This design comes from an exercise in tuning for small area, a short achievable clock period and few clock cycles on the open sky130 flow, not from production work.
Where RTL was checked, it was by simulation tests only, not by an equivalence proof against the original.
Some runs may be left out. An edit can pass the tests and still lose a function that they never use.
For runs 3 to 12, only the layout was checked, not whether the RTL still works.

**constraint.sdc**
```tcl
create_clock -name core_clock -period 40.0 [get_ports {clk}]
set_input_delay 8.0000 -clock core_clock [delete_from_list [all_inputs] [get_ports {clk}]]
set_output_delay 8.0000 -clock core_clock [all_outputs]
set_load 0.01 [all_outputs]
```
**standard.sh**
```bash
#!/bin/bash
# synth_recipe.tcl (not shown) runs the flow's synth.tcl, then flattens the netlist and writes it again
# the make line also repeats each setting of config.mk as NAME=value (left out here)
make -C /OpenROAD-flow-scripts/flow DESIGN_CONFIG=/design/flow/config.mk WORK_HOME=/design/flow/orfs CLKGATE_MAP_FILE= SYNTH_SCRIPT=/design/flow/synth_recipe.tcl "${@:-finish}"
```
**config.mk**
```make
export PLATFORM = sky130hd
export DESIGN_NAME = kmeans_top
export DESIGN_NICKNAME = kmeans_top
export VERILOG_FILES = /design/flow/design.v
export SDC_FILE = /design/flow/constraint.sdc
export NUM_CORES = 8
export LEC_CHECK = 0
export ABC_CLOCK_PERIOD_IN_PS = 9000
export CAP_MARGIN = 20
export CORE_MARGIN = 2
export CORE_UTILIZATION = 65
export PLACE_DENSITY = 0.85
export SLEW_MARGIN = 20
export SYNTH_HIERARCHICAL = 1
```
**flow/run.sh**
```bash
#!/bin/bash
# Layout flow: the standard synthesis unchanged, then the standard
# layout steps, with
#  - the timing repair asked to leave SETUP_SLACK_MARGIN ns of setup slack,
#    i.e. to aim at a shorter period than the constraint's 40 ns;
#  - small port buffers (every port still gets its own buffer);
#  - clock tree synthesis without dummy loads.
set -euo pipefail
MARGIN=30.6
CTS="-sink_clustering_enable -repair_clock_nets -dont_use_dummy_load -sink_clustering_size 24 -sink_clustering_max_diameter 120"
bash standard.sh synth > synth.log 2>&1
sed "s|CLKGATE_MAP_FILE= |CLKGATE_MAP_FILE= SETUP_SLACK_MARGIN=$MARGIN 'BUFFER_PORTS_ARGS=-buffer_cell sky130_fd_sc_hd__buf_1' 'CTS_ARGS=$CTS' |" standard.sh > layout.sh
bash layout.sh > layout.log 2>&1
```
**design.v**
```verilog
module sqdist (
    input  [31:0] pn,    
    input  [31:0] c,
    output [17:0] d
);
    wire w1 = ~(c[0] ^ pn[0]);
    wire w2 = c[0] | pn[0];
    wire w3, w4;
    kfa f5 (.a(c[1]), .b(pn[1]), .c(w2), .s(w3), .co(w4));
    wire w6, w7;
    kfa f8 (.a(c[2]), .b(pn[2]), .c(w4), .s(w6), .co(w7));
    wire w9, w10;
    kfa f11 (.a(c[3]), .b(pn[3]), .c(w7), .s(w9), .co(w10));
    wire w12, w13;
    kfa f14 (.a(c[4]), .b(pn[4]), .c(w10), .s(w12), .co(w13));
    wire w15, w16;
    kfa f17 (.a(c[5]), .b(pn[5]), .c(w13), .s(w15), .co(w16));
    wire w18, w19;
    kfa f20 (.a(c[6]), .b(pn[6]), .c(w16), .s(w18), .co(w19));
    wire w21, w22;
    kfa f23 (.a(c[7]), .b(pn[7]), .c(w19), .s(w21), .co(w22));
    wire w24 = c[7] ^ pn[7] ^ w22;
    wire w25 = w1 & w3;
    wire w26 = w1 & w6;
    wire w27 = w1 & w9;
    wire w28 = w1 & w12;
    wire w29 = w1 & w15;
    wire w30 = w1 & w18;
    wire w31 = w1 & w21;
    wire w32 = w3 & w6;
    wire w33 = w3 & w9;
    wire w34 = w3 & w12;
    wire w35 = w3 & w15;
    wire w36 = w3 & w18;
    wire w37 = w3 & w21;
    wire w38 = w6 & w9;
    wire w39 = w6 & w12;
    wire w40 = w6 & w15;
    wire w41 = w6 & w18;
    wire w42 = w6 & w21;
    wire w43 = w9 & w12;
    wire w44 = w9 & w15;
    wire w45 = w9 & w18;
    wire w46 = w9 & w21;
    wire w47 = w12 & w15;
    wire w48 = w12 & w18;
    wire w49 = w12 & w21;
    wire w50 = w15 & w18;
    wire w51 = w15 & w21;
    wire w52 = w18 & w21;
    wire w53 = ~(w24 & w1);
    wire w54 = ~(w24 & w3);
    wire w55 = ~(w24 & w6);
    wire w56 = ~(w24 & w9);
    wire w57 = ~(w24 & w12);
    wire w58 = ~(w24 & w15);
    wire w59 = ~(w24 & w18);
    wire w60 = ~(w24 & w21);
    wire w61 = ~(c[8] ^ pn[8]);
    wire w62 = c[8] | pn[8];
    wire w63, w64;
    kfa f65 (.a(c[9]), .b(pn[9]), .c(w62), .s(w63), .co(w64));
    wire w66, w67;
    kfa f68 (.a(c[10]), .b(pn[10]), .c(w64), .s(w66), .co(w67));
    wire w69, w70;
    kfa f71 (.a(c[11]), .b(pn[11]), .c(w67), .s(w69), .co(w70));
    wire w72, w73;
    kfa f74 (.a(c[12]), .b(pn[12]), .c(w70), .s(w72), .co(w73));
    wire w75, w76;
    kfa f77 (.a(c[13]), .b(pn[13]), .c(w73), .s(w75), .co(w76));
    wire w78, w79;
    kfa f80 (.a(c[14]), .b(pn[14]), .c(w76), .s(w78), .co(w79));
    wire w81, w82;
    kfa f83 (.a(c[15]), .b(pn[15]), .c(w79), .s(w81), .co(w82));
    wire w84 = c[15] ^ pn[15] ^ w82;
    wire w85 = w61 & w63;
    wire w86 = w61 & w66;
    wire w87 = w61 & w69;
    wire w88 = w61 & w72;
    wire w89 = w61 & w75;
    wire w90 = w61 & w78;
    wire w91 = w61 & w81;
    wire w92 = w63 & w66;
    wire w93 = w63 & w69;
    wire w94 = w63 & w72;
    wire w95 = w63 & w75;
    wire w96 = w63 & w78;
    wire w97 = w63 & w81;
    wire w98 = w66 & w69;
    wire w99 = w66 & w72;
    wire w100 = w66 & w75;
    wire w101 = w66 & w78;
    wire w102 = w66 & w81;
    wire w103 = w69 & w72;
    wire w104 = w69 & w75;
    wire w105 = w69 & w78;
    wire w106 = w69 & w81;
    wire w107 = w72 & w75;
    wire w108 = w72 & w78;
    wire w109 = w72 & w81;
    wire w110 = w75 & w78;
    wire w111 = w75 & w81;
    wire w112 = w78 & w81;
    wire w113 = ~(w84 & w61);
    wire w114 = ~(w84 & w63);
    wire w115 = ~(w84 & w66);
    wire w116 = ~(w84 & w69);
    wire w117 = ~(w84 & w72);
    wire w118 = ~(w84 & w75);
    wire w119 = ~(w84 & w78);
    wire w120 = ~(w84 & w81);
    wire w121 = ~(c[16] ^ pn[16]);
    wire w122 = c[16] | pn[16];
    wire w123, w124;
    kfa f125 (.a(c[17]), .b(pn[17]), .c(w122), .s(w123), .co(w124));
    wire w126, w127;
    kfa f128 (.a(c[18]), .b(pn[18]), .c(w124), .s(w126), .co(w127));
    wire w129, w130;
    kfa f131 (.a(c[19]), .b(pn[19]), .c(w127), .s(w129), .co(w130));
    wire w132, w133;
    kfa f134 (.a(c[20]), .b(pn[20]), .c(w130), .s(w132), .co(w133));
    wire w135, w136;
    kfa f137 (.a(c[21]), .b(pn[21]), .c(w133), .s(w135), .co(w136));
    wire w138, w139;
    kfa f140 (.a(c[22]), .b(pn[22]), .c(w136), .s(w138), .co(w139));
    wire w141, w142;
    kfa f143 (.a(c[23]), .b(pn[23]), .c(w139), .s(w141), .co(w142));
    wire w144 = c[23] ^ pn[23] ^ w142;
    wire w145 = w121 & w123;
    wire w146 = w121 & w126;
    wire w147 = w121 & w129;
    wire w148 = w121 & w132;
    wire w149 = w121 & w135;
    wire w150 = w121 & w138;
    wire w151 = w121 & w141;
    wire w152 = w123 & w126;
    wire w153 = w123 & w129;
    wire w154 = w123 & w132;
    wire w155 = w123 & w135;
    wire w156 = w123 & w138;
    wire w157 = w123 & w141;
    wire w158 = w126 & w129;
    wire w159 = w126 & w132;
    wire w160 = w126 & w135;
    wire w161 = w126 & w138;
    wire w162 = w126 & w141;
    wire w163 = w129 & w132;
    wire w164 = w129 & w135;
    wire w165 = w129 & w138;
    wire w166 = w129 & w141;
    wire w167 = w132 & w135;
    wire w168 = w132 & w138;
    wire w169 = w132 & w141;
    wire w170 = w135 & w138;
    wire w171 = w135 & w141;
    wire w172 = w138 & w141;
    wire w173 = ~(w144 & w121);
    wire w174 = ~(w144 & w123);
    wire w175 = ~(w144 & w126);
    wire w176 = ~(w144 & w129);
    wire w177 = ~(w144 & w132);
    wire w178 = ~(w144 & w135);
    wire w179 = ~(w144 & w138);
    wire w180 = ~(w144 & w141);
    wire w181 = ~(c[24] ^ pn[24]);
    wire w182 = c[24] | pn[24];
    wire w183, w184;
    kfa f185 (.a(c[25]), .b(pn[25]), .c(w182), .s(w183), .co(w184));
    wire w186, w187;
    kfa f188 (.a(c[26]), .b(pn[26]), .c(w184), .s(w186), .co(w187));
    wire w189, w190;
    kfa f191 (.a(c[27]), .b(pn[27]), .c(w187), .s(w189), .co(w190));
    wire w192, w193;
    kfa f194 (.a(c[28]), .b(pn[28]), .c(w190), .s(w192), .co(w193));
    wire w195, w196;
    kfa f197 (.a(c[29]), .b(pn[29]), .c(w193), .s(w195), .co(w196));
    wire w198, w199;
    kfa f200 (.a(c[30]), .b(pn[30]), .c(w196), .s(w198), .co(w199));
    wire w201, w202;
    kfa f203 (.a(c[31]), .b(pn[31]), .c(w199), .s(w201), .co(w202));
    wire w204 = c[31] ^ pn[31] ^ w202;
    wire w205 = w181 & w183;
    wire w206 = w181 & w186;
    wire w207 = w181 & w189;
    wire w208 = w181 & w192;
    wire w209 = w181 & w195;
    wire w210 = w181 & w198;
    wire w211 = w181 & w201;
    wire w212 = w183 & w186;
    wire w213 = w183 & w189;
    wire w214 = w183 & w192;
    wire w215 = w183 & w195;
    wire w216 = w183 & w198;
    wire w217 = w183 & w201;
    wire w218 = w186 & w189;
    wire w219 = w186 & w192;
    wire w220 = w186 & w195;
    wire w221 = w186 & w198;
    wire w222 = w186 & w201;
    wire w223 = w189 & w192;
    wire w224 = w189 & w195;
    wire w225 = w189 & w198;
    wire w226 = w189 & w201;
    wire w227 = w192 & w195;
    wire w228 = w192 & w198;
    wire w229 = w192 & w201;
    wire w230 = w195 & w198;
    wire w231 = w195 & w201;
    wire w232 = w198 & w201;
    wire w233 = ~(w204 & w181);
    wire w234 = ~(w204 & w183);
    wire w235 = ~(w204 & w186);
    wire w236 = ~(w204 & w189);
    wire w237 = ~(w204 & w192);
    wire w238 = ~(w204 & w195);
    wire w239 = ~(w204 & w198);
    wire w240 = ~(w204 & w201);
    wire w241, w242;
    kfa f243 (.a(w1), .b(w61), .c(w121), .s(w241), .co(w242));
    wire w244, w245;
    kfa f246 (.a(w3), .b(w63), .c(w123), .s(w244), .co(w245));
    wire w247, w248;
    kfa f249 (.a(w183), .b(w25), .c(w85), .s(w247), .co(w248));
    wire w250, w251;
    kfa f252 (.a(w145), .b(w205), .c(w244), .s(w250), .co(w251));
    wire w253, w254;
    kfa f255 (.a(w245), .b(w248), .c(w26), .s(w253), .co(w254));
    wire w256, w257;
    kfa f258 (.a(w86), .b(w146), .c(w206), .s(w256), .co(w257));
    wire w259, w260;
    kfa f261 (.a(w251), .b(w253), .c(w256), .s(w259), .co(w260));
    wire w262, w263;
    kfa f264 (.a(w6), .b(w66), .c(w126), .s(w262), .co(w263));
    wire w265, w266;
    kfa f267 (.a(w186), .b(w32), .c(w92), .s(w265), .co(w266));
    wire w268, w269;
    kfa f270 (.a(w152), .b(w212), .c(w262), .s(w268), .co(w269));
    wire w271, w272;
    kfa f273 (.a(w27), .b(w87), .c(w147), .s(w271), .co(w272));
    wire w274, w275;
    kfa f276 (.a(w207), .b(w254), .c(w257), .s(w274), .co(w275));
    wire w277, w278;
    kfa f279 (.a(w265), .b(w268), .c(w260), .s(w277), .co(w278));
    wire w280, w281;
    kfa f282 (.a(w271), .b(w274), .c(w277), .s(w280), .co(w281));
    wire w283, w284;
    kfa f285 (.a(w263), .b(w33), .c(w93), .s(w283), .co(w284));
    wire w286, w287;
    kfa f288 (.a(w153), .b(w213), .c(w266), .s(w286), .co(w287));
    wire w289, w290;
    kfa f291 (.a(w269), .b(w28), .c(w88), .s(w289), .co(w290));
    wire w292, w293;
    kfa f294 (.a(w148), .b(w208), .c(w272), .s(w292), .co(w293));
    wire w295, w296;
    kfa f297 (.a(w275), .b(w283), .c(w286), .s(w295), .co(w296));
    wire w298, w299;
    kfa f300 (.a(w278), .b(w289), .c(w292), .s(w298), .co(w299));
    wire w301, w302;
    kfa f303 (.a(w295), .b(w281), .c(w298), .s(w301), .co(w302));
    wire w304, w305;
    kfa f306 (.a(w9), .b(w69), .c(w129), .s(w304), .co(w305));
    wire w307, w308;
    kfa f309 (.a(w189), .b(w38), .c(w98), .s(w307), .co(w308));
    wire w310, w311;
    kfa f312 (.a(w158), .b(w218), .c(w304), .s(w310), .co(w311));
    wire w313, w314;
    kfa f315 (.a(w34), .b(w94), .c(w154), .s(w313), .co(w314));
    wire w316, w317;
    kfa f318 (.a(w214), .b(w284), .c(w287), .s(w316), .co(w317));
    wire w319, w320;
    kfa f321 (.a(w307), .b(w29), .c(w89), .s(w319), .co(w320));
    wire w322, w323;
    kfa f324 (.a(w149), .b(w209), .c(w290), .s(w322), .co(w323));
    wire w325, w326;
    kfa f327 (.a(w293), .b(w310), .c(w296), .s(w325), .co(w326));
    wire w328, w329;
    kfa f330 (.a(w313), .b(w316), .c(w299), .s(w328), .co(w329));
    wire w331, w332;
    kfa f333 (.a(w319), .b(w322), .c(w325), .s(w331), .co(w332));
    wire w334, w335;
    kfa f336 (.a(w302), .b(w328), .c(w331), .s(w334), .co(w335));
    wire w337, w338;
    kfa f339 (.a(w305), .b(w39), .c(w99), .s(w337), .co(w338));
    wire w340, w341;
    kfa f342 (.a(w159), .b(w219), .c(w308), .s(w340), .co(w341));
    wire w343, w344;
    kfa f345 (.a(w311), .b(w35), .c(w95), .s(w343), .co(w344));
    wire w346, w347;
    kfa f348 (.a(w155), .b(w215), .c(w314), .s(w346), .co(w347));
    wire w349, w350;
    kfa f351 (.a(w317), .b(w337), .c(w340), .s(w349), .co(w350));
    wire w352, w353;
    kfa f354 (.a(w30), .b(w90), .c(w150), .s(w352), .co(w353));
    wire w355, w356;
    kfa f357 (.a(w210), .b(w320), .c(w323), .s(w355), .co(w356));
    wire w358, w359;
    kfa f360 (.a(w326), .b(w343), .c(w346), .s(w358), .co(w359));
    wire w361, w362;
    kfa f363 (.a(w349), .b(w329), .c(w352), .s(w361), .co(w362));
    wire w364, w365;
    kfa f366 (.a(w355), .b(w332), .c(w358), .s(w364), .co(w365));
    wire w367, w368;
    kfa f369 (.a(w361), .b(w335), .c(w364), .s(w367), .co(w368));
    wire w370, w371;
    kfa f372 (.a(w12), .b(w72), .c(w132), .s(w370), .co(w371));
    wire w373, w374;
    kfa f375 (.a(w192), .b(w43), .c(w103), .s(w373), .co(w374));
    wire w376, w377;
    kfa f378 (.a(w163), .b(w223), .c(w370), .s(w376), .co(w377));
    wire w379, w380;
    kfa f381 (.a(w40), .b(w100), .c(w160), .s(w379), .co(w380));
    wire w382, w383;
    kfa f384 (.a(w220), .b(w338), .c(w341), .s(w382), .co(w383));
    wire w385, w386;
    kfa f387 (.a(w373), .b(w36), .c(w96), .s(w385), .co(w386));
    wire w388, w389;
    kfa f390 (.a(w156), .b(w216), .c(w344), .s(w388), .co(w389));
    wire w391, w392;
    kfa f393 (.a(w347), .b(w376), .c(w350), .s(w391), .co(w392));
    wire w394, w395;
    kfa f396 (.a(w379), .b(w382), .c(w31), .s(w394), .co(w395));
    wire w397, w398;
    kfa f399 (.a(w91), .b(w151), .c(w211), .s(w397), .co(w398));
    wire w400, w401;
    kfa f402 (.a(w353), .b(w356), .c(w359), .s(w400), .co(w401));
    wire w403, w404;
    kfa f405 (.a(w385), .b(w388), .c(w391), .s(w403), .co(w404));
    wire w406, w407;
    kfa f408 (.a(w362), .b(w394), .c(w397), .s(w406), .co(w407));
    wire w409, w410;
    kfa f411 (.a(w365), .b(w400), .c(w403), .s(w409), .co(w410));
    wire w412, w413;
    kfa f414 (.a(w406), .b(w368), .c(w409), .s(w412), .co(w413));
    wire w415, w416;
    kfa f417 (.a(w371), .b(w44), .c(w104), .s(w415), .co(w416));
    wire w418, w419;
    kfa f420 (.a(w164), .b(w224), .c(w374), .s(w418), .co(w419));
    wire w421, w422;
    kfa f423 (.a(w377), .b(w41), .c(w101), .s(w421), .co(w422));
    wire w424, w425;
    kfa f426 (.a(w161), .b(w221), .c(w380), .s(w424), .co(w425));
    wire w427, w428;
    kfa f429 (.a(w383), .b(w415), .c(w418), .s(w427), .co(w428));
    wire w430, w431;
    kfa f432 (.a(w37), .b(w97), .c(w157), .s(w430), .co(w431));
    wire w433, w434;
    kfa f435 (.a(w217), .b(w386), .c(w389), .s(w433), .co(w434));
    wire w436, w437;
    kfa f438 (.a(w392), .b(w421), .c(w424), .s(w436), .co(w437));
    wire w439, w440;
    kfa f441 (.a(w427), .b(w53), .c(w113), .s(w439), .co(w440));
    wire w442, w443;
    kfa f444 (.a(w173), .b(w233), .c(w395), .s(w442), .co(w443));
    wire w445, w446;
    kfa f447 (.a(w398), .b(w401), .c(w430), .s(w445), .co(w446));
    wire w448, w449;
    kfa f450 (.a(w433), .b(w404), .c(w436), .s(w448), .co(w449));
    wire w451, w452;
    kfa f453 (.a(w439), .b(w442), .c(w407), .s(w451), .co(w452));
    wire w454, w455;
    kfa f456 (.a(w445), .b(w448), .c(w410), .s(w454), .co(w455));
    wire w457, w458;
    kfa f459 (.a(w451), .b(w413), .c(w454), .s(w457), .co(w458));
    wire w460, w461;
    kfa f462 (.a(w15), .b(w75), .c(w135), .s(w460), .co(w461));
    wire w463, w464;
    kfa f465 (.a(w195), .b(w47), .c(w107), .s(w463), .co(w464));
    wire w466, w467;
    kfa f468 (.a(w167), .b(w227), .c(w460), .s(w466), .co(w467));
    wire w469, w470;
    kfa f471 (.a(w45), .b(w105), .c(w165), .s(w469), .co(w470));
    wire w472, w473;
    kfa f474 (.a(w225), .b(w416), .c(w419), .s(w472), .co(w473));
    wire w475, w476;
    kfa f477 (.a(w463), .b(w42), .c(w102), .s(w475), .co(w476));
    wire w478, w479;
    kfa f480 (.a(w162), .b(w222), .c(w422), .s(w478), .co(w479));
    wire w481, w482;
    kfa f483 (.a(w425), .b(w466), .c(w428), .s(w481), .co(w482));
    wire w484, w485;
    kfa f486 (.a(w469), .b(w472), .c(w54), .s(w484), .co(w485));
    wire w487, w488;
    kfa f489 (.a(w114), .b(w174), .c(w234), .s(w487), .co(w488));
    wire w490, w491;
    kfa f492 (.a(w431), .b(w434), .c(w437), .s(w490), .co(w491));
    wire w493, w494;
    kfa f495 (.a(w475), .b(w478), .c(w481), .s(w493), .co(w494));
    wire w496, w497;
    kfa f498 (.a(w440), .b(w443), .c(w484), .s(w496), .co(w497));
    wire w499, w500;
    kfa f501 (.a(w487), .b(w446), .c(w449), .s(w499), .co(w500));
    wire w502, w503;
    kfa f504 (.a(w490), .b(w493), .c(w452), .s(w502), .co(w503));
    wire w505, w506;
    kfa f507 (.a(w496), .b(w499), .c(w455), .s(w505), .co(w506));
    wire w508, w509;
    kfa f510 (.a(w502), .b(w458), .c(w505), .s(w508), .co(w509));
    wire w511, w512;
    kfa f513 (.a(1'b1), .b(w461), .c(w48), .s(w511), .co(w512));
    wire w514, w515;
    kfa f516 (.a(w108), .b(w168), .c(w228), .s(w514), .co(w515));
    wire w517, w518;
    kfa f519 (.a(w464), .b(w467), .c(w46), .s(w517), .co(w518));
    wire w520, w521;
    kfa f522 (.a(w106), .b(w166), .c(w226), .s(w520), .co(w521));
    wire w523, w524;
    kfa f525 (.a(w470), .b(w473), .c(w511), .s(w523), .co(w524));
    wire w526, w527;
    kfa f528 (.a(w514), .b(w55), .c(w115), .s(w526), .co(w527));
    wire w529, w530;
    kfa f531 (.a(w175), .b(w235), .c(w476), .s(w529), .co(w530));
    wire w532, w533;
    kfa f534 (.a(w479), .b(w482), .c(w517), .s(w532), .co(w533));
    wire w535, w536;
    kfa f537 (.a(w520), .b(w523), .c(w485), .s(w535), .co(w536));
    wire w538, w539;
    kfa f540 (.a(w488), .b(w526), .c(w529), .s(w538), .co(w539));
    wire w541, w542;
    kfa f543 (.a(w491), .b(w494), .c(w532), .s(w541), .co(w542));
    wire w544, w545;
    kfa f546 (.a(w497), .b(w535), .c(w538), .s(w544), .co(w545));
    wire w547, w548;
    kfa f549 (.a(w500), .b(w541), .c(w503), .s(w547), .co(w548));
    wire w550, w551;
    kfa f552 (.a(w544), .b(w506), .c(w547), .s(w550), .co(w551));
    wire w553, w554;
    kfa f555 (.a(w18), .b(w78), .c(w138), .s(w553), .co(w554));
    wire w556, w557;
    kfa f558 (.a(w198), .b(w50), .c(w110), .s(w556), .co(w557));
    wire w559, w560;
    kfa f561 (.a(w170), .b(w230), .c(w553), .s(w559), .co(w560));
    wire w562, w563;
    kfa f564 (.a(w49), .b(w109), .c(w169), .s(w562), .co(w563));
    wire w565, w566;
    kfa f567 (.a(w229), .b(w512), .c(w515), .s(w565), .co(w566));
    wire w568, w569;
    kfa f570 (.a(w556), .b(w56), .c(w116), .s(w568), .co(w569));
    wire w571, w572;
    kfa f573 (.a(w176), .b(w236), .c(w518), .s(w571), .co(w572));
    wire w574, w575;
    kfa f576 (.a(w521), .b(w559), .c(w524), .s(w574), .co(w575));
    wire w577, w578;
    kfa f579 (.a(w562), .b(w565), .c(w527), .s(w577), .co(w578));
    wire w580, w581;
    kfa f582 (.a(w530), .b(w568), .c(w571), .s(w580), .co(w581));
    wire w583, w584;
    kfa f585 (.a(w533), .b(w574), .c(w536), .s(w583), .co(w584));
    wire w586, w587;
    kfa f588 (.a(w539), .b(w577), .c(w580), .s(w586), .co(w587));
    wire w589, w590;
    kfa f591 (.a(w542), .b(w583), .c(w545), .s(w589), .co(w590));
    wire w592, w593;
    kfa f594 (.a(w586), .b(w548), .c(w589), .s(w592), .co(w593));
    wire w595, w596;
    kfa f597 (.a(w554), .b(w51), .c(w111), .s(w595), .co(w596));
    wire w598, w599;
    kfa f600 (.a(w171), .b(w231), .c(w557), .s(w598), .co(w599));
    wire w601, w602;
    kfa f603 (.a(w560), .b(w57), .c(w117), .s(w601), .co(w602));
    wire w604, w605;
    kfa f606 (.a(w177), .b(w237), .c(w563), .s(w604), .co(w605));
    wire w607, w608;
    kfa f609 (.a(w566), .b(w595), .c(w598), .s(w607), .co(w608));
    wire w610, w611;
    kfa f612 (.a(w569), .b(w572), .c(w601), .s(w610), .co(w611));
    wire w613, w614;
    kfa f615 (.a(w604), .b(w575), .c(w607), .s(w613), .co(w614));
    wire w616, w617;
    kfa f618 (.a(w578), .b(w581), .c(w610), .s(w616), .co(w617));
    wire w619, w620;
    kfa f621 (.a(w613), .b(w584), .c(w587), .s(w619), .co(w620));
    wire w622, w623;
    kfa f624 (.a(w616), .b(w590), .c(w619), .s(w622), .co(w623));
    wire w625, w626;
    kfa f627 (.a(w21), .b(w81), .c(w141), .s(w625), .co(w626));
    wire w628, w629;
    kfa f630 (.a(w201), .b(w52), .c(w112), .s(w628), .co(w629));
    wire w631, w632;
    kfa f633 (.a(w172), .b(w232), .c(w625), .s(w631), .co(w632));
    wire w634, w635;
    kfa f636 (.a(w58), .b(w118), .c(w178), .s(w634), .co(w635));
    wire w637, w638;
    kfa f639 (.a(w238), .b(w596), .c(w599), .s(w637), .co(w638));
    wire w640, w641;
    kfa f642 (.a(w628), .b(w602), .c(w605), .s(w640), .co(w641));
    wire w643, w644;
    kfa f645 (.a(w631), .b(w634), .c(w637), .s(w643), .co(w644));
    wire w646, w647;
    kfa f648 (.a(w608), .b(w611), .c(w640), .s(w646), .co(w647));
    wire w649, w650;
    kfa f651 (.a(w643), .b(w614), .c(w617), .s(w649), .co(w650));
    wire w652, w653;
    kfa f654 (.a(w646), .b(w620), .c(w649), .s(w652), .co(w653));
    wire w655, w656;
    kfa f657 (.a(w626), .b(w59), .c(w119), .s(w655), .co(w656));
    wire w658, w659;
    kfa f660 (.a(w179), .b(w239), .c(w629), .s(w658), .co(w659));
    wire w661, w662;
    kfa f663 (.a(w632), .b(w635), .c(w638), .s(w661), .co(w662));
    wire w664, w665;
    kfa f666 (.a(w655), .b(w658), .c(w641), .s(w664), .co(w665));
    wire w667, w668;
    kfa f669 (.a(w644), .b(w661), .c(w647), .s(w667), .co(w668));
    wire w670, w671;
    kfa f672 (.a(w664), .b(w650), .c(w667), .s(w670), .co(w671));
    wire w673, w674;
    kfa f675 (.a(w24), .b(w84), .c(w144), .s(w673), .co(w674));
    wire w676, w677;
    kfa f678 (.a(w204), .b(w60), .c(w120), .s(w676), .co(w677));
    wire w679, w680;
    kfa f681 (.a(w180), .b(w240), .c(w673), .s(w679), .co(w680));
    wire w682, w683;
    kfa f684 (.a(w656), .b(w659), .c(w676), .s(w682), .co(w683));
    wire w685, w686;
    kfa f687 (.a(w662), .b(w679), .c(w682), .s(w685), .co(w686));
    wire w688, w689;
    kfa f690 (.a(w665), .b(w685), .c(w668), .s(w688), .co(w689));
    wire w691, w692;
    kfa f693 (.a(w674), .b(w677), .c(w680), .s(w691), .co(w692));
    wire w694, w695;
    kfa f696 (.a(w683), .b(w691), .c(w686), .s(w694), .co(w695));
    wire [17:0] ra = {w689, w671, w653, w623, w593, w551, w509, w508, w457, w412, w367, w334, w301, w280, w259, w247, w242, w181};
    wire [17:0] rb = {w694, w688, w670, w652, w622, w592, w550, 1'b0, 1'b0, 1'b0, 1'b0, 1'b0, 1'b0, 1'b0, 1'b0, w250, 1'b0, w241};
    assign d = ra + rb;
endmodule
module kfa (input a, input b, input c, output s, output co);
    assign s = a ^ b ^ c;
    assign co = (a & b) | (a & c) | (b & c);
endmodule
module kha (input a, input b, output s, output co);
    assign s = a ^ b;
    assign co = a & b;
endmodule
module kmeans_top #
(
    parameter K = 8,
    parameter D = 4,
    parameter W = 8,
    parameter N = 128
)
(
    input clk,
    input rst,
    input start,
    input signed [D*W-1:0] point_flat,
    input signed [K*D*W-1:0] init_centroid_flat,
    output done,
    output [6:0] point_addr,
    output signed [K*D*W-1:0] final_centroid_flat
);
    localparam PASS_LEN = 140;    
    reg        run;        
    reg        done_r;
    reg        conv_q;     
    reg [7:0]  t;          
    wire idle = ~run & ~done_r;
    wire load = idle & start;
    reg [K*D*W-1:0] cen;   
    assign final_centroid_flat = cen;
    assign done = done_r;
    assign point_addr = t[6:0];
    reg [31:0] p0;
    reg        v1;         
    always @(posedge clk) p0 <= point_flat;
    wire [31:0] pn = ~p0;
    wire [17:0] dst [0:K-1];
    genvar gk, gd;
    generate for (gk = 0; gk < K; gk = gk + 1) begin : g_dist
        sqdist u_sq (.pn(pn), .c(cen[gk*32 +: 32]), .d(dst[gk]));
    end endgenerate
    reg [17:0] dq [0:K-1];
    reg [31:0] p1;
    reg        v2;
    integer i;
    always @(posedge clk) begin
        for (i = 0; i < K; i = i + 1) dq[i] <= dst[i];
        p1 <= p0;
    end
    wire        c1a = dq[1] < dq[0];
    wire        c1b = dq[3] < dq[2];
    wire        c1c = dq[5] < dq[4];
    wire        c1d = dq[7] < dq[6];
    wire [17:0] m1a = c1a ? dq[1] : dq[0];
    wire [17:0] m1b = c1b ? dq[3] : dq[2];
    wire [17:0] m1c = c1c ? dq[5] : dq[4];
    wire [17:0] m1d = c1d ? dq[7] : dq[6];
    wire        c2a = m1b < m1a;
    wire        c2b = m1d < m1c;
    wire [17:0] m2a = c2a ? m1b : m1a;
    wire [17:0] m2b = c2b ? m1d : m1c;
    wire [1:0]  i2a = c2a ? {1'b1, c1b} : {1'b0, c1a};
    wire [1:0]  i2b = c2b ? {1'b1, c1d} : {1'b0, c1c};
    wire        c3  = m2b < m2a;
    wire [2:0]  best = c3 ? {1'b1, i2b} : {1'b0, i2a};
    reg  [2:0]  rsel;
    reg  [K-1:0] roh;      
    reg  [31:0] p2;
    reg         v3;
    reg         drv;       
    always @(posedge clk) begin
        rsel <= v2 ? best : (t[2:0] - 3'd2);    
        roh  <= {{K-1{1'b0}}, 1'b1} << (v2 ? best : (t[2:0] - 3'd2));
        p2 <= p1;
    end
    integer d;
    reg [14:0]  sum [0:K-1][0:D-1];
    reg [6:0]   m   [0:K-1];
    reg [K-1:0] fresh;
    wire [K-1:0] rsg = roh & ~fresh;
    reg  [14:0] rs [0:D-1];
    reg  [6:0]  rm;
    integer rk;
    always @(*) begin
        for (d = 0; d < D; d = d + 1) begin
            rs[d] = 15'd0;
            for (rk = 0; rk < K; rk = rk + 1)
                rs[d] = rs[d] | (sum[rk][d] & {15{rsg[rk]}});
        end
        rm = 7'd0;
        for (rk = 0; rk < K; rk = rk + 1)
            rm = rm | (m[rk] & {7{rsg[rk]}});
    end
    wire       rf = |(roh & fresh);
    wire [14:0] acc [0:D-1];
    genvar ga;
    generate for (gd = 0; gd < D; gd = gd + 1) begin : g_acc
        wire [14:0] x  = rs[gd];
        wire [7:0]  pu = {~p2[gd*8+7], p2[gd*8 +: 7]};
        wire [15:0] k;
        kha u_h0 (.a(x[0]), .b(pu[0]), .s(acc[gd][0]), .co(k[1]));
        for (ga = 1; ga < 8; ga = ga + 1) begin : g_lo
            kfa u_fa (.a(x[ga]), .b(pu[ga]), .c(k[ga]), .s(acc[gd][ga]), .co(k[ga+1]));
        end
        for (ga = 8; ga < 15; ga = ga + 1) begin : g_hi
            kha u_ha (.a(x[ga]), .b(k[ga]), .s(acc[gd][ga]), .co(k[ga+1]));
        end
        assign k[0] = 1'b0;
    end endgenerate
    always @(posedge clk) begin
        for (rk = 0; rk < K; rk = rk + 1)
            if (v3 && roh[rk]) begin
                for (d = 0; d < D; d = d + 1)
                    sum[rk][d] <= acc[d];
                m[rk] <= rf ? 7'd0 : rm + 7'd1;
            end
    end
    localparam [7:0] FASTMASK = 8'b00001011;
    reg [14:0] da [0:D-1];
    reg [6:0]  dam;
    reg        dae;        
    reg        dav;
    reg [2:0]  daj;
    reg [14:0] db [0:D-1];
    reg [6:0]  dbm;
    reg        dbe;
    reg        dbv;
    reg [2:0]  dbj;
    wire [14:0] dq_out [0:D-1];    
    genvar gs, gb;
    generate for (gd = 0; gd < D; gd = gd + 1) begin : g_div
        wire [14:0] ch [0:8];      
        assign ch[0] = rs[gd];
        for (gs = 0; gs < 8; gs = gs + 1) begin : g_step
            wire [14:0] r  = (gs == 3) ? da[gd] : (gs == 6) ? db[gd] : ch[gs];
            wire [6:0]  mn = (gs < 3) ? ~rm : (gs < 6) ? ~dam : ~dbm;    
            wire [7:0]  tt = r[14:7];                                    
            wire [6:0]  df;        
            wire        q;         
            if (FASTMASK[gs]) begin : g_fast
                wire [8:0] sm = {1'b0, tt} + {2'b01, mn};
                assign df = sm[6:0];
                assign q  = sm[8];
            end else begin : g_ripple
                wire [7:0] k;
                assign df[0] = tt[0] ^ mn[0];
                assign k[1]  = tt[0] & mn[0];
                for (gb = 1; gb < 7; gb = gb + 1) begin : g_b
                    kfa u_fa (.a(tt[gb]), .b(mn[gb]), .c(k[gb]), .s(df[gb]), .co(k[gb+1]));
                end
                assign k[0] = 1'b0;
                assign q = tt[7] | k[7];
            end
            assign ch[gs+1] = q ? {df, r[6:0], 1'b1} : {r[13:7], r[6:0], 1'b0};
        end
        assign dq_out[gd] = ch[8];
        always @(posedge clk) begin
            da[gd] <= ch[3];
            db[gd] <= ch[6];
        end
    end endgenerate
    always @(posedge clk) begin
        dam <= rm;  dae <= rf;  daj <= rsel;
        dbm <= dam; dbe <= dae; dbj <= daj;
    end
    wire [31:0] c0 = cen[31:0];
    reg  [31:0] cin;
    always @(*) begin : g_dc
        reg [7:0] q;
        for (d = 0; d < D; d = d + 1) begin
            q = dq_out[d][7:0];    
            cin[d*8 +: 8] = dbe ? c0[d*8 +: 8]
                          : {~q[7], q[6:0]} + {7'd0, ~q[7] & (dq_out[d][14:8] != 7'd0)};
        end
    end
    reg  chg;              
    wire cmp_now = (cin != c0);
    wire last_shift = dbv & (dbj == 3'd7);
    wire cen_sh   = dbv & ~load;
    wire cen_hold = ~load & ~dbv;
    always @(posedge clk)
        cen <= (init_centroid_flat & {K*D*W{load}})
             | ({cin, cen[K*D*W-1:32]} & {K*D*W{cen_sh}})
             | (cen & {K*D*W{cen_hold}});
    always @(posedge clk) begin
        if (rst) begin
            run <= 1'b0; done_r <= 1'b0; conv_q <= 1'b0; t <= 8'd0;
            v1 <= 1'b0; v2 <= 1'b0; v3 <= 1'b0; drv <= 1'b0; dav <= 1'b0; dbv <= 1'b0;
        end else begin
            done_r <= 1'b0;
            conv_q <= run & last_shift & ~(chg | cmp_now);
            if (load) begin
                run <= 1'b1; t <= 8'd0;
                v1 <= 1'b0; v2 <= 1'b0; v3 <= 1'b0; drv <= 1'b0; dav <= 1'b0; dbv <= 1'b0;
            end else if (run) begin
                if (conv_q) begin
                    run <= 1'b0; done_r <= 1'b1;
                    v1 <= 1'b0; v2 <= 1'b0; v3 <= 1'b0; drv <= 1'b0; dav <= 1'b0; dbv <= 1'b0;
                end else begin
                    t   <= (t == PASS_LEN-1) ? 8'd0 : t + 8'd1;
                    v1  <= (t < 128);
                    v2  <= v1;
                    v3  <= v2;
                    drv <= (t >= 130) & (t <= 137);
                    dav <= drv;
                    dbv <= dav;
                end
            end
        end
    end
    always @(posedge clk) begin
        if (run && t == 0) fresh <= {K{1'b1}};
        else if (v3) fresh <= fresh & ~roh;
        if (dbv) chg <= (dbj == 3'd0) ? cmp_now : (chg | cmp_now);
    end
endmodule
```
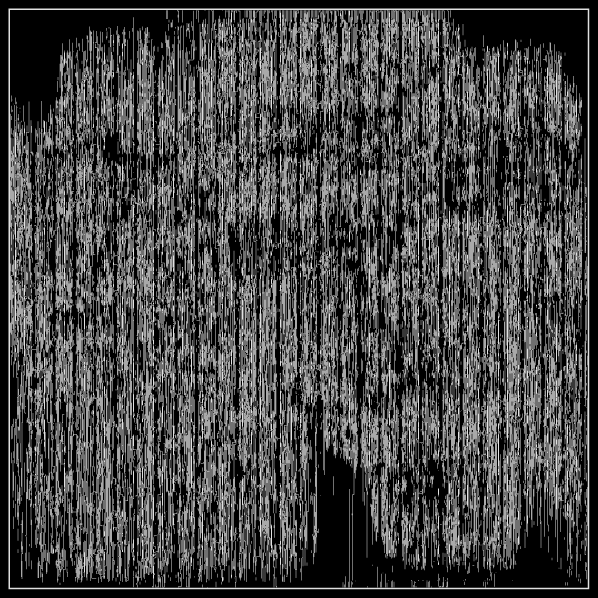
(run_1/met2.png)
Drawn at 1.5 px/um.
nets with wire on the layer: 9447
main direction: vertical
share of all routed wire: 41%
wire length on this layer: 140 mm

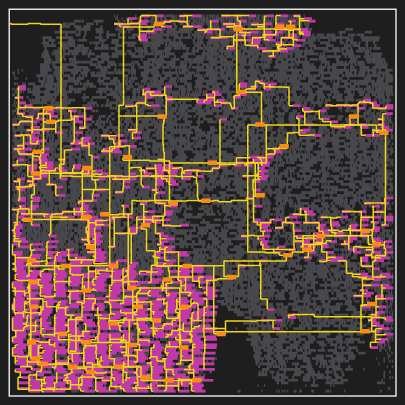
(run_1/clock_map.png)
Drawn at 1 px/um.
[orange] cells driving clock nets | count: 60
[magenta] flip-flops | count: 1211
[yellow] clock wires | length: 12700 um
flops lie: spread over the die

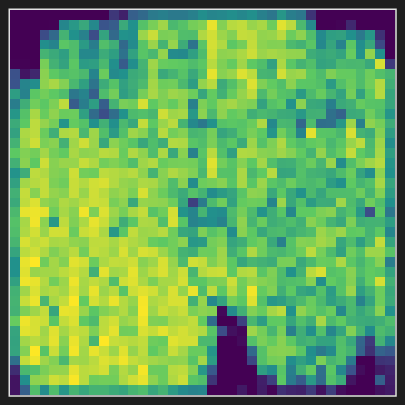
(run_1/density.png)
Drawn at 1 px/um. The die is cut into 39 by 39 equal tiles; dark purple is low, yellow is high, 0 to 100% covered.
nearly empty tiles: 5.1%
fullest tile: 100%
tiles over 75% full: 48%
mean over tiles: 68%
emptiest ninth of the die: top left

==> summary.txt, run 1 <==
status no timing/DRC/antenna violations; sequential cell area 30100 sq um; DIE AREA 148000 sq um; period utilisation layout 0.235; Inst Count DP 10100; DRC errors left 0; Setup WS post-layout 30.59 ns; post-cts sizing count 385; clock tree buffer depth 3; Placed Area 99200 sq um; Die Y 385 um; FF-to-FF path depth 27; met1 global-route usage 0.551; share of cells above drive strength 1 0.107; reg2reg end db[2][11]$_DFF_P_; Layout Cells excl Fill 10300; Max Cap Viol 0; EDFF count, synth 537; Detail Route Antenna Nets 0; worst setup path start cen[216]$_DFF_P_; Starting Density 0.656; post-synthesis compound-gate area fraction 0.0742; commonest cells after routing, fill and taps aside fa_1, and2_1, nand2_1; RSZ-0062 raised after global routing no; Clk Latency, worst-skew pair 0.77 ns; Critical Path Stages 1; Port Buffer Count 554; number of global-route vias before repair 70500; clk sinks 1211; critical path class flop to primary output; dpl hpwl 254000 um; fin crit period 9.41 ns; commonest non-fill, non-tap cell in the layout fa_1; Syn Inst Count 7667; Top delay family on crit path flip-flops; CP max stage cell dfxtp_2; critical path endpoint final_centroid_flat[216]; Hold Path Class flop to flop; Max H-tree Level 2; crit-path max FO 4; Synth Area in XOR/XNOR 0.0269; Critical Path Source Type flop; FF-to-FF setup slack 30.77 ns; GRT overflow 0; # hold bufs at CTS 0; mux contribution to synthesized area 0.0550; finished layout cell area 103000 sq um; largest net degree at the start of global routing 226; Post-Syn Area per Cell 12.3 sq um; fmax 106 MHz; Synth-to-Final Area Change 8.86%; Synth async-reset ratio 0; sequential-to-total area share from yosys stat 0.314
Testbench counts for the RTL of run 1, summed over its fixed seeds: cycles 132,252.
[run 1: worst min-delay path by stage]
stage	from	end	slack [ns]	cells past startpoint
final	daj[0]$_DFF_P_	dbj[0]$_DFF_P_	0.28	0
after global routing	daj[0]$_DFF_P_	dbj[0]$_DFF_P_	0.31	0
after CTS	daj[0]$_DFF_P_	dbj[0]$_DFF_P_	0.29	0
after detailed placement	p1[22]$_DFF_P_	p2[22]$_DFF_P_	0.31	0
after global placement	p1[27]$_DFF_P_	p2[27]$_DFF_P_	0.31	0
after floorplan	rsel[0]$_DFF_P_	daj[0]$_DFF_P_	0.31	0
[run 1: modules after synthesis, one instance, submodules excluded]
| module | cell area (sq um) | flip-flops and latches |
|---|---|---|
| kfa | 20.0 | 0 |
| kha | 12.5 | 0 |
| sqdist | 1570 | 0 |
| kmeans_top | 49700 | 1211 |
[run 1: sequential cells by signal, indices dropped and copies added, names as in the netlist, 3 cells and up]
register and flops:
p1 32, p2 32, rsel 3, dam 7, sum 480, fresh 8, daj 3, dbm 7
dbj 3, p0 32, m 56, cen 256, db 60, t 8, da 60, dq 144
roh 8
[run 1: final cells by class]
class | count | area share
tap | 1903 | 0.0232
sequential | 1211 | 0.293
inverter | 386 | 0.0143
clock buffer | 60 | 0.0146
antenna | 44 | 0.00107
timing repair buffer | 785 | 0.0415
multi-input combinational | 5894 | 0.612
[run 1: synth_stat cells, types with 47 or more instances]
cell	number	area share
a21oi_1	195	0.010
mux2_2	160	0.019
clkbuf_1	132	0.0052
nor2_1	184	0.0073
nand4_1	91	0.0060
nor2b_1	250	0.017
nand3_1	51	0.0027
xnor2_1	198	0.018
nand2_1	642	0.026
xor2_1	92	0.0085
dfxtp_1	674	0.14
fa_1	1600	0.34
inv_1	382	0.015
nor3_1	49	0.0026
ha_1	374	0.050
and2_1	691	0.046
mux2i_1	320	0.034
o21ai_0	348	0.018
a21o_1	47	0.0037
edfxtp_1	537	0.17
a22oi_1	265	0.021
[run 1: per-layer routing]
metal / vias to the layer above / part of all wire / routed length [um]
met1: 34500 / 0.33 / 111000
met3: 1422 / 0.15 / 52200
met2: 5305 / 0.41 / 140000
met5: - / 0.0016 / 538
met4: 52 / 0.10 / 34500
li1: 27300 / - / -
==> run 1 -> run 2 <==
--- a/config.mk
+++ b/config.mk
@@ -9,6 +9,7 @@
 export CAP_MARGIN = 20
 export CORE_MARGIN = 2
 export CORE_UTILIZATION = 65
-export PLACE_DENSITY = 0.85
+export GPL_ROUTABILITY_DRIVEN = 0
+export PLACE_DENSITY = 0.95
 export SLEW_MARGIN = 20
 export SYNTH_HIERARCHICAL = 1
==> run 2 against run 1 <==
Net effect:
- the run now fails in 5_1_grt
- synthesized cell count is the same
- area after synthesis stayed put
==> summary.txt, run 2 <==
Syn Inst Count 7667 (unchanged); Root Driver clkbuf_16; CTS buffer count 60; post-synthesis cell area 94500 sq um; biggest area consumer among synthesized cells fa_1; Post-Syn Area per Cell 12.3 sq um (unchanged); error msg [ERROR GRT-0232] Routing congestion too high. Check the congestion heatmap in the GUI.; Synth async-reset ratio 0 (unchanged); status did not finish; worst slack at placement 29.07 ns; Rows 139; sequential-to-total area share from yosys stat 0.314 (unchanged); largest net degree at the start of global routing 119; cell with the most instances after synthesis fa_1; Yosys reg bits 1211; synth cell count leaders fa_1, and2_1, dfxtp_1; GRT Util Overall 0.618; Max H-tree Level 2 (unchanged); Starting Density 0.656 (unchanged); clock tree buffer depth 3 (unchanged); GRT overflow 97; worst-slack endpoint at the end of global-route timing repair final_centroid_flat[180]; synth top area cells fa_1, edfxtp_1, dfxtp_1; clk sinks 1211 (unchanged); unique cell type count in the Yosys netlist 92; Fail Step 5_1_grt; Net Count, Synth 9932; Worst EP Category top-level output; Port Buffer Count 554 (unchanged); die width 385 um; EDFF count, synth 537 (unchanged); dpl hpwl 262000 um (+2.9%); Yosys warnings 19; I/O pin count 555; Main synth FF type dfxtp_1; top-area cell type share of the netlist area 0.339 (unchanged); Die Y 385 um (unchanged)
-- run 2: cell counts after synthesis --
No cell type changed its count.
-- run 2: worst min path at each step --
stage	start	end	slack [ns]	cells past startpoint
CTS	p1[22]$_DFF_P_	p2[22]$_DFF_P_	0.31	0
global placement	p1[9]$_DFF_P_	p2[9]$_DFF_P_	0.31	0
floorplan	rsel[0]$_DFF_P_	daj[0]$_DFF_P_	0.31	0
detailed placement	da[0][4]$_DFF_P_	db[0][7]$_DFF_P_	0.31	0
-- run 2: stage by stage --
| stage | util | area (sq um) | cells |
|---|---|---|---|
| 2_1_floorplan | - | 94500 | 7667 |
| 3_3_place_gp | 0.689 | 99200 | 10100 |
| 3_5_place_dp | 0.689 | 99200 | 10100 |
| 4_1_cts | 0.711 | 102000 | 10200 |
-- run 2: routing by layer --
metal	GRT overflow	global-route usage
met5	0	0.326
met2	37	0.766
met1	3	0.595
met3	9	0.512
met4	48	0.588
-- run 2: cells by family after synthesis --
family	share of synthesized area
compound gates	0.0742
fa+ha+maj	0.389
flops	0.314
simple gates	0.118
buf+inv	0.0233
other cells	0.000318
xor+xnor	0.0269
mux	0.0550
-- run 2: Yosys stat by module, one instance, submodules excluded --
module,times used,cells inside,flops+latches
kmeans_top,1,4087,1211
sqdist,8,245,0
kfa,1588,1,0
kha,32,1,0
-- run 2: what timing repair did --
action,in CTS
pin swaps,9
setup endpoints to repair,398
hold buffers,0
cloned,3
gates resized for setup,480
setup buffers,59
==> run 2 -> run 3 <==
--- a/design.v
+++ b/design.v
@@ -527,10 +527,6 @@
     assign s = a ^ b ^ c;
     assign co = (a & b) | (a & c) | (b & c);
 endmodule
-module kha (input a, input b, output s, output co);
-    assign s = a ^ b;
-    assign co = a & b;
-endmodule
 module kmeans_top #
 (
     parameter K = 8,
@@ -593,124 +589,97 @@
     wire        c3  = m2b < m2a;
     wire [2:0]  best = c3 ? {1'b1, i2b} : {1'b0, i2a};
     reg  [2:0]  rsel;
-    reg  [K-1:0] roh;      
     reg  [31:0] p2;
     reg         v3;
     reg         drv;       
     always @(posedge clk) begin
         rsel <= v2 ? best : (t[2:0] - 3'd2);    
-        roh  <= {{K-1{1'b0}}, 1'b1} << (v2 ? best : (t[2:0] - 3'd2));
         p2 <= p1;
     end
-    integer d;
     reg [14:0]  sum [0:K-1][0:D-1];
     reg [6:0]   m   [0:K-1];
     reg [K-1:0] fresh;
-    wire [K-1:0] rsg = roh & ~fresh;
-    reg  [14:0] rs [0:D-1];
-    reg  [6:0]  rm;
-    integer rk;
-    always @(*) begin
-        for (d = 0; d < D; d = d + 1) begin
-            rs[d] = 15'd0;
-            for (rk = 0; rk < K; rk = rk + 1)
-                rs[d] = rs[d] | (sum[rk][d] & {15{rsg[rk]}});
-        end
-        rm = 7'd0;
-        for (rk = 0; rk < K; rk = rk + 1)
-            rm = rm | (m[rk] & {7{rsg[rk]}});
-    end
-    wire       rf = |(roh & fresh);
-    wire [14:0] acc [0:D-1];
-    genvar ga;
-    generate for (gd = 0; gd < D; gd = gd + 1) begin : g_acc
-        wire [14:0] x  = rs[gd];
-        wire [7:0]  pu = {~p2[gd*8+7], p2[gd*8 +: 7]};
-        wire [15:0] k;
-        kha u_h0 (.a(x[0]), .b(pu[0]), .s(acc[gd][0]), .co(k[1]));
-        for (ga = 1; ga < 8; ga = ga + 1) begin : g_lo
-            kfa u_fa (.a(x[ga]), .b(pu[ga]), .c(k[ga]), .s(acc[gd][ga]), .co(k[ga+1]));
-        end
-        for (ga = 8; ga < 15; ga = ga + 1) begin : g_hi
-            kha u_ha (.a(x[ga]), .b(k[ga]), .s(acc[gd][ga]), .co(k[ga+1]));
-        end
-        assign k[0] = 1'b0;
+    wire [14:0] rs [0:D-1];
+    generate for (gd = 0; gd < D; gd = gd + 1) begin : g_rs
+        assign rs[gd] = sum[rsel][gd];
     end endgenerate
+    wire [6:0] rm = m[rsel];
+    wire       rf = fresh[rsel];
+    integer d;
     always @(posedge clk) begin
-        for (rk = 0; rk < K; rk = rk + 1)
-            if (v3 && roh[rk]) begin
-                for (d = 0; d < D; d = d + 1)
-                    sum[rk][d] <= acc[d];
-                m[rk] <= rf ? 7'd0 : rm + 7'd1;
-            end
-    end
-    localparam [7:0] FASTMASK = 8'b00001011;
+        if (v3) begin
+            for (d = 0; d < D; d = d + 1)
+                sum[rsel][d] <= (rf ? 15'd0 : rs[d]) + {7'd0, ~p2[d*8+7], p2[d*8 +: 7]};
+            m[rsel] <= rf ? 7'd0 : rm + 7'd1;
+        end
+    end
+    function [14:0] divstep;
+        input [14:0] r;
+        input [6:0]  mm;       
+        reg [8:0] diff;
+        begin
+            diff = {1'b0, r[14:7]} + {1'b0, ~{1'b0, mm}};    
+            if (diff[8]) divstep = {diff[6:0], r[6:0], 1'b1};
+            else         divstep = {r[13:7],   r[6:0], 1'b0};
+        end
+    endfunction
     reg [14:0] da [0:D-1];
     reg [6:0]  dam;
     reg        dae;        
     reg        dav;
     reg [2:0]  daj;
+    always @(posedge clk) begin : g_da
+        reg [14:0] r;
+        integer s;
+        for (d = 0; d < D; d = d + 1) begin
+            r = rs[d];
+            for (s = 0; s < 3; s = s + 1) r = divstep(r, rm);
+            da[d] <= r;
+        end
+        dam <= rm;
+        dae <= rf;
+        daj <= rsel;
+    end
     reg [14:0] db [0:D-1];
     reg [6:0]  dbm;
     reg        dbe;
     reg        dbv;
     reg [2:0]  dbj;
-    wire [14:0] dq_out [0:D-1];    
-    genvar gs, gb;
-    generate for (gd = 0; gd < D; gd = gd + 1) begin : g_div
-        wire [14:0] ch [0:8];      
-        assign ch[0] = rs[gd];
-        for (gs = 0; gs < 8; gs = gs + 1) begin : g_step
-            wire [14:0] r  = (gs == 3) ? da[gd] : (gs == 6) ? db[gd] : ch[gs];
-            wire [6:0]  mn = (gs < 3) ? ~rm : (gs < 6) ? ~dam : ~dbm;    
-            wire [7:0]  tt = r[14:7];                                    
-            wire [6:0]  df;        
-            wire        q;         
-            if (FASTMASK[gs]) begin : g_fast
-                wire [8:0] sm = {1'b0, tt} + {2'b01, mn};
-                assign df = sm[6:0];
-                assign q  = sm[8];
-            end else begin : g_ripple
-                wire [7:0] k;
-                assign df[0] = tt[0] ^ mn[0];
-                assign k[1]  = tt[0] & mn[0];
-                for (gb = 1; gb < 7; gb = gb + 1) begin : g_b
-                    kfa u_fa (.a(tt[gb]), .b(mn[gb]), .c(k[gb]), .s(df[gb]), .co(k[gb+1]));
-                end
-                assign k[0] = 1'b0;
-                assign q = tt[7] | k[7];
-            end
-            assign ch[gs+1] = q ? {df, r[6:0], 1'b1} : {r[13:7], r[6:0], 1'b0};
-        end
-        assign dq_out[gd] = ch[8];
-        always @(posedge clk) begin
-            da[gd] <= ch[3];
-            db[gd] <= ch[6];
-        end
-    end endgenerate
-    always @(posedge clk) begin
-        dam <= rm;  dae <= rf;  daj <= rsel;
-        dbm <= dam; dbe <= dae; dbj <= daj;
+    always @(posedge clk) begin : g_db
+        reg [14:0] r;
+        integer s;
+        for (d = 0; d < D; d = d + 1) begin
+            r = da[d];
+            for (s = 0; s < 3; s = s + 1) r = divstep(r, dam);
+            db[d] <= r;
+        end
+        dbm <= dam;
+        dbe <= dae;
+        dbj <= daj;
     end
     wire [31:0] c0 = cen[31:0];
     reg  [31:0] cin;
     always @(*) begin : g_dc
-        reg [7:0] q;
+        reg [14:0] r;
+        reg [7:0]  q;
+        integer s;
         for (d = 0; d < D; d = d + 1) begin
-            q = dq_out[d][7:0];    
+            r = db[d];
+            for (s = 0; s < 2; s = s + 1) r = divstep(r, dbm);
+            q = r[7:0];    
             cin[d*8 +: 8] = dbe ? c0[d*8 +: 8]
-                          : {~q[7], q[6:0]} + {7'd0, ~q[7] & (dq_out[d][14:8] != 7'd0)};
+                          : {~q[7], q[6:0]} + {7'd0, ~q[7] & (r[14:8] != 7'd0)};
         end
     end
     reg  chg;              
     wire cmp_now = (cin != c0);
     wire last_shift = dbv & (dbj == 3'd7);
-    wire cen_sh   = dbv & ~load;
-    wire cen_hold = ~load & ~dbv;
-    always @(posedge clk)
-        cen <= (init_centroid_flat & {K*D*W{load}})
-             | ({cin, cen[K*D*W-1:32]} & {K*D*W{cen_sh}})
-             | (cen & {K*D*W{cen_hold}});
+    always @(posedge clk) begin
+        if (load)
+            cen <= init_centroid_flat;
+        else if (dbv)
+            cen <= {cin, cen[K*D*W-1:32]};
+    end
     always @(posedge clk) begin
         if (rst) begin
             run <= 1'b0; done_r <= 1'b0; conv_q <= 1'b0; t <= 8'd0;
@@ -739,7 +708,7 @@
     end
     always @(posedge clk) begin
         if (run && t == 0) fresh <= {K{1'b1}};
-        else if (v3) fresh <= fresh & ~roh;
+        else if (v3) fresh[rsel] <= 1'b0;
         if (dbv) chg <= (dbj == 3'd0) ? cmp_now : (chg | cmp_now);
     end
 endmodule
--- a/flow/run.sh
+++ b/flow/run.sh
@@ -6,8 +6,8 @@
 #  - small port buffers (every port still gets its own buffer);
 #  - clock tree synthesis without dummy loads.
 set -euo pipefail
-MARGIN=30.6
-CTS="-sink_clustering_enable -repair_clock_nets -dont_use_dummy_load -sink_clustering_size 24 -sink_clustering_max_diameter 120"
+MARGIN=31
+CTS="-sink_clustering_enable -repair_clock_nets -dont_use_dummy_load"
 bash standard.sh synth > synth.log 2>&1
 sed "s|CLKGATE_MAP_FILE= |CLKGATE_MAP_FILE= SETUP_SLACK_MARGIN=$MARGIN 'BUFFER_PORTS_ARGS=-buffer_cell sky130_fd_sc_hd__buf_1' 'CTS_ARGS=$CTS' |" standard.sh > layout.sh
 bash layout.sh > layout.log 2>&1
--- a/config.mk
+++ b/config.mk
@@ -9,7 +9,6 @@
 export CAP_MARGIN = 20
 export CORE_MARGIN = 2
 export CORE_UTILIZATION = 65
-export GPL_ROUTABILITY_DRIVEN = 0
-export PLACE_DENSITY = 0.95
+export PLACE_DENSITY = 0.75
 export SLEW_MARGIN = 20
 export SYNTH_HIERARCHICAL = 1
==> run 3 against run 2 <==
Net effect:
- the run now finishes clean
- synthesized cell count rose by 0.97%
- area after synthesis rose by 4.8%
==> summary.txt, run 3 <==
Min-Delay Startpoint p1[13]$_DFF_P_; Slew Viols, Final 0; Core ar. 152000 sq um; FF-to-FF path depth 24; status no timing/DRC/antenna violations; fin crit period 9.58 ns; Synth async-reset ratio 0 (unchanged); biggest area consumer among synthesized cells fa_1; Net Count, Synth 10000 (+0.73%); synth cell count leaders fa_1, edfxtp_1, and2_1; Root Driver clkbuf_16; Inst Count DP 10300 (+2.3%); CP max stage delay 0.63 ns; worst slack at placement 27.68 ns (-1.39 ns); Starting Density 0.654 (-0.00245); Synth-to-Final Area Change 13.8%; DR vias 71500; Port Buffer Count 554 (unchanged); GRT Util Overall 0.459; number of global-route vias before repair 73400; clk sinks 1203 (-0.66%); CTS buffer count 132 (+120%); top-area cell type share of the netlist area 0.298 (-0.0407); Hold Path Class flop to flop; period utilisation layout 0.240; Via-to-Cell Ratio 6.56; share of cells above drive strength 1 0.171; sequential-to-total area share from yosys stat 0.323 (+0.00977); TNS Setup 0 ns; grt met2 use 0.659; CP bufs+invs 1; Yosys warnings 13 (-6); largest net degree at the start of global routing 87; Final #Nets 11100; # hold bufs at CTS 0 (unchanged); met3 Use GR 0.170; Critical Path Source Type flop; Clk Latency, worst-skew pair 0.83 ns; I/O pin count 555 (unchanged); cell with the most instances after synthesis fa_1; Post-Syn Area per Cell 12.8 sq um (+3.8%); Rows 143 (+2.9%); GRT overflow 0; Top delay family on crit path flip-flops; 1st-iter DRT viols 8577; EDFF count, synth 793 (+48%); Worst Hold Depth 0; Max Cap Viol 0; DIE AREA 156000 sq um; clock tree buffer depth 3 (unchanged); FF-to-FF setup slack 31.14 ns; Detailed Route WL 357000 um; post-synthesis cell area 99000 sq um (+4.8%); drt first pass iters 13; unique cell type count in the Yosys netlist 87 (-5.4%); Layout Cells excl Fill 10900; clk_skew 0.128 ns; Die Y 394 um (+2.4%); final hold vios 0; Top Registers sum x480, cen x256, dq x144; max reg flops 480; endpoints failing setup 0; Main synth FF type edfxtp_1; Max H-tree Level 4 (+2); die width 394 um (+2.4%); gp weighted congestion 1.03; crit-path max FO 2; Syn Inst Count 7741 (+0.97%); Yosys reg bits 1203 (-0.66%); DRC errors left 0; Worst-Margin Slew 1.15 ns; reg2reg end dq[1][16]$_DFF_P_; synth top area cells fa_1, edfxtp_1, dfxtp_1; CP Capture Type primary output; RSZ-0062 raised after global routing yes; dpl hpwl 262000 um (about the same)
## run 3: routing by layer
metal / wire [um] / share of wire
met1: 121000 / 0.34
met2: 151000 / 0.42
met3: 49400 / 0.14
met4: 34100 / 0.096
met5: 606 / 0.0017
## run 3: final cells by class
| cell class | instances | area [sq um] |
|---|---|---|
| multi-input cells | 5911 | 65000 |
| well taps | 2030 | 2540 |
| clock buffers | 132 | 3300 |
| diodes | 30 | 75.1 |
| fillers | 9868 | 38800 |
| repair buffers | 1082 | 7850 |
| inverters | 510 | 1930 |
| flip-flops and latches | 1203 | 32100 |
## run 3: stage by stage
step	util	hold slack (ns)	cell area, sq um
after floorplan	-	0.310	99100
after global placement	0.686	0.310	104000
after detailed placement	0.686	0.312	104000
after CTS	0.734	0.306	111000
after global routing	0.744	0.305	113000
final	0.744	0.304	113000
## run 3: repair_timing
item / 4_1_cts / 5_1_grt
gates cloned: 11 / 3
setup buffers: 318 / 100
resized for setup: 289 / 193
endpoints found under the setup margin: 851 / 555
pin swaps: 2 / 2
## run 3: modules after synthesis (local to each module, per instance)
| module | cell area, sq um | flops+latches | cells inside |
|---|---|---|---|
| sqdist | 1580 | 0 | 246 |
| kmeans_top | 57500 | 1203 | 4333 |
| kfa | 20.0 | 0 | 1 |
## run 3: logic make-up after synthesis
family | Yosys count | synth area share
other | 8 | 0.000303
multiplexers | 633 | 0.0861
AO/OA/AOI/OAI | 749 | 0.0492
AND/OR/NAND/NOR | 2122 | 0.117
flip-flops | 1203 | 0.323
buffers and inverters | 629 | 0.0248
adder cells (fa/ha/maj) | 1973 | 0.361
XOR/XNOR | 424 | 0.0383
## run 3: how the worst max path moves through the flow
stage | to | from | depth (start not counted)
floorplan | cen[0]$_DFFE_PP_ | start | 5
detailed placement | cen[29]$_DFFE_PP_ | start | 6
global route | final_centroid_flat[241] | cen[241]$_DFFE_PP_ | 1
finish | final_centroid_flat[241] | cen[241]$_DFFE_PP_ | 1
CTS | final_centroid_flat[157] | cen[157]$_DFFE_PP_ | 1
global placement | cen[14]$_DFFE_PP_ | start | 6
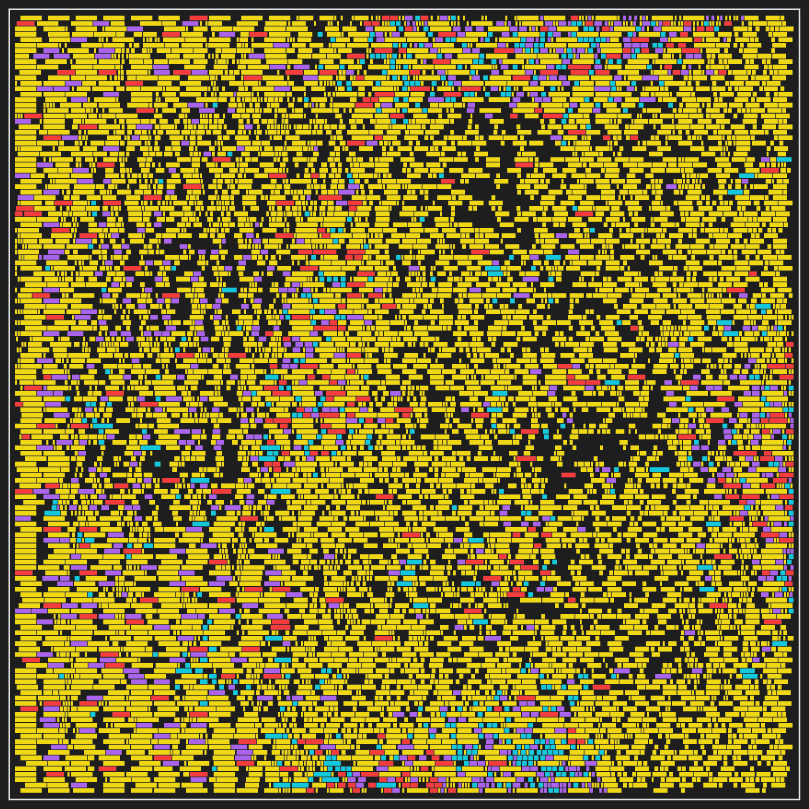
(run_3/drive_strength.png)
Drawn at 2 px/um.
| colour | size | cells | share | most used |
|---|---|---|---|---|
| yellow | drive 1 or less | 7327 | 83% | fa_1 |
| cyan | drive 3 to 4 | 504 | 5.7% | buf_4 |
| red | drive 6 and up | 314 | 3.6% | clkbuf_16 |
| purple | drive 2 | 693 | 7.8% | mux2_2 |

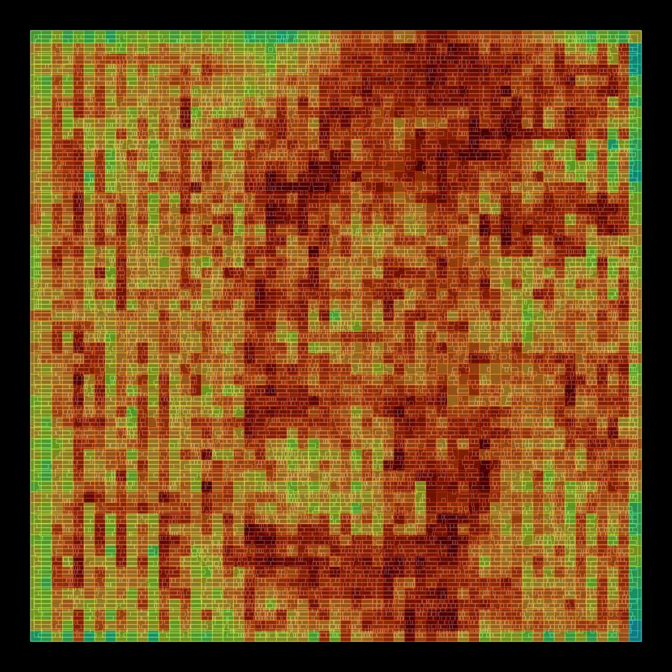
(run_3/final_congestion.png)
met1 global-route usage: 0.577
layer with the highest usage: met2
routed length per instance: 32.7 um

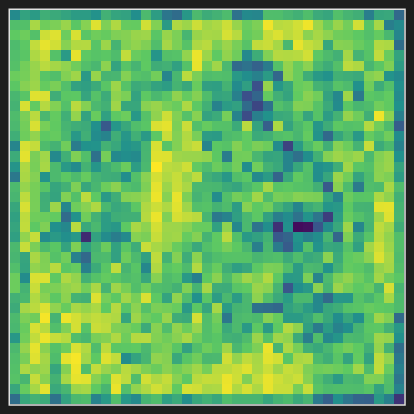
(run_3/density.png)
Drawn at 1 px/um. The die is cut into 39 by 39 equal tiles; dark purple is low, yellow is high, 0 to 100% covered.
mean over tiles: 71%
tiles over 75% full: 43%
fullest tile: 100%

==> run 3 -> run 4 <==
==> flow/run.sh (replaced) <==
#!/bin/bash
# Layout flow: the standard synthesis unchanged, then the standard
# layout steps, with
#  - the timing repair asked to leave SETUP_SLACK_MARGIN ns of setup slack,
#    i.e. to aim at a shorter period than the constraint's 40 ns;
#  - small port buffers (every port still gets its own buffer).
set -euo pipefail
MARGIN=31
bash standard.sh synth > synth.log 2>&1
sed "s|CLKGATE_MAP_FILE= |CLKGATE_MAP_FILE= SETUP_SLACK_MARGIN=$MARGIN 'BUFFER_PORTS_ARGS=-buffer_cell sky130_fd_sc_hd__buf_1' |" standard.sh > layout.sh
bash layout.sh > layout.log 2>&1
--- a/config.mk
+++ b/config.mk
@@ -8,7 +8,6 @@
 export ABC_CLOCK_PERIOD_IN_PS = 9000
 export CAP_MARGIN = 20
 export CORE_MARGIN = 2
-export CORE_UTILIZATION = 65
-export PLACE_DENSITY = 0.75
+export CORE_UTILIZATION = 40
 export SLEW_MARGIN = 20
 export SYNTH_HIERARCHICAL = 1
==> run 4 against run 3 <==
Net effect:
- cell count increased by 13%
- still clean on timing, DRC and antenna
- die area is 62% higher
- critical endpoint is now final_centroid_flat[45]
- via count fell by 5.9%
- routed wire length fell by 3.0%
- largest cell class unchanged
- critical path type unchanged
- setup slack lost 0.19 ns
- design area up 2.2%
==> summary.txt, run 4 <==
status no timing/DRC/antenna violations; DRC errors left 0 (unchanged); final hold vios 0 (unchanged); CTS buffer count 142 (+7.6%); clock tree buffer depth 3 (unchanged); Hold Path Class flop to flop; fin crit period 9.77 ns (+0.189 ns); synth cell count leaders fa_1, edfxtp_1, and2_1; clk_skew 0.115 ns (-0.0136 ns); Net Count, Synth 10000 (unchanged); routed length per instance 28.2 um (-14%); Top delay family on crit path flip-flops; Core ar. 246000 sq um (+62%); finished layout cell area 115000 sq um (+2.2%); fmax 102 MHz; gp weighted congestion 0.945 (-8.3%); Synth async-reset ratio 0 (unchanged); unique cell type count in the Yosys netlist 87 (unchanged); Detailed Route WL 346000 um (-3.0%); Rows 182 (+27%); 1st-iter DRT viols 5470 (-36%); drt first pass iters 6 (-7); Port Buffer Count 554 (unchanged); post-synthesis cell area 99000 sq um (unchanged); Via-to-Cell Ratio 5.48 (-16%); first-pass GRT wire length 495000 um; Die Y 502 um (+27%); Slew Viols, Final 0 (unchanged); cell with the most instances after synthesis fa_1; clk sinks 1203 (unchanged); Clk Latency, worst-skew pair 0.87 ns (+0.04 ns); I/O pin count 555 (unchanged); Placed Area 106000 sq um (+1.6%); period utilisation layout 0.244 (+0.00472); Post-Syn Area per Cell 12.8 sq um (unchanged); Filler Cells Inserted 21800 (+120%); max reg flops 480 (unchanged); CP Capture Type primary output; sequential-to-total area share from yosys stat 0.323 (unchanged); DR vias 67300 (-5.9%); TNS Setup 0 ns (unchanged); CP bufs+invs 1 (unchanged); Critical Path Source Type flop; Max Cap Viol 0 (unchanged); EDFF count, synth 793 (unchanged); synth top area cells fa_1, edfxtp_1, dfxtp_1; Yosys reg bits 1203 (unchanged); Syn Inst Count 7741 (unchanged); Root Driver clkbuf_16; Max H-tree Level 4 (unchanged); # hold bufs at CTS 0 (unchanged); Final #Nets 11100 (-0.018%); Worst-Margin Slew 1.21 ns (+0.0616 ns); Main synth FF type edfxtp_1; utilization after layout 0.468 (-0.276); dpl hpwl 255000 um (-2.6%); top-area cell type share of the netlist area 0.298 (unchanged); Starting Density 0.402 (-0.251); Yosys warnings 13 (unchanged); GRT Util Overall 0.274 (-0.185); DIE AREA 252000 sq um (+62%); biggest area consumer among synthesized cells fa_1; die width 502 um (+27%); number of global-route vias before repair 71200 (-2.9%); largest net degree at the start of global routing 85 (-2.3%)
## run 4: changes by cell type in the layout (fill, tap and decap cells not counted), moves of 12 or more
cell / change
clkbuf_16: +12
clkinv_16: +12
clkinv_1: +17
fa_1: +13
clkinv_2: +18
buf_6: -52
fa_2: -13
clkbuf_1: +30
diode_2: -16
buf_1: -28
clkbuf_2: +67
## run 4: layout make-up
type	count	area, sq um	area share
tap	3312	4140	0.0360
timing repair buffer	1070	7420	0.0644
sequential	1203	32100	0.278
inverter	510	1920	0.0167
multi-input combinational	5911	64900	0.563
clock buffer	184	3820	0.0332
clock inverter	74	907	0.00787
antenna	14	35.0	0.000304
## run 4: final timing paths
check | cells past startpoint | endpoint | start | slack, ns
hold / removal | 0 | p2[24]$_DFF_P_ | p1[24]$_DFF_P_ | 0.29
setup reg to reg | 24 | dq[1][16]$_DFF_P_ | cen[48]$_DFFE_PP_ | 31.20
setup / recovery | 1 | final_centroid_flat[45] | cen[45]$_DFFE_PP_ | 30.23
hold reg to reg | 0 | p2[24]$_DFF_P_ | p1[24]$_DFF_P_ | 0.29
## run 4: kinds of logic (layout without fill, tap and decap cells)
family,after synthesis,after routing,share of synthesized area
other,8,22,0.000303
xor gates and xnor gates,424,424,0.0383
adders and majority gates,1973,1973,0.361
AOI/OAI and AO/OA,749,749,0.0492
buffers and inverters,629,1838,0.0248
and+or+nand+nor,2122,2124,0.117
muxes,633,633,0.0861
DFF,1203,1203,0.323
## run 4: modules after synthesis (local to each module, per instance)
module | cells inside | times used | flops+latches
kmeans_top | 4333 | 1 | 1203
sqdist | 246 | 8 | 0
kfa | 1 | 1440 | 0
## run 4: metrics by stage
step           setup slack (ns)  cells  hold slack [ns]
3_3_place_gp              28.58  11600            0.314
2_1_floorplan             29.05   7741            0.310
4_1_cts                   30.32  12100            0.294
6_report                  30.23  12300            0.292
3_5_place_dp              28.54  11600            0.313
5_1_grt                   30.24  12300            0.305
## run 4: per-layer routing
metal  vias to the layer above  global-route usage  wire length, um  share of wire
li1                      28700                   -                -              -
met1                     34900               0.312           123000           0.36
met2                      2740               0.437           161000           0.46
met3                       921              0.0654            27400          0.079
met4                        10               0.230            34800           0.10
met5                         -                   0               72        0.00021
## run 4: what timing repair did
item,4_1_cts,5_1_grt
setup buffers,290,119
resized for setup,206,215
setup endpoints to repair,679,452
cloned,6,4
endpoints found under the hold margin,0,0
pin swaps,0,3
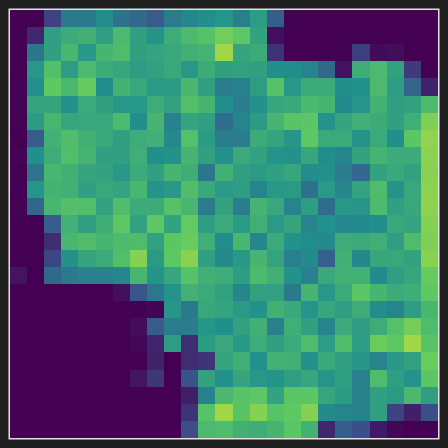
(run_4/density.png)
The die is cut into 25 by 25 equal tiles; dark purple is low, yellow is high, 0 to 100% covered.
fullest tile: 86%
nearly empty tiles: 20%
emptiest ninth of the die: bottom left
tiles over 75% full: 4.0%

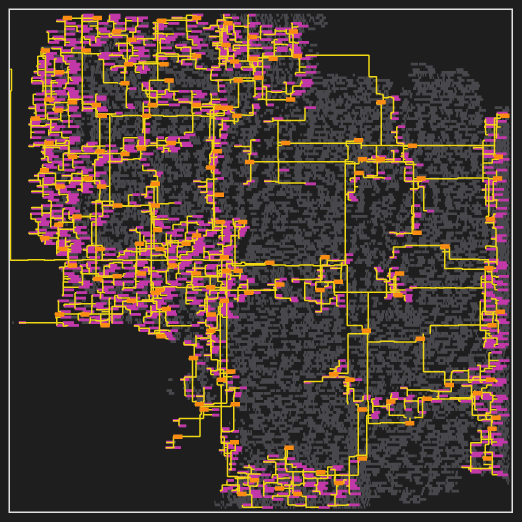
(run_4/clock_map.png)
Drawn at 1 px/um.
[magenta] flip-flops | count: 1203
[yellow] clock wires | length: 17000 um
[orange] cells driving clock nets | count: 142
routed clock nets: 143

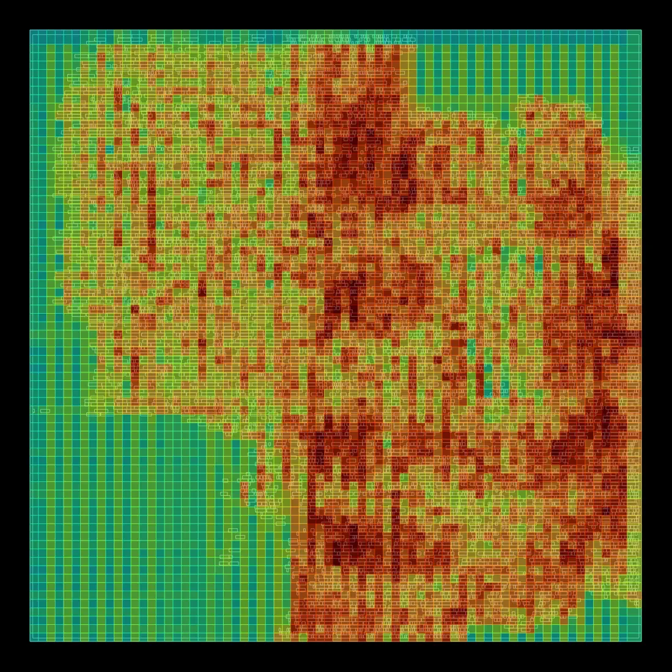
(run_4/final_congestion.png)
met1 global-route usage: 0.312
met3 Use GR: 0.0654

==> run 4 -> run 5 <==
--- a/flow/run.sh
+++ b/flow/run.sh
@@ -5,7 +5,7 @@
 #    i.e. to aim at a shorter period than the constraint's 40 ns;
 #  - small port buffers (every port still gets its own buffer).
 set -euo pipefail
-MARGIN=31
+MARGIN=30.5
 bash standard.sh synth > synth.log 2>&1
 sed "s|CLKGATE_MAP_FILE= |CLKGATE_MAP_FILE= SETUP_SLACK_MARGIN=$MARGIN 'BUFFER_PORTS_ARGS=-buffer_cell sky130_fd_sc_hd__buf_1' |" standard.sh > layout.sh
 bash layout.sh > layout.log 2>&1
==> run 5 against run 4 <==
Net effect:
- hold slack better by 0.0074 ns
- area after synthesis stayed put
- core utilization decreased by 0.51 points
- first-iteration DRC count shrank 4.4%
- die area unchanged
==> summary.txt, run 5 <==
unique cell type count in the Yosys netlist 87 (unchanged); utilization after layout 0.463 (-0.00509); Critical Path RT 32.00 ns; first-pass GRT wire length 493000 um (-0.32%); Via-to-Cell Ratio 5.45 (-0.65%); commonest non-fill, non-tap cell in the layout fa_1; I/O pin count 555 (unchanged); Setup WS post-layout 30.27 ns (+0.0397 ns); CP max stage delay 0.69 ns; largest reg by FF count sum; DR vias 66300 (-1.6%); crit-path max FO 2; Clk Latency, worst-skew pair 0.87 ns (about the same); Rows 182 (unchanged); CP max stage cell edfxtp_1; Layout Cells excl Fill 12200 (-0.92%); Net Count, Synth 10000 (unchanged); DIE AREA 252000 sq um (unchanged); Min-Delay Startpoint p1[29]$_DFF_P_; fmax 103 MHz (+0.41%); hold_ws 0.300 ns (+0.00740 ns); finished layout cell area 114000 sq um (-1.1%); sequential-to-total area share from yosys stat 0.323 (unchanged); synth top area cells fa_1, edfxtp_1, dfxtp_1; critical path class flop to primary output; relative slew slack 0.202; gp weighted congestion 0.960 (+1.5%); CP Capture Type primary output; launching point of the worst reg2reg path p0[1]$_DFF_P_; drt first pass iters 6 (unchanged); fin crit period 9.73 ns (-0.0397 ns); CTS tree done; cell with the most instances after synthesis fa_1; max reg flops 480 (unchanged); Final #Nets 11000 (-1.1%); Slew Viols, Final 0 (unchanged); Detailed Route WL 340000 um (-1.7%); Synth async-reset ratio 0 (unchanged); # hold bufs at CTS 0 (unchanged); post-synthesis cell area 99000 sq um (unchanged); TNS Setup 0 ns (unchanged); initial antenna violation count 21; EDFF count, synth 793 (unchanged); RSZ-0062 raised after global routing yes; met3 Use GR 0.0665 (+0.00118); dpl hpwl 255000 um (+0.22%); Worst-Margin Slew 1.19 ns (-0.0227 ns); commonest cells after routing, fill and taps aside fa_1, edfxtp_1, and2_1; clock tree buffer depth 3 (unchanged); endpoints failing setup 0; Max H-tree Level 4 (unchanged); Clock transition at path regs 0.06 ns; DRC errors left 0 (unchanged); synth cell count leaders fa_1, edfxtp_1, and2_1; final hold vios 0 (unchanged); status no timing/DRC/antenna violations; Starting Density 0.402 (unchanged); Max Cap Viol 0 (unchanged); Core ar. 246000 sq um (unchanged); worst slack at placement 29.39 ns (+0.846 ns); Main synth FF type edfxtp_1; worst path cell trace buf_1; CTS buffer count 142 (unchanged); CP bufs+invs 1 (unchanged); GRT overflow 0; Top Registers sum x480, cen x256, dq x144; share of cells above drive strength 1 0.147; Post-Syn Area per Cell 12.8 sq um (unchanged); Synth-to-Final Area Change 15.1%; Port Buffer Count 554 (unchanged); Yosys warnings 13 (unchanged); Yosys reg bits 1203 (unchanged); Die Y 502 um (unchanged); layer with the highest usage met2; biggest area consumer among synthesized cells fa_1; clk_skew 0.0871 ns (-0.0276 ns); met1 global-route usage 0.310 (-0.00226); Hold Path Class flop to flop; Inst Count DP 11600 (-0.0086%); 1st-iter DRT viols 5227 (-4.4%); top-area cell type share of the netlist area 0.298 (unchanged); number of global-route vias before repair 71800 (+0.75%); die width 502 um (unchanged); Syn Inst Count 7741 (unchanged); period utilisation layout 0.243 (-0.000993); Root Driver clkbuf_16; Critical Path Source Type flop; largest net degree at the start of global routing 141 (+66%); Detail Route Antenna Nets 0; Top delay family on crit path flip-flops; clk sinks 1203 (unchanged); critical path data arrival time 1.73 ns; worst setup path start cen[38]$_DFFE_PP_; Placed Area 106000 sq um (about the same)
-- run 5: per-module statistics from Yosys, one instance, submodules excluded --
module | flip-flops and latches | cell area [sq um] | copies in the design | cells
kmeans_top | 1203 | 57500 | 1 | 4333
sqdist | 0 | 1580 | 8 | 246
kfa | 0 | 20.0 | 1440 | 1
-- run 5: what timing repair did --
action | CTS | global route
setup endpoints to repair | 468 | 234
hold endpoints to repair | 0 | 0
cloned | 0 | 1
pin swaps | 0 | 2
resized for setup | 145 | 42
buffers inserted | 261 | 35
-- run 5: cell families (layout without fill, tap and decap cells) --
kind of cell / count (synthesis) / after routing / synth area share
flip-flops: 1203 / 1203 / 0.323
XOR/XNOR: 424 / 424 / 0.0383
AO/OA/AOI/OAI: 749 / 749 / 0.0492
buffers and inverters: 629 / 1724 / 0.0248
adder cells (fa/ha/maj): 1973 / 1973 / 0.361
other: 8 / 24 / 0.000303
AND/OR/NAND/NOR: 2122 / 2123 / 0.117
multiplexers: 633 / 633 / 0.0861
-- run 5: layout make-up --
type | instances | area (sq um)
tap | 3312 | 4140
fill | 22100 | 132000
clock inverter | 74 | 1070
timing repair buffer | 950 | 6090
clock buffer | 190 | 3890
multi-input combinational | 5910 | 64800
inverter | 510 | 1920
sequential | 1203 | 32000
antenna | 16 | 40.0
-- run 5: path summary, 6_finish.rpt --
path	end	slack, ns	depth (start not counted)
setup / recovery	final_centroid_flat[38]	30.27	1
hold / removal	p2[29]$_DFF_P_	0.30	0
setup reg to reg	dq[5][17]$_DFF_P_	31.05	22
hold reg to reg	p2[29]$_DFF_P_	0.30	0
-- run 5: per-layer routing --
metal | wire [um] | part of all wire
met1 | 123000 | 0.36
met2 | 160000 | 0.47
met3 | 24700 | 0.073
met4 | 33000 | 0.097
met5 | 86 | 0.00025
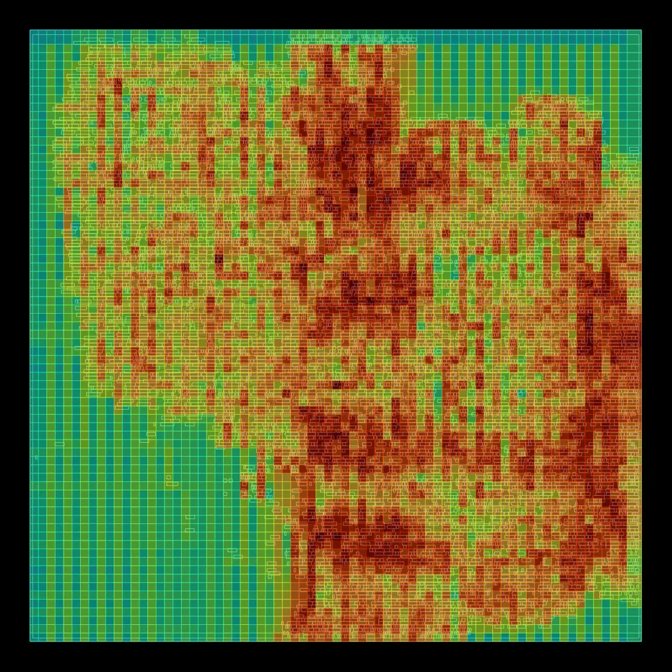
(run_5/final_congestion.png)
GRT Util Overall: 0.273
routed length per instance: 28.0 um
grt met2 use: 0.437

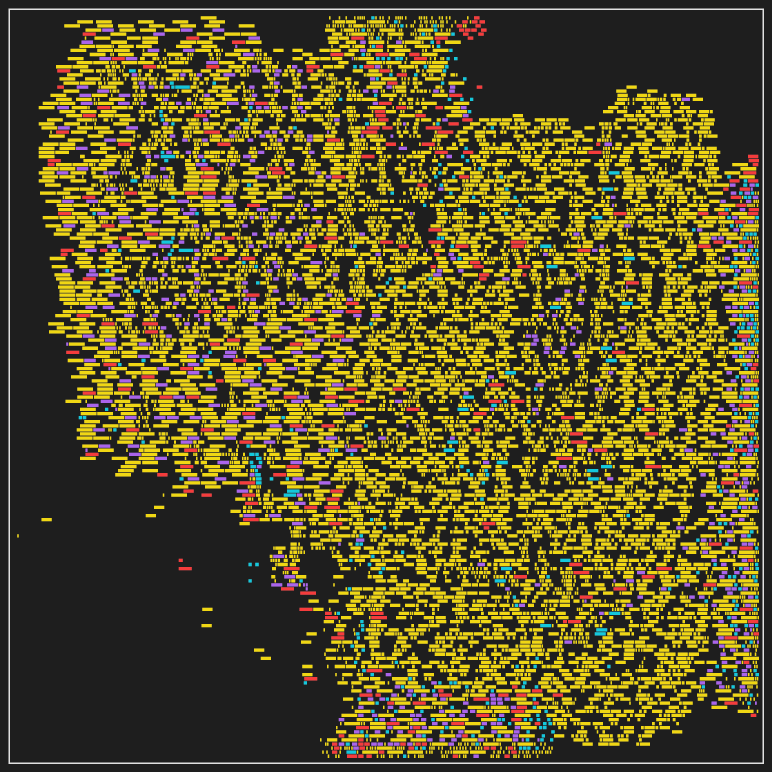
(run_5/drive_strength.png)
Drawn at 1.5 px/um.
| colour | size | cells | share | most used |
|---|---|---|---|---|
| red | drive 6 and up | 296 | 3.3% | clkbuf_16 |
| cyan | drive 3 to 4 | 403 | 4.6% | buf_4 |
| purple | drive 2 | 601 | 6.8% | mux2_2 |
| yellow | drive 1 or less | 7537 | 85% | fa_1 |

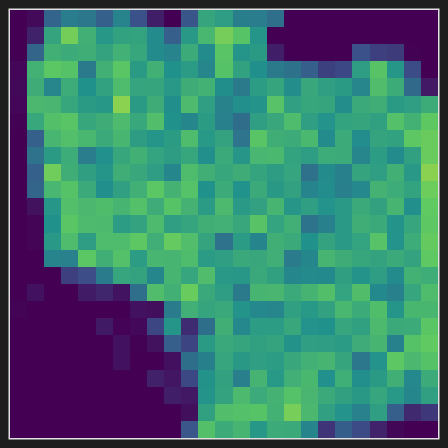
(run_5/density.png)
The die is cut into 25 by 25 equal tiles; dark purple is low, yellow is high, 0 to 100% covered.
fullest tile: 82%
tiles over 75% full: 2.2%
emptiest ninth of the die: bottom left
mean over tiles: 44%

==> run 5 -> run 6 <==
--- a/design.v
+++ b/design.v
@@ -544,7 +544,7 @@
     output [6:0] point_addr,
     output signed [K*D*W-1:0] final_centroid_flat
 );
-    localparam PASS_LEN = 140;    
+    localparam PASS_LEN = 139;    
     reg        run;        
     reg        done_r;
     reg        conv_q;     
@@ -564,28 +564,27 @@
     generate for (gk = 0; gk < K; gk = gk + 1) begin : g_dist
         sqdist u_sq (.pn(pn), .c(cen[gk*32 +: 32]), .d(dst[gk]));
     end endgenerate
-    reg [17:0] dq [0:K-1];
+    reg [17:0] l1d [0:3];
+    reg        l1s [0:3];
     reg [31:0] p1;
     reg        v2;
     integer i;
     always @(posedge clk) begin
-        for (i = 0; i < K; i = i + 1) dq[i] <= dst[i];
+        for (i = 0; i < 4; i = i + 1) begin
+            if (dst[2*i+1] < dst[2*i]) begin
+                l1d[i] <= dst[2*i+1]; l1s[i] <= 1'b1;
+            end else begin
+                l1d[i] <= dst[2*i];   l1s[i] <= 1'b0;
+            end
+        end
         p1 <= p0;
     end
-    wire        c1a = dq[1] < dq[0];
-    wire        c1b = dq[3] < dq[2];
-    wire        c1c = dq[5] < dq[4];
-    wire        c1d = dq[7] < dq[6];
-    wire [17:0] m1a = c1a ? dq[1] : dq[0];
-    wire [17:0] m1b = c1b ? dq[3] : dq[2];
-    wire [17:0] m1c = c1c ? dq[5] : dq[4];
-    wire [17:0] m1d = c1d ? dq[7] : dq[6];
-    wire        c2a = m1b < m1a;
-    wire        c2b = m1d < m1c;
-    wire [17:0] m2a = c2a ? m1b : m1a;
-    wire [17:0] m2b = c2b ? m1d : m1c;
-    wire [1:0]  i2a = c2a ? {1'b1, c1b} : {1'b0, c1a};
-    wire [1:0]  i2b = c2b ? {1'b1, c1d} : {1'b0, c1c};
+    wire        c2a = l1d[1] < l1d[0];
+    wire        c2b = l1d[3] < l1d[2];
+    wire [17:0] m2a = c2a ? l1d[1] : l1d[0];
+    wire [17:0] m2b = c2b ? l1d[3] : l1d[2];
+    wire [1:0]  i2a = c2a ? {1'b1, l1s[1]} : {1'b0, l1s[0]};
+    wire [1:0]  i2b = c2b ? {1'b1, l1s[3]} : {1'b0, l1s[2]};
     wire        c3  = m2b < m2a;
     wire [2:0]  best = c3 ? {1'b1, i2b} : {1'b0, i2a};
     reg  [2:0]  rsel;
@@ -623,85 +622,67 @@
             else         divstep = {r[13:7],   r[6:0], 1'b0};
         end
     endfunction
-    reg [14:0] da [0:D-1];
-    reg [6:0]  dam;
-    reg        dae;        
-    reg        dav;
-    reg [2:0]  daj;
-    always @(posedge clk) begin : g_da
+    reg [14:0] dva [0:D-1];
+    reg [6:0]  dvm;
+    reg        dve;        
+    reg        dvv;
+    reg [2:0]  dvj;
+    always @(posedge clk) begin : g_dva
         reg [14:0] r;
         integer s;
         for (d = 0; d < D; d = d + 1) begin
             r = rs[d];
-            for (s = 0; s < 3; s = s + 1) r = divstep(r, rm);
-            da[d] <= r;
+            for (s = 0; s < 4; s = s + 1) r = divstep(r, rm);
+            dva[d] <= r;
         end
-        dam <= rm;
-        dae <= rf;
-        daj <= rsel;
-    end
-    reg [14:0] db [0:D-1];
-    reg [6:0]  dbm;
-    reg        dbe;
-    reg        dbv;
-    reg [2:0]  dbj;
-    always @(posedge clk) begin : g_db
-        reg [14:0] r;
-        integer s;
-        for (d = 0; d < D; d = d + 1) begin
-            r = da[d];
-            for (s = 0; s < 3; s = s + 1) r = divstep(r, dam);
-            db[d] <= r;
-        end
-        dbm <= dam;
-        dbe <= dae;
-        dbj <= daj;
+        dvm <= rm;
+        dve <= rf;
+        dvj <= rsel;
     end
     wire [31:0] c0 = cen[31:0];
     reg  [31:0] cin;
-    always @(*) begin : g_dc
+    always @(*) begin : g_dvb
         reg [14:0] r;
         reg [7:0]  q;
         integer s;
         for (d = 0; d < D; d = d + 1) begin
-            r = db[d];
-            for (s = 0; s < 2; s = s + 1) r = divstep(r, dbm);
+            r = dva[d];
+            for (s = 0; s < 4; s = s + 1) r = divstep(r, dvm);
             q = r[7:0];    
-            cin[d*8 +: 8] = dbe ? c0[d*8 +: 8]
+            cin[d*8 +: 8] = dve ? c0[d*8 +: 8]
                           : {~q[7], q[6:0]} + {7'd0, ~q[7] & (r[14:8] != 7'd0)};
         end
     end
     reg  chg;              
     wire cmp_now = (cin != c0);
-    wire last_shift = dbv & (dbj == 3'd7);
+    wire last_shift = dvv & (dvj == 3'd7);
     always @(posedge clk) begin
         if (load)
             cen <= init_centroid_flat;
-        else if (dbv)
+        else if (dvv)
             cen <= {cin, cen[K*D*W-1:32]};
     end
     always @(posedge clk) begin
         if (rst) begin
             run <= 1'b0; done_r <= 1'b0; conv_q <= 1'b0; t <= 8'd0;
-            v1 <= 1'b0; v2 <= 1'b0; v3 <= 1'b0; drv <= 1'b0; dav <= 1'b0; dbv <= 1'b0;
+            v1 <= 1'b0; v2 <= 1'b0; v3 <= 1'b0; drv <= 1'b0; dvv <= 1'b0;
         end else begin
             done_r <= 1'b0;
             conv_q <= run & last_shift & ~(chg | cmp_now);
             if (load) begin
                 run <= 1'b1; t <= 8'd0;
-                v1 <= 1'b0; v2 <= 1'b0; v3 <= 1'b0; drv <= 1'b0; dav <= 1'b0; dbv <= 1'b0;
+                v1 <= 1'b0; v2 <= 1'b0; v3 <= 1'b0; drv <= 1'b0; dvv <= 1'b0;
             end else if (run) begin
                 if (conv_q) begin
                     run <= 1'b0; done_r <= 1'b1;
-                    v1 <= 1'b0; v2 <= 1'b0; v3 <= 1'b0; drv <= 1'b0; dav <= 1'b0; dbv <= 1'b0;
+                    v1 <= 1'b0; v2 <= 1'b0; v3 <= 1'b0; drv <= 1'b0; dvv <= 1'b0;
                 end else begin
                     t   <= (t == PASS_LEN-1) ? 8'd0 : t + 8'd1;
                     v1  <= (t < 128);
                     v2  <= v1;
                     v3  <= v2;
                     drv <= (t >= 130) & (t <= 137);
-                    dav <= drv;
-                    dbv <= dav;
+                    dvv <= drv;
                 end
             end
         end
@@ -709,6 +690,6 @@
     always @(posedge clk) begin
         if (run && t == 0) fresh <= {K{1'b1}};
         else if (v3) fresh[rsel] <= 1'b0;
-        if (dbv) chg <= (dbj == 3'd0) ? cmp_now : (chg | cmp_now);
+        if (dvv) chg <= (dvj == 3'd0) ? cmp_now : (chg | cmp_now);
     end
 endmodule
==> run.sh (new file) <==
#!/bin/bash
# synth_recipe.tcl (not shown) runs the flow's synth.tcl, then flattens the netlist and writes it again
# the make line also repeats each setting of config.mk as NAME=value (left out here)
make -C /OpenROAD-flow-scripts/flow DESIGN_CONFIG=/design/flow/config.mk WORK_HOME=/design/flow/orfs CLKGATE_MAP_FILE= SYNTH_SCRIPT=/design/flow/synth_recipe.tcl finish
removed: flow/run.sh
removed: standard.sh
==> run 6 against run 5 <==
Net effect:
- synthesized cell count increased by 9.8%
- area after synthesis down 1.5%
- die area fell by 1.5%
- hold slack improved by 0.019 ns
==> summary.txt, run 6 <==
final hold vios 0 (unchanged); Final #Nets 11400 (+3.9%); ClkCell Share 0.0385 (-0.00506); Clk Latency, worst-skew pair 0.83 ns (-0.04 ns); number of global-route vias before repair 73900 (+3.0%); n_taps 3202 (-3.3%); fin crit period 12.17 ns (+2.44 ns); GRT Util Overall 0.298 (+0.0248); Yosys reg bits 1063 (-12%); Post-Syn Area per Cell 11.5 sq um (-10%); CTS buffer count 120 (-15%); TNS Setup 0 ns (unchanged); clk_skew 0.0876 ns (+0.000517 ns); area occupied by multi-input gates 66000 sq um (+1.8%); Placed Area 108000 sq um (+1.8%); largest reg by FF count sum; Starting Density 0.402 (-0.000498); commonest cells after routing, fill and taps aside fa_1, nand2_1, edfxtp_1; Slew Viols, Final 0 (unchanged); antenna cell count 15 (-1); sequential-to-total area share from yosys stat 0.300 (-0.0238); Max H-tree Level 3 (-1); post-synthesis cell area 97600 sq um (-1.5%); Main synth FF type edfxtp_1; Non-clk invs 471 (-7.6%); Port Buffer Count 554 (unchanged); clk sinks 1063 (-12%); Core ar. 243000 sq um (-1.4%); launching point of the worst reg2reg path dvm[0]$_DFF_P_; Seq Cell Count 1063 (-12%); Non-clk bufs 704 (-26%); initial antenna violation count 19 (-9.5%); CP Capture Type flop; Clock transition at path regs 0.07 ns (about the same); crit-path max FO 16 (+14); commonest non-fill, non-tap cell in the layout fa_1; critical path data arrival time 12.64 ns (+10.91 ns); Data buffer area share 0.0596 (+0.00613); dpl hpwl 287000 um (+12%); sequential cell area 29200 sq um (-8.8%); status no timing/DRC/antenna violations; Synth async-reset ratio 0 (unchanged); Net Count, Synth 10800 (+7.6%); multi-input gate share of total cell area 0.589 (+0.0206); # hold bufs at CTS 0 (unchanged); Worst-Margin Slew 1.19 ns (+0.00378 ns); first-pass GRT wire length 529000 um (+7.3%); Hold Path Class flop to flop; relative slew slack 0.199 (-0.00254); fmax 82.2 MHz (-20%); sequential cell area share 0.261 (-0.0200); die width 498 um (-0.75%); hold_ws 0.318 ns (+0.0186 ns); Synth-to-Final Area Change 14.8%; largest net degree at the start of global routing 94 (-33%); biggest area consumer among synthesized cells fa_1; synth top area cells fa_1, edfxtp_1, ha_1; number of clock buffers in the layout 156 (-18%); Via-to-Cell Ratio 5.63 (+3.4%); Filler Cells Inserted 22200 (+0.44%); Rows 181 (-0.55%); DR vias 70200 (+5.9%); GRT overflow 0 (unchanged); worst setup path start dvm[0]$_DFF_P_; CTS tree done; Yosys warnings 13 (unchanged); synth cell count leaders fa_1, nand2_1, edfxtp_1; endpoints failing setup 0 (unchanged); Top Registers sum x480, cen x256, l1d x72; unique cell type count in the Yosys netlist 101 (+16%); top-area cell type share of the netlist area 0.303 (+0.00454); CP max stage cell nor4_2; finished layout cell area 112000 sq um (-1.7%); 1st-iter DRT viols 6182 (+18%); Die Y 498 um (-0.75%); Syn Inst Count 8501 (+9.8%); share of cells above drive strength 1 0.0789 (-0.0682); RSZ-0062 raised after global routing no; drt first pass iters 6 (unchanged); largest cell class by area multi-input gates; CP max stage delay 0.88 ns (+0.19 ns); DIE AREA 248000 sq um (-1.5%); Critical Path Source Type flop; max reg flops 480 (unchanged); Detail Route Antenna Nets 0 (unchanged)
## run 6: modules after synthesis (local to each module, per instance)
module,times used,area (sq um),cells
kfa,1440,20.0,1
kmeans_top,1,56100,5093
sqdist,8,1580,246
## run 6: kinds of logic (layout without fill, tap and decap cells)
| kind of cell | Yosys count | in the layout | synth area share |
|---|---|---|---|
| xor gates and xnor gates | 418 | 418 | 0.0380 |
| buffers and inverters | 655 | 1403 | 0.0269 |
| adders and majority gates | 1975 | 1975 | 0.367 |
| and+or+nand+nor | 2918 | 2918 | 0.150 |
| AOI/OAI and AO/OA | 1040 | 1040 | 0.0699 |
| other | 8 | 23 | 0.000308 |
| muxes | 424 | 424 | 0.0485 |
| DFF | 1063 | 1063 | 0.300 |
## run 6: routing by layer
| layer | GRT usage | share of wire | up-vias |
|---|---|---|---|
| met5 | 0.00367 | 0.00042 | - |
| met3 | 0.0734 | 0.086 | 913 |
| met1 | 0.352 | 0.37 | 36100 |
| li1 | - | - | 30000 |
| met4 | 0.226 | 0.091 | 6 |
| met2 | 0.470 | 0.46 | 3150 |
## run 6: path summary, 6_finish.rpt
path	endpoint	slack, ns	cells after the start
min	p2[27]$_DFF_P_	0.32	0
max reg2reg	chg$_DFFE_PP_	27.83	42
min reg2reg	p2[27]$_DFF_P_	0.32	0
max	chg$_DFFE_PP_	27.83	42
## run 6: worst max-delay path: cells and delay by family (launching register included)
kind,cells,cell delay (ns)
AO/OA/AOI/OAI,18,4.55
XOR/XNOR,1,0.15
adder cells (fa/ha/maj),7,2.41
buffers and inverters,3,0.38
flip-flops,1,0.30
multiplexers,3,1.24
AND/OR/NAND/NOR,10,2.82
## run 6: per-stage QoR
stage,utilization,setup slack (ns),cells
after global routing,0.461,26.84,12500
after CTS,0.461,27.88,12500
after global placement,0.443,28.04,12200
final,0.461,27.83,12500
after detailed placement,0.443,28.01,12200
after floorplan,-,25.20,8501
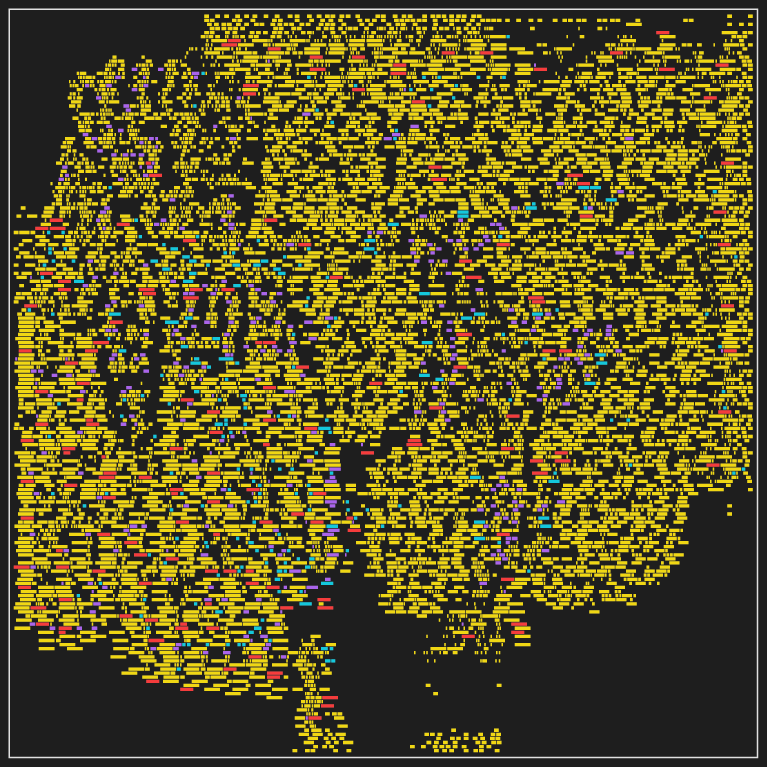
(run_6/drive_strength.png)
Drawn at 1.5 px/um.
| colour | size | cells | share | most used |
|---|---|---|---|---|
| red | drive 6 and up | 161 | 1.7% | clkbuf_16 |
| purple | drive 2 | 339 | 3.7% | mux2_2 |
| cyan | drive 3 to 4 | 230 | 2.5% | buf_4 |
| yellow | drive 1 or less | 8519 | 92% | fa_1 |

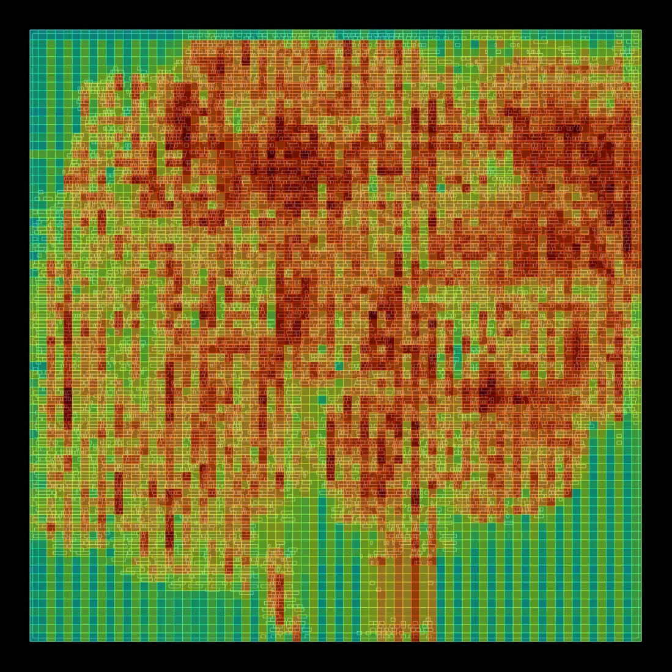
(run_6/final_congestion.png)
met3 Use GR: 0.0734
grt met2 use: 0.470
utilization after layout: 0.461
routed length per instance: 29.8 um

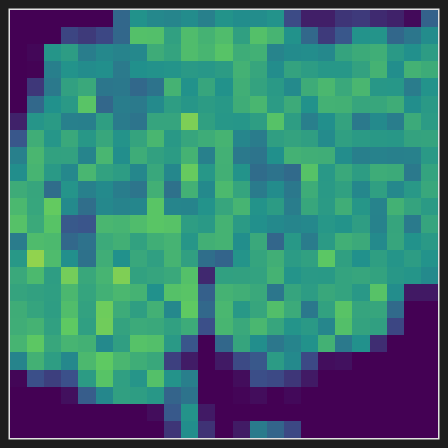
(run_6/density.png)
The die is cut into 25 by 25 equal tiles; dark purple is low, yellow is high, 0 to 100% covered.
tiles over 75% full: 1.3%
fullest tile: 83%
mean over tiles: 44%
nearly empty tiles: 15%
emptiest ninth of the die: bottom right

==> run 6 -> run 7 <==
==> flow/run.sh (new file) <==
#!/bin/bash
# Layout flow: the standard synthesis unchanged, then the standard
# layout steps with the timing repair asked to leave setup slack
# SETUP_SLACK_MARGIN ns, i.e. to aim at a shorter period than the clock's.
set -euo pipefail
MARGIN=${MARGIN:-30}
bash standard.sh synth > synth.log 2>&1
sed "s|CLKGATE_MAP_FILE= |CLKGATE_MAP_FILE= SETUP_SLACK_MARGIN=$MARGIN |" standard.sh > layout.sh
bash layout.sh > layout.log 2>&1
==> standard.sh (new file) <==
#!/bin/bash
# synth_recipe.tcl (not shown) runs the flow's synth.tcl, then flattens the netlist and writes it again
# the make line also repeats each setting of config.mk as NAME=value (left out here)
make -C /OpenROAD-flow-scripts/flow DESIGN_CONFIG=/design/flow/config.mk WORK_HOME=/design/flow/orfs CLKGATE_MAP_FILE= SYNTH_SCRIPT=/design/flow/synth_recipe.tcl "${@:-finish}"
removed: run.sh
==> run 7 against run 6 <==
Net effect:
- cell count rose by 3.6%
- die area did not move
- via count grew 3.1%
- critical path depth shrank 41
- register-to-register slack improved by 2.3 ns
- non-clock buffer count increased by 441
- critical path type is now flop to primary output
- hold slack got worse by 0.021 ns
- fmax is 22% higher
==> summary.txt, run 7 <==
Port Buffer Count 554 (unchanged); max reg flops 480 (unchanged); Filler Cells Inserted 21700 (-2.2%); status no timing/DRC/antenna violations; Yosys reg bits 1063 (unchanged); worst setup path start cen[124]$_DFFE_PP_; clk_skew 0.0892 ns (+0.00159 ns); TNS Setup 0 ns (unchanged); Slew Viols, Final 0 (unchanged); fin crit period 9.98 ns (-2.19 ns); number of global-route vias before repair 75300 (+1.8%); FF-to-FF setup slack 30.12 ns (+2.29 ns); Detail Route Antenna Nets 0 (unchanged); relative slew slack 0.243 (+0.0439); largest net degree at the start of global routing 92 (-2.1%); share of cells above drive strength 1 0.161 (+0.0819); Top Registers sum x480, cen x256, l1d x72; endpoints failing setup 0 (unchanged); reg2reg end l1d[0][9]$_DFF_P_; FF-to-FF path depth 34 (-19%); Syn Inst Count 8501 (unchanged); area occupied by multi-input gates 68000 sq um (+3.1%); Critical Path Stages 1 (-98%); Starting Density 0.402 (unchanged); # hold bufs at CTS 0 (unchanged); biggest area consumer among synthesized cells fa_1; dpl hpwl 277000 um (-3.5%); routed length per instance 29.4 um (-1.6%); critical path data arrival time 1.98 ns (-10.66 ns); Clock transition at path regs 0.07 ns (about the same); Rows 181 (unchanged); Main synth FF type edfxtp_1; critical path class flop to primary output; CP max stage delay 0.62 ns (-0.26 ns); Die Y 498 um (unchanged); Clk Latency, worst-skew pair 0.84 ns (about the same); largest reg by FF count sum; synth cell count leaders fa_1, nand2_1, edfxtp_1; top-area cell type share of the netlist area 0.303 (unchanged); Worst-Margin Slew 1.14 ns (-0.0573 ns); Via-to-Cell Ratio 5.60 (-0.47%); period utilisation layout 0.249; die width 498 um (unchanged); Hold Path Class flop to flop; commonest non-fill, non-tap cell in the layout fa_1; finished layout cell area 118000 sq um (+5.8%); 1st-iter DRT viols 5973 (-3.4%); crit-path max FO 2 (-14); launching point of the worst reg2reg path p0[0]$_DFF_P_; critical path endpoint final_centroid_flat[124]; Setup WS post-layout 30.02 ns (+2.19 ns); Core ar. 243000 sq um (unchanged); worst path cell trace clkdlybuf4s50_1; Detailed Route WL 379000 um; CP Capture Type primary output; RSZ-0062 raised after global routing yes; CP bufs+invs 1 (-2); commonest cells after routing, fill and taps aside fa_1, nand2_1, edfxtp_1; final hold vios 0 (unchanged); Final #Nets 11900 (+3.9%); Root Driver clkbuf_16; sequential-to-total area share from yosys stat 0.300 (unchanged); synth top area cells fa_1, edfxtp_1, ha_1; clk sinks 1063 (unchanged); DR vias 72400 (+3.1%); Yosys warnings 13 (unchanged); CTS buffer count 119 (-0.83%); unique cell type count in the Yosys netlist 101 (unchanged); initial antenna violation count 39 (+20); CTS tree done; Max H-tree Level 3 (unchanged); Net Count, Synth 10800 (unchanged); Placed Area 108000 sq um (about the same); Top delay family on crit path buffers and inverters; DIE AREA 248000 sq um (unchanged); CP max stage cell clkdlybuf4s50_1; Critical Path Source Type flop; fmax 100 MHz (+22%); Synth async-reset ratio 0 (unchanged); drt first pass iters 8 (+2); sequential cell area 29200 sq um (about the same); post-synthesis cell area 97600 sq um (unchanged); Post-Syn Area per Cell 11.5 sq um (unchanged); GRT Util Overall 0.301 (+0.00319); worst slack at placement 27.84 ns (-0.172 ns); Synth-to-Final Area Change 21.4%
run 7: cell counts after synthesis:
No cell type changed its count.
run 7: routing by layer:
metal	up-vias	GRT usage	wire length, um
met5	-	0	116
met4	20	0.236	34900
met3	909	0.0649	29400
met2	3072	0.487	178000
met1	37400	0.349	137000
li1	30900	-	-
run 7: layout make-up:
class | instances | share of cell area
Timing Repair Buffer | 1145 | 0.0955
Tap cell | 3202 | 0.0338
Clock inverter | 55 | 0.00505
Sequential cell | 1063 | 0.247
Clock buffer | 172 | 0.0287
Multi-Input combinational cell | 6785 | 0.574
Antenna cell | 22 | 0.000465
Inverter | 471 | 0.0151
run 7: through the flow:
step / instances / hold WS, ns
floorplan: 8501 / 0.310
global placement: 12200 / 0.313
detailed placement: 12200 / 0.312
CTS: 12700 / 0.280
global route: 12900 / 0.290
finish: 12900 / 0.297
run 7: modules after synthesis, one instance, submodules excluded:
module,cells inside,copies in the design,flip-flops and latches
kmeans_top,5093,1,1063
sqdist,246,8,0
kfa,1,1440,0
run 7: worst min path at each step:
stage                  start            end  slack (ns)  cells past startpoint
4_1_cts        p1[8]$_DFF_P_  p2[8]$_DFF_P_        0.28                      0
5_1_grt        p1[8]$_DFF_P_  p2[8]$_DFF_P_        0.29                      0
3_5_place_dp   p1[8]$_DFF_P_  p2[8]$_DFF_P_        0.31                      0
6_report       p1[8]$_DFF_P_  p2[8]$_DFF_P_        0.30                      0
2_1_floorplan  p1[0]$_DFF_P_  p2[0]$_DFF_P_        0.31                      0
3_3_place_gp   p1[7]$_DFF_P_  p2[7]$_DFF_P_        0.31                      0
run 7: kinds of logic (layout without fill, tap and decap cells):
| family | after synthesis | after routing | synth area share |
|---|---|---|---|
| AOI/OAI and AO/OA | 1040 | 1040 | 0.0699 |
| xor gates and xnor gates | 418 | 418 | 0.0380 |
| adders and majority gates | 1975 | 1975 | 0.367 |
| buffers and inverters | 655 | 1843 | 0.0269 |
| DFF | 1063 | 1063 | 0.300 |
| muxes | 424 | 424 | 0.0485 |
| other | 8 | 30 | 0.000308 |
| and+or+nand+nor | 2918 | 2920 | 0.150 |
run 7: repair_timing:
item,CTS,global route
pin swaps,40,164
resized for setup,233,425
hold endpoints to repair,0,0
gates cloned,3,9
setup buffers,288,153
endpoints found under the setup margin,617,200
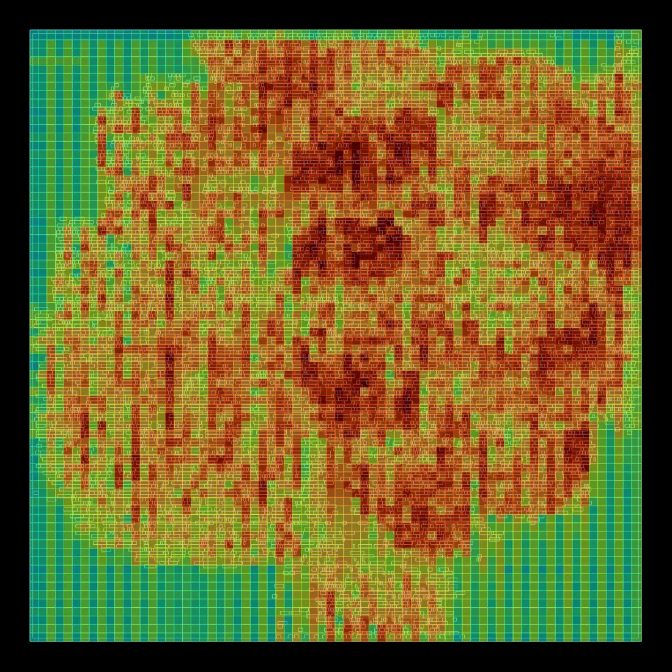
(run_7/final_congestion.png)
utilization after layout: 0.488
grt met2 use: 0.487

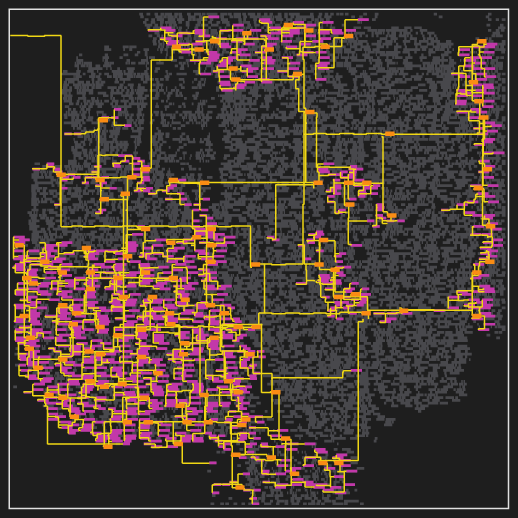
(run_7/clock_map.png)
Drawn at 1 px/um.
[orange] cells driving clock nets | count: 119
[magenta] flip-flops | count: 1063
[yellow] clock wires | length: 15300 um
routed clock nets: 120
flops lie: spread over the die

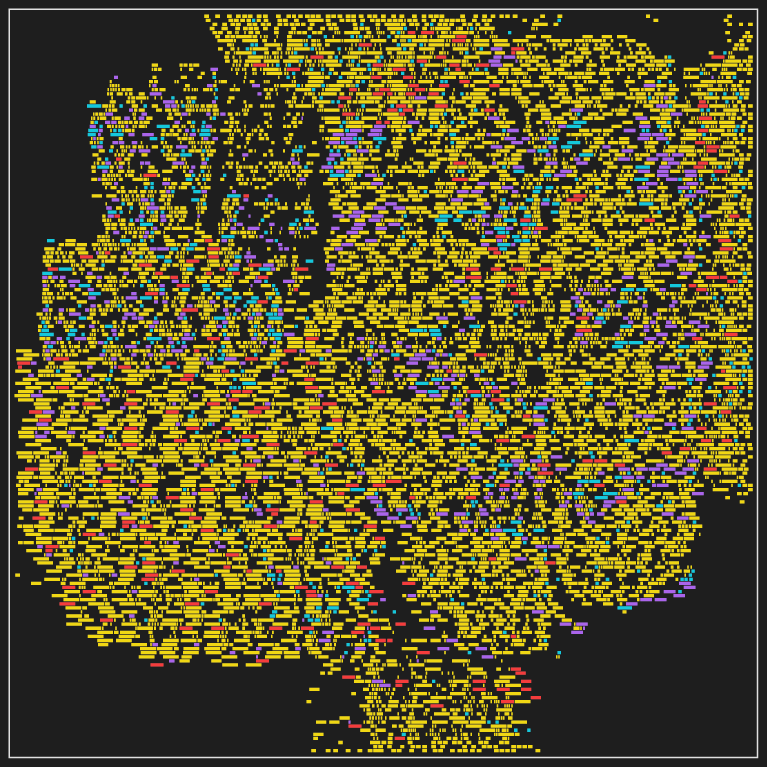
(run_7/drive_strength.png)
Drawn at 1.5 px/um.
| colour | size | cells | share | most used |
|---|---|---|---|---|
| yellow | drive 1 or less | 8132 | 84% | fa_1 |
| purple | drive 2 | 626 | 6.5% | fa_2 |
| cyan | drive 3 to 4 | 658 | 6.8% | buf_4 |
| red | drive 6 and up | 275 | 2.8% | clkbuf_16 |

==> run 7 -> run 8 <==
==> flow/run.sh (replaced) <==
#!/bin/bash
# Layout flow: the standard synthesis unchanged, then the standard
# layout steps, with
#  - the timing repair asked to leave SETUP_SLACK_MARGIN ns of setup slack,
#    i.e. to aim at a shorter period than the constraint's 40 ns;
#  - small port buffers (every port still gets its own buffer).
set -euo pipefail
MARGIN=31.5
bash standard.sh synth > synth.log 2>&1
sed "s|CLKGATE_MAP_FILE= |CLKGATE_MAP_FILE= SETUP_SLACK_MARGIN=$MARGIN 'BUFFER_PORTS_ARGS=-buffer_cell sky130_fd_sc_hd__buf_1' |" standard.sh > layout.sh
bash layout.sh > layout.log 2>&1
==> run 8 against run 7 <==
Net effect:
- flip-flop and latch count stayed put
- fmax is 3.6% higher
- clock skew fell by 0.0090 ns
- area after synthesis unchanged
- via count grew 7.1%
- highest routed layer unchanged
==> summary.txt, run 8 <==
relative slew slack 0.232 (-0.0112); I/O pin count 555; clock tree buffer depth 3; endpoints failing setup 0 (unchanged); Via-to-Cell Ratio 5.67 (+1.3%); gp weighted congestion 0.957; Detailed Route WL 416000 um (+9.8%); unique cell type count in the Yosys netlist 101 (unchanged); max reg flops 480 (unchanged); Filler Cells Inserted 20600 (-5.3%); synth top area cells fa_1, edfxtp_1, ha_1; Clk Latency, worst-skew pair 0.85 ns (about the same); worst path cell trace buf_6 -> buf_6; FF-to-FF path depth 34 (unchanged); top-area cell type share of the netlist area 0.303 (unchanged); Main synth FF type edfxtp_1; commonest cells after routing, fill and taps aside nand2_1, fa_1, buf_4; Port Buffer Count 554 (unchanged); commonest non-fill, non-tap cell in the layout nand2_1; CTS tree done; Synth async-reset ratio 0 (unchanged); reg2reg end l1d[1][9]$_DFF_P_; worst slack at placement 28.32 ns (+0.483 ns); fin crit period 9.63 ns (-0.346 ns); worst setup path start cen[160]$_DFFE_PP_; first-pass GRT wire length 577000 um; Rows 181 (unchanged); Slew Viols, Final 0 (unchanged); # hold bufs at CTS 0 (unchanged); Critical Path Source Type flop; Inst Count DP 12200 (-0.25%); Final #Nets 12600 (+6.4%); number of global-route vias before repair 79300 (+5.3%); Clock transition at path regs 0.07 ns (about the same); Layout Cells excl Fill 13700 (+5.8%); CTS buffer count 118 (-0.84%); drt first pass iters 6 (-2); Net Count, Synth 10800 (unchanged); Yosys reg bits 1063 (unchanged); status no timing/DRC/antenna violations; biggest area consumer among synthesized cells fa_1; Worst-Margin Slew 1.14 ns (+0.00475 ns); CP max stage cell edfxtp_1; Detail Route Antenna Nets 0 (unchanged); dpl hpwl 279000 um (+0.82%); DR vias 77500 (+7.1%); share of cells above drive strength 1 0.312 (+0.151); Min-Delay Startpoint p1[28]$_DFF_P_; area occupied by multi-input gates 72100 sq um (+6.0%); final hold vios 0 (unchanged); largest net degree at the start of global routing 90 (-2.2%); fmax 104 MHz (+3.6%); Syn Inst Count 8501 (unchanged); clk sinks 1063 (unchanged); critical path class flop to primary output; DIE AREA 248000 sq um (unchanged); Top Registers sum x480, cen x256, l1d x72; CP Capture Type primary output; synth cell count leaders fa_1, nand2_1, edfxtp_1; CP max stage delay 0.53 ns (-0.09 ns); sequential cell area 29300 sq um (+0.15%); Core ar. 243000 sq um (unchanged); sequential-to-total area share from yosys stat 0.300 (unchanged); die width 498 um (unchanged); post-synthesis cell area 97600 sq um (unchanged); RSZ-0062 raised after global routing yes; Synth-to-Final Area Change 31.4%; largest reg by FF count sum; DRC errors left 0; Starting Density 0.402 (unchanged); Hold Path Class flop to flop; Post-Syn Area per Cell 11.5 sq um (unchanged); launching point of the worst reg2reg path p0[16]$_DFF_P_; TNS Setup 0 ns (unchanged); Root Driver clkbuf_16; crit-path max FO 3 (+1); Yosys warnings 13 (unchanged); clk_skew 0.0802 ns (-0.00900 ns); initial antenna violation count 27 (-31%); period utilisation layout 0.241 (-0.00864); critical path endpoint final_centroid_flat[160]; critical path data arrival time 1.63 ns (-0.35 ns); Critical Path RT 32.00 ns; GRT overflow 0; 1st-iter DRT viols 7627 (+28%); FF-to-FF setup slack 30.37 ns (+0.25 ns); Setup WS post-layout 30.37 ns (+0.346 ns); Max H-tree Level 3 (unchanged); Die Y 498 um (unchanged)
==> run 8: cell counts after synthesis <==
Identical to the previous run, type by type.
==> run 8: cell families (layout without fill, tap and decap cells) <==
group / count (synthesis) / count (layout) / synth area share
mux: 424 / 424 / 0.0485
xor+xnor: 418 / 418 / 0.0380
other cells: 8 / 15 / 0.000308
compound gates: 1040 / 1040 / 0.0699
buf+inv: 655 / 2597 / 0.0269
flops: 1063 / 1063 / 0.300
simple gates: 2918 / 2927 / 0.150
fa+ha+maj: 1975 / 1975 / 0.367
==> run 8: stage by stage <==
stage | utilization | hold WS (ns) | area, sq um
after floorplan | - | 0.310 | 100000
after global routing | 0.528 | 0.292 | 128000
final | 0.528 | 0.281 | 128000
after CTS | 0.505 | 0.297 | 123000
after global placement | 0.437 | 0.315 | 106000
after detailed placement | 0.437 | 0.313 | 106000
==> run 8: metal layers <==
| metal | wire length, um | up-vias | GRT usage |
|---|---|---|---|
| li1 | - | 32500 | - |
| met1 | 150000 | 39800 | 0.389 |
| met2 | 185000 | 3936 | 0.501 |
| met3 | 39700 | 1272 | 0.0844 |
| met4 | 41600 | 22 | 0.255 |
| met5 | 155 | - | 0 |
==> run 8: layout make-up <==
cell class / count / share of cell area
inverter: 471 / 0.0149
antenna: 7 / 0.000137
sequential: 1063 / 0.228
timing repair buffer: 1903 / 0.130
clock inverter: 82 / 0.00795
multi-input combinational: 6792 / 0.563
tap: 3202 / 0.0313
clock buffer: 141 / 0.0244
==> run 8: Yosys stat by module (local to each module, per instance) <==
module / copies in the design / flip-flops and latches
sqdist: 8 / 0
kfa: 1440 / 0
kmeans_top: 1 / 1063
==> run 8: worst min path at each step <==
stage / depth (start not counted) / end
2_1_floorplan: 0 / p2[0]$_DFF_P_
3_3_place_gp: 0 / p2[29]$_DFF_P_
3_5_place_dp: 0 / p2[5]$_DFF_P_
4_1_cts: 0 / p2[28]$_DFF_P_
5_1_grt: 0 / p2[28]$_DFF_P_
6_report: 0 / p2[28]$_DFF_P_
==> run 8: repair_timing <==
item / in CTS / in global routing
buffers inserted: 862 / 307
endpoints found under the setup margin: 894 / 650
gates cloned: 58 / 21
gates resized for setup: 938 / 684
pin swaps: 321 / 368
==> run 8: worst max-delay path: cells and delay by family, from the launching register on <==
family                 cells  cell delay [ns]
flip-flops                 1             0.53
buffers and inverters      2             0.32
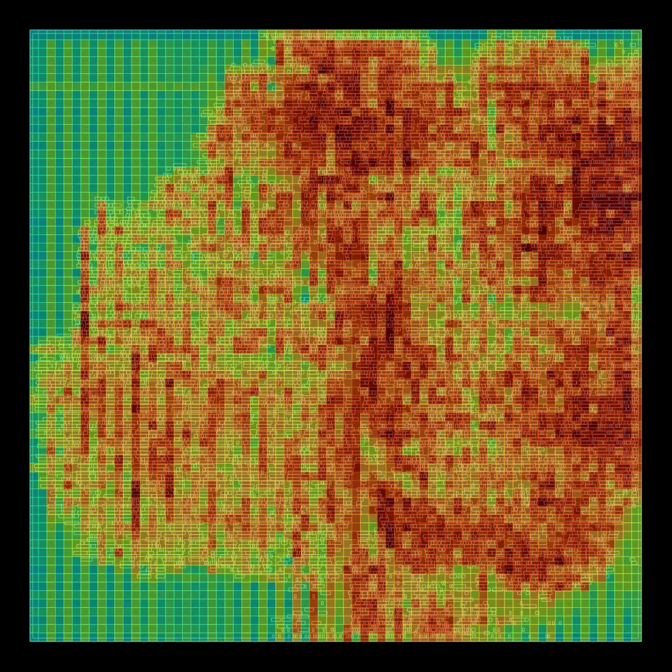
(run_8/final_congestion.png)
GRT Util Overall: 0.326
met3 Use GR: 0.0844
met1 global-route usage: 0.389
routed length per instance: 30.5 um

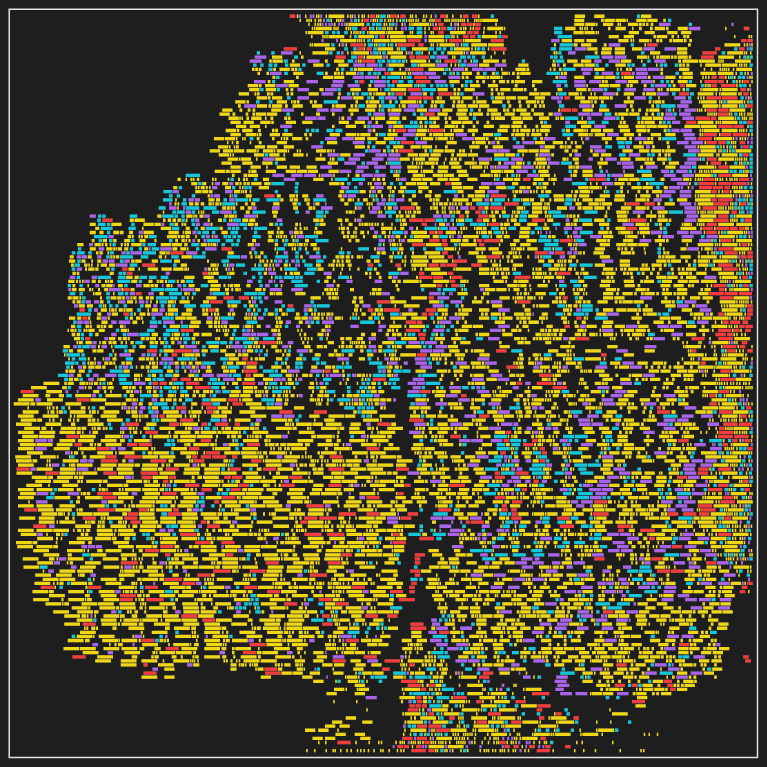
(run_8/drive_strength.png)
Drawn at 1.5 px/um.
| colour | size | cells | share | most used |
|---|---|---|---|---|
| red | drive 6 and up | 586 | 5.6% | buf_6 |
| purple | drive 2 | 1150 | 11% | fa_2 |
| cyan | drive 3 to 4 | 1523 | 15% | buf_4 |
| yellow | drive 1 or less | 7193 | 69% | nand2_1 |

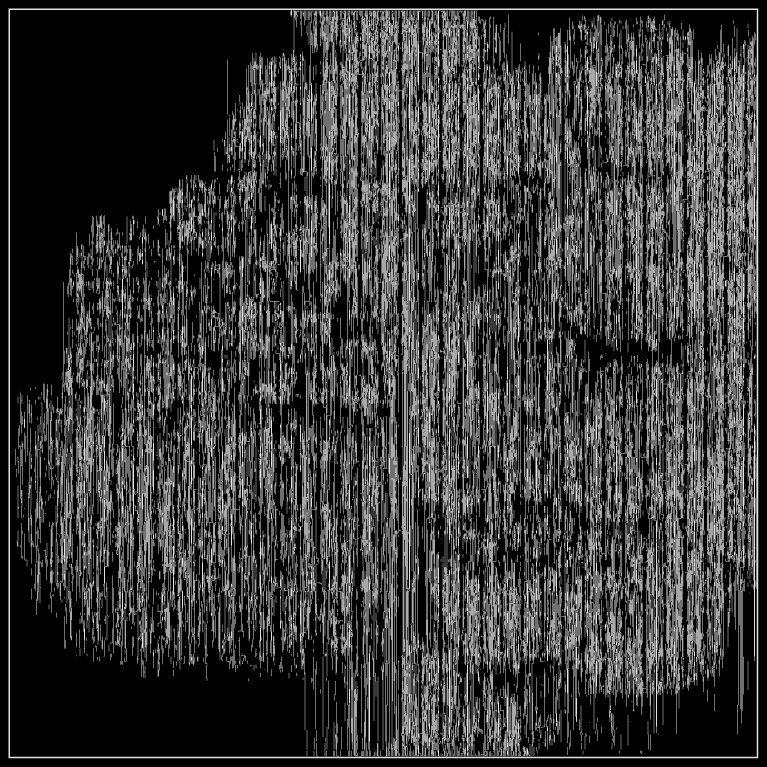
(run_8/met2.png)
Drawn at 1.5 px/um.
nets with wire on the layer: 11170
main direction: vertical
longest straight run: 225 um

==> run 8 -> run 9 <==
--- a/config.mk
+++ b/config.mk
@@ -8,6 +8,8 @@
 export ABC_CLOCK_PERIOD_IN_PS = 9000
 export CAP_MARGIN = 20
 export CORE_MARGIN = 2
-export CORE_UTILIZATION = 40
+export CORE_UTILIZATION = 55
+export CTS_BUF_LIST = sky130_fd_sc_hd__clkbuf_8
+export CTS_CLUSTER_SIZE = 20
 export SLEW_MARGIN = 20
 export SYNTH_HIERARCHICAL = 1
==> run 9 against run 8 <==
Net effect:
- count of clock-buffer cells in the layout increased by 60
- setup slack got worse by 0.14 ns
- via count about the same
- area after synthesis unchanged
- still clean
- die area decreased by 27%
- routed wire length decreased by 7.2%
- sequential share of layout area increased by 0.70 points
- critical endpoint is now final_centroid_flat[218]
==> summary.txt, run 9 <==
1st-iter DRT viols 7590 (-0.49%); Root Driver clkbuf_8; Via-to-Cell Ratio 6.04 (+6.4%); synth top area cells fa_1, edfxtp_1, ha_1; post-synthesis cell area 97600 sq um (unchanged); crit-path max FO 2 (-1); Core ar. 176000 sq um (-27%); share of cells above drive strength 1 0.300 (-0.0118); Top delay family on crit path flip-flops; I/O pin count 555 (unchanged); Non-clk invs 471 (unchanged); worst slack at placement 28.40 ns (+0.0744 ns); Top Registers sum x480, cen x256, l1d x72; Max H-tree Level 4 (+1); sequential cell area 29300 sq um (about the same); M1 WL 133000 um (-11%); DR vias 77500 (+0.053%); largest cell class by area multi-input gates; FF-to-FF path depth 34 (unchanged); Rows 154 (-15%); final hold vios 0 (unchanged); WL met2 172000 um (-7.0%); Critical Path RT 32.00 ns (about the same); Yosys warnings 13 (unchanged); worst path cell trace buf_2; Worst-Margin Slew 1.31 ns (+0.169 ns); largest net degree at the start of global routing 106 (+18%); hold endpoint p2[6]$_DFF_P_; max reg flops 480 (unchanged); Port Buffer Count 554 (unchanged); relative slew slack 0.128 (-0.104); status no timing/DRC/antenna violations; Layout Cells excl Fill 12800 (-6.0%); CP bufs+invs 1 (-1); antenna cell count 22 (+15); Critical Path Source Type flop; clk sinks 1063 (unchanged); Filler Cells Inserted 12800 (-38%); routed length per instance 30.1 um (-1.3%); gp weighted congestion 0.999 (+4.4%); Yosys reg bits 1063 (unchanged); n_taps 2340 (-27%); Setup WS post-layout 30.23 ns (-0.138 ns); Min-Delay Startpoint p1[6]$_DFF_P_; biggest area consumer among synthesized cells fa_1; unique cell type count in the Yosys netlist 101 (unchanged); CTS tree done
==> run 9: cell counts after synthesis <==
No cell type changed its count.
==> run 9: per-module statistics from Yosys, one instance, submodules excluded <==
module / cells inside / flip-flops and latches / copies in the design
kmeans_top: 5093 / 1063 / 1
kfa: 1 / 0 / 1440
sqdist: 246 / 0 / 8
==> run 9: cells by family (layout without fill, tap and decap cells) <==
group / count (synthesis) / after routing / synth area share
adder cells (fa/ha/maj): 1975 / 1975 / 0.367
flip-flops: 1063 / 1063 / 0.300
AND/OR/NAND/NOR: 2918 / 2927 / 0.150
buffers and inverters: 655 / 2629 / 0.0269
AO/OA/AOI/OAI: 1040 / 1040 / 0.0699
XOR/XNOR: 418 / 418 / 0.0380
multiplexers: 424 / 424 / 0.0485
other: 8 / 30 / 0.000308
==> run 9: worst max-delay path by stage <==
stage | startpoint | to | slack, ns
2_1_floorplan | start | cen[0]$_DFFE_PP_ | 29.59
3_3_place_gp | start | cen[39]$_DFFE_PP_ | 28.40
3_5_place_dp | start | cen[39]$_DFFE_PP_ | 28.40
4_1_cts | cen[121]$_DFFE_PP_ | final_centroid_flat[121] | 30.18
5_1_grt | p0[16]$_DFF_P_ | l1d[0][1]$_DFF_P_ | 30.11
6_report | cen[218]$_DFFE_PP_ | final_centroid_flat[218] | 30.23
==> run 9: stage by stage <==
step	area, sq um	hold slack (ns)
floorplan	100000	0.310
global placement	105000	0.311
detailed placement	105000	0.314
CTS	119000	0.319
global route	124000	0.317
finish	124000	0.324
==> run 9: routing by layer <==
layer / up-vias / global-route usage
li1: 32500 / -
met1: 39400 / 0.498
met2: 4286 / 0.639
met3: 1363 / 0.117
met4: 14 / 0.353
met5: - / 0
==> run 9: what timing repair did <==
action,4_1_cts,5_1_grt
setup buffers,771,348
gates resized for setup,759,671
hold buffers,0,0
gates cloned,39,2
endpoints found under the setup margin,884,438
pin swaps,243,382
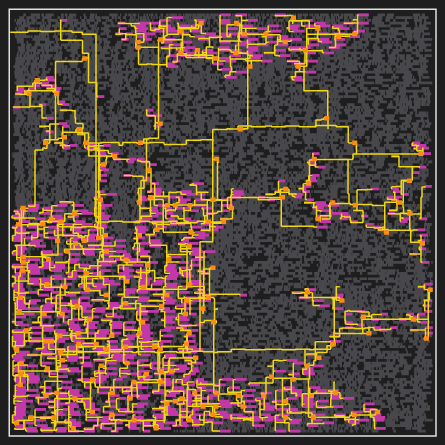
(run_9/clock_map.png)
Drawn at 1 px/um.
[yellow] clock wires | length: 15900 um
[magenta] flip-flops | count: 1063
[orange] cells driving clock nets | count: 183
flops lie: spread over the die

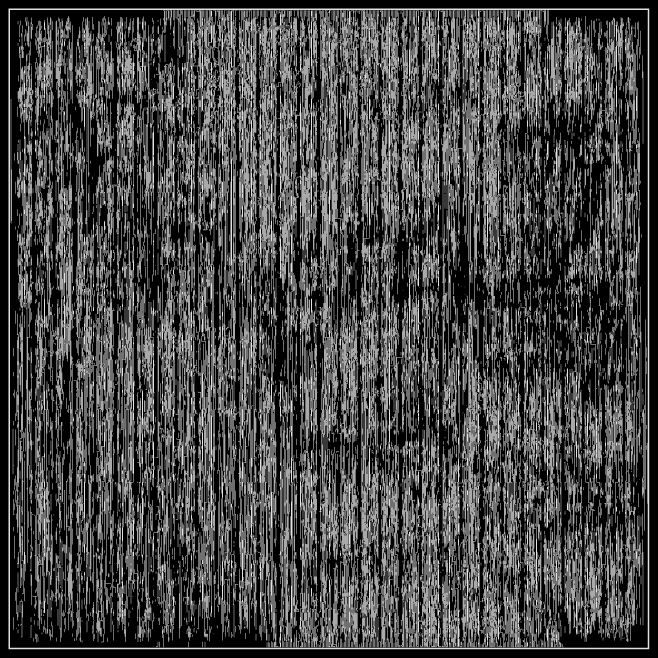
(run_9/met2.png)
Drawn at 1.5 px/um.
share of all routed wire: 45%
wire length on this layer: 172 mm
nets with wire on the layer: 11114
longest straight run: 221 um

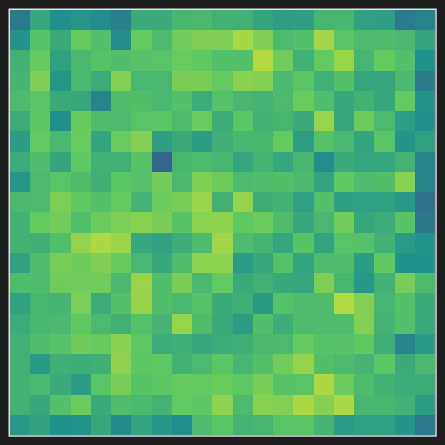
(run_9/density.png)
Drawn at 1 px/um. The die is cut into 21 by 21 equal tiles; dark purple is low, yellow is high, 0 to 100% covered.
fullest tile: 88%
mean over tiles: 67%
tiles over 75% full: 24%

## Run 10: files that changed since run 9, shown whole
removed: flow/run.sh
removed: standard.sh
==> design.v <==
module kmeans_fsm #
(
    parameter N = 128
)
(
    input  wire        clk,
    input  wire        rst,
    input  wire        start,
    input  wire        converged,
    output reg         valid,
    output reg         compute_mean,
    output reg         clear_acc,
    output reg         done,
    output reg         load,
    output reg  [6:0]  point_idx
);
    localparam IDLE   = 2'd0,
               ASSIGN = 2'd1,
               UPDATE = 2'd2,
               CHECK  = 2'd3;
    reg [1:0] state, next_state;
    always @(posedge clk) begin
        if (rst) begin
            state     <= IDLE;
            point_idx <= 0;
        end else begin
            state <= next_state;
            if (state == IDLE && start)
                point_idx <= 0;
            else if (state == ASSIGN) begin
                if (point_idx < N-1)
                    point_idx <= point_idx + 1;
                else point_idx <= 0;    
            end
            else if (state == CHECK && !converged)
                point_idx <= 0;    
        end
    end
    always @(*) begin
        next_state = state;
        case (state)
            IDLE: begin
                if (start)
                    next_state = ASSIGN;
            end
            ASSIGN: begin
                if (point_idx == N-1)
                    next_state = UPDATE;
                else next_state = ASSIGN;    
            end
            UPDATE: begin
                next_state = CHECK;
            end
            CHECK: begin
                if (converged)
                    next_state = IDLE;
                else
                    next_state = ASSIGN;
            end
        endcase
    end
    always @(*) begin
        valid        = 0;
        compute_mean = 0;
        clear_acc    = 0;
        done         = 0;
        load         = 0;
        case (state)
            IDLE: begin
                load = start;        
            end
            ASSIGN: begin
                valid = 1;           
            end
            UPDATE: begin
                compute_mean = 1;    
            end
            CHECK: begin
                clear_acc = ~converged;
                done      = converged;  
            end
        endcase
    end
endmodule
module centroid_compare #
(
    parameter K = 8,
    parameter D = 4,
    parameter W = 8
)
(
    input  signed [K*D*W-1:0] old_c,
    input  signed [K*D*W-1:0] new_c,
    output reg converged
);
    integer i;
    always @(*) begin
        converged = 1;
        for (i=0;i<K*D;i=i+1)
            if (old_c[i*W +: W] != new_c[i*W +: W])
                converged = 0;
    end
endmodule
module distance_unit #
(
    parameter K = 8,
    parameter D = 4,
    parameter W = 8
)
(
    input  signed [D*W-1:0] point_flat,
    input  signed [K*D*W-1:0] centroid_flat,
    output reg [$clog2(K)-1:0] min_cluster
);
    integer i, j;
    reg signed [W-1:0] point   [0:D-1];
    reg signed [W-1:0] centroid[0:K-1][0:D-1];
    reg signed [2*W+4:0] min_dist;
    reg signed [2*W-1:0] diff;
    reg signed [W:0] diff_p1 [0:K-1][0:D-1];
    reg signed [2*W+4:0] dist_p2 [0:K-1];
    always @(*) begin
        for (j = 0; j < D; j = j + 1)
            point[j] = point_flat[j*W +: W];
        for (i = 0; i < K; i = i + 1)
            for (j = 0; j < D; j = j + 1)
                centroid[i][j] = centroid_flat[(i*D + j)*W +: W];
    end
    always @(*) begin
        for (i = 0; i < K; i = i + 1)
            for (j = 0; j < D; j = j + 1)
                diff_p1[i][j] = point[j] - centroid[i][j];
    end
    always @(*) begin
        for (i = 0; i < K; i = i + 1) begin
            dist_p2[i] =
                  diff_p1[i][0] * diff_p1[i][0]
                + diff_p1[i][1] * diff_p1[i][1]
                + diff_p1[i][2] * diff_p1[i][2]
                + diff_p1[i][3] * diff_p1[i][3];
        end
    end
    always @(*) begin
        min_dist    = dist_p2[0];
        min_cluster = 0;
        for (i = 1; i < K; i = i + 1) begin
            if (dist_p2[i] < min_dist) begin
                min_dist    = dist_p2[i];
                min_cluster = i[$clog2(K)-1:0];
            end
        end
    end
endmodule
module mean_accumulator #
(
    parameter K = 8,
    parameter D = 4,
    parameter W = 8
)
(
    input clk,
    input rst,
    input valid,
    input clear,
    input compute_mean,
    input load,
    input signed [K*D*W-1:0] init_centroids, 
    input [$clog2(K)-1:0] cluster_id,
    input signed [D*W-1:0] point_flat,
    output reg signed [K*D*W-1:0] centroid_flat
);
    integer i,j;
    reg signed [W-1:0] point[0:D-1];
    reg signed [W+7:0] sum[0:K-1][0:D-1];
    reg [7:0] count[0:K-1];
    always @(*) begin
        for (j=0;j<D;j=j+1)
            point[j] = point_flat[j*W +: W];
    end
    always @(posedge clk) begin
        if (rst) begin
            centroid_flat <= init_centroids; 
            for (i=0;i<K;i=i+1) begin
                count[i] <= 0;
                for (j=0;j<D;j=j+1)
                    sum[i][j] <= 0;
            end
        end
        else if (load) begin
            centroid_flat <= init_centroids;
            for (i=0;i<K;i=i+1) begin
                count[i] <= 0;
                for (j=0;j<D;j=j+1)
                    sum[i][j] <= 0;
            end
        end
        else if (clear) begin
            for (i=0;i<K;i=i+1) begin
                count[i] <= 0;
                for (j=0;j<D;j=j+1)
                    sum[i][j] <= 0;
            end
        end
        else if (valid) begin       
            count[cluster_id] <= count[cluster_id] + 1;
            for (j=0;j<D;j=j+1)
                sum[cluster_id][j] <= sum[cluster_id][j] + point[j];
        end
        else if (compute_mean) begin   
            for (i=0;i<K;i=i+1)
                for (j=0;j<D;j=j+1)
                    if (count[i] != 0)
                        centroid_flat[(i*D+j)*W +: W] <= sum[i][j] / $signed({1'b0, count[i]});
        end
    end
endmodule
module kmeans_top #
(
    parameter K = 8,
    parameter D = 4,
    parameter W = 8,
    parameter N = 128
)
(
    input clk,
    input rst,
    input start,
    input signed [D*W-1:0] point_flat,
    input signed [K*D*W-1:0] init_centroid_flat,
    output done,
    output [6:0] point_addr,
    output signed [K*D*W-1:0] final_centroid_flat
);
    wire [$clog2(K)-1:0] cluster_id;
    wire valid, compute_mean, clear_acc, converged, load;
    wire [6:0] point_idx;
    reg signed [K*D*W-1:0] old_centroid_flat;
    wire signed [K*D*W-1:0] centroid_flat;
    always @(posedge clk)
        old_centroid_flat <= centroid_flat;
    distance_unit DU (
        .point_flat(point_flat),
        .centroid_flat(centroid_flat),
        .min_cluster(cluster_id)
    );
    mean_accumulator MA (
        .clk(clk),
        .rst(rst),
        .valid(valid),
        .clear(clear_acc),
        .compute_mean(compute_mean),
        .load(load),
        .init_centroids(init_centroid_flat),
        .cluster_id(cluster_id),
        .point_flat(point_flat),
        .centroid_flat(centroid_flat)
    );
    centroid_compare CC (
        .old_c(old_centroid_flat),
        .new_c(centroid_flat),
        .converged(converged)
    );
    kmeans_fsm FSM (
        .clk(clk),
        .rst(rst),
        .start(start),
        .converged(converged),
        .valid(valid),
        .compute_mean(compute_mean),
        .clear_acc(clear_acc),
        .done(done),
        .load(load),
        .point_idx(point_idx)
    );
    assign point_addr = point_idx;
    assign final_centroid_flat = centroid_flat;
endmodule
==> run.sh <==
#!/bin/bash
# synth_recipe.tcl (not shown) runs the flow's synth.tcl, then flattens the netlist and writes it again
# the make line also repeats each setting of config.mk as NAME=value (left out here)
make -C /OpenROAD-flow-scripts/flow DESIGN_CONFIG=/design/flow/config.mk WORK_HOME=/design/flow/orfs CLKGATE_MAP_FILE= SYNTH_SCRIPT=/design/flow/synth_recipe.tcl finish
==> config.mk <==
export PLATFORM = sky130hd
export DESIGN_NAME = kmeans_top
export DESIGN_NICKNAME = kmeans_top
export VERILOG_FILES = /design/flow/design.v
export SDC_FILE = /design/flow/constraint.sdc
export NUM_CORES = 8
export LEC_CHECK = 0
export CAP_MARGIN = 20
export CORE_MARGIN = 2
export CORE_UTILIZATION = 40
export SLEW_MARGIN = 20
==> run 10 against run 9 <==
Net effect:
- sequential share of layout area down 15 points
- die area rose to 4.5 times the previous value
- cell count rose to 4.1 times the previous value
- non-clock buffer count up 206
- routed wire length rose to 3.6 times the previous value
- register-to-register slack worse by 28 ns
- fmax down 74%
- via count rose to 4.1 times the previous value
- still clean on timing, DRC and antenna
- clock skew up 0.029 ns
==> summary.txt, run 10 <==
1st-iter DRT viols 28100 (+270%); RSZ-0062 raised after global routing yes; FF-to-FF setup slack 2.22 ns; fmax 26.2 MHz; max reg flops 512 (+6.7%); Worst-Margin Slew 1.35 ns (+0.0386 ns); worst slack at placement -0.457 ns (-28.85 ns); grt met2 use 0.508 (-0.131); fin crit period 38.15 ns; unique cell type count in the Yosys netlist 129 (+28%); clk_skew 0.108 ns; # hold bufs at CTS 0 (unchanged); synth top area cells ha_1, fa_1, edfxtp_1; biggest area consumer among synthesized cells ha_1; Critical Path Source Type input pin; sequential-to-total area share from yosys stat 0.0933; largest net degree at the start of global routing 108 (+1.9%); Setup WS post-layout 1.85 ns (-28.38 ns); status no timing/DRC/antenna violations; I/O pin count 555 (unchanged); clock tree buffer depth 4; Main synth FF type edfxtp_1; Port Buffer Count 554 (unchanged); CTS tree done; CP max stage delay 0.55 ns; Rows 330 (+110%); Top Registers MA.sum x512, MA.centroid_flat x256, old_centroid_flat x256; commonest cells after routing, fill and taps aside ha_1, inv_1, nor2_1; relative slew slack 0.0956 (-0.0322); Yosys reg bits 1097 (+3.2%); most frequent CP cell a21o_1; die width 905 um; Net Count, Synth 48300; Syn Inst Count 40600; Synth async-reset ratio 0; Detailed Route WL 1410000 um; cell with the most instances after synthesis ha_1; M1 WL 562000 um (+320%); share of cells above drive strength 1 0.0840 (-0.216); clk sinks 1097 (+3.2%); Detail Route Antenna Nets 0; worst setup path start point_flat[16]; finished layout cell area 360000 sq um (+190%); Critical Path RT 40.61 ns (+8.61 ns); crit-path max FO 45 (+43); Yosys warnings 10 (-3); Max H-tree Level 4 (unchanged); GRT Util Overall 0.330; DRC errors left 0; DR vias 318000 (+310%); launching point of the worst reg2reg path MA.count[4][4]$_SDFFCE_PN0P_; top-area cell type share of the netlist area 0.202; Placed Area 352000 sq um (+240%); final hold vios 0 (unchanged); post-synthesis cell area 325000 sq um (+230%); Core ar. 808000 sq um (+360%); EDFF count, synth 832; layer with the highest usage met2; Via-to-Cell Ratio 5.99 (-0.79%); Root Driver clkbuf_16; gp weighted congestion 1.03 (+3.4%); critical path class input pin to flop; WL met2 603000 um (+250%); Min-Delay Startpoint MA.centroid_flat[23]$_DFFE_PP_
run 10: cell types whose count changed after synthesis, sizes merged, moves of 1648 or more:
cell	previous run	this run
inv	471	4169
o21a	31	2033
o21ai	184	2021
ha	499	5234
nor3	84	2152
nand2	1192	3167
a21oi	395	2043
nor2	381	3981
run 10: worst max-delay path: cells and delay by family:
kind                     cells  cell delay (ns)
AND/OR/NAND/NOR             30             4.51
XOR/XNOR                     4             0.93
buffers and inverters       31             5.18
AO/OA/AOI/OAI               73            12.15
multiplexers                 4             1.10
adder cells (fa/ha/maj)     19             6.80
run 10: timing repair:
| item | 4_1_cts | 5_1_grt |
|---|---|---|
| setup endpoints to repair | 0 | 678 |
| hold endpoints to repair | 0 | 0 |
| resized for setup | 0 | 347 |
| setup buffers | 0 | 106 |
run 10: area by class of cell:
cell class / count / area (sq um)
inverter: 4177 / 15700
sequential: 1097 / 30300
fill: 80400 / 448000
tap: 10800 / 13500
multi-input combinational: 34600 / 278000
clock buffer: 163 / 3590
clock inverter: 84 / 719
timing repair buffer: 2032 / 17300
antenna: 185 / 463
run 10: logic make-up after synthesis:
kind of cell,synth area share
and+or+nand+nor,0.190
adders and majority gates,0.335
muxes,0.0400
AOI/OAI and AO/OA,0.217
DFF,0.0933
xor gates and xnor gates,0.0668
buffers and inverters,0.0578
run 10: path summary, 6_finish.rpt:
check                                     to  cells after the start
max              MA.sum[8][15]$_SDFFCE_PN0P_                    161
max reg2reg  MA.centroid_flat[134]$_DFFE_PP_                    155
min            old_centroid_flat[23]$_DFF_P_                      0
min reg2reg    old_centroid_flat[23]$_DFF_P_                      0
run 10: stage by stage:
| step | std cells | hold slack (ns) |
|---|---|---|
| 2_1_floorplan | 40600 | 0.435 |
| 3_3_place_gp | 52500 | 0.444 |
| 3_5_place_dp | 52500 | 0.468 |
| 4_1_cts | 52800 | 0.489 |
| 5_1_grt | 52900 | 0.500 |
| 6_report | 53100 | 0.493 |
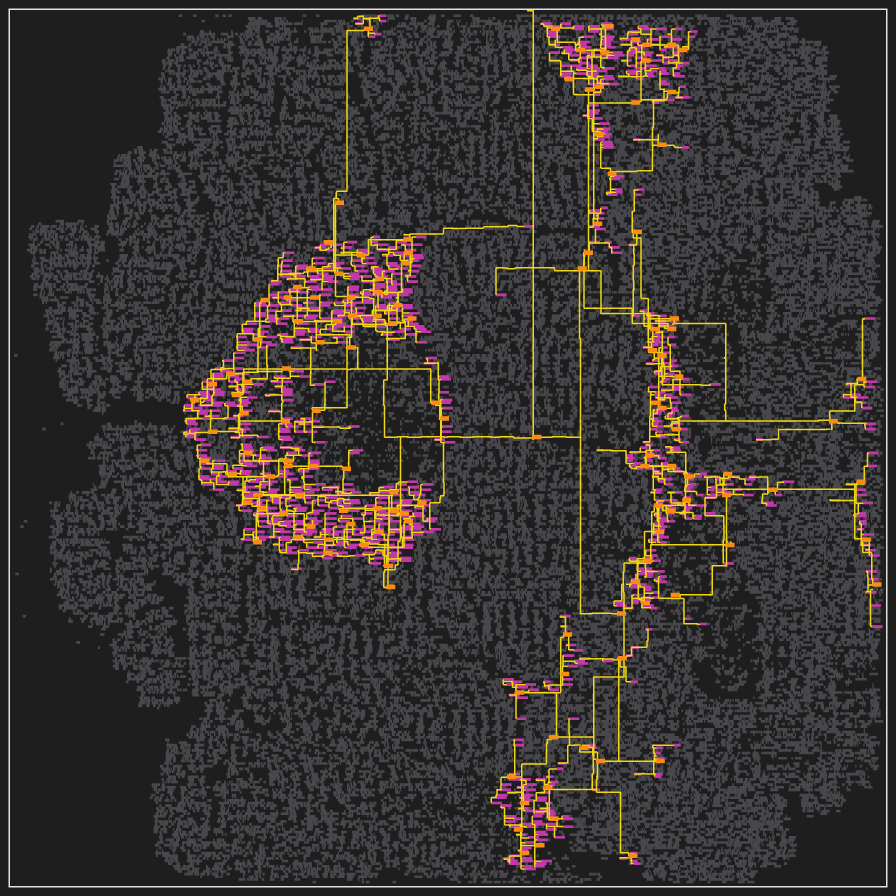
(run_10/clock_map.png)
[orange] cells driving clock nets | count: 137
[magenta] flip-flops | count: 1097
[yellow] clock wires | length: 19700 um
routed clock nets: 138

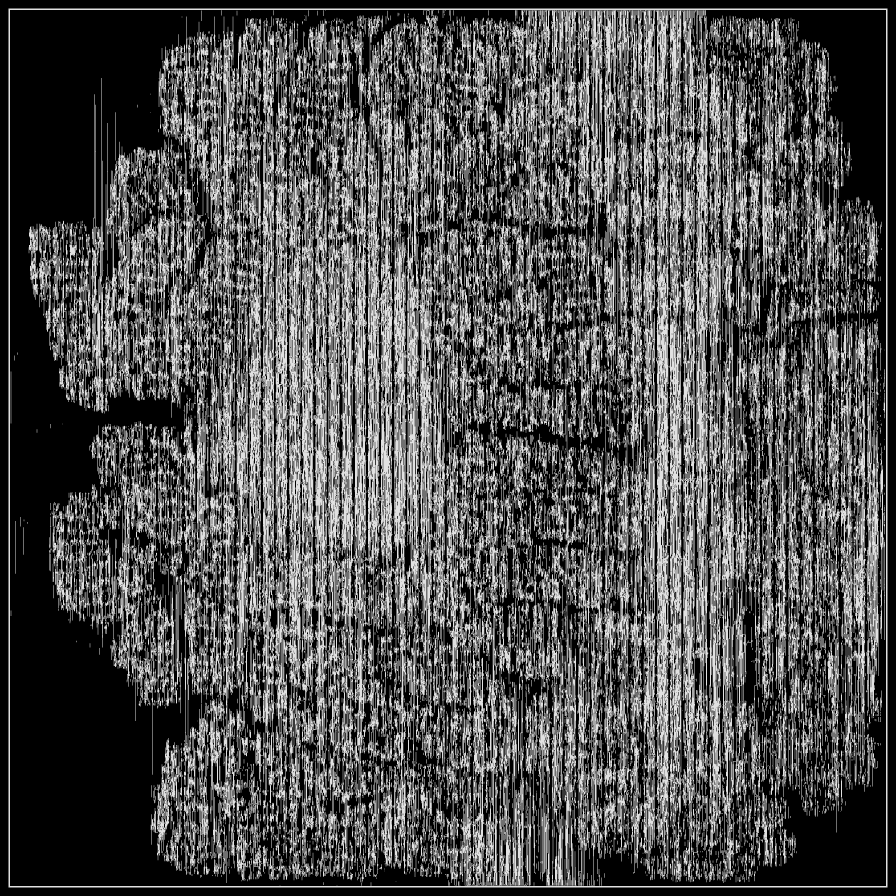
(run_10/met2.png)
share of all routed wire: 43%
main direction: vertical

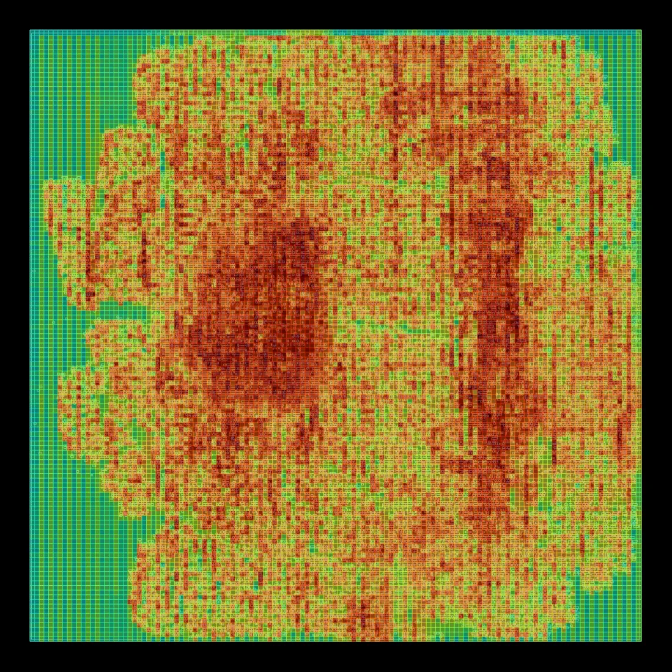
(run_10/final_congestion.png)
routed length per instance: 26.5 um
met1 global-route usage: 0.409
utilization after layout: 0.445
met3 Use GR: 0.0704

## Run 11: files that changed since run 10, shown whole
==> design.v <==
module sqdist (
    input  [31:0] p,
    input  [31:0] c,
    output [17:0] d
);
    wire [8:0] x0 = {p[7], p[7:0]} - {c[7], c[7:0]};
    wire [8:0] x1 = {p[15], p[15:8]} - {c[15], c[15:8]};
    wire [8:0] x2 = {p[23], p[23:16]} - {c[23], c[23:16]};
    wire [8:0] x3 = {p[31], p[31:24]} - {c[31], c[31:24]};
    wire w1 = x0[0] & x0[1];
    wire w2 = x0[0] & x0[2];
    wire w3 = x0[0] & x0[3];
    wire w4 = x0[0] & x0[4];
    wire w5 = x0[0] & x0[5];
    wire w6 = x0[0] & x0[6];
    wire w7 = x0[0] & x0[7];
    wire w8 = x0[1] & x0[2];
    wire w9 = x0[1] & x0[3];
    wire w10 = x0[1] & x0[4];
    wire w11 = x0[1] & x0[5];
    wire w12 = x0[1] & x0[6];
    wire w13 = x0[1] & x0[7];
    wire w14 = x0[2] & x0[3];
    wire w15 = x0[2] & x0[4];
    wire w16 = x0[2] & x0[5];
    wire w17 = x0[2] & x0[6];
    wire w18 = x0[2] & x0[7];
    wire w19 = x0[3] & x0[4];
    wire w20 = x0[3] & x0[5];
    wire w21 = x0[3] & x0[6];
    wire w22 = x0[3] & x0[7];
    wire w23 = x0[4] & x0[5];
    wire w24 = x0[4] & x0[6];
    wire w25 = x0[4] & x0[7];
    wire w26 = x0[5] & x0[6];
    wire w27 = x0[5] & x0[7];
    wire w28 = x0[6] & x0[7];
    wire w29 = ~(x0[8] & x0[0]);
    wire w30 = ~(x0[8] & x0[1]);
    wire w31 = ~(x0[8] & x0[2]);
    wire w32 = ~(x0[8] & x0[3]);
    wire w33 = ~(x0[8] & x0[4]);
    wire w34 = ~(x0[8] & x0[5]);
    wire w35 = ~(x0[8] & x0[6]);
    wire w36 = ~(x0[8] & x0[7]);
    wire w37 = x1[0] & x1[1];
    wire w38 = x1[0] & x1[2];
    wire w39 = x1[0] & x1[3];
    wire w40 = x1[0] & x1[4];
    wire w41 = x1[0] & x1[5];
    wire w42 = x1[0] & x1[6];
    wire w43 = x1[0] & x1[7];
    wire w44 = x1[1] & x1[2];
    wire w45 = x1[1] & x1[3];
    wire w46 = x1[1] & x1[4];
    wire w47 = x1[1] & x1[5];
    wire w48 = x1[1] & x1[6];
    wire w49 = x1[1] & x1[7];
    wire w50 = x1[2] & x1[3];
    wire w51 = x1[2] & x1[4];
    wire w52 = x1[2] & x1[5];
    wire w53 = x1[2] & x1[6];
    wire w54 = x1[2] & x1[7];
    wire w55 = x1[3] & x1[4];
    wire w56 = x1[3] & x1[5];
    wire w57 = x1[3] & x1[6];
    wire w58 = x1[3] & x1[7];
    wire w59 = x1[4] & x1[5];
    wire w60 = x1[4] & x1[6];
    wire w61 = x1[4] & x1[7];
    wire w62 = x1[5] & x1[6];
    wire w63 = x1[5] & x1[7];
    wire w64 = x1[6] & x1[7];
    wire w65 = ~(x1[8] & x1[0]);
    wire w66 = ~(x1[8] & x1[1]);
    wire w67 = ~(x1[8] & x1[2]);
    wire w68 = ~(x1[8] & x1[3]);
    wire w69 = ~(x1[8] & x1[4]);
    wire w70 = ~(x1[8] & x1[5]);
    wire w71 = ~(x1[8] & x1[6]);
    wire w72 = ~(x1[8] & x1[7]);
    wire w73 = x2[0] & x2[1];
    wire w74 = x2[0] & x2[2];
    wire w75 = x2[0] & x2[3];
    wire w76 = x2[0] & x2[4];
    wire w77 = x2[0] & x2[5];
    wire w78 = x2[0] & x2[6];
    wire w79 = x2[0] & x2[7];
    wire w80 = x2[1] & x2[2];
    wire w81 = x2[1] & x2[3];
    wire w82 = x2[1] & x2[4];
    wire w83 = x2[1] & x2[5];
    wire w84 = x2[1] & x2[6];
    wire w85 = x2[1] & x2[7];
    wire w86 = x2[2] & x2[3];
    wire w87 = x2[2] & x2[4];
    wire w88 = x2[2] & x2[5];
    wire w89 = x2[2] & x2[6];
    wire w90 = x2[2] & x2[7];
    wire w91 = x2[3] & x2[4];
    wire w92 = x2[3] & x2[5];
    wire w93 = x2[3] & x2[6];
    wire w94 = x2[3] & x2[7];
    wire w95 = x2[4] & x2[5];
    wire w96 = x2[4] & x2[6];
    wire w97 = x2[4] & x2[7];
    wire w98 = x2[5] & x2[6];
    wire w99 = x2[5] & x2[7];
    wire w100 = x2[6] & x2[7];
    wire w101 = ~(x2[8] & x2[0]);
    wire w102 = ~(x2[8] & x2[1]);
    wire w103 = ~(x2[8] & x2[2]);
    wire w104 = ~(x2[8] & x2[3]);
    wire w105 = ~(x2[8] & x2[4]);
    wire w106 = ~(x2[8] & x2[5]);
    wire w107 = ~(x2[8] & x2[6]);
    wire w108 = ~(x2[8] & x2[7]);
    wire w109 = x3[0] & x3[1];
    wire w110 = x3[0] & x3[2];
    wire w111 = x3[0] & x3[3];
    wire w112 = x3[0] & x3[4];
    wire w113 = x3[0] & x3[5];
    wire w114 = x3[0] & x3[6];
    wire w115 = x3[0] & x3[7];
    wire w116 = x3[1] & x3[2];
    wire w117 = x3[1] & x3[3];
    wire w118 = x3[1] & x3[4];
    wire w119 = x3[1] & x3[5];
    wire w120 = x3[1] & x3[6];
    wire w121 = x3[1] & x3[7];
    wire w122 = x3[2] & x3[3];
    wire w123 = x3[2] & x3[4];
    wire w124 = x3[2] & x3[5];
    wire w125 = x3[2] & x3[6];
    wire w126 = x3[2] & x3[7];
    wire w127 = x3[3] & x3[4];
    wire w128 = x3[3] & x3[5];
    wire w129 = x3[3] & x3[6];
    wire w130 = x3[3] & x3[7];
    wire w131 = x3[4] & x3[5];
    wire w132 = x3[4] & x3[6];
    wire w133 = x3[4] & x3[7];
    wire w134 = x3[5] & x3[6];
    wire w135 = x3[5] & x3[7];
    wire w136 = x3[6] & x3[7];
    wire w137 = ~(x3[8] & x3[0]);
    wire w138 = ~(x3[8] & x3[1]);
    wire w139 = ~(x3[8] & x3[2]);
    wire w140 = ~(x3[8] & x3[3]);
    wire w141 = ~(x3[8] & x3[4]);
    wire w142 = ~(x3[8] & x3[5]);
    wire w143 = ~(x3[8] & x3[6]);
    wire w144 = ~(x3[8] & x3[7]);
    wire w145 = x0[0] ^ x1[0] ^ x2[0];
    wire w146 = (x0[0] & x1[0]) | (x0[0] & x2[0]) | (x1[0] & x2[0]);
    wire w147 = x0[1] ^ x1[1] ^ x2[1];
    wire w148 = (x0[1] & x1[1]) | (x0[1] & x2[1]) | (x1[1] & x2[1]);
    wire w149 = x3[1] ^ w1 ^ w37;
    wire w150 = (x3[1] & w1) | (x3[1] & w37) | (w1 & w37);
    wire w151 = w73 ^ w109 ^ w147;
    wire w152 = (w73 & w109) | (w73 & w147) | (w109 & w147);
    wire w153 = w148 ^ w150 ^ w2;
    wire w154 = (w148 & w150) | (w148 & w2) | (w150 & w2);
    wire w155 = w38 ^ w74 ^ w110;
    wire w156 = (w38 & w74) | (w38 & w110) | (w74 & w110);
    wire w157 = w152 ^ w153 ^ w155;
    wire w158 = (w152 & w153) | (w152 & w155) | (w153 & w155);
    wire w159 = x0[2] ^ x1[2] ^ x2[2];
    wire w160 = (x0[2] & x1[2]) | (x0[2] & x2[2]) | (x1[2] & x2[2]);
    wire w161 = x3[2] ^ w8 ^ w44;
    wire w162 = (x3[2] & w8) | (x3[2] & w44) | (w8 & w44);
    wire w163 = w80 ^ w116 ^ w159;
    wire w164 = (w80 & w116) | (w80 & w159) | (w116 & w159);
    wire w165 = w3 ^ w39 ^ w75;
    wire w166 = (w3 & w39) | (w3 & w75) | (w39 & w75);
    wire w167 = w111 ^ w154 ^ w156;
    wire w168 = (w111 & w154) | (w111 & w156) | (w154 & w156);
    wire w169 = w161 ^ w163 ^ w158;
    wire w170 = (w161 & w163) | (w161 & w158) | (w163 & w158);
    wire w171 = w165 ^ w167 ^ w169;
    wire w172 = (w165 & w167) | (w165 & w169) | (w167 & w169);
    wire w173 = w160 ^ w9 ^ w45;
    wire w174 = (w160 & w9) | (w160 & w45) | (w9 & w45);
    wire w175 = w81 ^ w117 ^ w162;
    wire w176 = (w81 & w117) | (w81 & w162) | (w117 & w162);
    wire w177 = w164 ^ w4 ^ w40;
    wire w178 = (w164 & w4) | (w164 & w40) | (w4 & w40);
    wire w179 = w76 ^ w112 ^ w166;
    wire w180 = (w76 & w112) | (w76 & w166) | (w112 & w166);
    wire w181 = w168 ^ w173 ^ w175;
    wire w182 = (w168 & w173) | (w168 & w175) | (w173 & w175);
    wire w183 = w170 ^ w177 ^ w179;
    wire w184 = (w170 & w177) | (w170 & w179) | (w177 & w179);
    wire w185 = w181 ^ w172 ^ w183;
    wire w186 = (w181 & w172) | (w181 & w183) | (w172 & w183);
    wire w187 = x0[3] ^ x1[3] ^ x2[3];
    wire w188 = (x0[3] & x1[3]) | (x0[3] & x2[3]) | (x1[3] & x2[3]);
    wire w189 = x3[3] ^ w14 ^ w50;
    wire w190 = (x3[3] & w14) | (x3[3] & w50) | (w14 & w50);
    wire w191 = w86 ^ w122 ^ w187;
    wire w192 = (w86 & w122) | (w86 & w187) | (w122 & w187);
    wire w193 = w10 ^ w46 ^ w82;
    wire w194 = (w10 & w46) | (w10 & w82) | (w46 & w82);
    wire w195 = w118 ^ w174 ^ w176;
    wire w196 = (w118 & w174) | (w118 & w176) | (w174 & w176);
    wire w197 = w189 ^ w178 ^ w180;
    wire w198 = (w189 & w178) | (w189 & w180) | (w178 & w180);
    wire w199 = w5 ^ w41 ^ w77;
    wire w200 = (w5 & w41) | (w5 & w77) | (w41 & w77);
    wire w201 = w113 ^ w191 ^ w182;
    wire w202 = (w113 & w191) | (w113 & w182) | (w191 & w182);
    wire w203 = w193 ^ w195 ^ w184;
    wire w204 = (w193 & w195) | (w193 & w184) | (w195 & w184);
    wire w205 = w197 ^ w199 ^ w201;
    wire w206 = (w197 & w199) | (w197 & w201) | (w199 & w201);
    wire w207 = w186 ^ w203 ^ w205;
    wire w208 = (w186 & w203) | (w186 & w205) | (w203 & w205);
    wire w209 = w188 ^ w15 ^ w51;
    wire w210 = (w188 & w15) | (w188 & w51) | (w15 & w51);
    wire w211 = w87 ^ w123 ^ w190;
    wire w212 = (w87 & w123) | (w87 & w190) | (w123 & w190);
    wire w213 = w192 ^ w194 ^ w196;
    wire w214 = (w192 & w194) | (w192 & w196) | (w194 & w196);
    wire w215 = w11 ^ w47 ^ w83;
    wire w216 = (w11 & w47) | (w11 & w83) | (w47 & w83);
    wire w217 = w119 ^ w209 ^ w211;
    wire w218 = (w119 & w209) | (w119 & w211) | (w209 & w211);
    wire w219 = w198 ^ w6 ^ w42;
    wire w220 = (w198 & w6) | (w198 & w42) | (w6 & w42);
    wire w221 = w78 ^ w114 ^ w200;
    wire w222 = (w78 & w114) | (w78 & w200) | (w114 & w200);
    wire w223 = w202 ^ w213 ^ w215;
    wire w224 = (w202 & w213) | (w202 & w215) | (w213 & w215);
    wire w225 = w217 ^ w204 ^ w219;
    wire w226 = (w217 & w204) | (w217 & w219) | (w204 & w219);
    wire w227 = w221 ^ w206 ^ w223;
    wire w228 = (w221 & w206) | (w221 & w223) | (w206 & w223);
    wire w229 = w225 ^ w208 ^ w227;
    wire w230 = (w225 & w208) | (w225 & w227) | (w208 & w227);
    wire w231 = x0[4] ^ x1[4] ^ x2[4];
    wire w232 = (x0[4] & x1[4]) | (x0[4] & x2[4]) | (x1[4] & x2[4]);
    wire w233 = x3[4] ^ w19 ^ w55;
    wire w234 = (x3[4] & w19) | (x3[4] & w55) | (w19 & w55);
    wire w235 = w91 ^ w127 ^ w231;
    wire w236 = (w91 & w127) | (w91 & w231) | (w127 & w231);
    wire w237 = w210 ^ w212 ^ w16;
    wire w238 = (w210 & w212) | (w210 & w16) | (w212 & w16);
    wire w239 = w52 ^ w88 ^ w124;
    wire w240 = (w52 & w88) | (w52 & w124) | (w88 & w124);
    wire w241 = w233 ^ w214 ^ w12;
    wire w242 = (w233 & w214) | (w233 & w12) | (w214 & w12);
    wire w243 = w48 ^ w84 ^ w120;
    wire w244 = (w48 & w84) | (w48 & w120) | (w84 & w120);
    wire w245 = w216 ^ w235 ^ w218;
    wire w246 = (w216 & w235) | (w216 & w218) | (w235 & w218);
    wire w247 = w237 ^ w239 ^ w7;
    wire w248 = (w237 & w239) | (w237 & w7) | (w239 & w7);
    wire w249 = w43 ^ w79 ^ w115;
    wire w250 = (w43 & w79) | (w43 & w115) | (w79 & w115);
    wire w251 = w220 ^ w222 ^ w224;
    wire w252 = (w220 & w222) | (w220 & w224) | (w222 & w224);
    wire w253 = w241 ^ w243 ^ w245;
    wire w254 = (w241 & w243) | (w241 & w245) | (w243 & w245);
    wire w255 = w226 ^ w247 ^ w249;
    wire w256 = (w226 & w247) | (w226 & w249) | (w247 & w249);
    wire w257 = w228 ^ w251 ^ w253;
    wire w258 = (w228 & w251) | (w228 & w253) | (w251 & w253);
    wire w259 = w255 ^ w230 ^ w257;
    wire w260 = (w255 & w230) | (w255 & w257) | (w230 & w257);
    wire w261 = w232 ^ w234 ^ w20;
    wire w262 = (w232 & w234) | (w232 & w20) | (w234 & w20);
    wire w263 = w56 ^ w92 ^ w128;
    wire w264 = (w56 & w92) | (w56 & w128) | (w92 & w128);
    wire w265 = w236 ^ w17 ^ w53;
    wire w266 = (w236 & w17) | (w236 & w53) | (w17 & w53);
    wire w267 = w89 ^ w125 ^ w238;
    wire w268 = (w89 & w125) | (w89 & w238) | (w125 & w238);
    wire w269 = w240 ^ w261 ^ w263;
    wire w270 = (w240 & w261) | (w240 & w263) | (w261 & w263);
    wire w271 = w13 ^ w49 ^ w85;
    wire w272 = (w13 & w49) | (w13 & w85) | (w49 & w85);
    wire w273 = w121 ^ w242 ^ w244;
    wire w274 = (w121 & w242) | (w121 & w244) | (w242 & w244);
    wire w275 = w246 ^ w265 ^ w267;
    wire w276 = (w246 & w265) | (w246 & w267) | (w265 & w267);
    wire w277 = w269 ^ w29 ^ w65;
    wire w278 = (w269 & w29) | (w269 & w65) | (w29 & w65);
    wire w279 = w101 ^ w137 ^ w248;
    wire w280 = (w101 & w137) | (w101 & w248) | (w137 & w248);
    wire w281 = w250 ^ w252 ^ w271;
    wire w282 = (w250 & w252) | (w250 & w271) | (w252 & w271);
    wire w283 = w273 ^ w254 ^ w275;
    wire w284 = (w273 & w254) | (w273 & w275) | (w254 & w275);
    wire w285 = w256 ^ w277 ^ w279;
    wire w286 = (w256 & w277) | (w256 & w279) | (w277 & w279);
    wire w287 = w281 ^ w258 ^ w283;
    wire w288 = (w281 & w258) | (w281 & w283) | (w258 & w283);
    wire w289 = w285 ^ w260 ^ w287;
    wire w290 = (w285 & w260) | (w285 & w287) | (w260 & w287);
    wire w291 = x0[5] ^ x1[5] ^ x2[5];
    wire w292 = (x0[5] & x1[5]) | (x0[5] & x2[5]) | (x1[5] & x2[5]);
    wire w293 = x3[5] ^ w23 ^ w59;
    wire w294 = (x3[5] & w23) | (x3[5] & w59) | (w23 & w59);
    wire w295 = w95 ^ w131 ^ w291;
    wire w296 = (w95 & w131) | (w95 & w291) | (w131 & w291);
    wire w297 = w21 ^ w57 ^ w93;
    wire w298 = (w21 & w57) | (w21 & w93) | (w57 & w93);
    wire w299 = w129 ^ w262 ^ w264;
    wire w300 = (w129 & w262) | (w129 & w264) | (w262 & w264);
    wire w301 = w293 ^ w18 ^ w54;
    wire w302 = (w293 & w18) | (w293 & w54) | (w18 & w54);
    wire w303 = w90 ^ w126 ^ w266;
    wire w304 = (w90 & w126) | (w90 & w266) | (w126 & w266);
    wire w305 = w268 ^ w295 ^ w270;
    wire w306 = (w268 & w295) | (w268 & w270) | (w295 & w270);
    wire w307 = w297 ^ w299 ^ w30;
    wire w308 = (w297 & w299) | (w297 & w30) | (w299 & w30);
    wire w309 = w66 ^ w102 ^ w138;
    wire w310 = (w66 & w102) | (w66 & w138) | (w102 & w138);
    wire w311 = w272 ^ w274 ^ w276;
    wire w312 = (w272 & w274) | (w272 & w276) | (w274 & w276);
    wire w313 = w301 ^ w303 ^ w305;
    wire w314 = (w301 & w303) | (w301 & w305) | (w303 & w305);
    wire w315 = w278 ^ w280 ^ w282;
    wire w316 = (w278 & w280) | (w278 & w282) | (w280 & w282);
    wire w317 = w307 ^ w309 ^ w311;
    wire w318 = (w307 & w309) | (w307 & w311) | (w309 & w311);
    wire w319 = w284 ^ w313 ^ w286;
    wire w320 = (w284 & w313) | (w284 & w286) | (w313 & w286);
    wire w321 = w315 ^ w317 ^ w288;
    wire w322 = (w315 & w317) | (w315 & w288) | (w317 & w288);
    wire w323 = w319 ^ w290 ^ w321;
    wire w324 = (w319 & w290) | (w319 & w321) | (w290 & w321);
    wire w325 = 1'b1 ^ w292 ^ w24;
    wire w326 = (1'b1 & w292) | (1'b1 & w24) | (w292 & w24);
    wire w327 = w60 ^ w96 ^ w132;
    wire w328 = (w60 & w96) | (w60 & w132) | (w96 & w132);
    wire w329 = w294 ^ w296 ^ w22;
    wire w330 = (w294 & w296) | (w294 & w22) | (w296 & w22);
    wire w331 = w58 ^ w94 ^ w130;
    wire w332 = (w58 & w94) | (w58 & w130) | (w94 & w130);
    wire w333 = w298 ^ w300 ^ w325;
    wire w334 = (w298 & w300) | (w298 & w325) | (w300 & w325);
    wire w335 = w327 ^ w31 ^ w67;
    wire w336 = (w327 & w31) | (w327 & w67) | (w31 & w67);
    wire w337 = w103 ^ w139 ^ w302;
    wire w338 = (w103 & w139) | (w103 & w302) | (w139 & w302);
    wire w339 = w304 ^ w306 ^ w329;
    wire w340 = (w304 & w306) | (w304 & w329) | (w306 & w329);
    wire w341 = w331 ^ w333 ^ w308;
    wire w342 = (w331 & w333) | (w331 & w308) | (w333 & w308);
    wire w343 = w310 ^ w312 ^ w335;
    wire w344 = (w310 & w312) | (w310 & w335) | (w312 & w335);
    wire w345 = w337 ^ w339 ^ w314;
    wire w346 = (w337 & w339) | (w337 & w314) | (w339 & w314);
    wire w347 = w316 ^ w341 ^ w318;
    wire w348 = (w316 & w341) | (w316 & w318) | (w341 & w318);
    wire w349 = w343 ^ w345 ^ w320;
    wire w350 = (w343 & w345) | (w343 & w320) | (w345 & w320);
    wire w351 = w347 ^ w322 ^ w349;
    wire w352 = (w347 & w322) | (w347 & w349) | (w322 & w349);
    wire w353 = x0[6] ^ x1[6] ^ x2[6];
    wire w354 = (x0[6] & x1[6]) | (x0[6] & x2[6]) | (x1[6] & x2[6]);
    wire w355 = x3[6] ^ w26 ^ w62;
    wire w356 = (x3[6] & w26) | (x3[6] & w62) | (w26 & w62);
    wire w357 = w98 ^ w134 ^ w353;
    wire w358 = (w98 & w134) | (w98 & w353) | (w134 & w353);
    wire w359 = w25 ^ w61 ^ w97;
    wire w360 = (w25 & w61) | (w25 & w97) | (w61 & w97);
    wire w361 = w133 ^ w326 ^ w328;
    wire w362 = (w133 & w326) | (w133 & w328) | (w326 & w328);
    wire w363 = w355 ^ w32 ^ w68;
    wire w364 = (w355 & w32) | (w355 & w68) | (w32 & w68);
    wire w365 = w104 ^ w140 ^ w330;
    wire w366 = (w104 & w140) | (w104 & w330) | (w140 & w330);
    wire w367 = w332 ^ w357 ^ w334;
    wire w368 = (w332 & w357) | (w332 & w334) | (w357 & w334);
    wire w369 = w359 ^ w361 ^ w336;
    wire w370 = (w359 & w361) | (w359 & w336) | (w361 & w336);
    wire w371 = w338 ^ w340 ^ w363;
    wire w372 = (w338 & w340) | (w338 & w363) | (w340 & w363);
    wire w373 = w365 ^ w367 ^ w342;
    wire w374 = (w365 & w367) | (w365 & w342) | (w367 & w342);
    wire w375 = w344 ^ w369 ^ w371;
    wire w376 = (w344 & w369) | (w344 & w371) | (w369 & w371);
    wire w377 = w346 ^ w373 ^ w348;
    wire w378 = (w346 & w373) | (w346 & w348) | (w373 & w348);
    wire w379 = w375 ^ w350 ^ w377;
    wire w380 = (w375 & w350) | (w375 & w377) | (w350 & w377);
    wire w381 = w354 ^ w27 ^ w63;
    wire w382 = (w354 & w27) | (w354 & w63) | (w27 & w63);
    wire w383 = w99 ^ w135 ^ w356;
    wire w384 = (w99 & w135) | (w99 & w356) | (w135 & w356);
    wire w385 = w358 ^ w33 ^ w69;
    wire w386 = (w358 & w33) | (w358 & w69) | (w33 & w69);
    wire w387 = w105 ^ w141 ^ w360;
    wire w388 = (w105 & w141) | (w105 & w360) | (w141 & w360);
    wire w389 = w362 ^ w381 ^ w383;
    wire w390 = (w362 & w381) | (w362 & w383) | (w381 & w383);
    wire w391 = w364 ^ w366 ^ w368;
    wire w392 = (w364 & w366) | (w364 & w368) | (w366 & w368);
    wire w393 = w385 ^ w387 ^ w389;
    wire w394 = (w385 & w387) | (w385 & w389) | (w387 & w389);
    wire w395 = w370 ^ w372 ^ w391;
    wire w396 = (w370 & w372) | (w370 & w391) | (w372 & w391);
    wire w397 = w393 ^ w374 ^ w376;
    wire w398 = (w393 & w374) | (w393 & w376) | (w374 & w376);
    wire w399 = w395 ^ w378 ^ w397;
    wire w400 = (w395 & w378) | (w395 & w397) | (w378 & w397);
    wire w401 = x0[7] ^ x1[7] ^ x2[7];
    wire w402 = (x0[7] & x1[7]) | (x0[7] & x2[7]) | (x1[7] & x2[7]);
    wire w403 = x3[7] ^ w28 ^ w64;
    wire w404 = (x3[7] & w28) | (x3[7] & w64) | (w28 & w64);
    wire w405 = w100 ^ w136 ^ w401;
    wire w406 = (w100 & w136) | (w100 & w401) | (w136 & w401);
    wire w407 = w34 ^ w70 ^ w106;
    wire w408 = (w34 & w70) | (w34 & w106) | (w70 & w106);
    wire w409 = w142 ^ w382 ^ w384;
    wire w410 = (w142 & w382) | (w142 & w384) | (w382 & w384);
    wire w411 = w403 ^ w386 ^ w388;
    wire w412 = (w403 & w386) | (w403 & w388) | (w386 & w388);
    wire w413 = w405 ^ w390 ^ w407;
    wire w414 = (w405 & w390) | (w405 & w407) | (w390 & w407);
    wire w415 = w409 ^ w392 ^ w411;
    wire w416 = (w409 & w392) | (w409 & w411) | (w392 & w411);
    wire w417 = w394 ^ w413 ^ w396;
    wire w418 = (w394 & w413) | (w394 & w396) | (w413 & w396);
    wire w419 = w415 ^ w398 ^ w417;
    wire w420 = (w415 & w398) | (w415 & w417) | (w398 & w417);
    wire w421 = w402 ^ w35 ^ w71;
    wire w422 = (w402 & w35) | (w402 & w71) | (w35 & w71);
    wire w423 = w107 ^ w143 ^ w404;
    wire w424 = (w107 & w143) | (w107 & w404) | (w143 & w404);
    wire w425 = w406 ^ w408 ^ w410;
    wire w426 = (w406 & w408) | (w406 & w410) | (w408 & w410);
    wire w427 = w421 ^ w423 ^ w412;
    wire w428 = (w421 & w423) | (w421 & w412) | (w423 & w412);
    wire w429 = w414 ^ w425 ^ w416;
    wire w430 = (w414 & w425) | (w414 & w416) | (w425 & w416);
    wire w431 = w427 ^ w418 ^ w429;
    wire w432 = (w427 & w418) | (w427 & w429) | (w418 & w429);
    wire w433 = x0[8] ^ x1[8] ^ x2[8];
    wire w434 = (x0[8] & x1[8]) | (x0[8] & x2[8]) | (x1[8] & x2[8]);
    wire w435 = x3[8] ^ w36 ^ w72;
    wire w436 = (x3[8] & w36) | (x3[8] & w72) | (w36 & w72);
    wire w437 = w108 ^ w144 ^ w433;
    wire w438 = (w108 & w144) | (w108 & w433) | (w144 & w433);
    wire w439 = w422 ^ w424 ^ w435;
    wire w440 = (w422 & w424) | (w422 & w435) | (w424 & w435);
    wire w441 = w437 ^ w426 ^ w439;
    wire w442 = (w437 & w426) | (w437 & w439) | (w426 & w439);
    wire w443 = w428 ^ w441 ^ w430;
    wire w444 = (w428 & w441) | (w428 & w430) | (w441 & w430);
    wire w445 = w434 ^ w436 ^ w438;
    wire w446 = (w434 & w436) | (w434 & w438) | (w436 & w438);
    wire w447 = w440 ^ w445 ^ w442;
    wire w448 = (w440 & w445) | (w440 & w442) | (w445 & w442);
    wire [17:0] ra = {w444, w432, w420, w400, w380, w352, w324, w323, w289, w259, w229, w207, w185, w171, w157, w149, w146, x3[0]};
    wire [17:0] rb = {w447, w443, w431, w419, w399, w379, w351, 1'b0, 1'b0, 1'b0, 1'b0, 1'b0, 1'b0, 1'b0, 1'b0, w151, 1'b0, w145};
    assign d = ra + rb;
endmodule
module kmeans_top #
(
    parameter K = 8,
    parameter D = 4,
    parameter W = 8,
    parameter N = 128
)
(
    input clk,
    input rst,
    input start,
    input signed [D*W-1:0] point_flat,
    input signed [K*D*W-1:0] init_centroid_flat,
    output done,
    output [6:0] point_addr,
    output signed [K*D*W-1:0] final_centroid_flat
);
    localparam PASS_LEN = 139;    
    reg        run;        
    reg        done_r;
    reg [7:0]  t;          
    wire idle = ~run & ~done_r;
    wire load = idle & start;
    reg [K*D*W-1:0] cen;
    assign final_centroid_flat = cen;
    assign done = done_r;
    assign point_addr = t[6:0];
    reg [31:0] p0;
    reg        v1;         
    always @(posedge clk) p0 <= point_flat;
    wire [17:0] dst [0:K-1];
    genvar gk, gd;
    generate for (gk = 0; gk < K; gk = gk + 1) begin : g_dist
        sqdist u_sq (.p(p0), .c(cen[gk*32 +: 32]), .d(dst[gk]));
    end endgenerate
    reg [17:0] l1d [0:3];
    reg        l1s [0:3];
    reg [31:0] p1;
    reg        v2;
    integer i;
    always @(posedge clk) begin
        for (i = 0; i < 4; i = i + 1) begin
            if (dst[2*i+1] < dst[2*i]) begin
                l1d[i] <= dst[2*i+1]; l1s[i] <= 1'b1;
            end else begin
                l1d[i] <= dst[2*i];   l1s[i] <= 1'b0;
            end
        end
        p1 <= p0;
    end
    wire        c2a = l1d[1] < l1d[0];
    wire        c2b = l1d[3] < l1d[2];
    wire [17:0] m2a = c2a ? l1d[1] : l1d[0];
    wire [17:0] m2b = c2b ? l1d[3] : l1d[2];
    wire [1:0]  i2a = c2a ? {1'b1, l1s[1]} : {1'b0, l1s[0]};
    wire [1:0]  i2b = c2b ? {1'b1, l1s[3]} : {1'b0, l1s[2]};
    wire        c3  = m2b < m2a;
    wire [2:0]  best = c3 ? {1'b1, i2b} : {1'b0, i2a};
    reg  [2:0]  id;
    reg  [31:0] p2;
    reg         v3;
    always @(posedge clk) begin
        id <= best;
        p2 <= p1;
    end
    reg [14:0] sum [0:K-1][0:D-1];
    reg [6:0]  m   [0:K-1];
    reg [K-1:0] fresh;
    wire [2:0] rsel;               
    wire       dr = run & (t >= 131) & (t <= 138);
    wire [2:0] dj = t[2:0] - 3'd3;    
    assign rsel = v3 ? id : dj;
    wire [14:0] rs [0:D-1];
    generate for (gd = 0; gd < D; gd = gd + 1) begin : g_rs
        assign rs[gd] = sum[rsel][gd];
    end endgenerate
    wire [6:0] rm = m[rsel];
    wire       rf = fresh[rsel];
    integer k, d;
    always @(posedge clk) begin
        if (v3) begin
            for (d = 0; d < D; d = d + 1)
                sum[id][d] <= (rf ? 15'd0 : rs[d]) + {7'd0, p2[d*8+7] ^ 1'b1, p2[d*8 +: 7]};
            m[id] <= rf ? 7'd0 : rm + 7'd1;
        end
    end
    function [14:0] divstep;    
        input [14:0] r;        
        input [6:0]  mm;       
        reg [8:0] diff;
        begin
            diff = {1'b0, r[14:7]} + {1'b0, ~{1'b0, mm}};
            if (diff[8]) divstep = {diff[6:0], r[6:0], 1'b1};
            else         divstep = {r[13:7], r[6:0], 1'b0};
        end
    endfunction
    reg [14:0] dva [0:D-1];
    reg [6:0]  dvm;
    reg        dve;
    reg        dvv;
    reg [2:0]  dvj;
    always @(posedge clk) begin : g_dva
        reg [14:0] r;
        integer s;
        for (d = 0; d < D; d = d + 1) begin
            r = rs[d];
            for (s = 0; s < 4; s = s + 1) r = divstep(r, rm);
            dva[d] <= r;
        end
        dvm <= rm;
        dve <= rf;
        dvj <= dj;
    end
    reg [7:0] cnew [0:D-1];
    reg       chg;         
    wire [31:0] c0 = cen[31:0];
    reg [31:0] cin;
    always @(*) begin : g_dvb
        reg [14:0] r;
        reg [7:0]  q;
        integer s;
        for (d = 0; d < D; d = d + 1) begin
            r = dva[d];
            for (s = 0; s < 4; s = s + 1) r = divstep(r, dvm);
            q = r[7:0];
            cnew[d] = {~q[7], q[6:0]} + {7'd0, ~q[7] & (r[14:8] != 7'd0)};
            cin[d*8 +: 8] = dve ? c0[d*8 +: 8] : cnew[d];
        end
    end
    wire cmp_now = (cin != c0);
    wire last_shift = dvv & (dvj == 3'd7);
    always @(posedge clk) begin
        if (load)
            cen <= init_centroid_flat;
        else if (dvv)
            cen <= {cin, cen[K*D*W-1:32]};
    end
    always @(posedge clk) begin
        if (rst) begin
            run <= 1'b0; done_r <= 1'b0; t <= 8'd0;
            v1 <= 1'b0; v2 <= 1'b0; v3 <= 1'b0; dvv <= 1'b0;
        end else begin
            done_r <= 1'b0;
            if (load) begin
                run <= 1'b1; t <= 8'd0;
                v1 <= 1'b0; v2 <= 1'b0; v3 <= 1'b0; dvv <= 1'b0;
            end else if (run) begin
                if (last_shift && !(chg | cmp_now)) begin
                    run <= 1'b0; done_r <= 1'b1;
                    v1 <= 1'b0; v2 <= 1'b0; v3 <= 1'b0; dvv <= 1'b0;
                end else begin
                    t  <= (t == PASS_LEN-1) ? 8'd0 : t + 8'd1;
                    v1 <= (t < 128);
                    v2 <= v1;
                    v3 <= v2;
                    dvv <= dr;
                end
            end
        end
    end
    always @(posedge clk) begin
        if (run && t == 0) fresh <= {K{1'b1}};
        else if (v3) fresh[id] <= 1'b0;
        if (dvv) chg <= (dvj == 3'd0) ? cmp_now : (chg | cmp_now);
    end
endmodule
==> config.mk <==
export PLATFORM = sky130hd
export DESIGN_NAME = kmeans_top
export DESIGN_NICKNAME = kmeans_top
export VERILOG_FILES = /design/flow/design.v
export SDC_FILE = /design/flow/constraint.sdc
export NUM_CORES = 8
export LEC_CHECK = 0
export ABC_CLOCK_PERIOD_IN_PS = 9000
export CAP_MARGIN = 20
export CORE_MARGIN = 2
export CORE_UTILIZATION = 40
export SLEW_MARGIN = 20
==> run 11 against run 10 <==
Net effect:
- still clean
- via count down 76%
- first-iteration DRC count decreased by 76%
- flip-flop and latch count fell by 36
- count of clock-buffer cells in the layout fell by 17
- non-clock buffer count is 1243 lower
- core utilization rose by 1.8 points
- global-route usage down 2.9 points
- critical endpoint is now t[5]$_SDFFE_PP0P_
==> summary.txt, run 11 <==
sequential cell area 29200 sq um (-3.6%); launching point of the worst reg2reg path dvm[0]$_DFF_P_; DRC errors left 0 (unchanged); reg2reg end t[5]$_SDFFE_PP0P_; CP max stage delay 0.65 ns (+0.10 ns); fmax 79.0 MHz (+200%); max reg flops 480 (-6.3%); relative slew slack 0.105 (+0.00898); Detailed Route WL 391000 um (-72%); die width 508 um (-44%); top-area cell type share of the netlist area 0.249 (+0.0468); mux contribution to synthesized area 0.0576 (+0.0177); clk_skew 0.126 ns (+0.0183 ns); Filler Cells Inserted 23600 (-71%); layer with the highest usage met2; Max H-tree Level 3 (-1); hold endpoint p2[12]$_DFF_P_; Root Driver clkbuf_16; Detail Route Antenna Nets 0 (unchanged); Core ar. 252000 sq um (-69%); Synth Area in Simple Gates 0.102 (-0.0885); FF-to-FF setup slack 27.34 ns (+25.12 ns); I/O pin count 555 (unchanged); Layout Cells excl Fill 14100 (-73%); clk sinks 1061 (-3.3%); unique cell type count in the Yosys netlist 93 (-28%); post-cts sizing count 0 (unchanged); finished layout cell area 117000 sq um (-68%); biggest area consumer among synthesized cells fa_1; Main synth FF type edfxtp_1; Via-to-Cell Ratio 5.41 (-9.6%); clock tree buffer depth 3 (-1); cell with the most instances after synthesis inv_1; post-synthesis cell area 101000 sq um (-69%); share of cells above drive strength 1 0.0736 (-0.0105); Post-CTS Setup Repair Bufs 0 (unchanged); synth top area cells fa_1, edfxtp_1, ha_1; Port Buffer Count 554 (unchanged); Synth Area in XOR/XNOR 0.0511 (-0.0156); Min-Delay Startpoint p1[12]$_DFF_P_; gp weighted congestion 0.994 (-3.7%); status no timing/DRC/antenna violations; CTS tree done; Placed Area 112000 sq um (-68%)
run 11: changes by cell type after synthesis, moves of 1319 or more:
cell,previous run,this run
o21a_1,2033,33
inv_1,4135,1909
nand2_1,3166,850
ha_1,5234,726
xnor2_1,1722,403
a21oi_1,2037,447
o21ai_0,1934,359
nor2_1,3975,913
nor3_1,2138,87
run 11: critical path: cells and delay by family, from the launching register on:
kind                       cells  cell delay, ns
and+or+nand+nor               12            3.42
xor gates and xnor gates       2            0.24
muxes                          3            0.89
AOI/OAI and AO/OA             16            4.48
adders and majority gates      7            2.41
DFF                            1            0.30
buffers and inverters          4            0.77
run 11: layout make-up:
type | count | share of cell area
Antenna cell | 31 | 0.000666
Timing Repair Buffer | 789 | 0.0629
Clock inverter | 71 | 0.00688
Inverter | 1911 | 0.0616
Tap cell | 3348 | 0.0360
Multi-Input combinational cell | 6745 | 0.555
Clock buffer | 146 | 0.0268
Sequential cell | 1061 | 0.251
run 11: metrics by stage:
| stage | hold slack [ns] | worst slack [ns] | util |
|---|---|---|---|
| floorplan | 0.310 | 25.36 | - |
| global placement | 0.310 | 27.82 | 0.446 |
| detailed placement | 0.312 | 27.62 | 0.447 |
| CTS | 0.280 | 27.51 | 0.462 |
| global route | 0.288 | 26.67 | 0.462 |
| finish | 0.299 | 27.34 | 0.463 |
run 11: worst max path at each step:
stage                            from  cells after the start  slack (ns)                 end
floorplan                       start                      2       25.36    cen[0]$_DFFE_PP_
global placement       dvm[0]$_DFF_P_                     45       27.82   t[1]$_SDFFE_PP0P_
detailed placement     dvm[0]$_DFF_P_                     44       27.62   t[5]$_SDFFE_PP0P_
CTS                    dvm[0]$_DFF_P_                     44       27.51   t[5]$_SDFFE_PP0P_
global route        t[0]$_SDFFE_PP0P_                     42       26.67  dva[2][11]$_DFF_P_
finish                 dvm[0]$_DFF_P_                     44       27.34   t[5]$_SDFFE_PP0P_
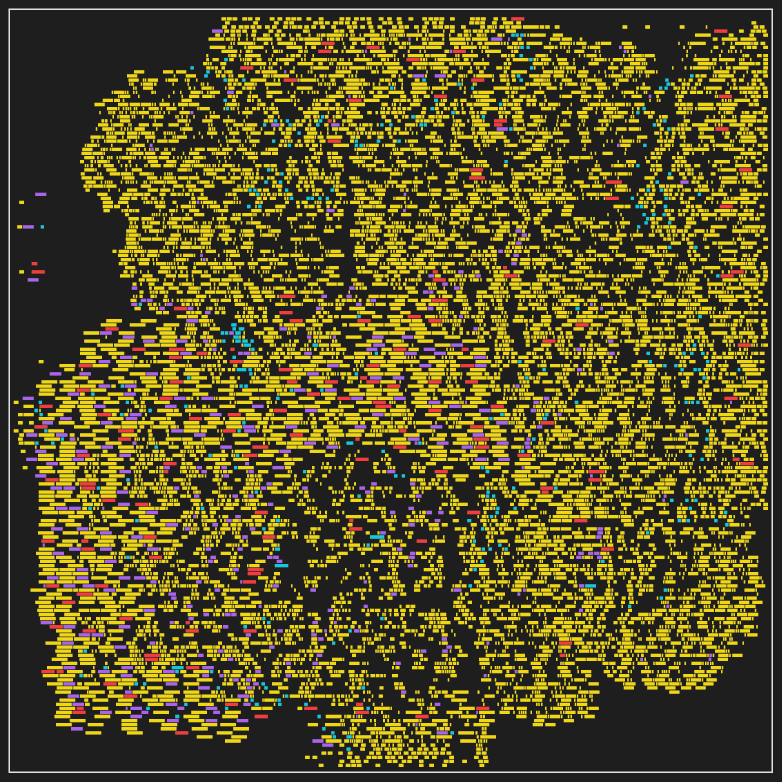
(run_11/drive_strength.png)
Drawn at 1.5 px/um.
| colour | size | cells | share | most used |
|---|---|---|---|---|
| yellow | drive 1 or less | 9934 | 93% | inv_1 |
| red | drive 6 and up | 154 | 1.4% | clkbuf_16 |
| purple | drive 2 | 365 | 3.4% | mux4_2 |
| cyan | drive 3 to 4 | 270 | 2.5% | buf_4 |

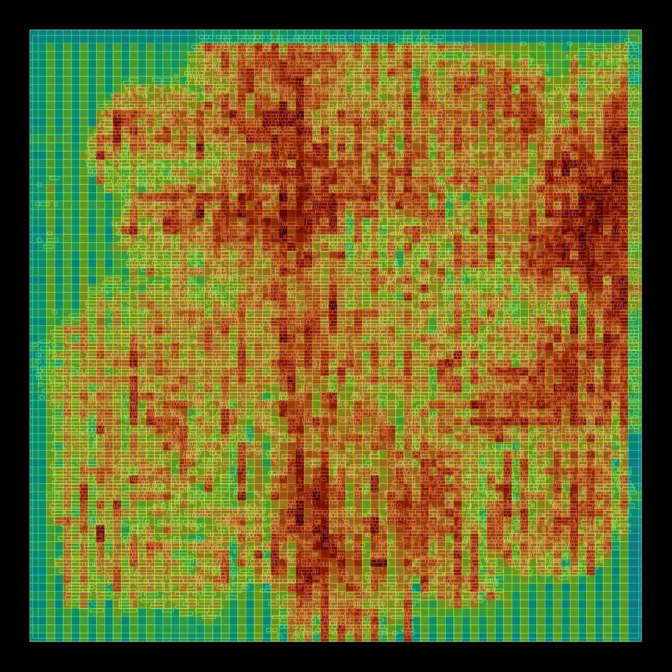
(run_11/final_congestion.png)
met1 global-route usage: 0.380
utilization after layout: 0.463
GRT Util Overall: 0.301
routed length per instance: 27.7 um

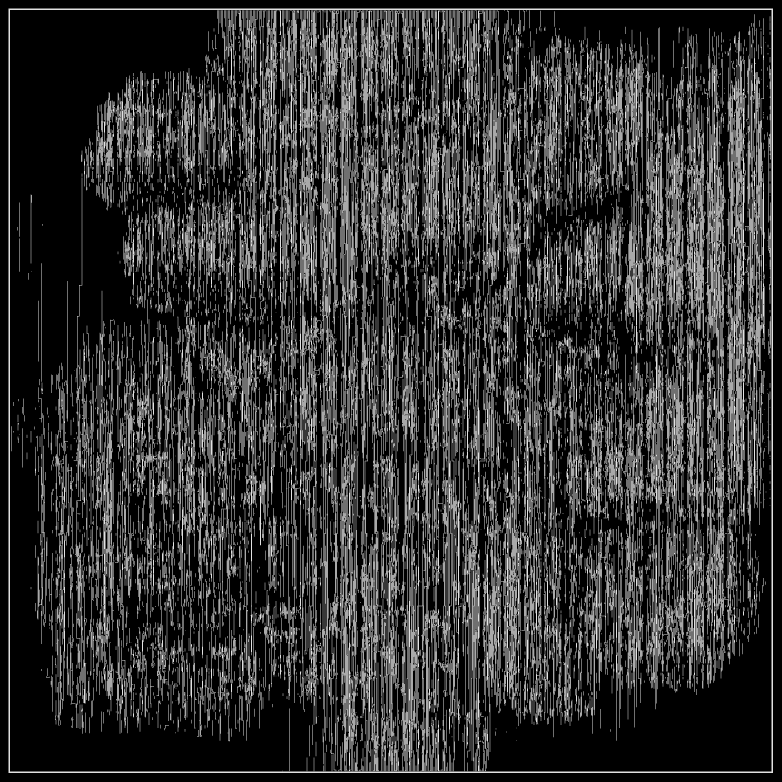
(run_11/met2.png)
Drawn at 1.5 px/um.
wire length on this layer: 182 mm
nets with wire on the layer: 11159
share of all routed wire: 46%

--- run 12 (changed files replaced; the others as in run 11) ---
removed: run.sh
==> design.v <==
module sqdist (
    input  [31:0] pn,    
    input  [31:0] c,
    output [17:0] d
);
    wire w1 = c[0] ^ pn[0];
    wire w2 = c[0] & pn[0];
    wire w3, w4;
    kfa f5 (.a(c[1]), .b(pn[1]), .c(w2), .s(w3), .co(w4));
    wire w6, w7;
    kfa f8 (.a(c[2]), .b(pn[2]), .c(w4), .s(w6), .co(w7));
    wire w9, w10;
    kfa f11 (.a(c[3]), .b(pn[3]), .c(w7), .s(w9), .co(w10));
    wire w12, w13;
    kfa f14 (.a(c[4]), .b(pn[4]), .c(w10), .s(w12), .co(w13));
    wire w15, w16;
    kfa f17 (.a(c[5]), .b(pn[5]), .c(w13), .s(w15), .co(w16));
    wire w18, w19;
    kfa f20 (.a(c[6]), .b(pn[6]), .c(w16), .s(w18), .co(w19));
    wire w21, w22;
    kfa f23 (.a(c[7]), .b(pn[7]), .c(w19), .s(w21), .co(w22));
    wire w24 = c[7] ^ pn[7] ^ w22;
    wire w25 = ~w1;
    wire w26 = ~w3;
    wire w27 = ~w6;
    wire w28 = ~w9;
    wire w29 = ~w12;
    wire w30 = ~w15;
    wire w31 = ~w18;
    wire w32 = ~w21;
    wire w33 = ~w24;
    wire w34 = ~(w1 | w3);
    wire w35 = ~(w1 | w6);
    wire w36 = ~(w1 | w9);
    wire w37 = ~(w1 | w12);
    wire w38 = ~(w1 | w15);
    wire w39 = ~(w1 | w18);
    wire w40 = ~(w1 | w21);
    wire w41 = ~(w3 | w6);
    wire w42 = ~(w3 | w9);
    wire w43 = ~(w3 | w12);
    wire w44 = ~(w3 | w15);
    wire w45 = ~(w3 | w18);
    wire w46 = ~(w3 | w21);
    wire w47 = ~(w6 | w9);
    wire w48 = ~(w6 | w12);
    wire w49 = ~(w6 | w15);
    wire w50 = ~(w6 | w18);
    wire w51 = ~(w6 | w21);
    wire w52 = ~(w9 | w12);
    wire w53 = ~(w9 | w15);
    wire w54 = ~(w9 | w18);
    wire w55 = ~(w9 | w21);
    wire w56 = ~(w12 | w15);
    wire w57 = ~(w12 | w18);
    wire w58 = ~(w12 | w21);
    wire w59 = ~(w15 | w18);
    wire w60 = ~(w15 | w21);
    wire w61 = ~(w18 | w21);
    wire w62 = ~(w33 & w25);
    wire w63 = ~(w33 & w26);
    wire w64 = ~(w33 & w27);
    wire w65 = ~(w33 & w28);
    wire w66 = ~(w33 & w29);
    wire w67 = ~(w33 & w30);
    wire w68 = ~(w33 & w31);
    wire w69 = ~(w33 & w32);
    wire w70 = c[8] ^ pn[8];
    wire w71 = c[8] & pn[8];
    wire w72, w73;
    kfa f74 (.a(c[9]), .b(pn[9]), .c(w71), .s(w72), .co(w73));
    wire w75, w76;
    kfa f77 (.a(c[10]), .b(pn[10]), .c(w73), .s(w75), .co(w76));
    wire w78, w79;
    kfa f80 (.a(c[11]), .b(pn[11]), .c(w76), .s(w78), .co(w79));
    wire w81, w82;
    kfa f83 (.a(c[12]), .b(pn[12]), .c(w79), .s(w81), .co(w82));
    wire w84, w85;
    kfa f86 (.a(c[13]), .b(pn[13]), .c(w82), .s(w84), .co(w85));
    wire w87, w88;
    kfa f89 (.a(c[14]), .b(pn[14]), .c(w85), .s(w87), .co(w88));
    wire w90, w91;
    kfa f92 (.a(c[15]), .b(pn[15]), .c(w88), .s(w90), .co(w91));
    wire w93 = c[15] ^ pn[15] ^ w91;
    wire w94 = ~w70;
    wire w95 = ~w72;
    wire w96 = ~w75;
    wire w97 = ~w78;
    wire w98 = ~w81;
    wire w99 = ~w84;
    wire w100 = ~w87;
    wire w101 = ~w90;
    wire w102 = ~w93;
    wire w103 = ~(w70 | w72);
    wire w104 = ~(w70 | w75);
    wire w105 = ~(w70 | w78);
    wire w106 = ~(w70 | w81);
    wire w107 = ~(w70 | w84);
    wire w108 = ~(w70 | w87);
    wire w109 = ~(w70 | w90);
    wire w110 = ~(w72 | w75);
    wire w111 = ~(w72 | w78);
    wire w112 = ~(w72 | w81);
    wire w113 = ~(w72 | w84);
    wire w114 = ~(w72 | w87);
    wire w115 = ~(w72 | w90);
    wire w116 = ~(w75 | w78);
    wire w117 = ~(w75 | w81);
    wire w118 = ~(w75 | w84);
    wire w119 = ~(w75 | w87);
    wire w120 = ~(w75 | w90);
    wire w121 = ~(w78 | w81);
    wire w122 = ~(w78 | w84);
    wire w123 = ~(w78 | w87);
    wire w124 = ~(w78 | w90);
    wire w125 = ~(w81 | w84);
    wire w126 = ~(w81 | w87);
    wire w127 = ~(w81 | w90);
    wire w128 = ~(w84 | w87);
    wire w129 = ~(w84 | w90);
    wire w130 = ~(w87 | w90);
    wire w131 = ~(w102 & w94);
    wire w132 = ~(w102 & w95);
    wire w133 = ~(w102 & w96);
    wire w134 = ~(w102 & w97);
    wire w135 = ~(w102 & w98);
    wire w136 = ~(w102 & w99);
    wire w137 = ~(w102 & w100);
    wire w138 = ~(w102 & w101);
    wire w139 = c[16] ^ pn[16];
    wire w140 = c[16] & pn[16];
    wire w141, w142;
    kfa f143 (.a(c[17]), .b(pn[17]), .c(w140), .s(w141), .co(w142));
    wire w144, w145;
    kfa f146 (.a(c[18]), .b(pn[18]), .c(w142), .s(w144), .co(w145));
    wire w147, w148;
    kfa f149 (.a(c[19]), .b(pn[19]), .c(w145), .s(w147), .co(w148));
    wire w150, w151;
    kfa f152 (.a(c[20]), .b(pn[20]), .c(w148), .s(w150), .co(w151));
    wire w153, w154;
    kfa f155 (.a(c[21]), .b(pn[21]), .c(w151), .s(w153), .co(w154));
    wire w156, w157;
    kfa f158 (.a(c[22]), .b(pn[22]), .c(w154), .s(w156), .co(w157));
    wire w159, w160;
    kfa f161 (.a(c[23]), .b(pn[23]), .c(w157), .s(w159), .co(w160));
    wire w162 = c[23] ^ pn[23] ^ w160;
    wire w163 = ~w139;
    wire w164 = ~w141;
    wire w165 = ~w144;
    wire w166 = ~w147;
    wire w167 = ~w150;
    wire w168 = ~w153;
    wire w169 = ~w156;
    wire w170 = ~w159;
    wire w171 = ~w162;
    wire w172 = ~(w139 | w141);
    wire w173 = ~(w139 | w144);
    wire w174 = ~(w139 | w147);
    wire w175 = ~(w139 | w150);
    wire w176 = ~(w139 | w153);
    wire w177 = ~(w139 | w156);
    wire w178 = ~(w139 | w159);
    wire w179 = ~(w141 | w144);
    wire w180 = ~(w141 | w147);
    wire w181 = ~(w141 | w150);
    wire w182 = ~(w141 | w153);
    wire w183 = ~(w141 | w156);
    wire w184 = ~(w141 | w159);
    wire w185 = ~(w144 | w147);
    wire w186 = ~(w144 | w150);
    wire w187 = ~(w144 | w153);
    wire w188 = ~(w144 | w156);
    wire w189 = ~(w144 | w159);
    wire w190 = ~(w147 | w150);
    wire w191 = ~(w147 | w153);
    wire w192 = ~(w147 | w156);
    wire w193 = ~(w147 | w159);
    wire w194 = ~(w150 | w153);
    wire w195 = ~(w150 | w156);
    wire w196 = ~(w150 | w159);
    wire w197 = ~(w153 | w156);
    wire w198 = ~(w153 | w159);
    wire w199 = ~(w156 | w159);
    wire w200 = ~(w171 & w163);
    wire w201 = ~(w171 & w164);
    wire w202 = ~(w171 & w165);
    wire w203 = ~(w171 & w166);
    wire w204 = ~(w171 & w167);
    wire w205 = ~(w171 & w168);
    wire w206 = ~(w171 & w169);
    wire w207 = ~(w171 & w170);
    wire w208 = c[24] ^ pn[24];
    wire w209 = c[24] & pn[24];
    wire w210, w211;
    kfa f212 (.a(c[25]), .b(pn[25]), .c(w209), .s(w210), .co(w211));
    wire w213, w214;
    kfa f215 (.a(c[26]), .b(pn[26]), .c(w211), .s(w213), .co(w214));
    wire w216, w217;
    kfa f218 (.a(c[27]), .b(pn[27]), .c(w214), .s(w216), .co(w217));
    wire w219, w220;
    kfa f221 (.a(c[28]), .b(pn[28]), .c(w217), .s(w219), .co(w220));
    wire w222, w223;
    kfa f224 (.a(c[29]), .b(pn[29]), .c(w220), .s(w222), .co(w223));
    wire w225, w226;
    kfa f227 (.a(c[30]), .b(pn[30]), .c(w223), .s(w225), .co(w226));
    wire w228, w229;
    kfa f230 (.a(c[31]), .b(pn[31]), .c(w226), .s(w228), .co(w229));
    wire w231 = c[31] ^ pn[31] ^ w229;
    wire w232 = ~w208;
    wire w233 = ~w210;
    wire w234 = ~w213;
    wire w235 = ~w216;
    wire w236 = ~w219;
    wire w237 = ~w222;
    wire w238 = ~w225;
    wire w239 = ~w228;
    wire w240 = ~w231;
    wire w241 = ~(w208 | w210);
    wire w242 = ~(w208 | w213);
    wire w243 = ~(w208 | w216);
    wire w244 = ~(w208 | w219);
    wire w245 = ~(w208 | w222);
    wire w246 = ~(w208 | w225);
    wire w247 = ~(w208 | w228);
    wire w248 = ~(w210 | w213);
    wire w249 = ~(w210 | w216);
    wire w250 = ~(w210 | w219);
    wire w251 = ~(w210 | w222);
    wire w252 = ~(w210 | w225);
    wire w253 = ~(w210 | w228);
    wire w254 = ~(w213 | w216);
    wire w255 = ~(w213 | w219);
    wire w256 = ~(w213 | w222);
    wire w257 = ~(w213 | w225);
    wire w258 = ~(w213 | w228);
    wire w259 = ~(w216 | w219);
    wire w260 = ~(w216 | w222);
    wire w261 = ~(w216 | w225);
    wire w262 = ~(w216 | w228);
    wire w263 = ~(w219 | w222);
    wire w264 = ~(w219 | w225);
    wire w265 = ~(w219 | w228);
    wire w266 = ~(w222 | w225);
    wire w267 = ~(w222 | w228);
    wire w268 = ~(w225 | w228);
    wire w269 = ~(w240 & w232);
    wire w270 = ~(w240 & w233);
    wire w271 = ~(w240 & w234);
    wire w272 = ~(w240 & w235);
    wire w273 = ~(w240 & w236);
    wire w274 = ~(w240 & w237);
    wire w275 = ~(w240 & w238);
    wire w276 = ~(w240 & w239);
    wire w277, w278;
    kfa f279 (.a(w25), .b(w94), .c(w163), .s(w277), .co(w278));
    wire w280, w281;
    kfa f282 (.a(w26), .b(w95), .c(w164), .s(w280), .co(w281));
    wire w283, w284;
    kfa f285 (.a(w233), .b(w34), .c(w103), .s(w283), .co(w284));
    wire w286, w287;
    kfa f288 (.a(w172), .b(w241), .c(w280), .s(w286), .co(w287));
    wire w289, w290;
    kfa f291 (.a(w281), .b(w284), .c(w35), .s(w289), .co(w290));
    wire w292, w293;
    kfa f294 (.a(w104), .b(w173), .c(w242), .s(w292), .co(w293));
    wire w295, w296;
    kfa f297 (.a(w287), .b(w289), .c(w292), .s(w295), .co(w296));
    wire w298, w299;
    kfa f300 (.a(w27), .b(w96), .c(w165), .s(w298), .co(w299));
    wire w301, w302;
    kfa f303 (.a(w234), .b(w41), .c(w110), .s(w301), .co(w302));
    wire w304, w305;
    kfa f306 (.a(w179), .b(w248), .c(w36), .s(w304), .co(w305));
    wire w307, w308;
    kfa f309 (.a(w105), .b(w174), .c(w243), .s(w307), .co(w308));
    wire w310, w311;
    kfa f312 (.a(w290), .b(w293), .c(w298), .s(w310), .co(w311));
    wire w313, w314;
    kfa f315 (.a(w301), .b(w296), .c(w304), .s(w313), .co(w314));
    wire w316, w317;
    kfa f318 (.a(w307), .b(w310), .c(w313), .s(w316), .co(w317));
    wire w319, w320;
    kfa f321 (.a(w299), .b(w42), .c(w111), .s(w319), .co(w320));
    wire w322, w323;
    kfa f324 (.a(w180), .b(w249), .c(w302), .s(w322), .co(w323));
    wire w325, w326;
    kfa f327 (.a(w37), .b(w106), .c(w175), .s(w325), .co(w326));
    wire w328, w329;
    kfa f330 (.a(w244), .b(w305), .c(w308), .s(w328), .co(w329));
    wire w331, w332;
    kfa f333 (.a(w311), .b(w319), .c(w322), .s(w331), .co(w332));
    wire w334, w335;
    kfa f336 (.a(w314), .b(w325), .c(w328), .s(w334), .co(w335));
    wire w337, w338;
    kfa f339 (.a(w331), .b(w317), .c(w334), .s(w337), .co(w338));
    wire w340, w341;
    kfa f342 (.a(w28), .b(w97), .c(w166), .s(w340), .co(w341));
    wire w343, w344;
    kfa f345 (.a(w235), .b(w47), .c(w116), .s(w343), .co(w344));
    wire w346, w347;
    kfa f348 (.a(w185), .b(w254), .c(w43), .s(w346), .co(w347));
    wire w349, w350;
    kfa f351 (.a(w112), .b(w181), .c(w250), .s(w349), .co(w350));
    wire w352, w353;
    kfa f354 (.a(w320), .b(w323), .c(w340), .s(w352), .co(w353));
    wire w355, w356;
    kfa f357 (.a(w343), .b(w38), .c(w107), .s(w355), .co(w356));
    wire w358, w359;
    kfa f360 (.a(w176), .b(w245), .c(w326), .s(w358), .co(w359));
    wire w361, w362;
    kfa f363 (.a(w329), .b(w332), .c(w346), .s(w361), .co(w362));
    wire w364, w365;
    kfa f366 (.a(w349), .b(w352), .c(w335), .s(w364), .co(w365));
    wire w367, w368;
    kfa f369 (.a(w355), .b(w358), .c(w361), .s(w367), .co(w368));
    wire w370, w371;
    kfa f372 (.a(w338), .b(w364), .c(w367), .s(w370), .co(w371));
    wire w373, w374;
    kfa f375 (.a(w341), .b(w48), .c(w117), .s(w373), .co(w374));
    wire w376, w377;
    kfa f378 (.a(w186), .b(w255), .c(w344), .s(w376), .co(w377));
    wire w379, w380;
    kfa f381 (.a(w44), .b(w113), .c(w182), .s(w379), .co(w380));
    wire w382, w383;
    kfa f384 (.a(w251), .b(w347), .c(w350), .s(w382), .co(w383));
    wire w385, w386;
    kfa f387 (.a(w353), .b(w373), .c(w376), .s(w385), .co(w386));
    wire w388, w389;
    kfa f390 (.a(w39), .b(w108), .c(w177), .s(w388), .co(w389));
    wire w391, w392;
    kfa f393 (.a(w246), .b(w356), .c(w359), .s(w391), .co(w392));
    wire w394, w395;
    kfa f396 (.a(w362), .b(w379), .c(w382), .s(w394), .co(w395));
    wire w397, w398;
    kfa f399 (.a(w385), .b(w365), .c(w388), .s(w397), .co(w398));
    wire w400, w401;
    kfa f402 (.a(w391), .b(w368), .c(w394), .s(w400), .co(w401));
    wire w403, w404;
    kfa f405 (.a(w397), .b(w371), .c(w400), .s(w403), .co(w404));
    wire w406, w407;
    kfa f408 (.a(w29), .b(w98), .c(w167), .s(w406), .co(w407));
    wire w409, w410;
    kfa f411 (.a(w236), .b(w52), .c(w121), .s(w409), .co(w410));
    wire w412, w413;
    kfa f414 (.a(w190), .b(w259), .c(w49), .s(w412), .co(w413));
    wire w415, w416;
    kfa f417 (.a(w118), .b(w187), .c(w256), .s(w415), .co(w416));
    wire w418, w419;
    kfa f420 (.a(w374), .b(w377), .c(w406), .s(w418), .co(w419));
    wire w421, w422;
    kfa f423 (.a(w409), .b(w45), .c(w114), .s(w421), .co(w422));
    wire w424, w425;
    kfa f426 (.a(w183), .b(w252), .c(w380), .s(w424), .co(w425));
    wire w427, w428;
    kfa f429 (.a(w383), .b(w386), .c(w412), .s(w427), .co(w428));
    wire w430, w431;
    kfa f432 (.a(w415), .b(w418), .c(w40), .s(w430), .co(w431));
    wire w433, w434;
    kfa f435 (.a(w109), .b(w178), .c(w247), .s(w433), .co(w434));
    wire w436, w437;
    kfa f438 (.a(w389), .b(w392), .c(w395), .s(w436), .co(w437));
    wire w439, w440;
    kfa f441 (.a(w421), .b(w424), .c(w427), .s(w439), .co(w440));
    wire w442, w443;
    kfa f444 (.a(w398), .b(w430), .c(w433), .s(w442), .co(w443));
    wire w445, w446;
    kfa f447 (.a(w401), .b(w436), .c(w439), .s(w445), .co(w446));
    wire w448, w449;
    kfa f450 (.a(w442), .b(w404), .c(w445), .s(w448), .co(w449));
    wire w451, w452;
    kfa f453 (.a(w407), .b(w53), .c(w122), .s(w451), .co(w452));
    wire w454, w455;
    kfa f456 (.a(w191), .b(w260), .c(w410), .s(w454), .co(w455));
    wire w457, w458;
    kfa f459 (.a(w50), .b(w119), .c(w188), .s(w457), .co(w458));
    wire w460, w461;
    kfa f462 (.a(w257), .b(w413), .c(w416), .s(w460), .co(w461));
    wire w463, w464;
    kfa f465 (.a(w419), .b(w451), .c(w454), .s(w463), .co(w464));
    wire w466, w467;
    kfa f468 (.a(w46), .b(w115), .c(w184), .s(w466), .co(w467));
    wire w469, w470;
    kfa f471 (.a(w253), .b(w422), .c(w425), .s(w469), .co(w470));
    wire w472, w473;
    kfa f474 (.a(w428), .b(w457), .c(w460), .s(w472), .co(w473));
    wire w475, w476;
    kfa f477 (.a(w463), .b(w431), .c(w434), .s(w475), .co(w476));
    wire w478, w479;
    kfa f480 (.a(w437), .b(w466), .c(w469), .s(w478), .co(w479));
    wire w481, w482;
    kfa f483 (.a(w62), .b(w131), .c(w200), .s(w481), .co(w482));
    wire w484, w485;
    kfa f486 (.a(w269), .b(w440), .c(w472), .s(w484), .co(w485));
    wire w487, w488;
    kfa f489 (.a(w475), .b(w443), .c(w478), .s(w487), .co(w488));
    wire w490, w491;
    kfa f492 (.a(w481), .b(w484), .c(w446), .s(w490), .co(w491));
    wire w493, w494;
    kfa f495 (.a(w487), .b(w449), .c(w490), .s(w493), .co(w494));
    wire w496, w497;
    kfa f498 (.a(w30), .b(w99), .c(w168), .s(w496), .co(w497));
    wire w499, w500;
    kfa f501 (.a(w237), .b(w56), .c(w125), .s(w499), .co(w500));
    wire w502, w503;
    kfa f504 (.a(w194), .b(w263), .c(w54), .s(w502), .co(w503));
    wire w505, w506;
    kfa f507 (.a(w123), .b(w192), .c(w261), .s(w505), .co(w506));
    wire w508, w509;
    kfa f510 (.a(w452), .b(w455), .c(w496), .s(w508), .co(w509));
    wire w511, w512;
    kfa f513 (.a(w499), .b(w51), .c(w120), .s(w511), .co(w512));
    wire w514, w515;
    kfa f516 (.a(w189), .b(w258), .c(w458), .s(w514), .co(w515));
    wire w517, w518;
    kfa f519 (.a(w461), .b(w464), .c(w502), .s(w517), .co(w518));
    wire w520, w521;
    kfa f522 (.a(w505), .b(w508), .c(w467), .s(w520), .co(w521));
    wire w523, w524;
    kfa f525 (.a(w470), .b(w473), .c(w511), .s(w523), .co(w524));
    wire w526, w527;
    kfa f528 (.a(w514), .b(w63), .c(w132), .s(w526), .co(w527));
    wire w529, w530;
    kfa f531 (.a(w201), .b(w270), .c(w517), .s(w529), .co(w530));
    wire w532, w533;
    kfa f534 (.a(w476), .b(w520), .c(w479), .s(w532), .co(w533));
    wire w535, w536;
    kfa f537 (.a(w482), .b(w485), .c(w523), .s(w535), .co(w536));
    wire w538, w539;
    kfa f540 (.a(w526), .b(w529), .c(w488), .s(w538), .co(w539));
    wire w541, w542;
    kfa f543 (.a(w532), .b(w535), .c(w491), .s(w541), .co(w542));
    wire w544, w545;
    kfa f546 (.a(w538), .b(w494), .c(w541), .s(w544), .co(w545));
    wire w547, w548;
    kfa f549 (.a(1'b1), .b(w497), .c(w57), .s(w547), .co(w548));
    wire w550, w551;
    kfa f552 (.a(w126), .b(w195), .c(w264), .s(w550), .co(w551));
    wire w553, w554;
    kfa f555 (.a(w500), .b(w55), .c(w124), .s(w553), .co(w554));
    wire w556, w557;
    kfa f558 (.a(w193), .b(w262), .c(w503), .s(w556), .co(w557));
    wire w559, w560;
    kfa f561 (.a(w506), .b(w509), .c(w547), .s(w559), .co(w560));
    wire w562, w563;
    kfa f564 (.a(w550), .b(w512), .c(w515), .s(w562), .co(w563));
    wire w565, w566;
    kfa f567 (.a(w518), .b(w553), .c(w556), .s(w565), .co(w566));
    wire w568, w569;
    kfa f570 (.a(w64), .b(w133), .c(w202), .s(w568), .co(w569));
    wire w571, w572;
    kfa f573 (.a(w271), .b(w559), .c(w521), .s(w571), .co(w572));
    wire w574, w575;
    kfa f576 (.a(w562), .b(w524), .c(w527), .s(w574), .co(w575));
    wire w577, w578;
    kfa f579 (.a(w530), .b(w565), .c(w568), .s(w577), .co(w578));
    wire w580, w581;
    kfa f582 (.a(w571), .b(w533), .c(w536), .s(w580), .co(w581));
    wire w583, w584;
    kfa f585 (.a(w574), .b(w577), .c(w539), .s(w583), .co(w584));
    wire w586, w587;
    kfa f588 (.a(w580), .b(w542), .c(w583), .s(w586), .co(w587));
    wire w589, w590;
    kfa f591 (.a(w31), .b(w100), .c(w169), .s(w589), .co(w590));
    wire w592, w593;
    kfa f594 (.a(w238), .b(w59), .c(w128), .s(w592), .co(w593));
    wire w595, w596;
    kfa f597 (.a(w197), .b(w266), .c(w58), .s(w595), .co(w596));
    wire w598, w599;
    kfa f600 (.a(w127), .b(w196), .c(w265), .s(w598), .co(w599));
    wire w601, w602;
    kfa f603 (.a(w548), .b(w551), .c(w589), .s(w601), .co(w602));
    wire w604, w605;
    kfa f606 (.a(w592), .b(w554), .c(w557), .s(w604), .co(w605));
    wire w607, w608;
    kfa f609 (.a(w560), .b(w595), .c(w598), .s(w607), .co(w608));
    wire w610, w611;
    kfa f612 (.a(w601), .b(w65), .c(w134), .s(w610), .co(w611));
    wire w613, w614;
    kfa f615 (.a(w203), .b(w272), .c(w563), .s(w613), .co(w614));
    wire w616, w617;
    kfa f618 (.a(w604), .b(w566), .c(w569), .s(w616), .co(w617));
    wire w619, w620;
    kfa f621 (.a(w607), .b(w610), .c(w572), .s(w619), .co(w620));
    wire w622, w623;
    kfa f624 (.a(w613), .b(w575), .c(w578), .s(w622), .co(w623));
    wire w625, w626;
    kfa f627 (.a(w616), .b(w619), .c(w581), .s(w625), .co(w626));
    wire w628, w629;
    kfa f630 (.a(w622), .b(w584), .c(w625), .s(w628), .co(w629));
    wire w631, w632;
    kfa f633 (.a(w590), .b(w60), .c(w129), .s(w631), .co(w632));
    wire w634, w635;
    kfa f636 (.a(w198), .b(w267), .c(w593), .s(w634), .co(w635));
    wire w637, w638;
    kfa f639 (.a(w596), .b(w599), .c(w602), .s(w637), .co(w638));
    wire w640, w641;
    kfa f642 (.a(w631), .b(w634), .c(w66), .s(w640), .co(w641));
    wire w643, w644;
    kfa f645 (.a(w135), .b(w204), .c(w273), .s(w643), .co(w644));
    wire w646, w647;
    kfa f648 (.a(w605), .b(w637), .c(w608), .s(w646), .co(w647));
    wire w649, w650;
    kfa f651 (.a(w611), .b(w640), .c(w643), .s(w649), .co(w650));
    wire w652, w653;
    kfa f654 (.a(w614), .b(w617), .c(w646), .s(w652), .co(w653));
    wire w655, w656;
    kfa f657 (.a(w649), .b(w620), .c(w623), .s(w655), .co(w656));
    wire w658, w659;
    kfa f660 (.a(w652), .b(w626), .c(w655), .s(w658), .co(w659));
    wire w661, w662;
    kfa f663 (.a(w32), .b(w101), .c(w170), .s(w661), .co(w662));
    wire w664, w665;
    kfa f666 (.a(w239), .b(w61), .c(w130), .s(w664), .co(w665));
    wire w667, w668;
    kfa f669 (.a(w199), .b(w268), .c(w632), .s(w667), .co(w668));
    wire w670, w671;
    kfa f672 (.a(w635), .b(w661), .c(w664), .s(w670), .co(w671));
    wire w673, w674;
    kfa f675 (.a(w67), .b(w136), .c(w205), .s(w673), .co(w674));
    wire w676, w677;
    kfa f678 (.a(w274), .b(w638), .c(w667), .s(w676), .co(w677));
    wire w679, w680;
    kfa f681 (.a(w641), .b(w644), .c(w670), .s(w679), .co(w680));
    wire w682, w683;
    kfa f684 (.a(w673), .b(w647), .c(w676), .s(w682), .co(w683));
    wire w685, w686;
    kfa f687 (.a(w650), .b(w679), .c(w653), .s(w685), .co(w686));
    wire w688, w689;
    kfa f690 (.a(w682), .b(w656), .c(w685), .s(w688), .co(w689));
    wire w691, w692;
    kfa f693 (.a(w662), .b(w665), .c(w68), .s(w691), .co(w692));
    wire w694, w695;
    kfa f696 (.a(w137), .b(w206), .c(w275), .s(w694), .co(w695));
    wire w697, w698;
    kfa f699 (.a(w668), .b(w671), .c(w674), .s(w697), .co(w698));
    wire w700, w701;
    kfa f702 (.a(w691), .b(w694), .c(w677), .s(w700), .co(w701));
    wire w703, w704;
    kfa f705 (.a(w680), .b(w697), .c(w683), .s(w703), .co(w704));
    wire w706, w707;
    kfa f708 (.a(w700), .b(w686), .c(w703), .s(w706), .co(w707));
    wire w709, w710;
    kfa f711 (.a(w33), .b(w102), .c(w171), .s(w709), .co(w710));
    wire w712, w713;
    kfa f714 (.a(w240), .b(w69), .c(w138), .s(w712), .co(w713));
    wire w715, w716;
    kfa f717 (.a(w207), .b(w276), .c(w709), .s(w715), .co(w716));
    wire w718, w719;
    kfa f720 (.a(w692), .b(w695), .c(w712), .s(w718), .co(w719));
    wire w721, w722;
    kfa f723 (.a(w715), .b(w698), .c(w718), .s(w721), .co(w722));
    wire w724, w725;
    kfa f726 (.a(w701), .b(w721), .c(w704), .s(w724), .co(w725));
    wire w727, w728;
    kfa f729 (.a(w710), .b(w713), .c(w716), .s(w727), .co(w728));
    wire w730, w731;
    kfa f732 (.a(w719), .b(w727), .c(w722), .s(w730), .co(w731));
    wire [17:0] ra = {w725, w707, w689, w659, w629, w587, w545, w544, w493, w448, w403, w370, w337, w316, w295, w283, w278, w232};
    wire [17:0] rb = {w730, w724, w706, w688, w658, w628, w586, 1'b0, 1'b0, 1'b0, 1'b0, 1'b0, 1'b0, 1'b0, 1'b0, w286, 1'b0, w277};
    assign d = ra + rb;
endmodule
module kfa (input a, input b, input c, output s, output co);
    assign s = a ^ b ^ c;
    assign co = (a & b) | (a & c) | (b & c);
endmodule
module kha (input a, input b, output s, output co);
    assign s = a ^ b;
    assign co = a & b;
endmodule
module kmeans_top #
(
    parameter K = 8,
    parameter D = 4,
    parameter W = 8,
    parameter N = 128
)
(
    input clk,
    input rst,
    input start,
    input signed [D*W-1:0] point_flat,
    input signed [K*D*W-1:0] init_centroid_flat,
    output done,
    output [6:0] point_addr,
    output signed [K*D*W-1:0] final_centroid_flat
);
    localparam PASS_LEN = 140;    
    reg        run;        
    reg        done_r;
    reg        conv_q;     
    reg [7:0]  t;          
    wire idle = ~run & ~done_r;
    wire load = idle & start;
    reg [K*D*W-1:0] cen;   
    assign final_centroid_flat = cen;
    assign done = done_r;
    assign point_addr = t[6:0];
    reg [31:0] p0;
    reg        v1;         
    always @(posedge clk) p0 <= point_flat;
    wire [31:0] pn = ~p0;
    wire [17:0] dst [0:K-1];
    genvar gk, gd;
    generate for (gk = 0; gk < K; gk = gk + 1) begin : g_dist
        sqdist u_sq (.pn(pn), .c(cen[gk*32 +: 32]), .d(dst[gk]));
    end endgenerate
    reg [17:0] dq [0:K-1];
    reg [31:0] p1;
    reg        v2;
    integer i;
    always @(posedge clk) begin
        for (i = 0; i < K; i = i + 1) dq[i] <= dst[i];
        p1 <= p0;
    end
    wire        c1a = dq[1] < dq[0];
    wire        c1b = dq[3] < dq[2];
    wire        c1c = dq[5] < dq[4];
    wire        c1d = dq[7] < dq[6];
    wire [17:0] m1a = c1a ? dq[1] : dq[0];
    wire [17:0] m1b = c1b ? dq[3] : dq[2];
    wire [17:0] m1c = c1c ? dq[5] : dq[4];
    wire [17:0] m1d = c1d ? dq[7] : dq[6];
    wire        c2a = m1b < m1a;
    wire        c2b = m1d < m1c;
    wire [17:0] m2a = c2a ? m1b : m1a;
    wire [17:0] m2b = c2b ? m1d : m1c;
    wire [1:0]  i2a = c2a ? {1'b1, c1b} : {1'b0, c1a};
    wire [1:0]  i2b = c2b ? {1'b1, c1d} : {1'b0, c1c};
    wire        c3  = m2b < m2a;
    wire [2:0]  best = c3 ? {1'b1, i2b} : {1'b0, i2a};
    reg  [2:0]  rsel;
    reg  [K-1:0] roh;      
    reg  [31:0] p2;
    reg         v3;
    reg         drv;       
    always @(posedge clk) begin
        rsel <= v2 ? best : (t[2:0] - 3'd2);    
        roh  <= {{K-1{1'b0}}, 1'b1} << (v2 ? best : (t[2:0] - 3'd2));
        p2 <= p1;
    end
    integer d;
    reg [14:0]  sum [0:K-1][0:D-1];
    reg [6:0]   m   [0:K-1];
    reg [K-1:0] fresh;
    wire [K-1:0] rsg = roh & ~fresh;
    reg  [14:0] rs [0:D-1];
    reg  [6:0]  rm;
    integer rk;
    always @(*) begin
        for (d = 0; d < D; d = d + 1) begin
            rs[d] = 15'd0;
            for (rk = 0; rk < K; rk = rk + 1)
                rs[d] = rs[d] | (sum[rk][d] & {15{rsg[rk]}});
        end
        rm = 7'd0;
        for (rk = 0; rk < K; rk = rk + 1)
            rm = rm | (m[rk] & {7{rsg[rk]}});
    end
    wire       rf = |(roh & fresh);
    wire [14:0] acc [0:D-1];
    genvar ga;
    generate for (gd = 0; gd < D; gd = gd + 1) begin : g_acc
        wire [14:0] x  = rs[gd];
        wire [7:0]  pu = {~p2[gd*8+7], p2[gd*8 +: 7]};
        wire [15:0] k;
        kha u_h0 (.a(x[0]), .b(pu[0]), .s(acc[gd][0]), .co(k[1]));
        for (ga = 1; ga < 8; ga = ga + 1) begin : g_lo
            kfa u_fa (.a(x[ga]), .b(pu[ga]), .c(k[ga]), .s(acc[gd][ga]), .co(k[ga+1]));
        end
        for (ga = 8; ga < 15; ga = ga + 1) begin : g_hi
            kha u_ha (.a(x[ga]), .b(k[ga]), .s(acc[gd][ga]), .co(k[ga+1]));
        end
        assign k[0] = 1'b0;
    end endgenerate
    always @(posedge clk) begin
        for (rk = 0; rk < K; rk = rk + 1)
            if (v3 && roh[rk]) begin
                for (d = 0; d < D; d = d + 1)
                    sum[rk][d] <= acc[d];
                m[rk] <= rf ? 7'd0 : rm + 7'd1;
            end
    end
    localparam [7:0] FASTMASK = 8'b00001011;
    reg [14:0] da [0:D-1];
    reg [6:0]  dam;
    reg        dae;        
    reg        dav;
    reg [2:0]  daj;
    reg [14:0] db [0:D-1];
    reg [6:0]  dbm;
    reg        dbe;
    reg        dbv;
    reg [2:0]  dbj;
    wire [14:0] dq_out [0:D-1];    
    genvar gs, gb;
    generate for (gd = 0; gd < D; gd = gd + 1) begin : g_div
        wire [14:0] ch [0:8];      
        assign ch[0] = rs[gd];
        for (gs = 0; gs < 8; gs = gs + 1) begin : g_step
            wire [14:0] r  = (gs == 3) ? da[gd] : (gs == 6) ? db[gd] : ch[gs];
            wire [6:0]  mn = (gs < 3) ? ~rm : (gs < 6) ? ~dam : ~dbm;    
            wire [7:0]  tt = r[14:7];                                    
            wire [6:0]  df;        
            wire        q;         
            if (FASTMASK[gs]) begin : g_fast
                wire [8:0] sm = {1'b0, tt} + {2'b01, mn};
                assign df = sm[6:0];
                assign q  = sm[8];
            end else begin : g_ripple
                wire [7:0] k;
                assign df[0] = tt[0] ^ mn[0];
                assign k[1]  = tt[0] & mn[0];
                for (gb = 1; gb < 7; gb = gb + 1) begin : g_b
                    kfa u_fa (.a(tt[gb]), .b(mn[gb]), .c(k[gb]), .s(df[gb]), .co(k[gb+1]));
                end
                assign k[0] = 1'b0;
                assign q = tt[7] | k[7];
            end
            assign ch[gs+1] = q ? {df, r[6:0], 1'b1} : {r[13:7], r[6:0], 1'b0};
        end
        assign dq_out[gd] = ch[8];
        always @(posedge clk) begin
            da[gd] <= ch[3];
            db[gd] <= ch[6];
        end
    end endgenerate
    always @(posedge clk) begin
        dam <= rm;  dae <= rf;  daj <= rsel;
        dbm <= dam; dbe <= dae; dbj <= daj;
    end
    wire [31:0] c0 = cen[31:0];
    reg  [31:0] cin;
    always @(*) begin : g_dc
        reg [7:0] q;
        for (d = 0; d < D; d = d + 1) begin
            q = dq_out[d][7:0];    
            cin[d*8 +: 8] = dbe ? c0[d*8 +: 8]
                          : {~q[7], q[6:0]} + {7'd0, ~q[7] & (dq_out[d][14:8] != 7'd0)};
        end
    end
    reg  chg;              
    wire cmp_now = (cin != c0);
    wire last_shift = dbv & (dbj == 3'd7);
    wire [K*D*W-1:0] cen_x = ({cin, cen[K*D*W-1:32]} & {K*D*W{dbv}})
                           | (cen & {K*D*W{~dbv}});
    always @(posedge clk)
        cen <= (init_centroid_flat & {K*D*W{load}})
             | (cen_x & {K*D*W{~load}});
    always @(posedge clk) begin
        if (rst) begin
            run <= 1'b0; done_r <= 1'b0; conv_q <= 1'b0; t <= 8'd0;
            v1 <= 1'b0; v2 <= 1'b0; v3 <= 1'b0; drv <= 1'b0; dav <= 1'b0; dbv <= 1'b0;
        end else begin
            done_r <= 1'b0;
            conv_q <= run & last_shift & ~(chg | cmp_now);
            if (load) begin
                run <= 1'b1; t <= 8'd0;
                v1 <= 1'b0; v2 <= 1'b0; v3 <= 1'b0; drv <= 1'b0; dav <= 1'b0; dbv <= 1'b0;
            end else if (run) begin
                if (conv_q) begin
                    run <= 1'b0; done_r <= 1'b1;
                    v1 <= 1'b0; v2 <= 1'b0; v3 <= 1'b0; drv <= 1'b0; dav <= 1'b0; dbv <= 1'b0;
                end else begin
                    t   <= (t == PASS_LEN-1) ? 8'd0 : t + 8'd1;
                    v1  <= (t < 128);
                    v2  <= v1;
                    v3  <= v2;
                    drv <= (t >= 130) & (t <= 137);
                    dav <= drv;
                    dbv <= dav;
                end
            end
        end
    end
    always @(posedge clk) begin
        if (run && t == 0) fresh <= {K{1'b1}};
        else if (v3) fresh <= fresh & ~roh;
        if (dbv) chg <= (dbj == 3'd0) ? cmp_now : (chg | cmp_now);
    end
endmodule
==> flow/run.sh <==
#!/bin/bash
# Layout flow: the standard synthesis unchanged, then the standard
# layout steps, with
#  - the timing repair asked to leave SETUP_SLACK_MARGIN ns of setup slack,
#    i.e. to aim at a shorter period than the constraint's 40 ns;
#  - small port buffers (every port still gets its own buffer);
#  - clock tree synthesis without dummy loads.
set -euo pipefail
MARGIN=30.6
CTS="-sink_clustering_enable -repair_clock_nets -dont_use_dummy_load -sink_clustering_size 24 -sink_clustering_max_diameter 120"
bash standard.sh synth > synth.log 2>&1
sed "s|CLKGATE_MAP_FILE= |CLKGATE_MAP_FILE= SETUP_SLACK_MARGIN=$MARGIN 'BUFFER_PORTS_ARGS=-buffer_cell sky130_fd_sc_hd__buf_1' 'CTS_ARGS=$CTS' |" standard.sh > layout.sh
bash layout.sh > layout.log 2>&1
==> standard.sh <==
#!/bin/bash
# synth_recipe.tcl (not shown) runs the flow's synth.tcl, then flattens the netlist and writes it again
# the make line also repeats each setting of config.mk as NAME=value (left out here)
make -C /OpenROAD-flow-scripts/flow DESIGN_CONFIG=/design/flow/config.mk WORK_HOME=/design/flow/orfs CLKGATE_MAP_FILE= SYNTH_SCRIPT=/design/flow/synth_recipe.tcl "${@:-finish}"
==> config.mk <==
export PLATFORM = sky130hd
export DESIGN_NAME = kmeans_top
export DESIGN_NICKNAME = kmeans_top
export VERILOG_FILES = /design/flow/design.v
export SDC_FILE = /design/flow/constraint.sdc
export NUM_CORES = 8
export LEC_CHECK = 0
export ABC_CLOCK_PERIOD_IN_PS = 9000
export CAP_MARGIN = 20
export CORE_MARGIN = 2
export CORE_UTILIZATION = 65
export PLACE_DENSITY = 0.85
export SLEW_MARGIN = 20
export SYNTH_HIERARCHICAL = 1
==> run 12 against run 11 <==
Net effect:
- flip-flop and latch count rose by 150
- synthesized cell count down 20%
- area after synthesis down 7.1%
- sequential share of layout area grew 6.0 points
- non-clock buffer count rose by 255
- cell count fell by 25%
- critical path type is now flop to primary output
- first-iteration DRC count is 51% higher
- clock skew decreased by 0.047 ns
- setup slack improved by 3.0 ns
- global-route usage grew 15 points
==> summary.txt, run 12 <==
top-area cell type share of the netlist area 0.340 (+0.0913); Detailed Route WL 334000 um (-15%); met1 global-route usage 0.551 (+0.170); Detail Route Antenna Nets 0 (unchanged); routed length per instance 31.7 um (+14%); 1st-iter DRT viols 10200; unique cell type count in the Yosys netlist 95 (+2.2%); synth top area cells fa_1, edfxtp_1, dfxtp_1; Placed Area 98000 sq um (-13%); DIE AREA 148000 sq um; area occupied by multi-input gates 59000 sq um; Syn Inst Count 7939; Max H-tree Level 2 (-1); worst path cell trace buf_1; Main synth FF type edfxtp_1; post-synthesis cell area 94300 sq um (-7.1%); CP max stage cell edfxtp_1; period utilisation layout 0.240; relative slew slack 0.142 (+0.0374); clk_skew 0.0796 ns (-0.0466 ns); status no timing/DRC/antenna violations; Via-to-Cell Ratio 6.71 (+24%); Critical Path Stages 1 (-98%); DRC errors left 0 (unchanged); biggest area consumer among synthesized cells fa_1; CTS tree done; met3 Use GR 0.245; Yosys reg bits 1211; topmost layer with routed signal wires met5; DR vias 70700; drt first pass iters 9; fmax 104 MHz (+32%); Core ar. 144000 sq um (-43%); CP bufs+invs 1 (-3); Port Buffer Count 554 (unchanged); Worst-Margin Slew 1.28 ns; share of cells above drive strength 1 0.113 (+0.0394); WL met2 138000 um; dpl hpwl 235000 um; layer with the highest usage met2; Inst Count DP 10100; critical path class flop to primary output; EDFF count, synth 793; Root Driver clkbuf_16; die width 385 um (-24%); CP max stage delay 0.70 ns (+0.05 ns); synth cell count leaders fa_1, nor2_1, nand2_1; M1 WL 109000 um; Starting Density 0.655; clock tree buffer depth 3 (unchanged); Layout Cells excl Fill 10500 (-25%); GRT Util Overall 0.449 (+0.148); Critical Path RT 32.00 ns; routed wl met3 60500 um; gp weighted congestion 1.01 (+2.0%); finished layout cell area 104000 sq um (-11%); I/O pin count 555 (unchanged); utilization after layout 0.721 (+0.258); Filler Cells Inserted 9519 (-60%); cell with the most instances after synthesis fa_1; sequential cell area 32200 sq um (+10%); FF-to-FF path depth 32; GRT overflow 0; Clk Latency, worst-skew pair 0.76 ns; clk sinks 1211 (+14%); Top delay family on crit path flip-flops
run 12: timing repair:
item	4_1_cts	5_1_grt
gates resized for setup	204	115
setup endpoints to repair	669	167
pin swaps	6	16
setup buffers	273	100
cloned	3	0
run 12: stage by stage:
| stage | setup slack (ns) | hold slack (ns) |
|---|---|---|
| 2_1_floorplan | 28.90 | 0.310 |
| 3_3_place_gp | 28.96 | 0.310 |
| 3_5_place_dp | 28.82 | 0.312 |
| 4_1_cts | 30.45 | 0.301 |
| 5_1_grt | 30.37 | 0.291 |
| 6_report | 30.39 | 0.305 |
run 12: cell type report:
class,count,share of cell area
inverter,459,0.0168
tap,1903,0.0230
clock buffer,60,0.0145
timing repair buffer,1044,0.0656
multi-input combinational,5832,0.569
sequential,1211,0.310
antenna,27,0.000651
run 12: modules after synthesis, one instance, submodules excluded:
module | cells inside | cell area (sq um) | flops+latches
kfa | 1 | 20.0 | 0
sqdist | 282 | 1430 | 0
kha | 1 | 12.5 | 0
kmeans_top | 4063 | 50600 | 1211
run 12: worst register-to-register path: cells and delay by family, from the launching register on:
family / cells / cell delay (ns)
AOI/OAI and AO/OA: 11 / 2.44
DFF: 1 / 0.36
adders and majority gates: 9 / 3.49
buffers and inverters: 4 / 0.75
muxes: 3 / 1.15
and+or+nand+nor: 5 / 1.03
run 12: cell families after synthesis:
logic type | share of synthesized area
other cells | 0.000319
xor+xnor | 0.0280
compound gates | 0.0735
simple gates | 0.106
mux | 0.0248
buf+inv | 0.0365
flops | 0.341
fa+ha+maj | 0.389
run 12: path summary, 6_finish.rpt:
kind                                         from                        to  slack [ns]
worst min-delay path               daj[0]$_DFF_P_            dbj[0]$_DFF_P_        0.31
worst min register to register     daj[0]$_DFF_P_            dbj[0]$_DFF_P_        0.31
worst max register to register  roh[1]$_SDFF_PP0_         da[2][11]$_DFF_P_       30.69
worst max-delay path                         flop  final_centroid_flat[209]       30.39
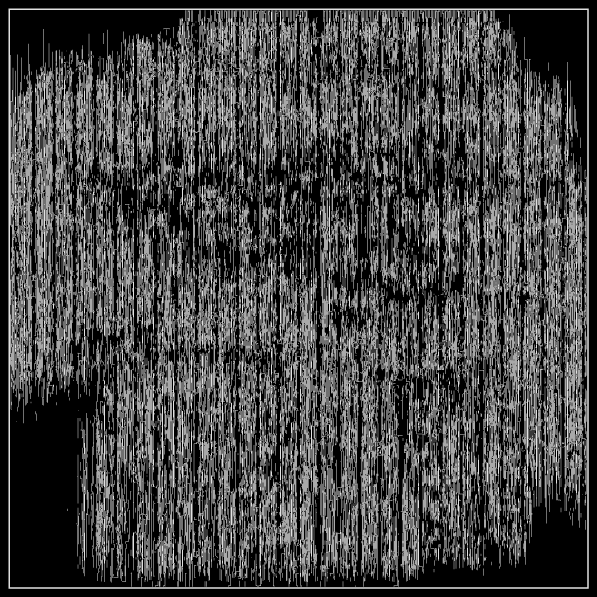
(run_12/met2.png)
Drawn at 1.5 px/um.
wire length on this layer: 138 mm
main direction: vertical
longest straight run: 89.9 um
nets with wire on the layer: 9721

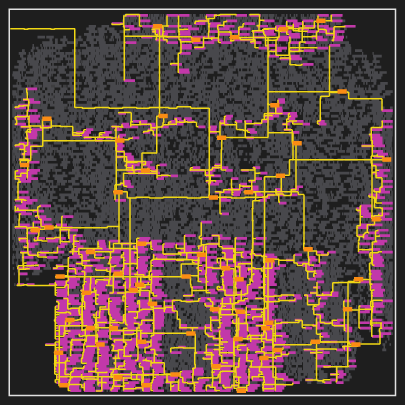
(run_12/clock_map.png)
Drawn at 1 px/um.
[orange] cells driving clock nets | count: 60
[magenta] flip-flops | count: 1211
[yellow] clock wires | length: 12700 um
flops lie: spread over the die

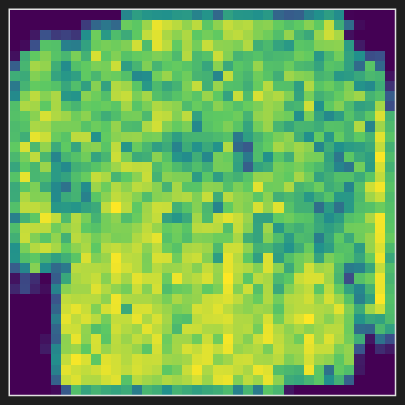
(run_12/density.png)
Drawn at 1 px/um. The die is cut into 38 by 38 equal tiles; dark purple is low, yellow is high, 0 to 100% covered.
tiles over 75% full: 51%
mean over tiles: 68%
fullest tile: 100%

==> run 12 -> run 13 <==
--- a/design.v
+++ b/design.v
@@ -741,11 +741,12 @@
     reg  chg;              
     wire cmp_now = (cin != c0);
     wire last_shift = dbv & (dbj == 3'd7);
-    wire [K*D*W-1:0] cen_x = ({cin, cen[K*D*W-1:32]} & {K*D*W{dbv}})
-                           | (cen & {K*D*W{~dbv}});
+    wire cen_sh   = dbv & ~load;
+    wire cen_hold = ~load & ~dbv;
     always @(posedge clk)
         cen <= (init_centroid_flat & {K*D*W{load}})
-             | (cen_x & {K*D*W{~load}});
+             | ({cin, cen[K*D*W-1:32]} & {K*D*W{cen_sh}})
+             | (cen & {K*D*W{cen_hold}});
     always @(posedge clk) begin
         if (rst) begin
             run <= 1'b0; done_r <= 1'b0; conv_q <= 1'b0; t <= 8'd0;
--- a/flow/run.sh
+++ b/flow/run.sh
@@ -6,7 +6,7 @@
 #  - small port buffers (every port still gets its own buffer);
 #  - clock tree synthesis without dummy loads.
 set -euo pipefail
-MARGIN=30.6
+MARGIN=30.75
 CTS="-sink_clustering_enable -repair_clock_nets -dont_use_dummy_load -sink_clustering_size 24 -sink_clustering_max_diameter 120"
 bash standard.sh synth > synth.log 2>&1
 sed "s|CLKGATE_MAP_FILE= |CLKGATE_MAP_FILE= SETUP_SLACK_MARGIN=$MARGIN 'BUFFER_PORTS_ARGS=-buffer_cell sky130_fd_sc_hd__buf_1' 'CTS_ARGS=$CTS' |" standard.sh > layout.sh
==> run 13 against run 12 <==
Net effect:
- still clean
- cell count hardly changed
- register-to-register slack worse by 0.09 ns
- fmax up 1.5%
- highest routed layer unchanged
==> summary.txt, run 13 <==
status no timing/DRC/antenna violations; FF-to-FF path depth 31 (-3.1%); cell with the most instances after synthesis fa_1; CP max stage delay 0.54 ns (-0.16 ns); share of cells above drive strength 1 0.163 (+0.0502); Starting Density 0.652 (-0.00306); launching point of the worst reg2reg path roh[4]$_SDFF_PN0_; clk_skew 0.154 ns (+0.0744 ns); relative slew slack 0.185 (+0.0428); area occupied by multi-input gates 60800 sq um (+3.0%); synth cell count leaders fa_1, nor2_1, dfxtp_1; Syn Inst Count 7963 (+0.30%); unique cell type count in the Yosys netlist 94 (-1.1%); I/O pin count 555 (unchanged); EDFF count, synth 537 (-32%); DRC errors left 0 (unchanged); period utilisation layout 0.237 (-0.00345); Core ar. 143000 sq um (-0.48%); Top delay family on crit path flip-flops; Root Driver clkbuf_16; dpl hpwl 252000 um (+7.4%); clk sinks 1211 (unchanged); worst slack at placement 28.73 ns (-0.0839 ns); Detailed Route WL 352000 um (+5.6%); Max H-tree Level 2 (unchanged); post-synthesis cell area 93400 sq um (-0.95%); Detail Route Antenna Nets 0 (unchanged); CP max stage cell dfxtp_4; routed length per instance 33.4 um (+5.5%); Yosys reg bits 1211 (unchanged); Via-to-Cell Ratio 6.71 (about the same); worst path cell trace buf_6; Min-Delay Startpoint p1[14]$_DFF_P_; fmax 106 MHz (+1.5%); FF-to-FF setup slack 30.60 ns (-0.09 ns); sequential cell area 30400 sq um (-5.5%); GRT overflow 0 (unchanged); critical path class flop to primary output; CP bufs+invs 1 (unchanged); Setup WS post-layout 30.53 ns (+0.138 ns); CTS tree done; synth top area cells fa_1, edfxtp_1, dfxtp_1; drt first pass iters 13 (+4); top-area cell type share of the netlist area 0.343 (+0.00325); biggest area consumer among synthesized cells fa_1; hold endpoint p2[14]$_DFF_P_; Worst-Margin Slew 1.22 ns (-0.0603 ns); worst setup path start cen[192]$_DFF_P_; GRT Util Overall 0.478 (+0.0296); 1st-iter DRT viols 8603 (-16%); DIE AREA 147000 sq um (-0.94%); Port Buffer Count 554 (unchanged); DR vias 70800 (+0.054%); Main synth FF type dfxtp_1; Filler Cells Inserted 9353 (-1.7%); Critical Path RT 32.00 ns (about the same); Clk Latency, worst-skew pair 0.78 ns (+0.02 ns); clock tree buffer depth 3 (unchanged)
Testbench counts for the RTL of run 13, summed over its fixed seeds: cycles 132,252.
-- run 13: routing by layer --
layer	track usage	wire length [um]	vias to the layer above
li1	-	-	27800
met1	0.560	113000	35300
met2	0.652	144000	5976
met3	0.273	61800	1653
met4	0.343	32300	50
met5	0.0493	1550	-
-- run 13: cells by family after synthesis --
group	after synthesis	share of synthesized area
flops	1211	0.317
fa+ha+maj	1974	0.393
mux	487	0.0548
compound gates	1018	0.0708
buf+inv	916	0.0377
other cells	8	0.000322
simple gates	2043	0.0973
xor+xnor	306	0.0287
-- run 13: area by class of cell --
class                      count  share of cell area
multi-input combinational   5840               0.583
timing repair buffer        1006              0.0687
inverter                     482              0.0177
tap                         1903              0.0229
clock buffer                  60              0.0144
sequential                  1211               0.292
antenna                       42             0.00101
-- run 13: worst max path at each step --
stage                     slack, ns                       end  cells after the start
after floorplan               30.79          cen[100]$_DFF_P_                      8
after global placement        28.83           cen[15]$_DFF_P_                      5
after detailed placement      28.73           cen[59]$_DFF_P_                      5
after CTS                     30.58  final_centroid_flat[192]                      1
after global routing          30.54         da[2][14]$_DFF_P_                     31
final                         30.53  final_centroid_flat[192]                      1
-- run 13: what timing repair did --
| item | 4_1_cts | 5_1_grt |
|---|---|---|
| gates cloned | 3 | 2 |
| pin swaps | 5 | 30 |
| resized for setup | 919 | 151 |
| buffers inserted | 197 | 97 |
| endpoints found under the setup margin | 522 | 263 |
-- run 13: stage by stage --
| step | util | std cells | area [sq um] | hold WS (ns) |
|---|---|---|---|---|
| finish | 0.728 | 10500 | 104000 | 0.329 |
| global route | 0.727 | 10500 | 104000 | 0.326 |
| CTS | 0.718 | 10400 | 103000 | 0.326 |
| detailed placement | 0.681 | 10100 | 97400 | 0.312 |
| global placement | 0.681 | 10100 | 97400 | 0.310 |
| floorplan | - | 7963 | 93400 | 0.310 |
-- run 13: per-module statistics from Yosys, one instance, submodules excluded --
module      copies in the design  cell area, sq um
sqdist                         8              1430
kmeans_top                     1             49700
kha                           32              12.5
kfa                         1588              20.0
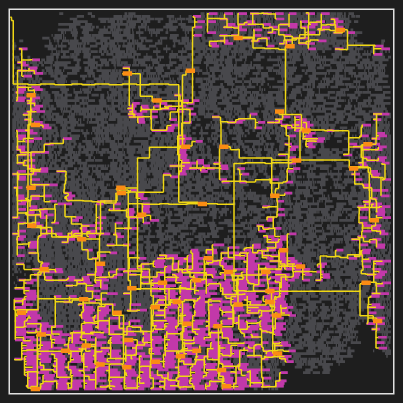
(run_13/clock_map.png)
Drawn at 1 px/um.
[orange] cells driving clock nets | count: 60
[magenta] flip-flops | count: 1211
[yellow] clock wires | length: 12600 um
routed clock nets: 61
flops lie: spread over the die

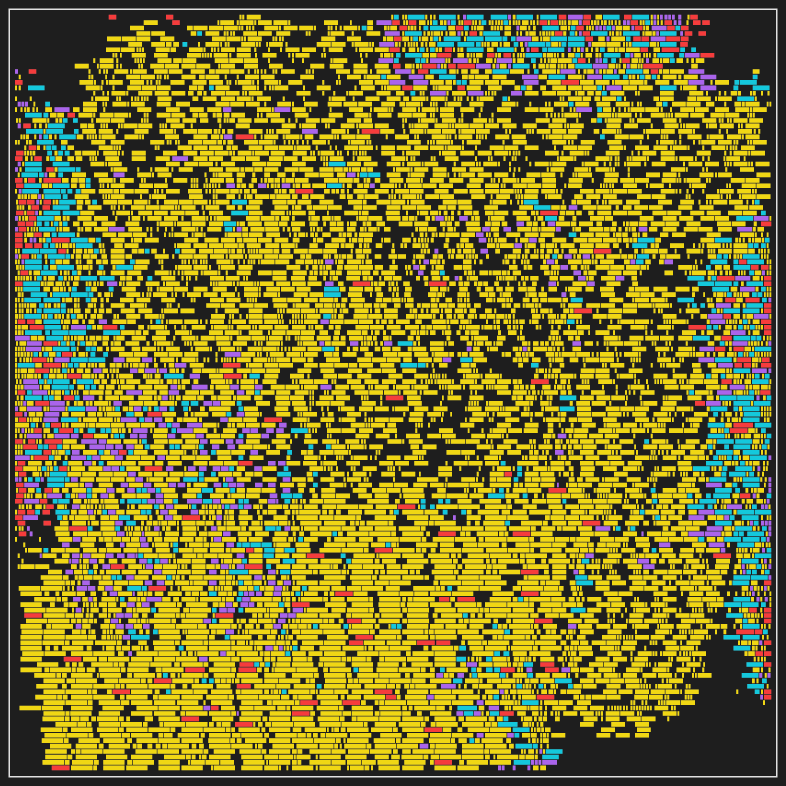
(run_13/drive_strength.png)
Drawn at 2 px/um.
| colour | size | cells | share | most used |
|---|---|---|---|---|
| red | drive 6 and up | 247 | 2.9% | buf_6 |
| yellow | drive 1 or less | 7196 | 84% | fa_1 |
| cyan | drive 3 to 4 | 676 | 7.9% | buf_4 |
| purple | drive 2 | 480 | 5.6% | mux2_2 |

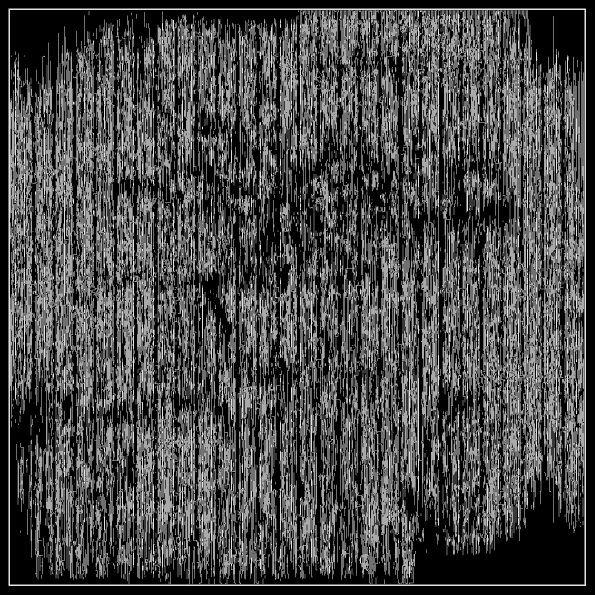
(run_13/met2.png)
Drawn at 1.5 px/um.
nets with wire on the layer: 9809
longest straight run: 135 um
wire length on this layer: 144 mm
share of all routed wire: 41%
main direction: vertical

==> run 13 -> run 14 <==
--- a/flow/run.sh
+++ b/flow/run.sh
@@ -6,7 +6,7 @@
 #  - small port buffers (every port still gets its own buffer);
 #  - clock tree synthesis without dummy loads.
 set -euo pipefail
-MARGIN=30.75
+MARGIN=30.45
 CTS="-sink_clustering_enable -repair_clock_nets -dont_use_dummy_load -sink_clustering_size 24 -sink_clustering_max_diameter 120"
 bash standard.sh synth > synth.log 2>&1
 sed "s|CLKGATE_MAP_FILE= |CLKGATE_MAP_FILE= SETUP_SLACK_MARGIN=$MARGIN 'BUFFER_PORTS_ARGS=-buffer_cell sky130_fd_sc_hd__buf_1' 'CTS_ARGS=$CTS' |" standard.sh > layout.sh
==> run 14 against run 13 <==
Net effect:
- synthesized cell count unchanged
- core utilization decreased by 2.9 points
- first-iteration DRC count increased by 5.0%
- count of clock-buffer cells in the layout increased by 6
- sequential share of layout area increased by 0.49 points
- critical endpoint is now final_centroid_flat[234]
==> summary.txt, run 14 <==
Top delay family on crit path flip-flops; Yosys reg bits 1211 (unchanged); gp weighted congestion 1.04; Min-Delay Startpoint p1[9]$_DFF_P_; Final #Nets 10600; sequential cell area 29700 sq um (-2.3%); first-pass GRT wire length 472000 um; Root Driver clkbuf_16; FF-to-FF path depth 23 (-26%); synth top area cells fa_1, edfxtp_1, dfxtp_1; Port Buffer Count 554 (unchanged); GRT Util Overall 0.452 (-0.0264); post-synthesis cell area 93400 sq um (unchanged); Yosys warnings 19; worst slack at placement 28.52 ns (-0.213 ns); EDFF count, synth 537 (unchanged); RSZ-0062 raised after global routing no; max reg flops 480; Setup WS post-layout 30.43 ns (-0.100 ns); share of cells above drive strength 1 0.0814 (-0.0818); Layout Cells excl Fill 10300 (-2.4%); Core ar. 143000 sq um (unchanged); period utilisation layout 0.239 (+0.00251); die width 383 um; worst path cell trace buf_1; Critical Path RT 32.00 ns (about the same); top-area cell type share of the netlist area 0.343 (unchanged); critical path class flop to primary output; Detailed Route WL 328000 um (-6.9%); Die Y 383 um; CP max stage cell dfxtp_1; CP Capture Type primary output; CTS tree done; Hold Path Class flop to flop; Via-to-Cell Ratio 6.62 (-1.4%); 1st-iter DRT viols 9030 (+5.0%); largest reg by FF count sum; launching point of the worst reg2reg path p0[0]$_DFF_P_; Inst Count DP 10100 (+0.020%); Main synth FF type dfxtp_1; Syn Inst Count 7963 (unchanged); number of global-route vias before repair 70400; area occupied by multi-input gates 60600 sq um (-0.34%); Net Count, Synth 10200; cell with the most instances after synthesis fa_1; finished layout cell area 100000 sq um (-3.9%); hold endpoint p2[9]$_DFF_P_; commonest non-fill, non-tap cell in the layout fa_1; drt first pass iters 9 (-4); Worst Hold Depth 0; largest net degree at the start of global routing 140; DIE AREA 147000 sq um (unchanged); clk sinks 1211 (unchanged); Slew Viols, Final 0; initial antenna violation count 25; DR vias 68100 (-3.8%); Filler Cells Inserted 9991 (+6.8%); Synth-to-Final Area Change 7.21%; commonest cells after routing, fill and taps aside fa_1, nor2_1, dfxtp_1; DRC errors left 0 (unchanged); unique cell type count in the Yosys netlist 94 (unchanged); status no timing/DRC/antenna violations; Top Registers sum x480, cen x256, dq x144; fmax 104 MHz (-1.0%); critical path data arrival time 1.57 ns; GRT overflow 0 (unchanged); I/O pin count 555 (unchanged); Detail Route Antenna Nets 0 (unchanged); sequential-to-total area share from yosys stat 0.317; Starting Density 0.652 (unchanged); clock tree buffer depth 3 (unchanged); Rows 139; clk_skew 0.127 ns (-0.0265 ns); biggest area consumer among synthesized cells fa_1; Clk Latency, worst-skew pair 0.75 ns (-0.03 ns); Placed Area 97400 sq um (about the same); # hold bufs at CTS 0; relative slew slack 0.166 (-0.0192); TNS Setup 0 ns; CP bufs+invs 1 (unchanged); crit-path max FO 4; Clock transition at path regs 0.10 ns; Worst-Margin Slew 1.24 ns (+0.0198 ns); dpl hpwl 250000 um (-0.83%); FF-to-FF setup slack 30.52 ns (-0.08 ns); fin crit period 9.57 ns; hold_ws 0.285 ns (-0.0440 ns); synth cell count leaders fa_1, nor2_1, dfxtp_1; Max H-tree Level 3 (+1); CP max stage delay 0.66 ns (+0.12 ns); Critical Path Source Type flop
[run 14: cell counts after synthesis]
Identical to the previous run, type by type.
[run 14: how the worst max path moves through the flow]
stage | startpoint | end | slack (ns) | cells after the start
finish | cen[234]$_DFF_P_ | final_centroid_flat[234] | 30.43 | 1
global route | fresh[0]$_SDFFE_PP1P_ | da[1][8]$_DFF_P_ | 30.34 | 32
CTS | cen[216]$_DFF_P_ | final_centroid_flat[216] | 30.45 | 1
detailed placement | start | cen[54]$_DFF_P_ | 28.52 | 6
global placement | start | cen[7]$_DFF_P_ | 28.65 | 6
floorplan | start | cen[142]$_DFF_P_ | 30.46 | 8
[run 14: repair_timing]
action | in CTS | in global routing
pin swaps | 5 | 11
gates resized for setup | 88 | 65
cloned | 2 | 1
buffers inserted | 14 | 40
endpoints found under the setup margin | 202 | 240
[run 14: layout make-up]
type,instances,share of cell area
multi-input cells,5838,0.605
diodes,16,0.000400
clock buffers,66,0.0165
inverters,482,0.0183
well taps,1903,0.0238
flip-flops and latches,1211,0.297
repair inverters,1,0.0000500
repair buffers,769,0.0389
[run 14: cell families after synthesis]
group	synth area share
AO/OA/AOI/OAI	0.0708
flip-flops	0.317
multiplexers	0.0548
other	0.000322
buffers and inverters	0.0377
AND/OR/NAND/NOR	0.0973
adder cells (fa/ha/maj)	0.393
XOR/XNOR	0.0287
[run 14: modules after synthesis (local to each module, per instance)]
module	cells inside	times used	area, sq um	flip-flops and latches
kha	1	32	12.5	0
kfa	1	1588	20.0	0
kmeans_top	4087	1	49700	1211
sqdist	282	8	1430	0
[run 14: layer usage]
| layer | global-route usage | part of all wire |
|---|---|---|
| met5 | 0.00331 | 0.0015 |
| met4 | 0.310 | 0.087 |
| met3 | 0.230 | 0.17 |
| met2 | 0.627 | 0.41 |
| met1 | 0.548 | 0.33 |
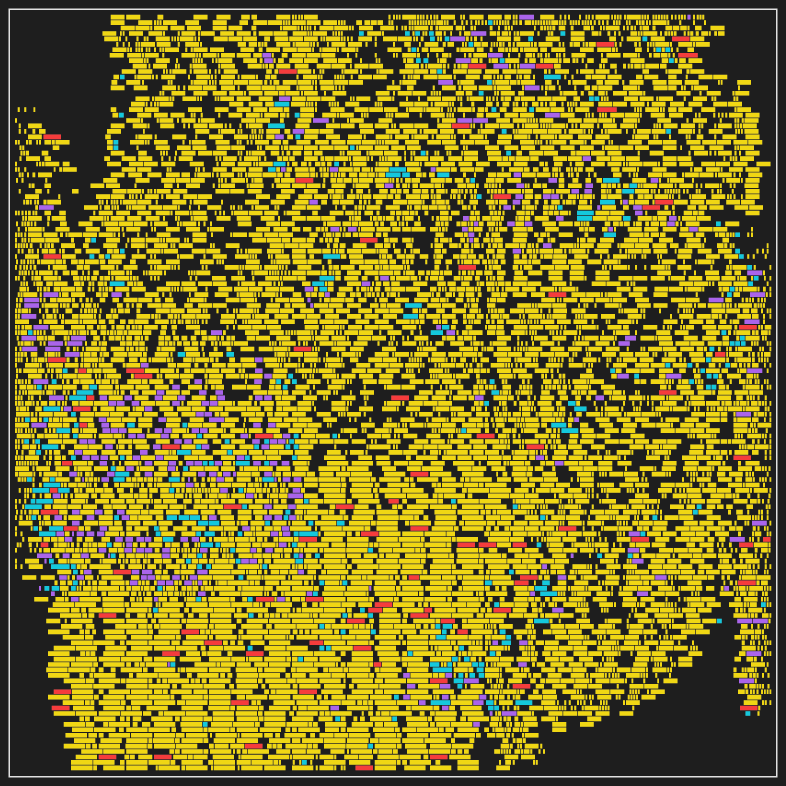
(run_14/drive_strength.png)
Drawn at 2 px/um.
| colour | size | cells | share | most used |
|---|---|---|---|---|
| cyan | drive 3 to 4 | 290 | 3.5% | buf_4 |
| yellow | drive 1 or less | 7686 | 92% | fa_1 |
| purple | drive 2 | 303 | 3.6% | mux2_2 |
| red | drive 6 and up | 88 | 1.1% | clkbuf_16 |

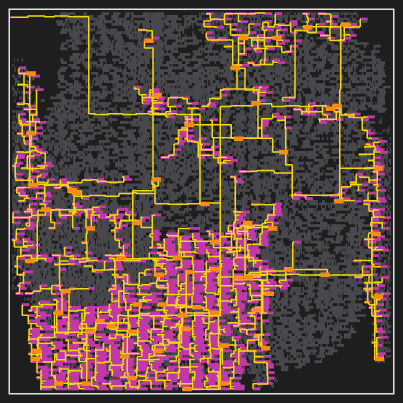
(run_14/clock_map.png)
Drawn at 1 px/um.
[yellow] clock wires | length: 12800 um
[orange] cells driving clock nets | count: 66
[magenta] flip-flops | count: 1211
routed clock nets: 67

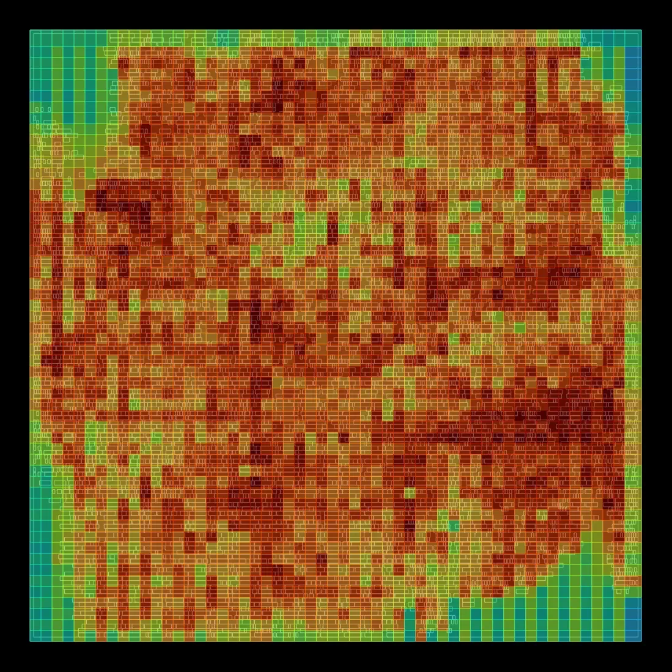
(run_14/final_congestion.png)
routed length per instance: 31.9 um
utilization after layout: 0.699
met1 global-route usage: 0.548
grt met2 use: 0.627

==> run 14 -> run 15 <==
--- a/flow/run.sh
+++ b/flow/run.sh
@@ -6,7 +6,7 @@
 #  - small port buffers (every port still gets its own buffer);
 #  - clock tree synthesis without dummy loads.
 set -euo pipefail
-MARGIN=30.45
+MARGIN=30.6
 CTS="-sink_clustering_enable -repair_clock_nets -dont_use_dummy_load -sink_clustering_size 24 -sink_clustering_max_diameter 120"
 bash standard.sh synth > synth.log 2>&1
 sed "s|CLKGATE_MAP_FILE= |CLKGATE_MAP_FILE= SETUP_SLACK_MARGIN=$MARGIN 'BUFFER_PORTS_ARGS=-buffer_cell sky130_fd_sc_hd__buf_1' 'CTS_ARGS=$CTS' |" standard.sh > layout.sh
--- a/config.mk
+++ b/config.mk
@@ -8,7 +8,7 @@
 export ABC_CLOCK_PERIOD_IN_PS = 9000
 export CAP_MARGIN = 20
 export CORE_MARGIN = 2
-export CORE_UTILIZATION = 65
+export CORE_UTILIZATION = 70
 export PLACE_DENSITY = 0.85
 export SLEW_MARGIN = 20
 export SYNTH_HIERARCHICAL = 1
==> run 15 against run 14 <==
Net effect:
- still clean on timing, DRC and antenna
- register-to-register slack gained 0.11 ns
- routed wire length grew 3.3%
- fmax up 1.4%
- area after synthesis did not move
- critical path type unchanged
- highest routed layer unchanged
==> summary.txt, run 15 <==
I/O pin count 555 (unchanged); Critical Path Source Type flop; dpl hpwl 252000 um (+0.82%); number of global-route vias before repair 70400 (+0.038%); Max Cap Viol 0; Inst Count DP 9999 (-1.4%); Detail Route Antenna Nets 0 (unchanged); cell with the most instances after synthesis fa_1; Synth-to-Final Area Change 8.16%; share of cells above drive strength 1 0.111 (+0.0299); Top Registers sum x480, cen x256, dq x144; Detailed Route WL 339000 um (+3.3%); EDFF count, synth 537 (unchanged); CTS buffer count 61; Port Buffer Count 554 (unchanged); fmax 106 MHz (+1.4%); unique cell type count in the Yosys netlist 94 (unchanged); 1st-iter DRT viols 9226 (+2.2%); die width 369 um (-3.6%); clk_skew 0.0998 ns (-0.0276 ns); final hold vios 0; crit-path max FO 4 (unchanged); top-area cell type share of the netlist area 0.343 (unchanged); worst path cell trace buf_1; Slew Viols, Final 0 (unchanged); largest reg by FF count sum; drt first pass iters 7 (-2); biggest area consumer among synthesized cells fa_1; Core ar. 133000 sq um (-7.1%); Net Count, Synth 10200 (unchanged); endpoints failing setup 0; commonest cells after routing, fill and taps aside fa_1, nor2_1, nand2_1; Hold Path Class flop to flop; Clock transition at path regs 0.10 ns (about the same); hold_ws 0.326 ns (+0.0409 ns); GRT overflow 0 (unchanged); initial antenna violation count 50 (+100%); gp weighted congestion 1.07 (+3.5%); clock tree buffer depth 3 (unchanged); utilization after layout 0.760 (+0.0603); DIE AREA 136000 sq um (-7.1%); Starting Density 0.702 (+0.0499); Layout Cells excl Fill 10200 (-0.62%); commonest non-fill, non-tap cell in the layout fa_1; GRT Util Overall 0.500 (+0.0483); routed length per instance 33.2 um (+3.9%); Rows 134 (-3.6%); Main synth FF type dfxtp_1; Yosys warnings 19 (unchanged); Syn Inst Count 7963 (unchanged); # hold bufs at CTS 0 (unchanged); relative slew slack 0.183 (+0.0170); Post-Syn Area per Cell 11.7 sq um; finished layout cell area 101000 sq um (+0.89%); clk sinks 1211 (unchanged); status no timing/DRC/antenna violations; Via-to-Cell Ratio 6.85 (+3.4%); RSZ-0062 raised after global routing yes; Clk Latency, worst-skew pair 0.76 ns (about the same); sequential-to-total area share from yosys stat 0.317 (unchanged); Top delay family on crit path flip-flops; Synth async-reset ratio 0; Yosys reg bits 1211 (unchanged); Final #Nets 10700 (+0.39%); period utilisation layout 0.236 (-0.00336); critical path data arrival time 1.44 ns (-0.13 ns); TNS Setup 0 ns (unchanged); Worst-Margin Slew 1.22 ns (-0.0270 ns); CP max stage delay 0.54 ns (-0.12 ns); Max H-tree Level 2 (-1); critical path class flop to primary output; synth top area cells fa_1, edfxtp_1, dfxtp_1; CP Capture Type primary output; fin crit period 9.44 ns (-0.134 ns); DRC errors left 0 (unchanged); Placed Area 97100 sq um (-0.28%); Root Driver clkbuf_16; first-pass GRT wire length 482000 um (+2.0%); max reg flops 480 (unchanged); Die Y 369 um (-3.6%); Critical Path RT 32.00 ns (about the same); CP max stage cell dfxtp_2; CP bufs+invs 1 (unchanged); DR vias 70000 (+2.8%); FF-to-FF setup slack 30.63 ns (+0.11 ns); CTS tree done; largest net degree at the start of global routing 103 (-26%); synth cell count leaders fa_1, nor2_1, dfxtp_1; post-synthesis cell area 93400 sq um (unchanged)
==> run 15: final cells by class <==
cell class	count	area, sq um
inverter	482	1830
timing repair buffer	816	4590
sequential	1211	30100
antenna	45	113
multi-input combinational	5839	60600
fill	8478	32000
clock buffer	61	1530
tap	1768	2210
==> run 15: through the flow <==
stage | setup slack [ns]
4_1_cts | 30.59
3_5_place_dp | 28.66
6_report | 30.56
5_1_grt | 30.36
3_3_place_gp | 28.76
2_1_floorplan | 30.61
==> run 15: timing repair <==
item	4_1_cts	5_1_grt
pin swaps	6	14
setup buffers	38	75
gates resized for setup	404	137
setup endpoints to repair	376	197
gates cloned	3	1
==> run 15: layer usage <==
metal	track usage	wire, um	up-vias
met5	0.0167	608	-
met4	0.344	30900	59
met2	0.673	136000	6001
met3	0.284	60400	1543
met1	0.605	110000	35000
li1	-	-	27400
==> run 15: Yosys stat by module (local to each module, per instance) <==
module | area, sq um | times used
kha | 12.5 | 32
sqdist | 1430 | 8
kfa | 20.0 | 1588
kmeans_top | 49700 | 1
==> run 15: cells by family (layout without fill, tap and decap cells) <==
logic type / count (synthesis) / in the layout / synth area share
AND/OR/NAND/NOR: 2043 / 2046 / 0.0973
adder cells (fa/ha/maj): 1974 / 1974 / 0.393
flip-flops: 1211 / 1211 / 0.317
AO/OA/AOI/OAI: 1018 / 1018 / 0.0708
buffers and inverters: 916 / 1359 / 0.0377
multiplexers: 487 / 487 / 0.0548
XOR/XNOR: 306 / 306 / 0.0287
other: 8 / 53 / 0.000322
==> run 15: worst paths after layout <==
kind / from / end / depth (start not counted)
min: p1[6]$_DFF_P_ / p2[6]$_DFF_P_ / 0
max: cen[138]$_DFF_P_ / final_centroid_flat[138] / 1
min reg2reg: p1[6]$_DFF_P_ / p2[6]$_DFF_P_ / 0
max reg2reg: dbm[0]$_DFF_P_ / chg$_DFFE_PP_ / 29
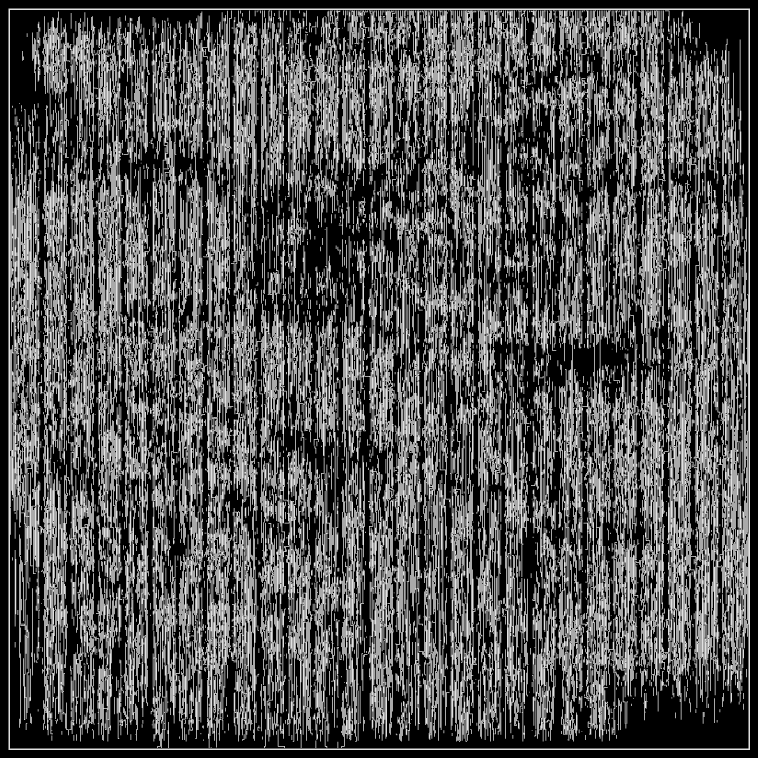
(run_15/met2.png)
Drawn at 2 px/um.
main direction: vertical
share of all routed wire: 40%
nets with wire on the layer: 9551
wire length on this layer: 136 mm

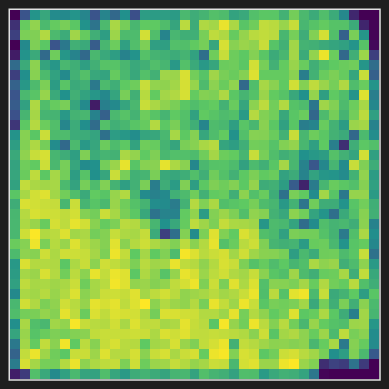
(run_15/density.png)
Drawn at 1 px/um. The die is cut into 37 by 37 equal tiles; dark purple is low, yellow is high, 0 to 100% covered.
tiles over 75% full: 53%
nearly empty tiles: 0.90%
fullest tile: 100%
mean over tiles: 72%

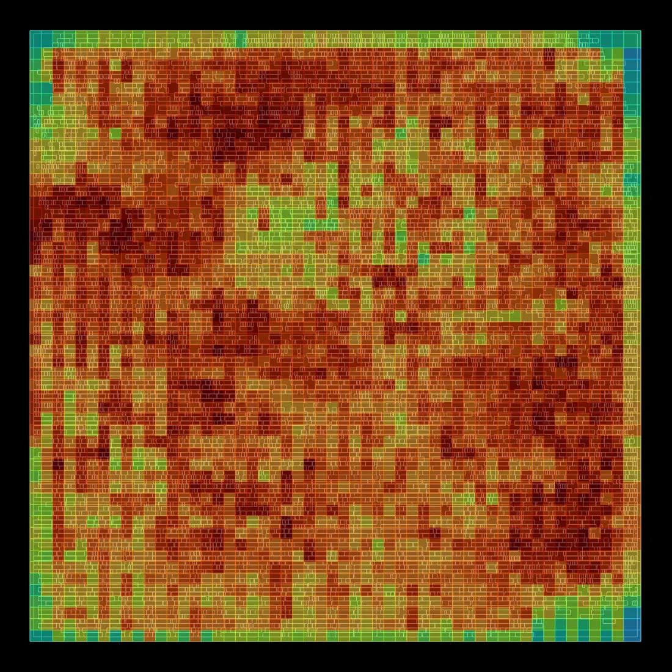
(run_15/final_congestion.png)
met3 Use GR: 0.284
grt met2 use: 0.673

[re-timing with driven ports]
Ports are ideal in the flow. The routed layouts listed here were re-timed in OpenROAD.
Step 1, drivers: a clkbuf_16 drives clk and a buf_2 each remaining input, both assumed.
Step 2, shift: input delay + t, output delay - t, t = (earliest + latest rising clock arrival at the registers) / 2. This alone moves slack from input paths to output paths.
Three values: no drivers, after step 1, after step 2; two values: the first two.
run | t, ns | setup WS [ns] | worst setup path at the end | clock arrival spread, ns
run 1 | 0.803 | 30.591 / 30.502 / 29.920 | input to register | 0.105 / 0.104
run 3 | 0.860 | 30.418 / 30.329 / 30.132 | input to register | 0.128 / 0.129
run 4 | 0.889 | 30.230 / 30.148 / 30.142 | input to register | 0.120 / 0.120
run 5 | 0.905 | 30.269 / 30.183 / 29.530 | input to register | 0.096 / 0.097
run 6 | 0.879 | 27.833 / 27.833 / 27.833 | register to register | 0.088 / 0.088
run 7 | 0.889 | 30.020 / 29.923 / 29.281 | input to register | 0.089 / 0.089
run 8 | 0.914 | 30.366 / 30.268 / 30.225 | input to register | 0.085 / 0.086
run 9 | 1.049 | 30.228 / 30.130 / 30.300 | register to register | 0.081 / 0.080
run 10 | 1.016 | 1.850 / 1.919 / 0.903 | input to register | 0.108 / 0.108
run 11 | 0.879 | 27.340 / 27.340 / 27.340 | register to register | 0.136 / 0.137
run 12 | 0.803 | 30.389 / 30.307 / 29.963 | input to register | 0.088 / 0.089
run 13 | 0.798 | 30.527 / 30.436 / 30.057 | input to register | 0.155 / 0.155
run 14 | 0.773 | 30.427 / 30.336 / 29.787 | input to register | 0.142 / 0.142
run 15 | 0.800 | 30.561 / 30.474 / 29.885 | input to register | 0.103 / 0.103
After both steps setup and hold are still met in every run listed. For run 10, which loses most, drivers alone change the setup slack by +0.069 ns; drivers and shift together by -0.947 ns.
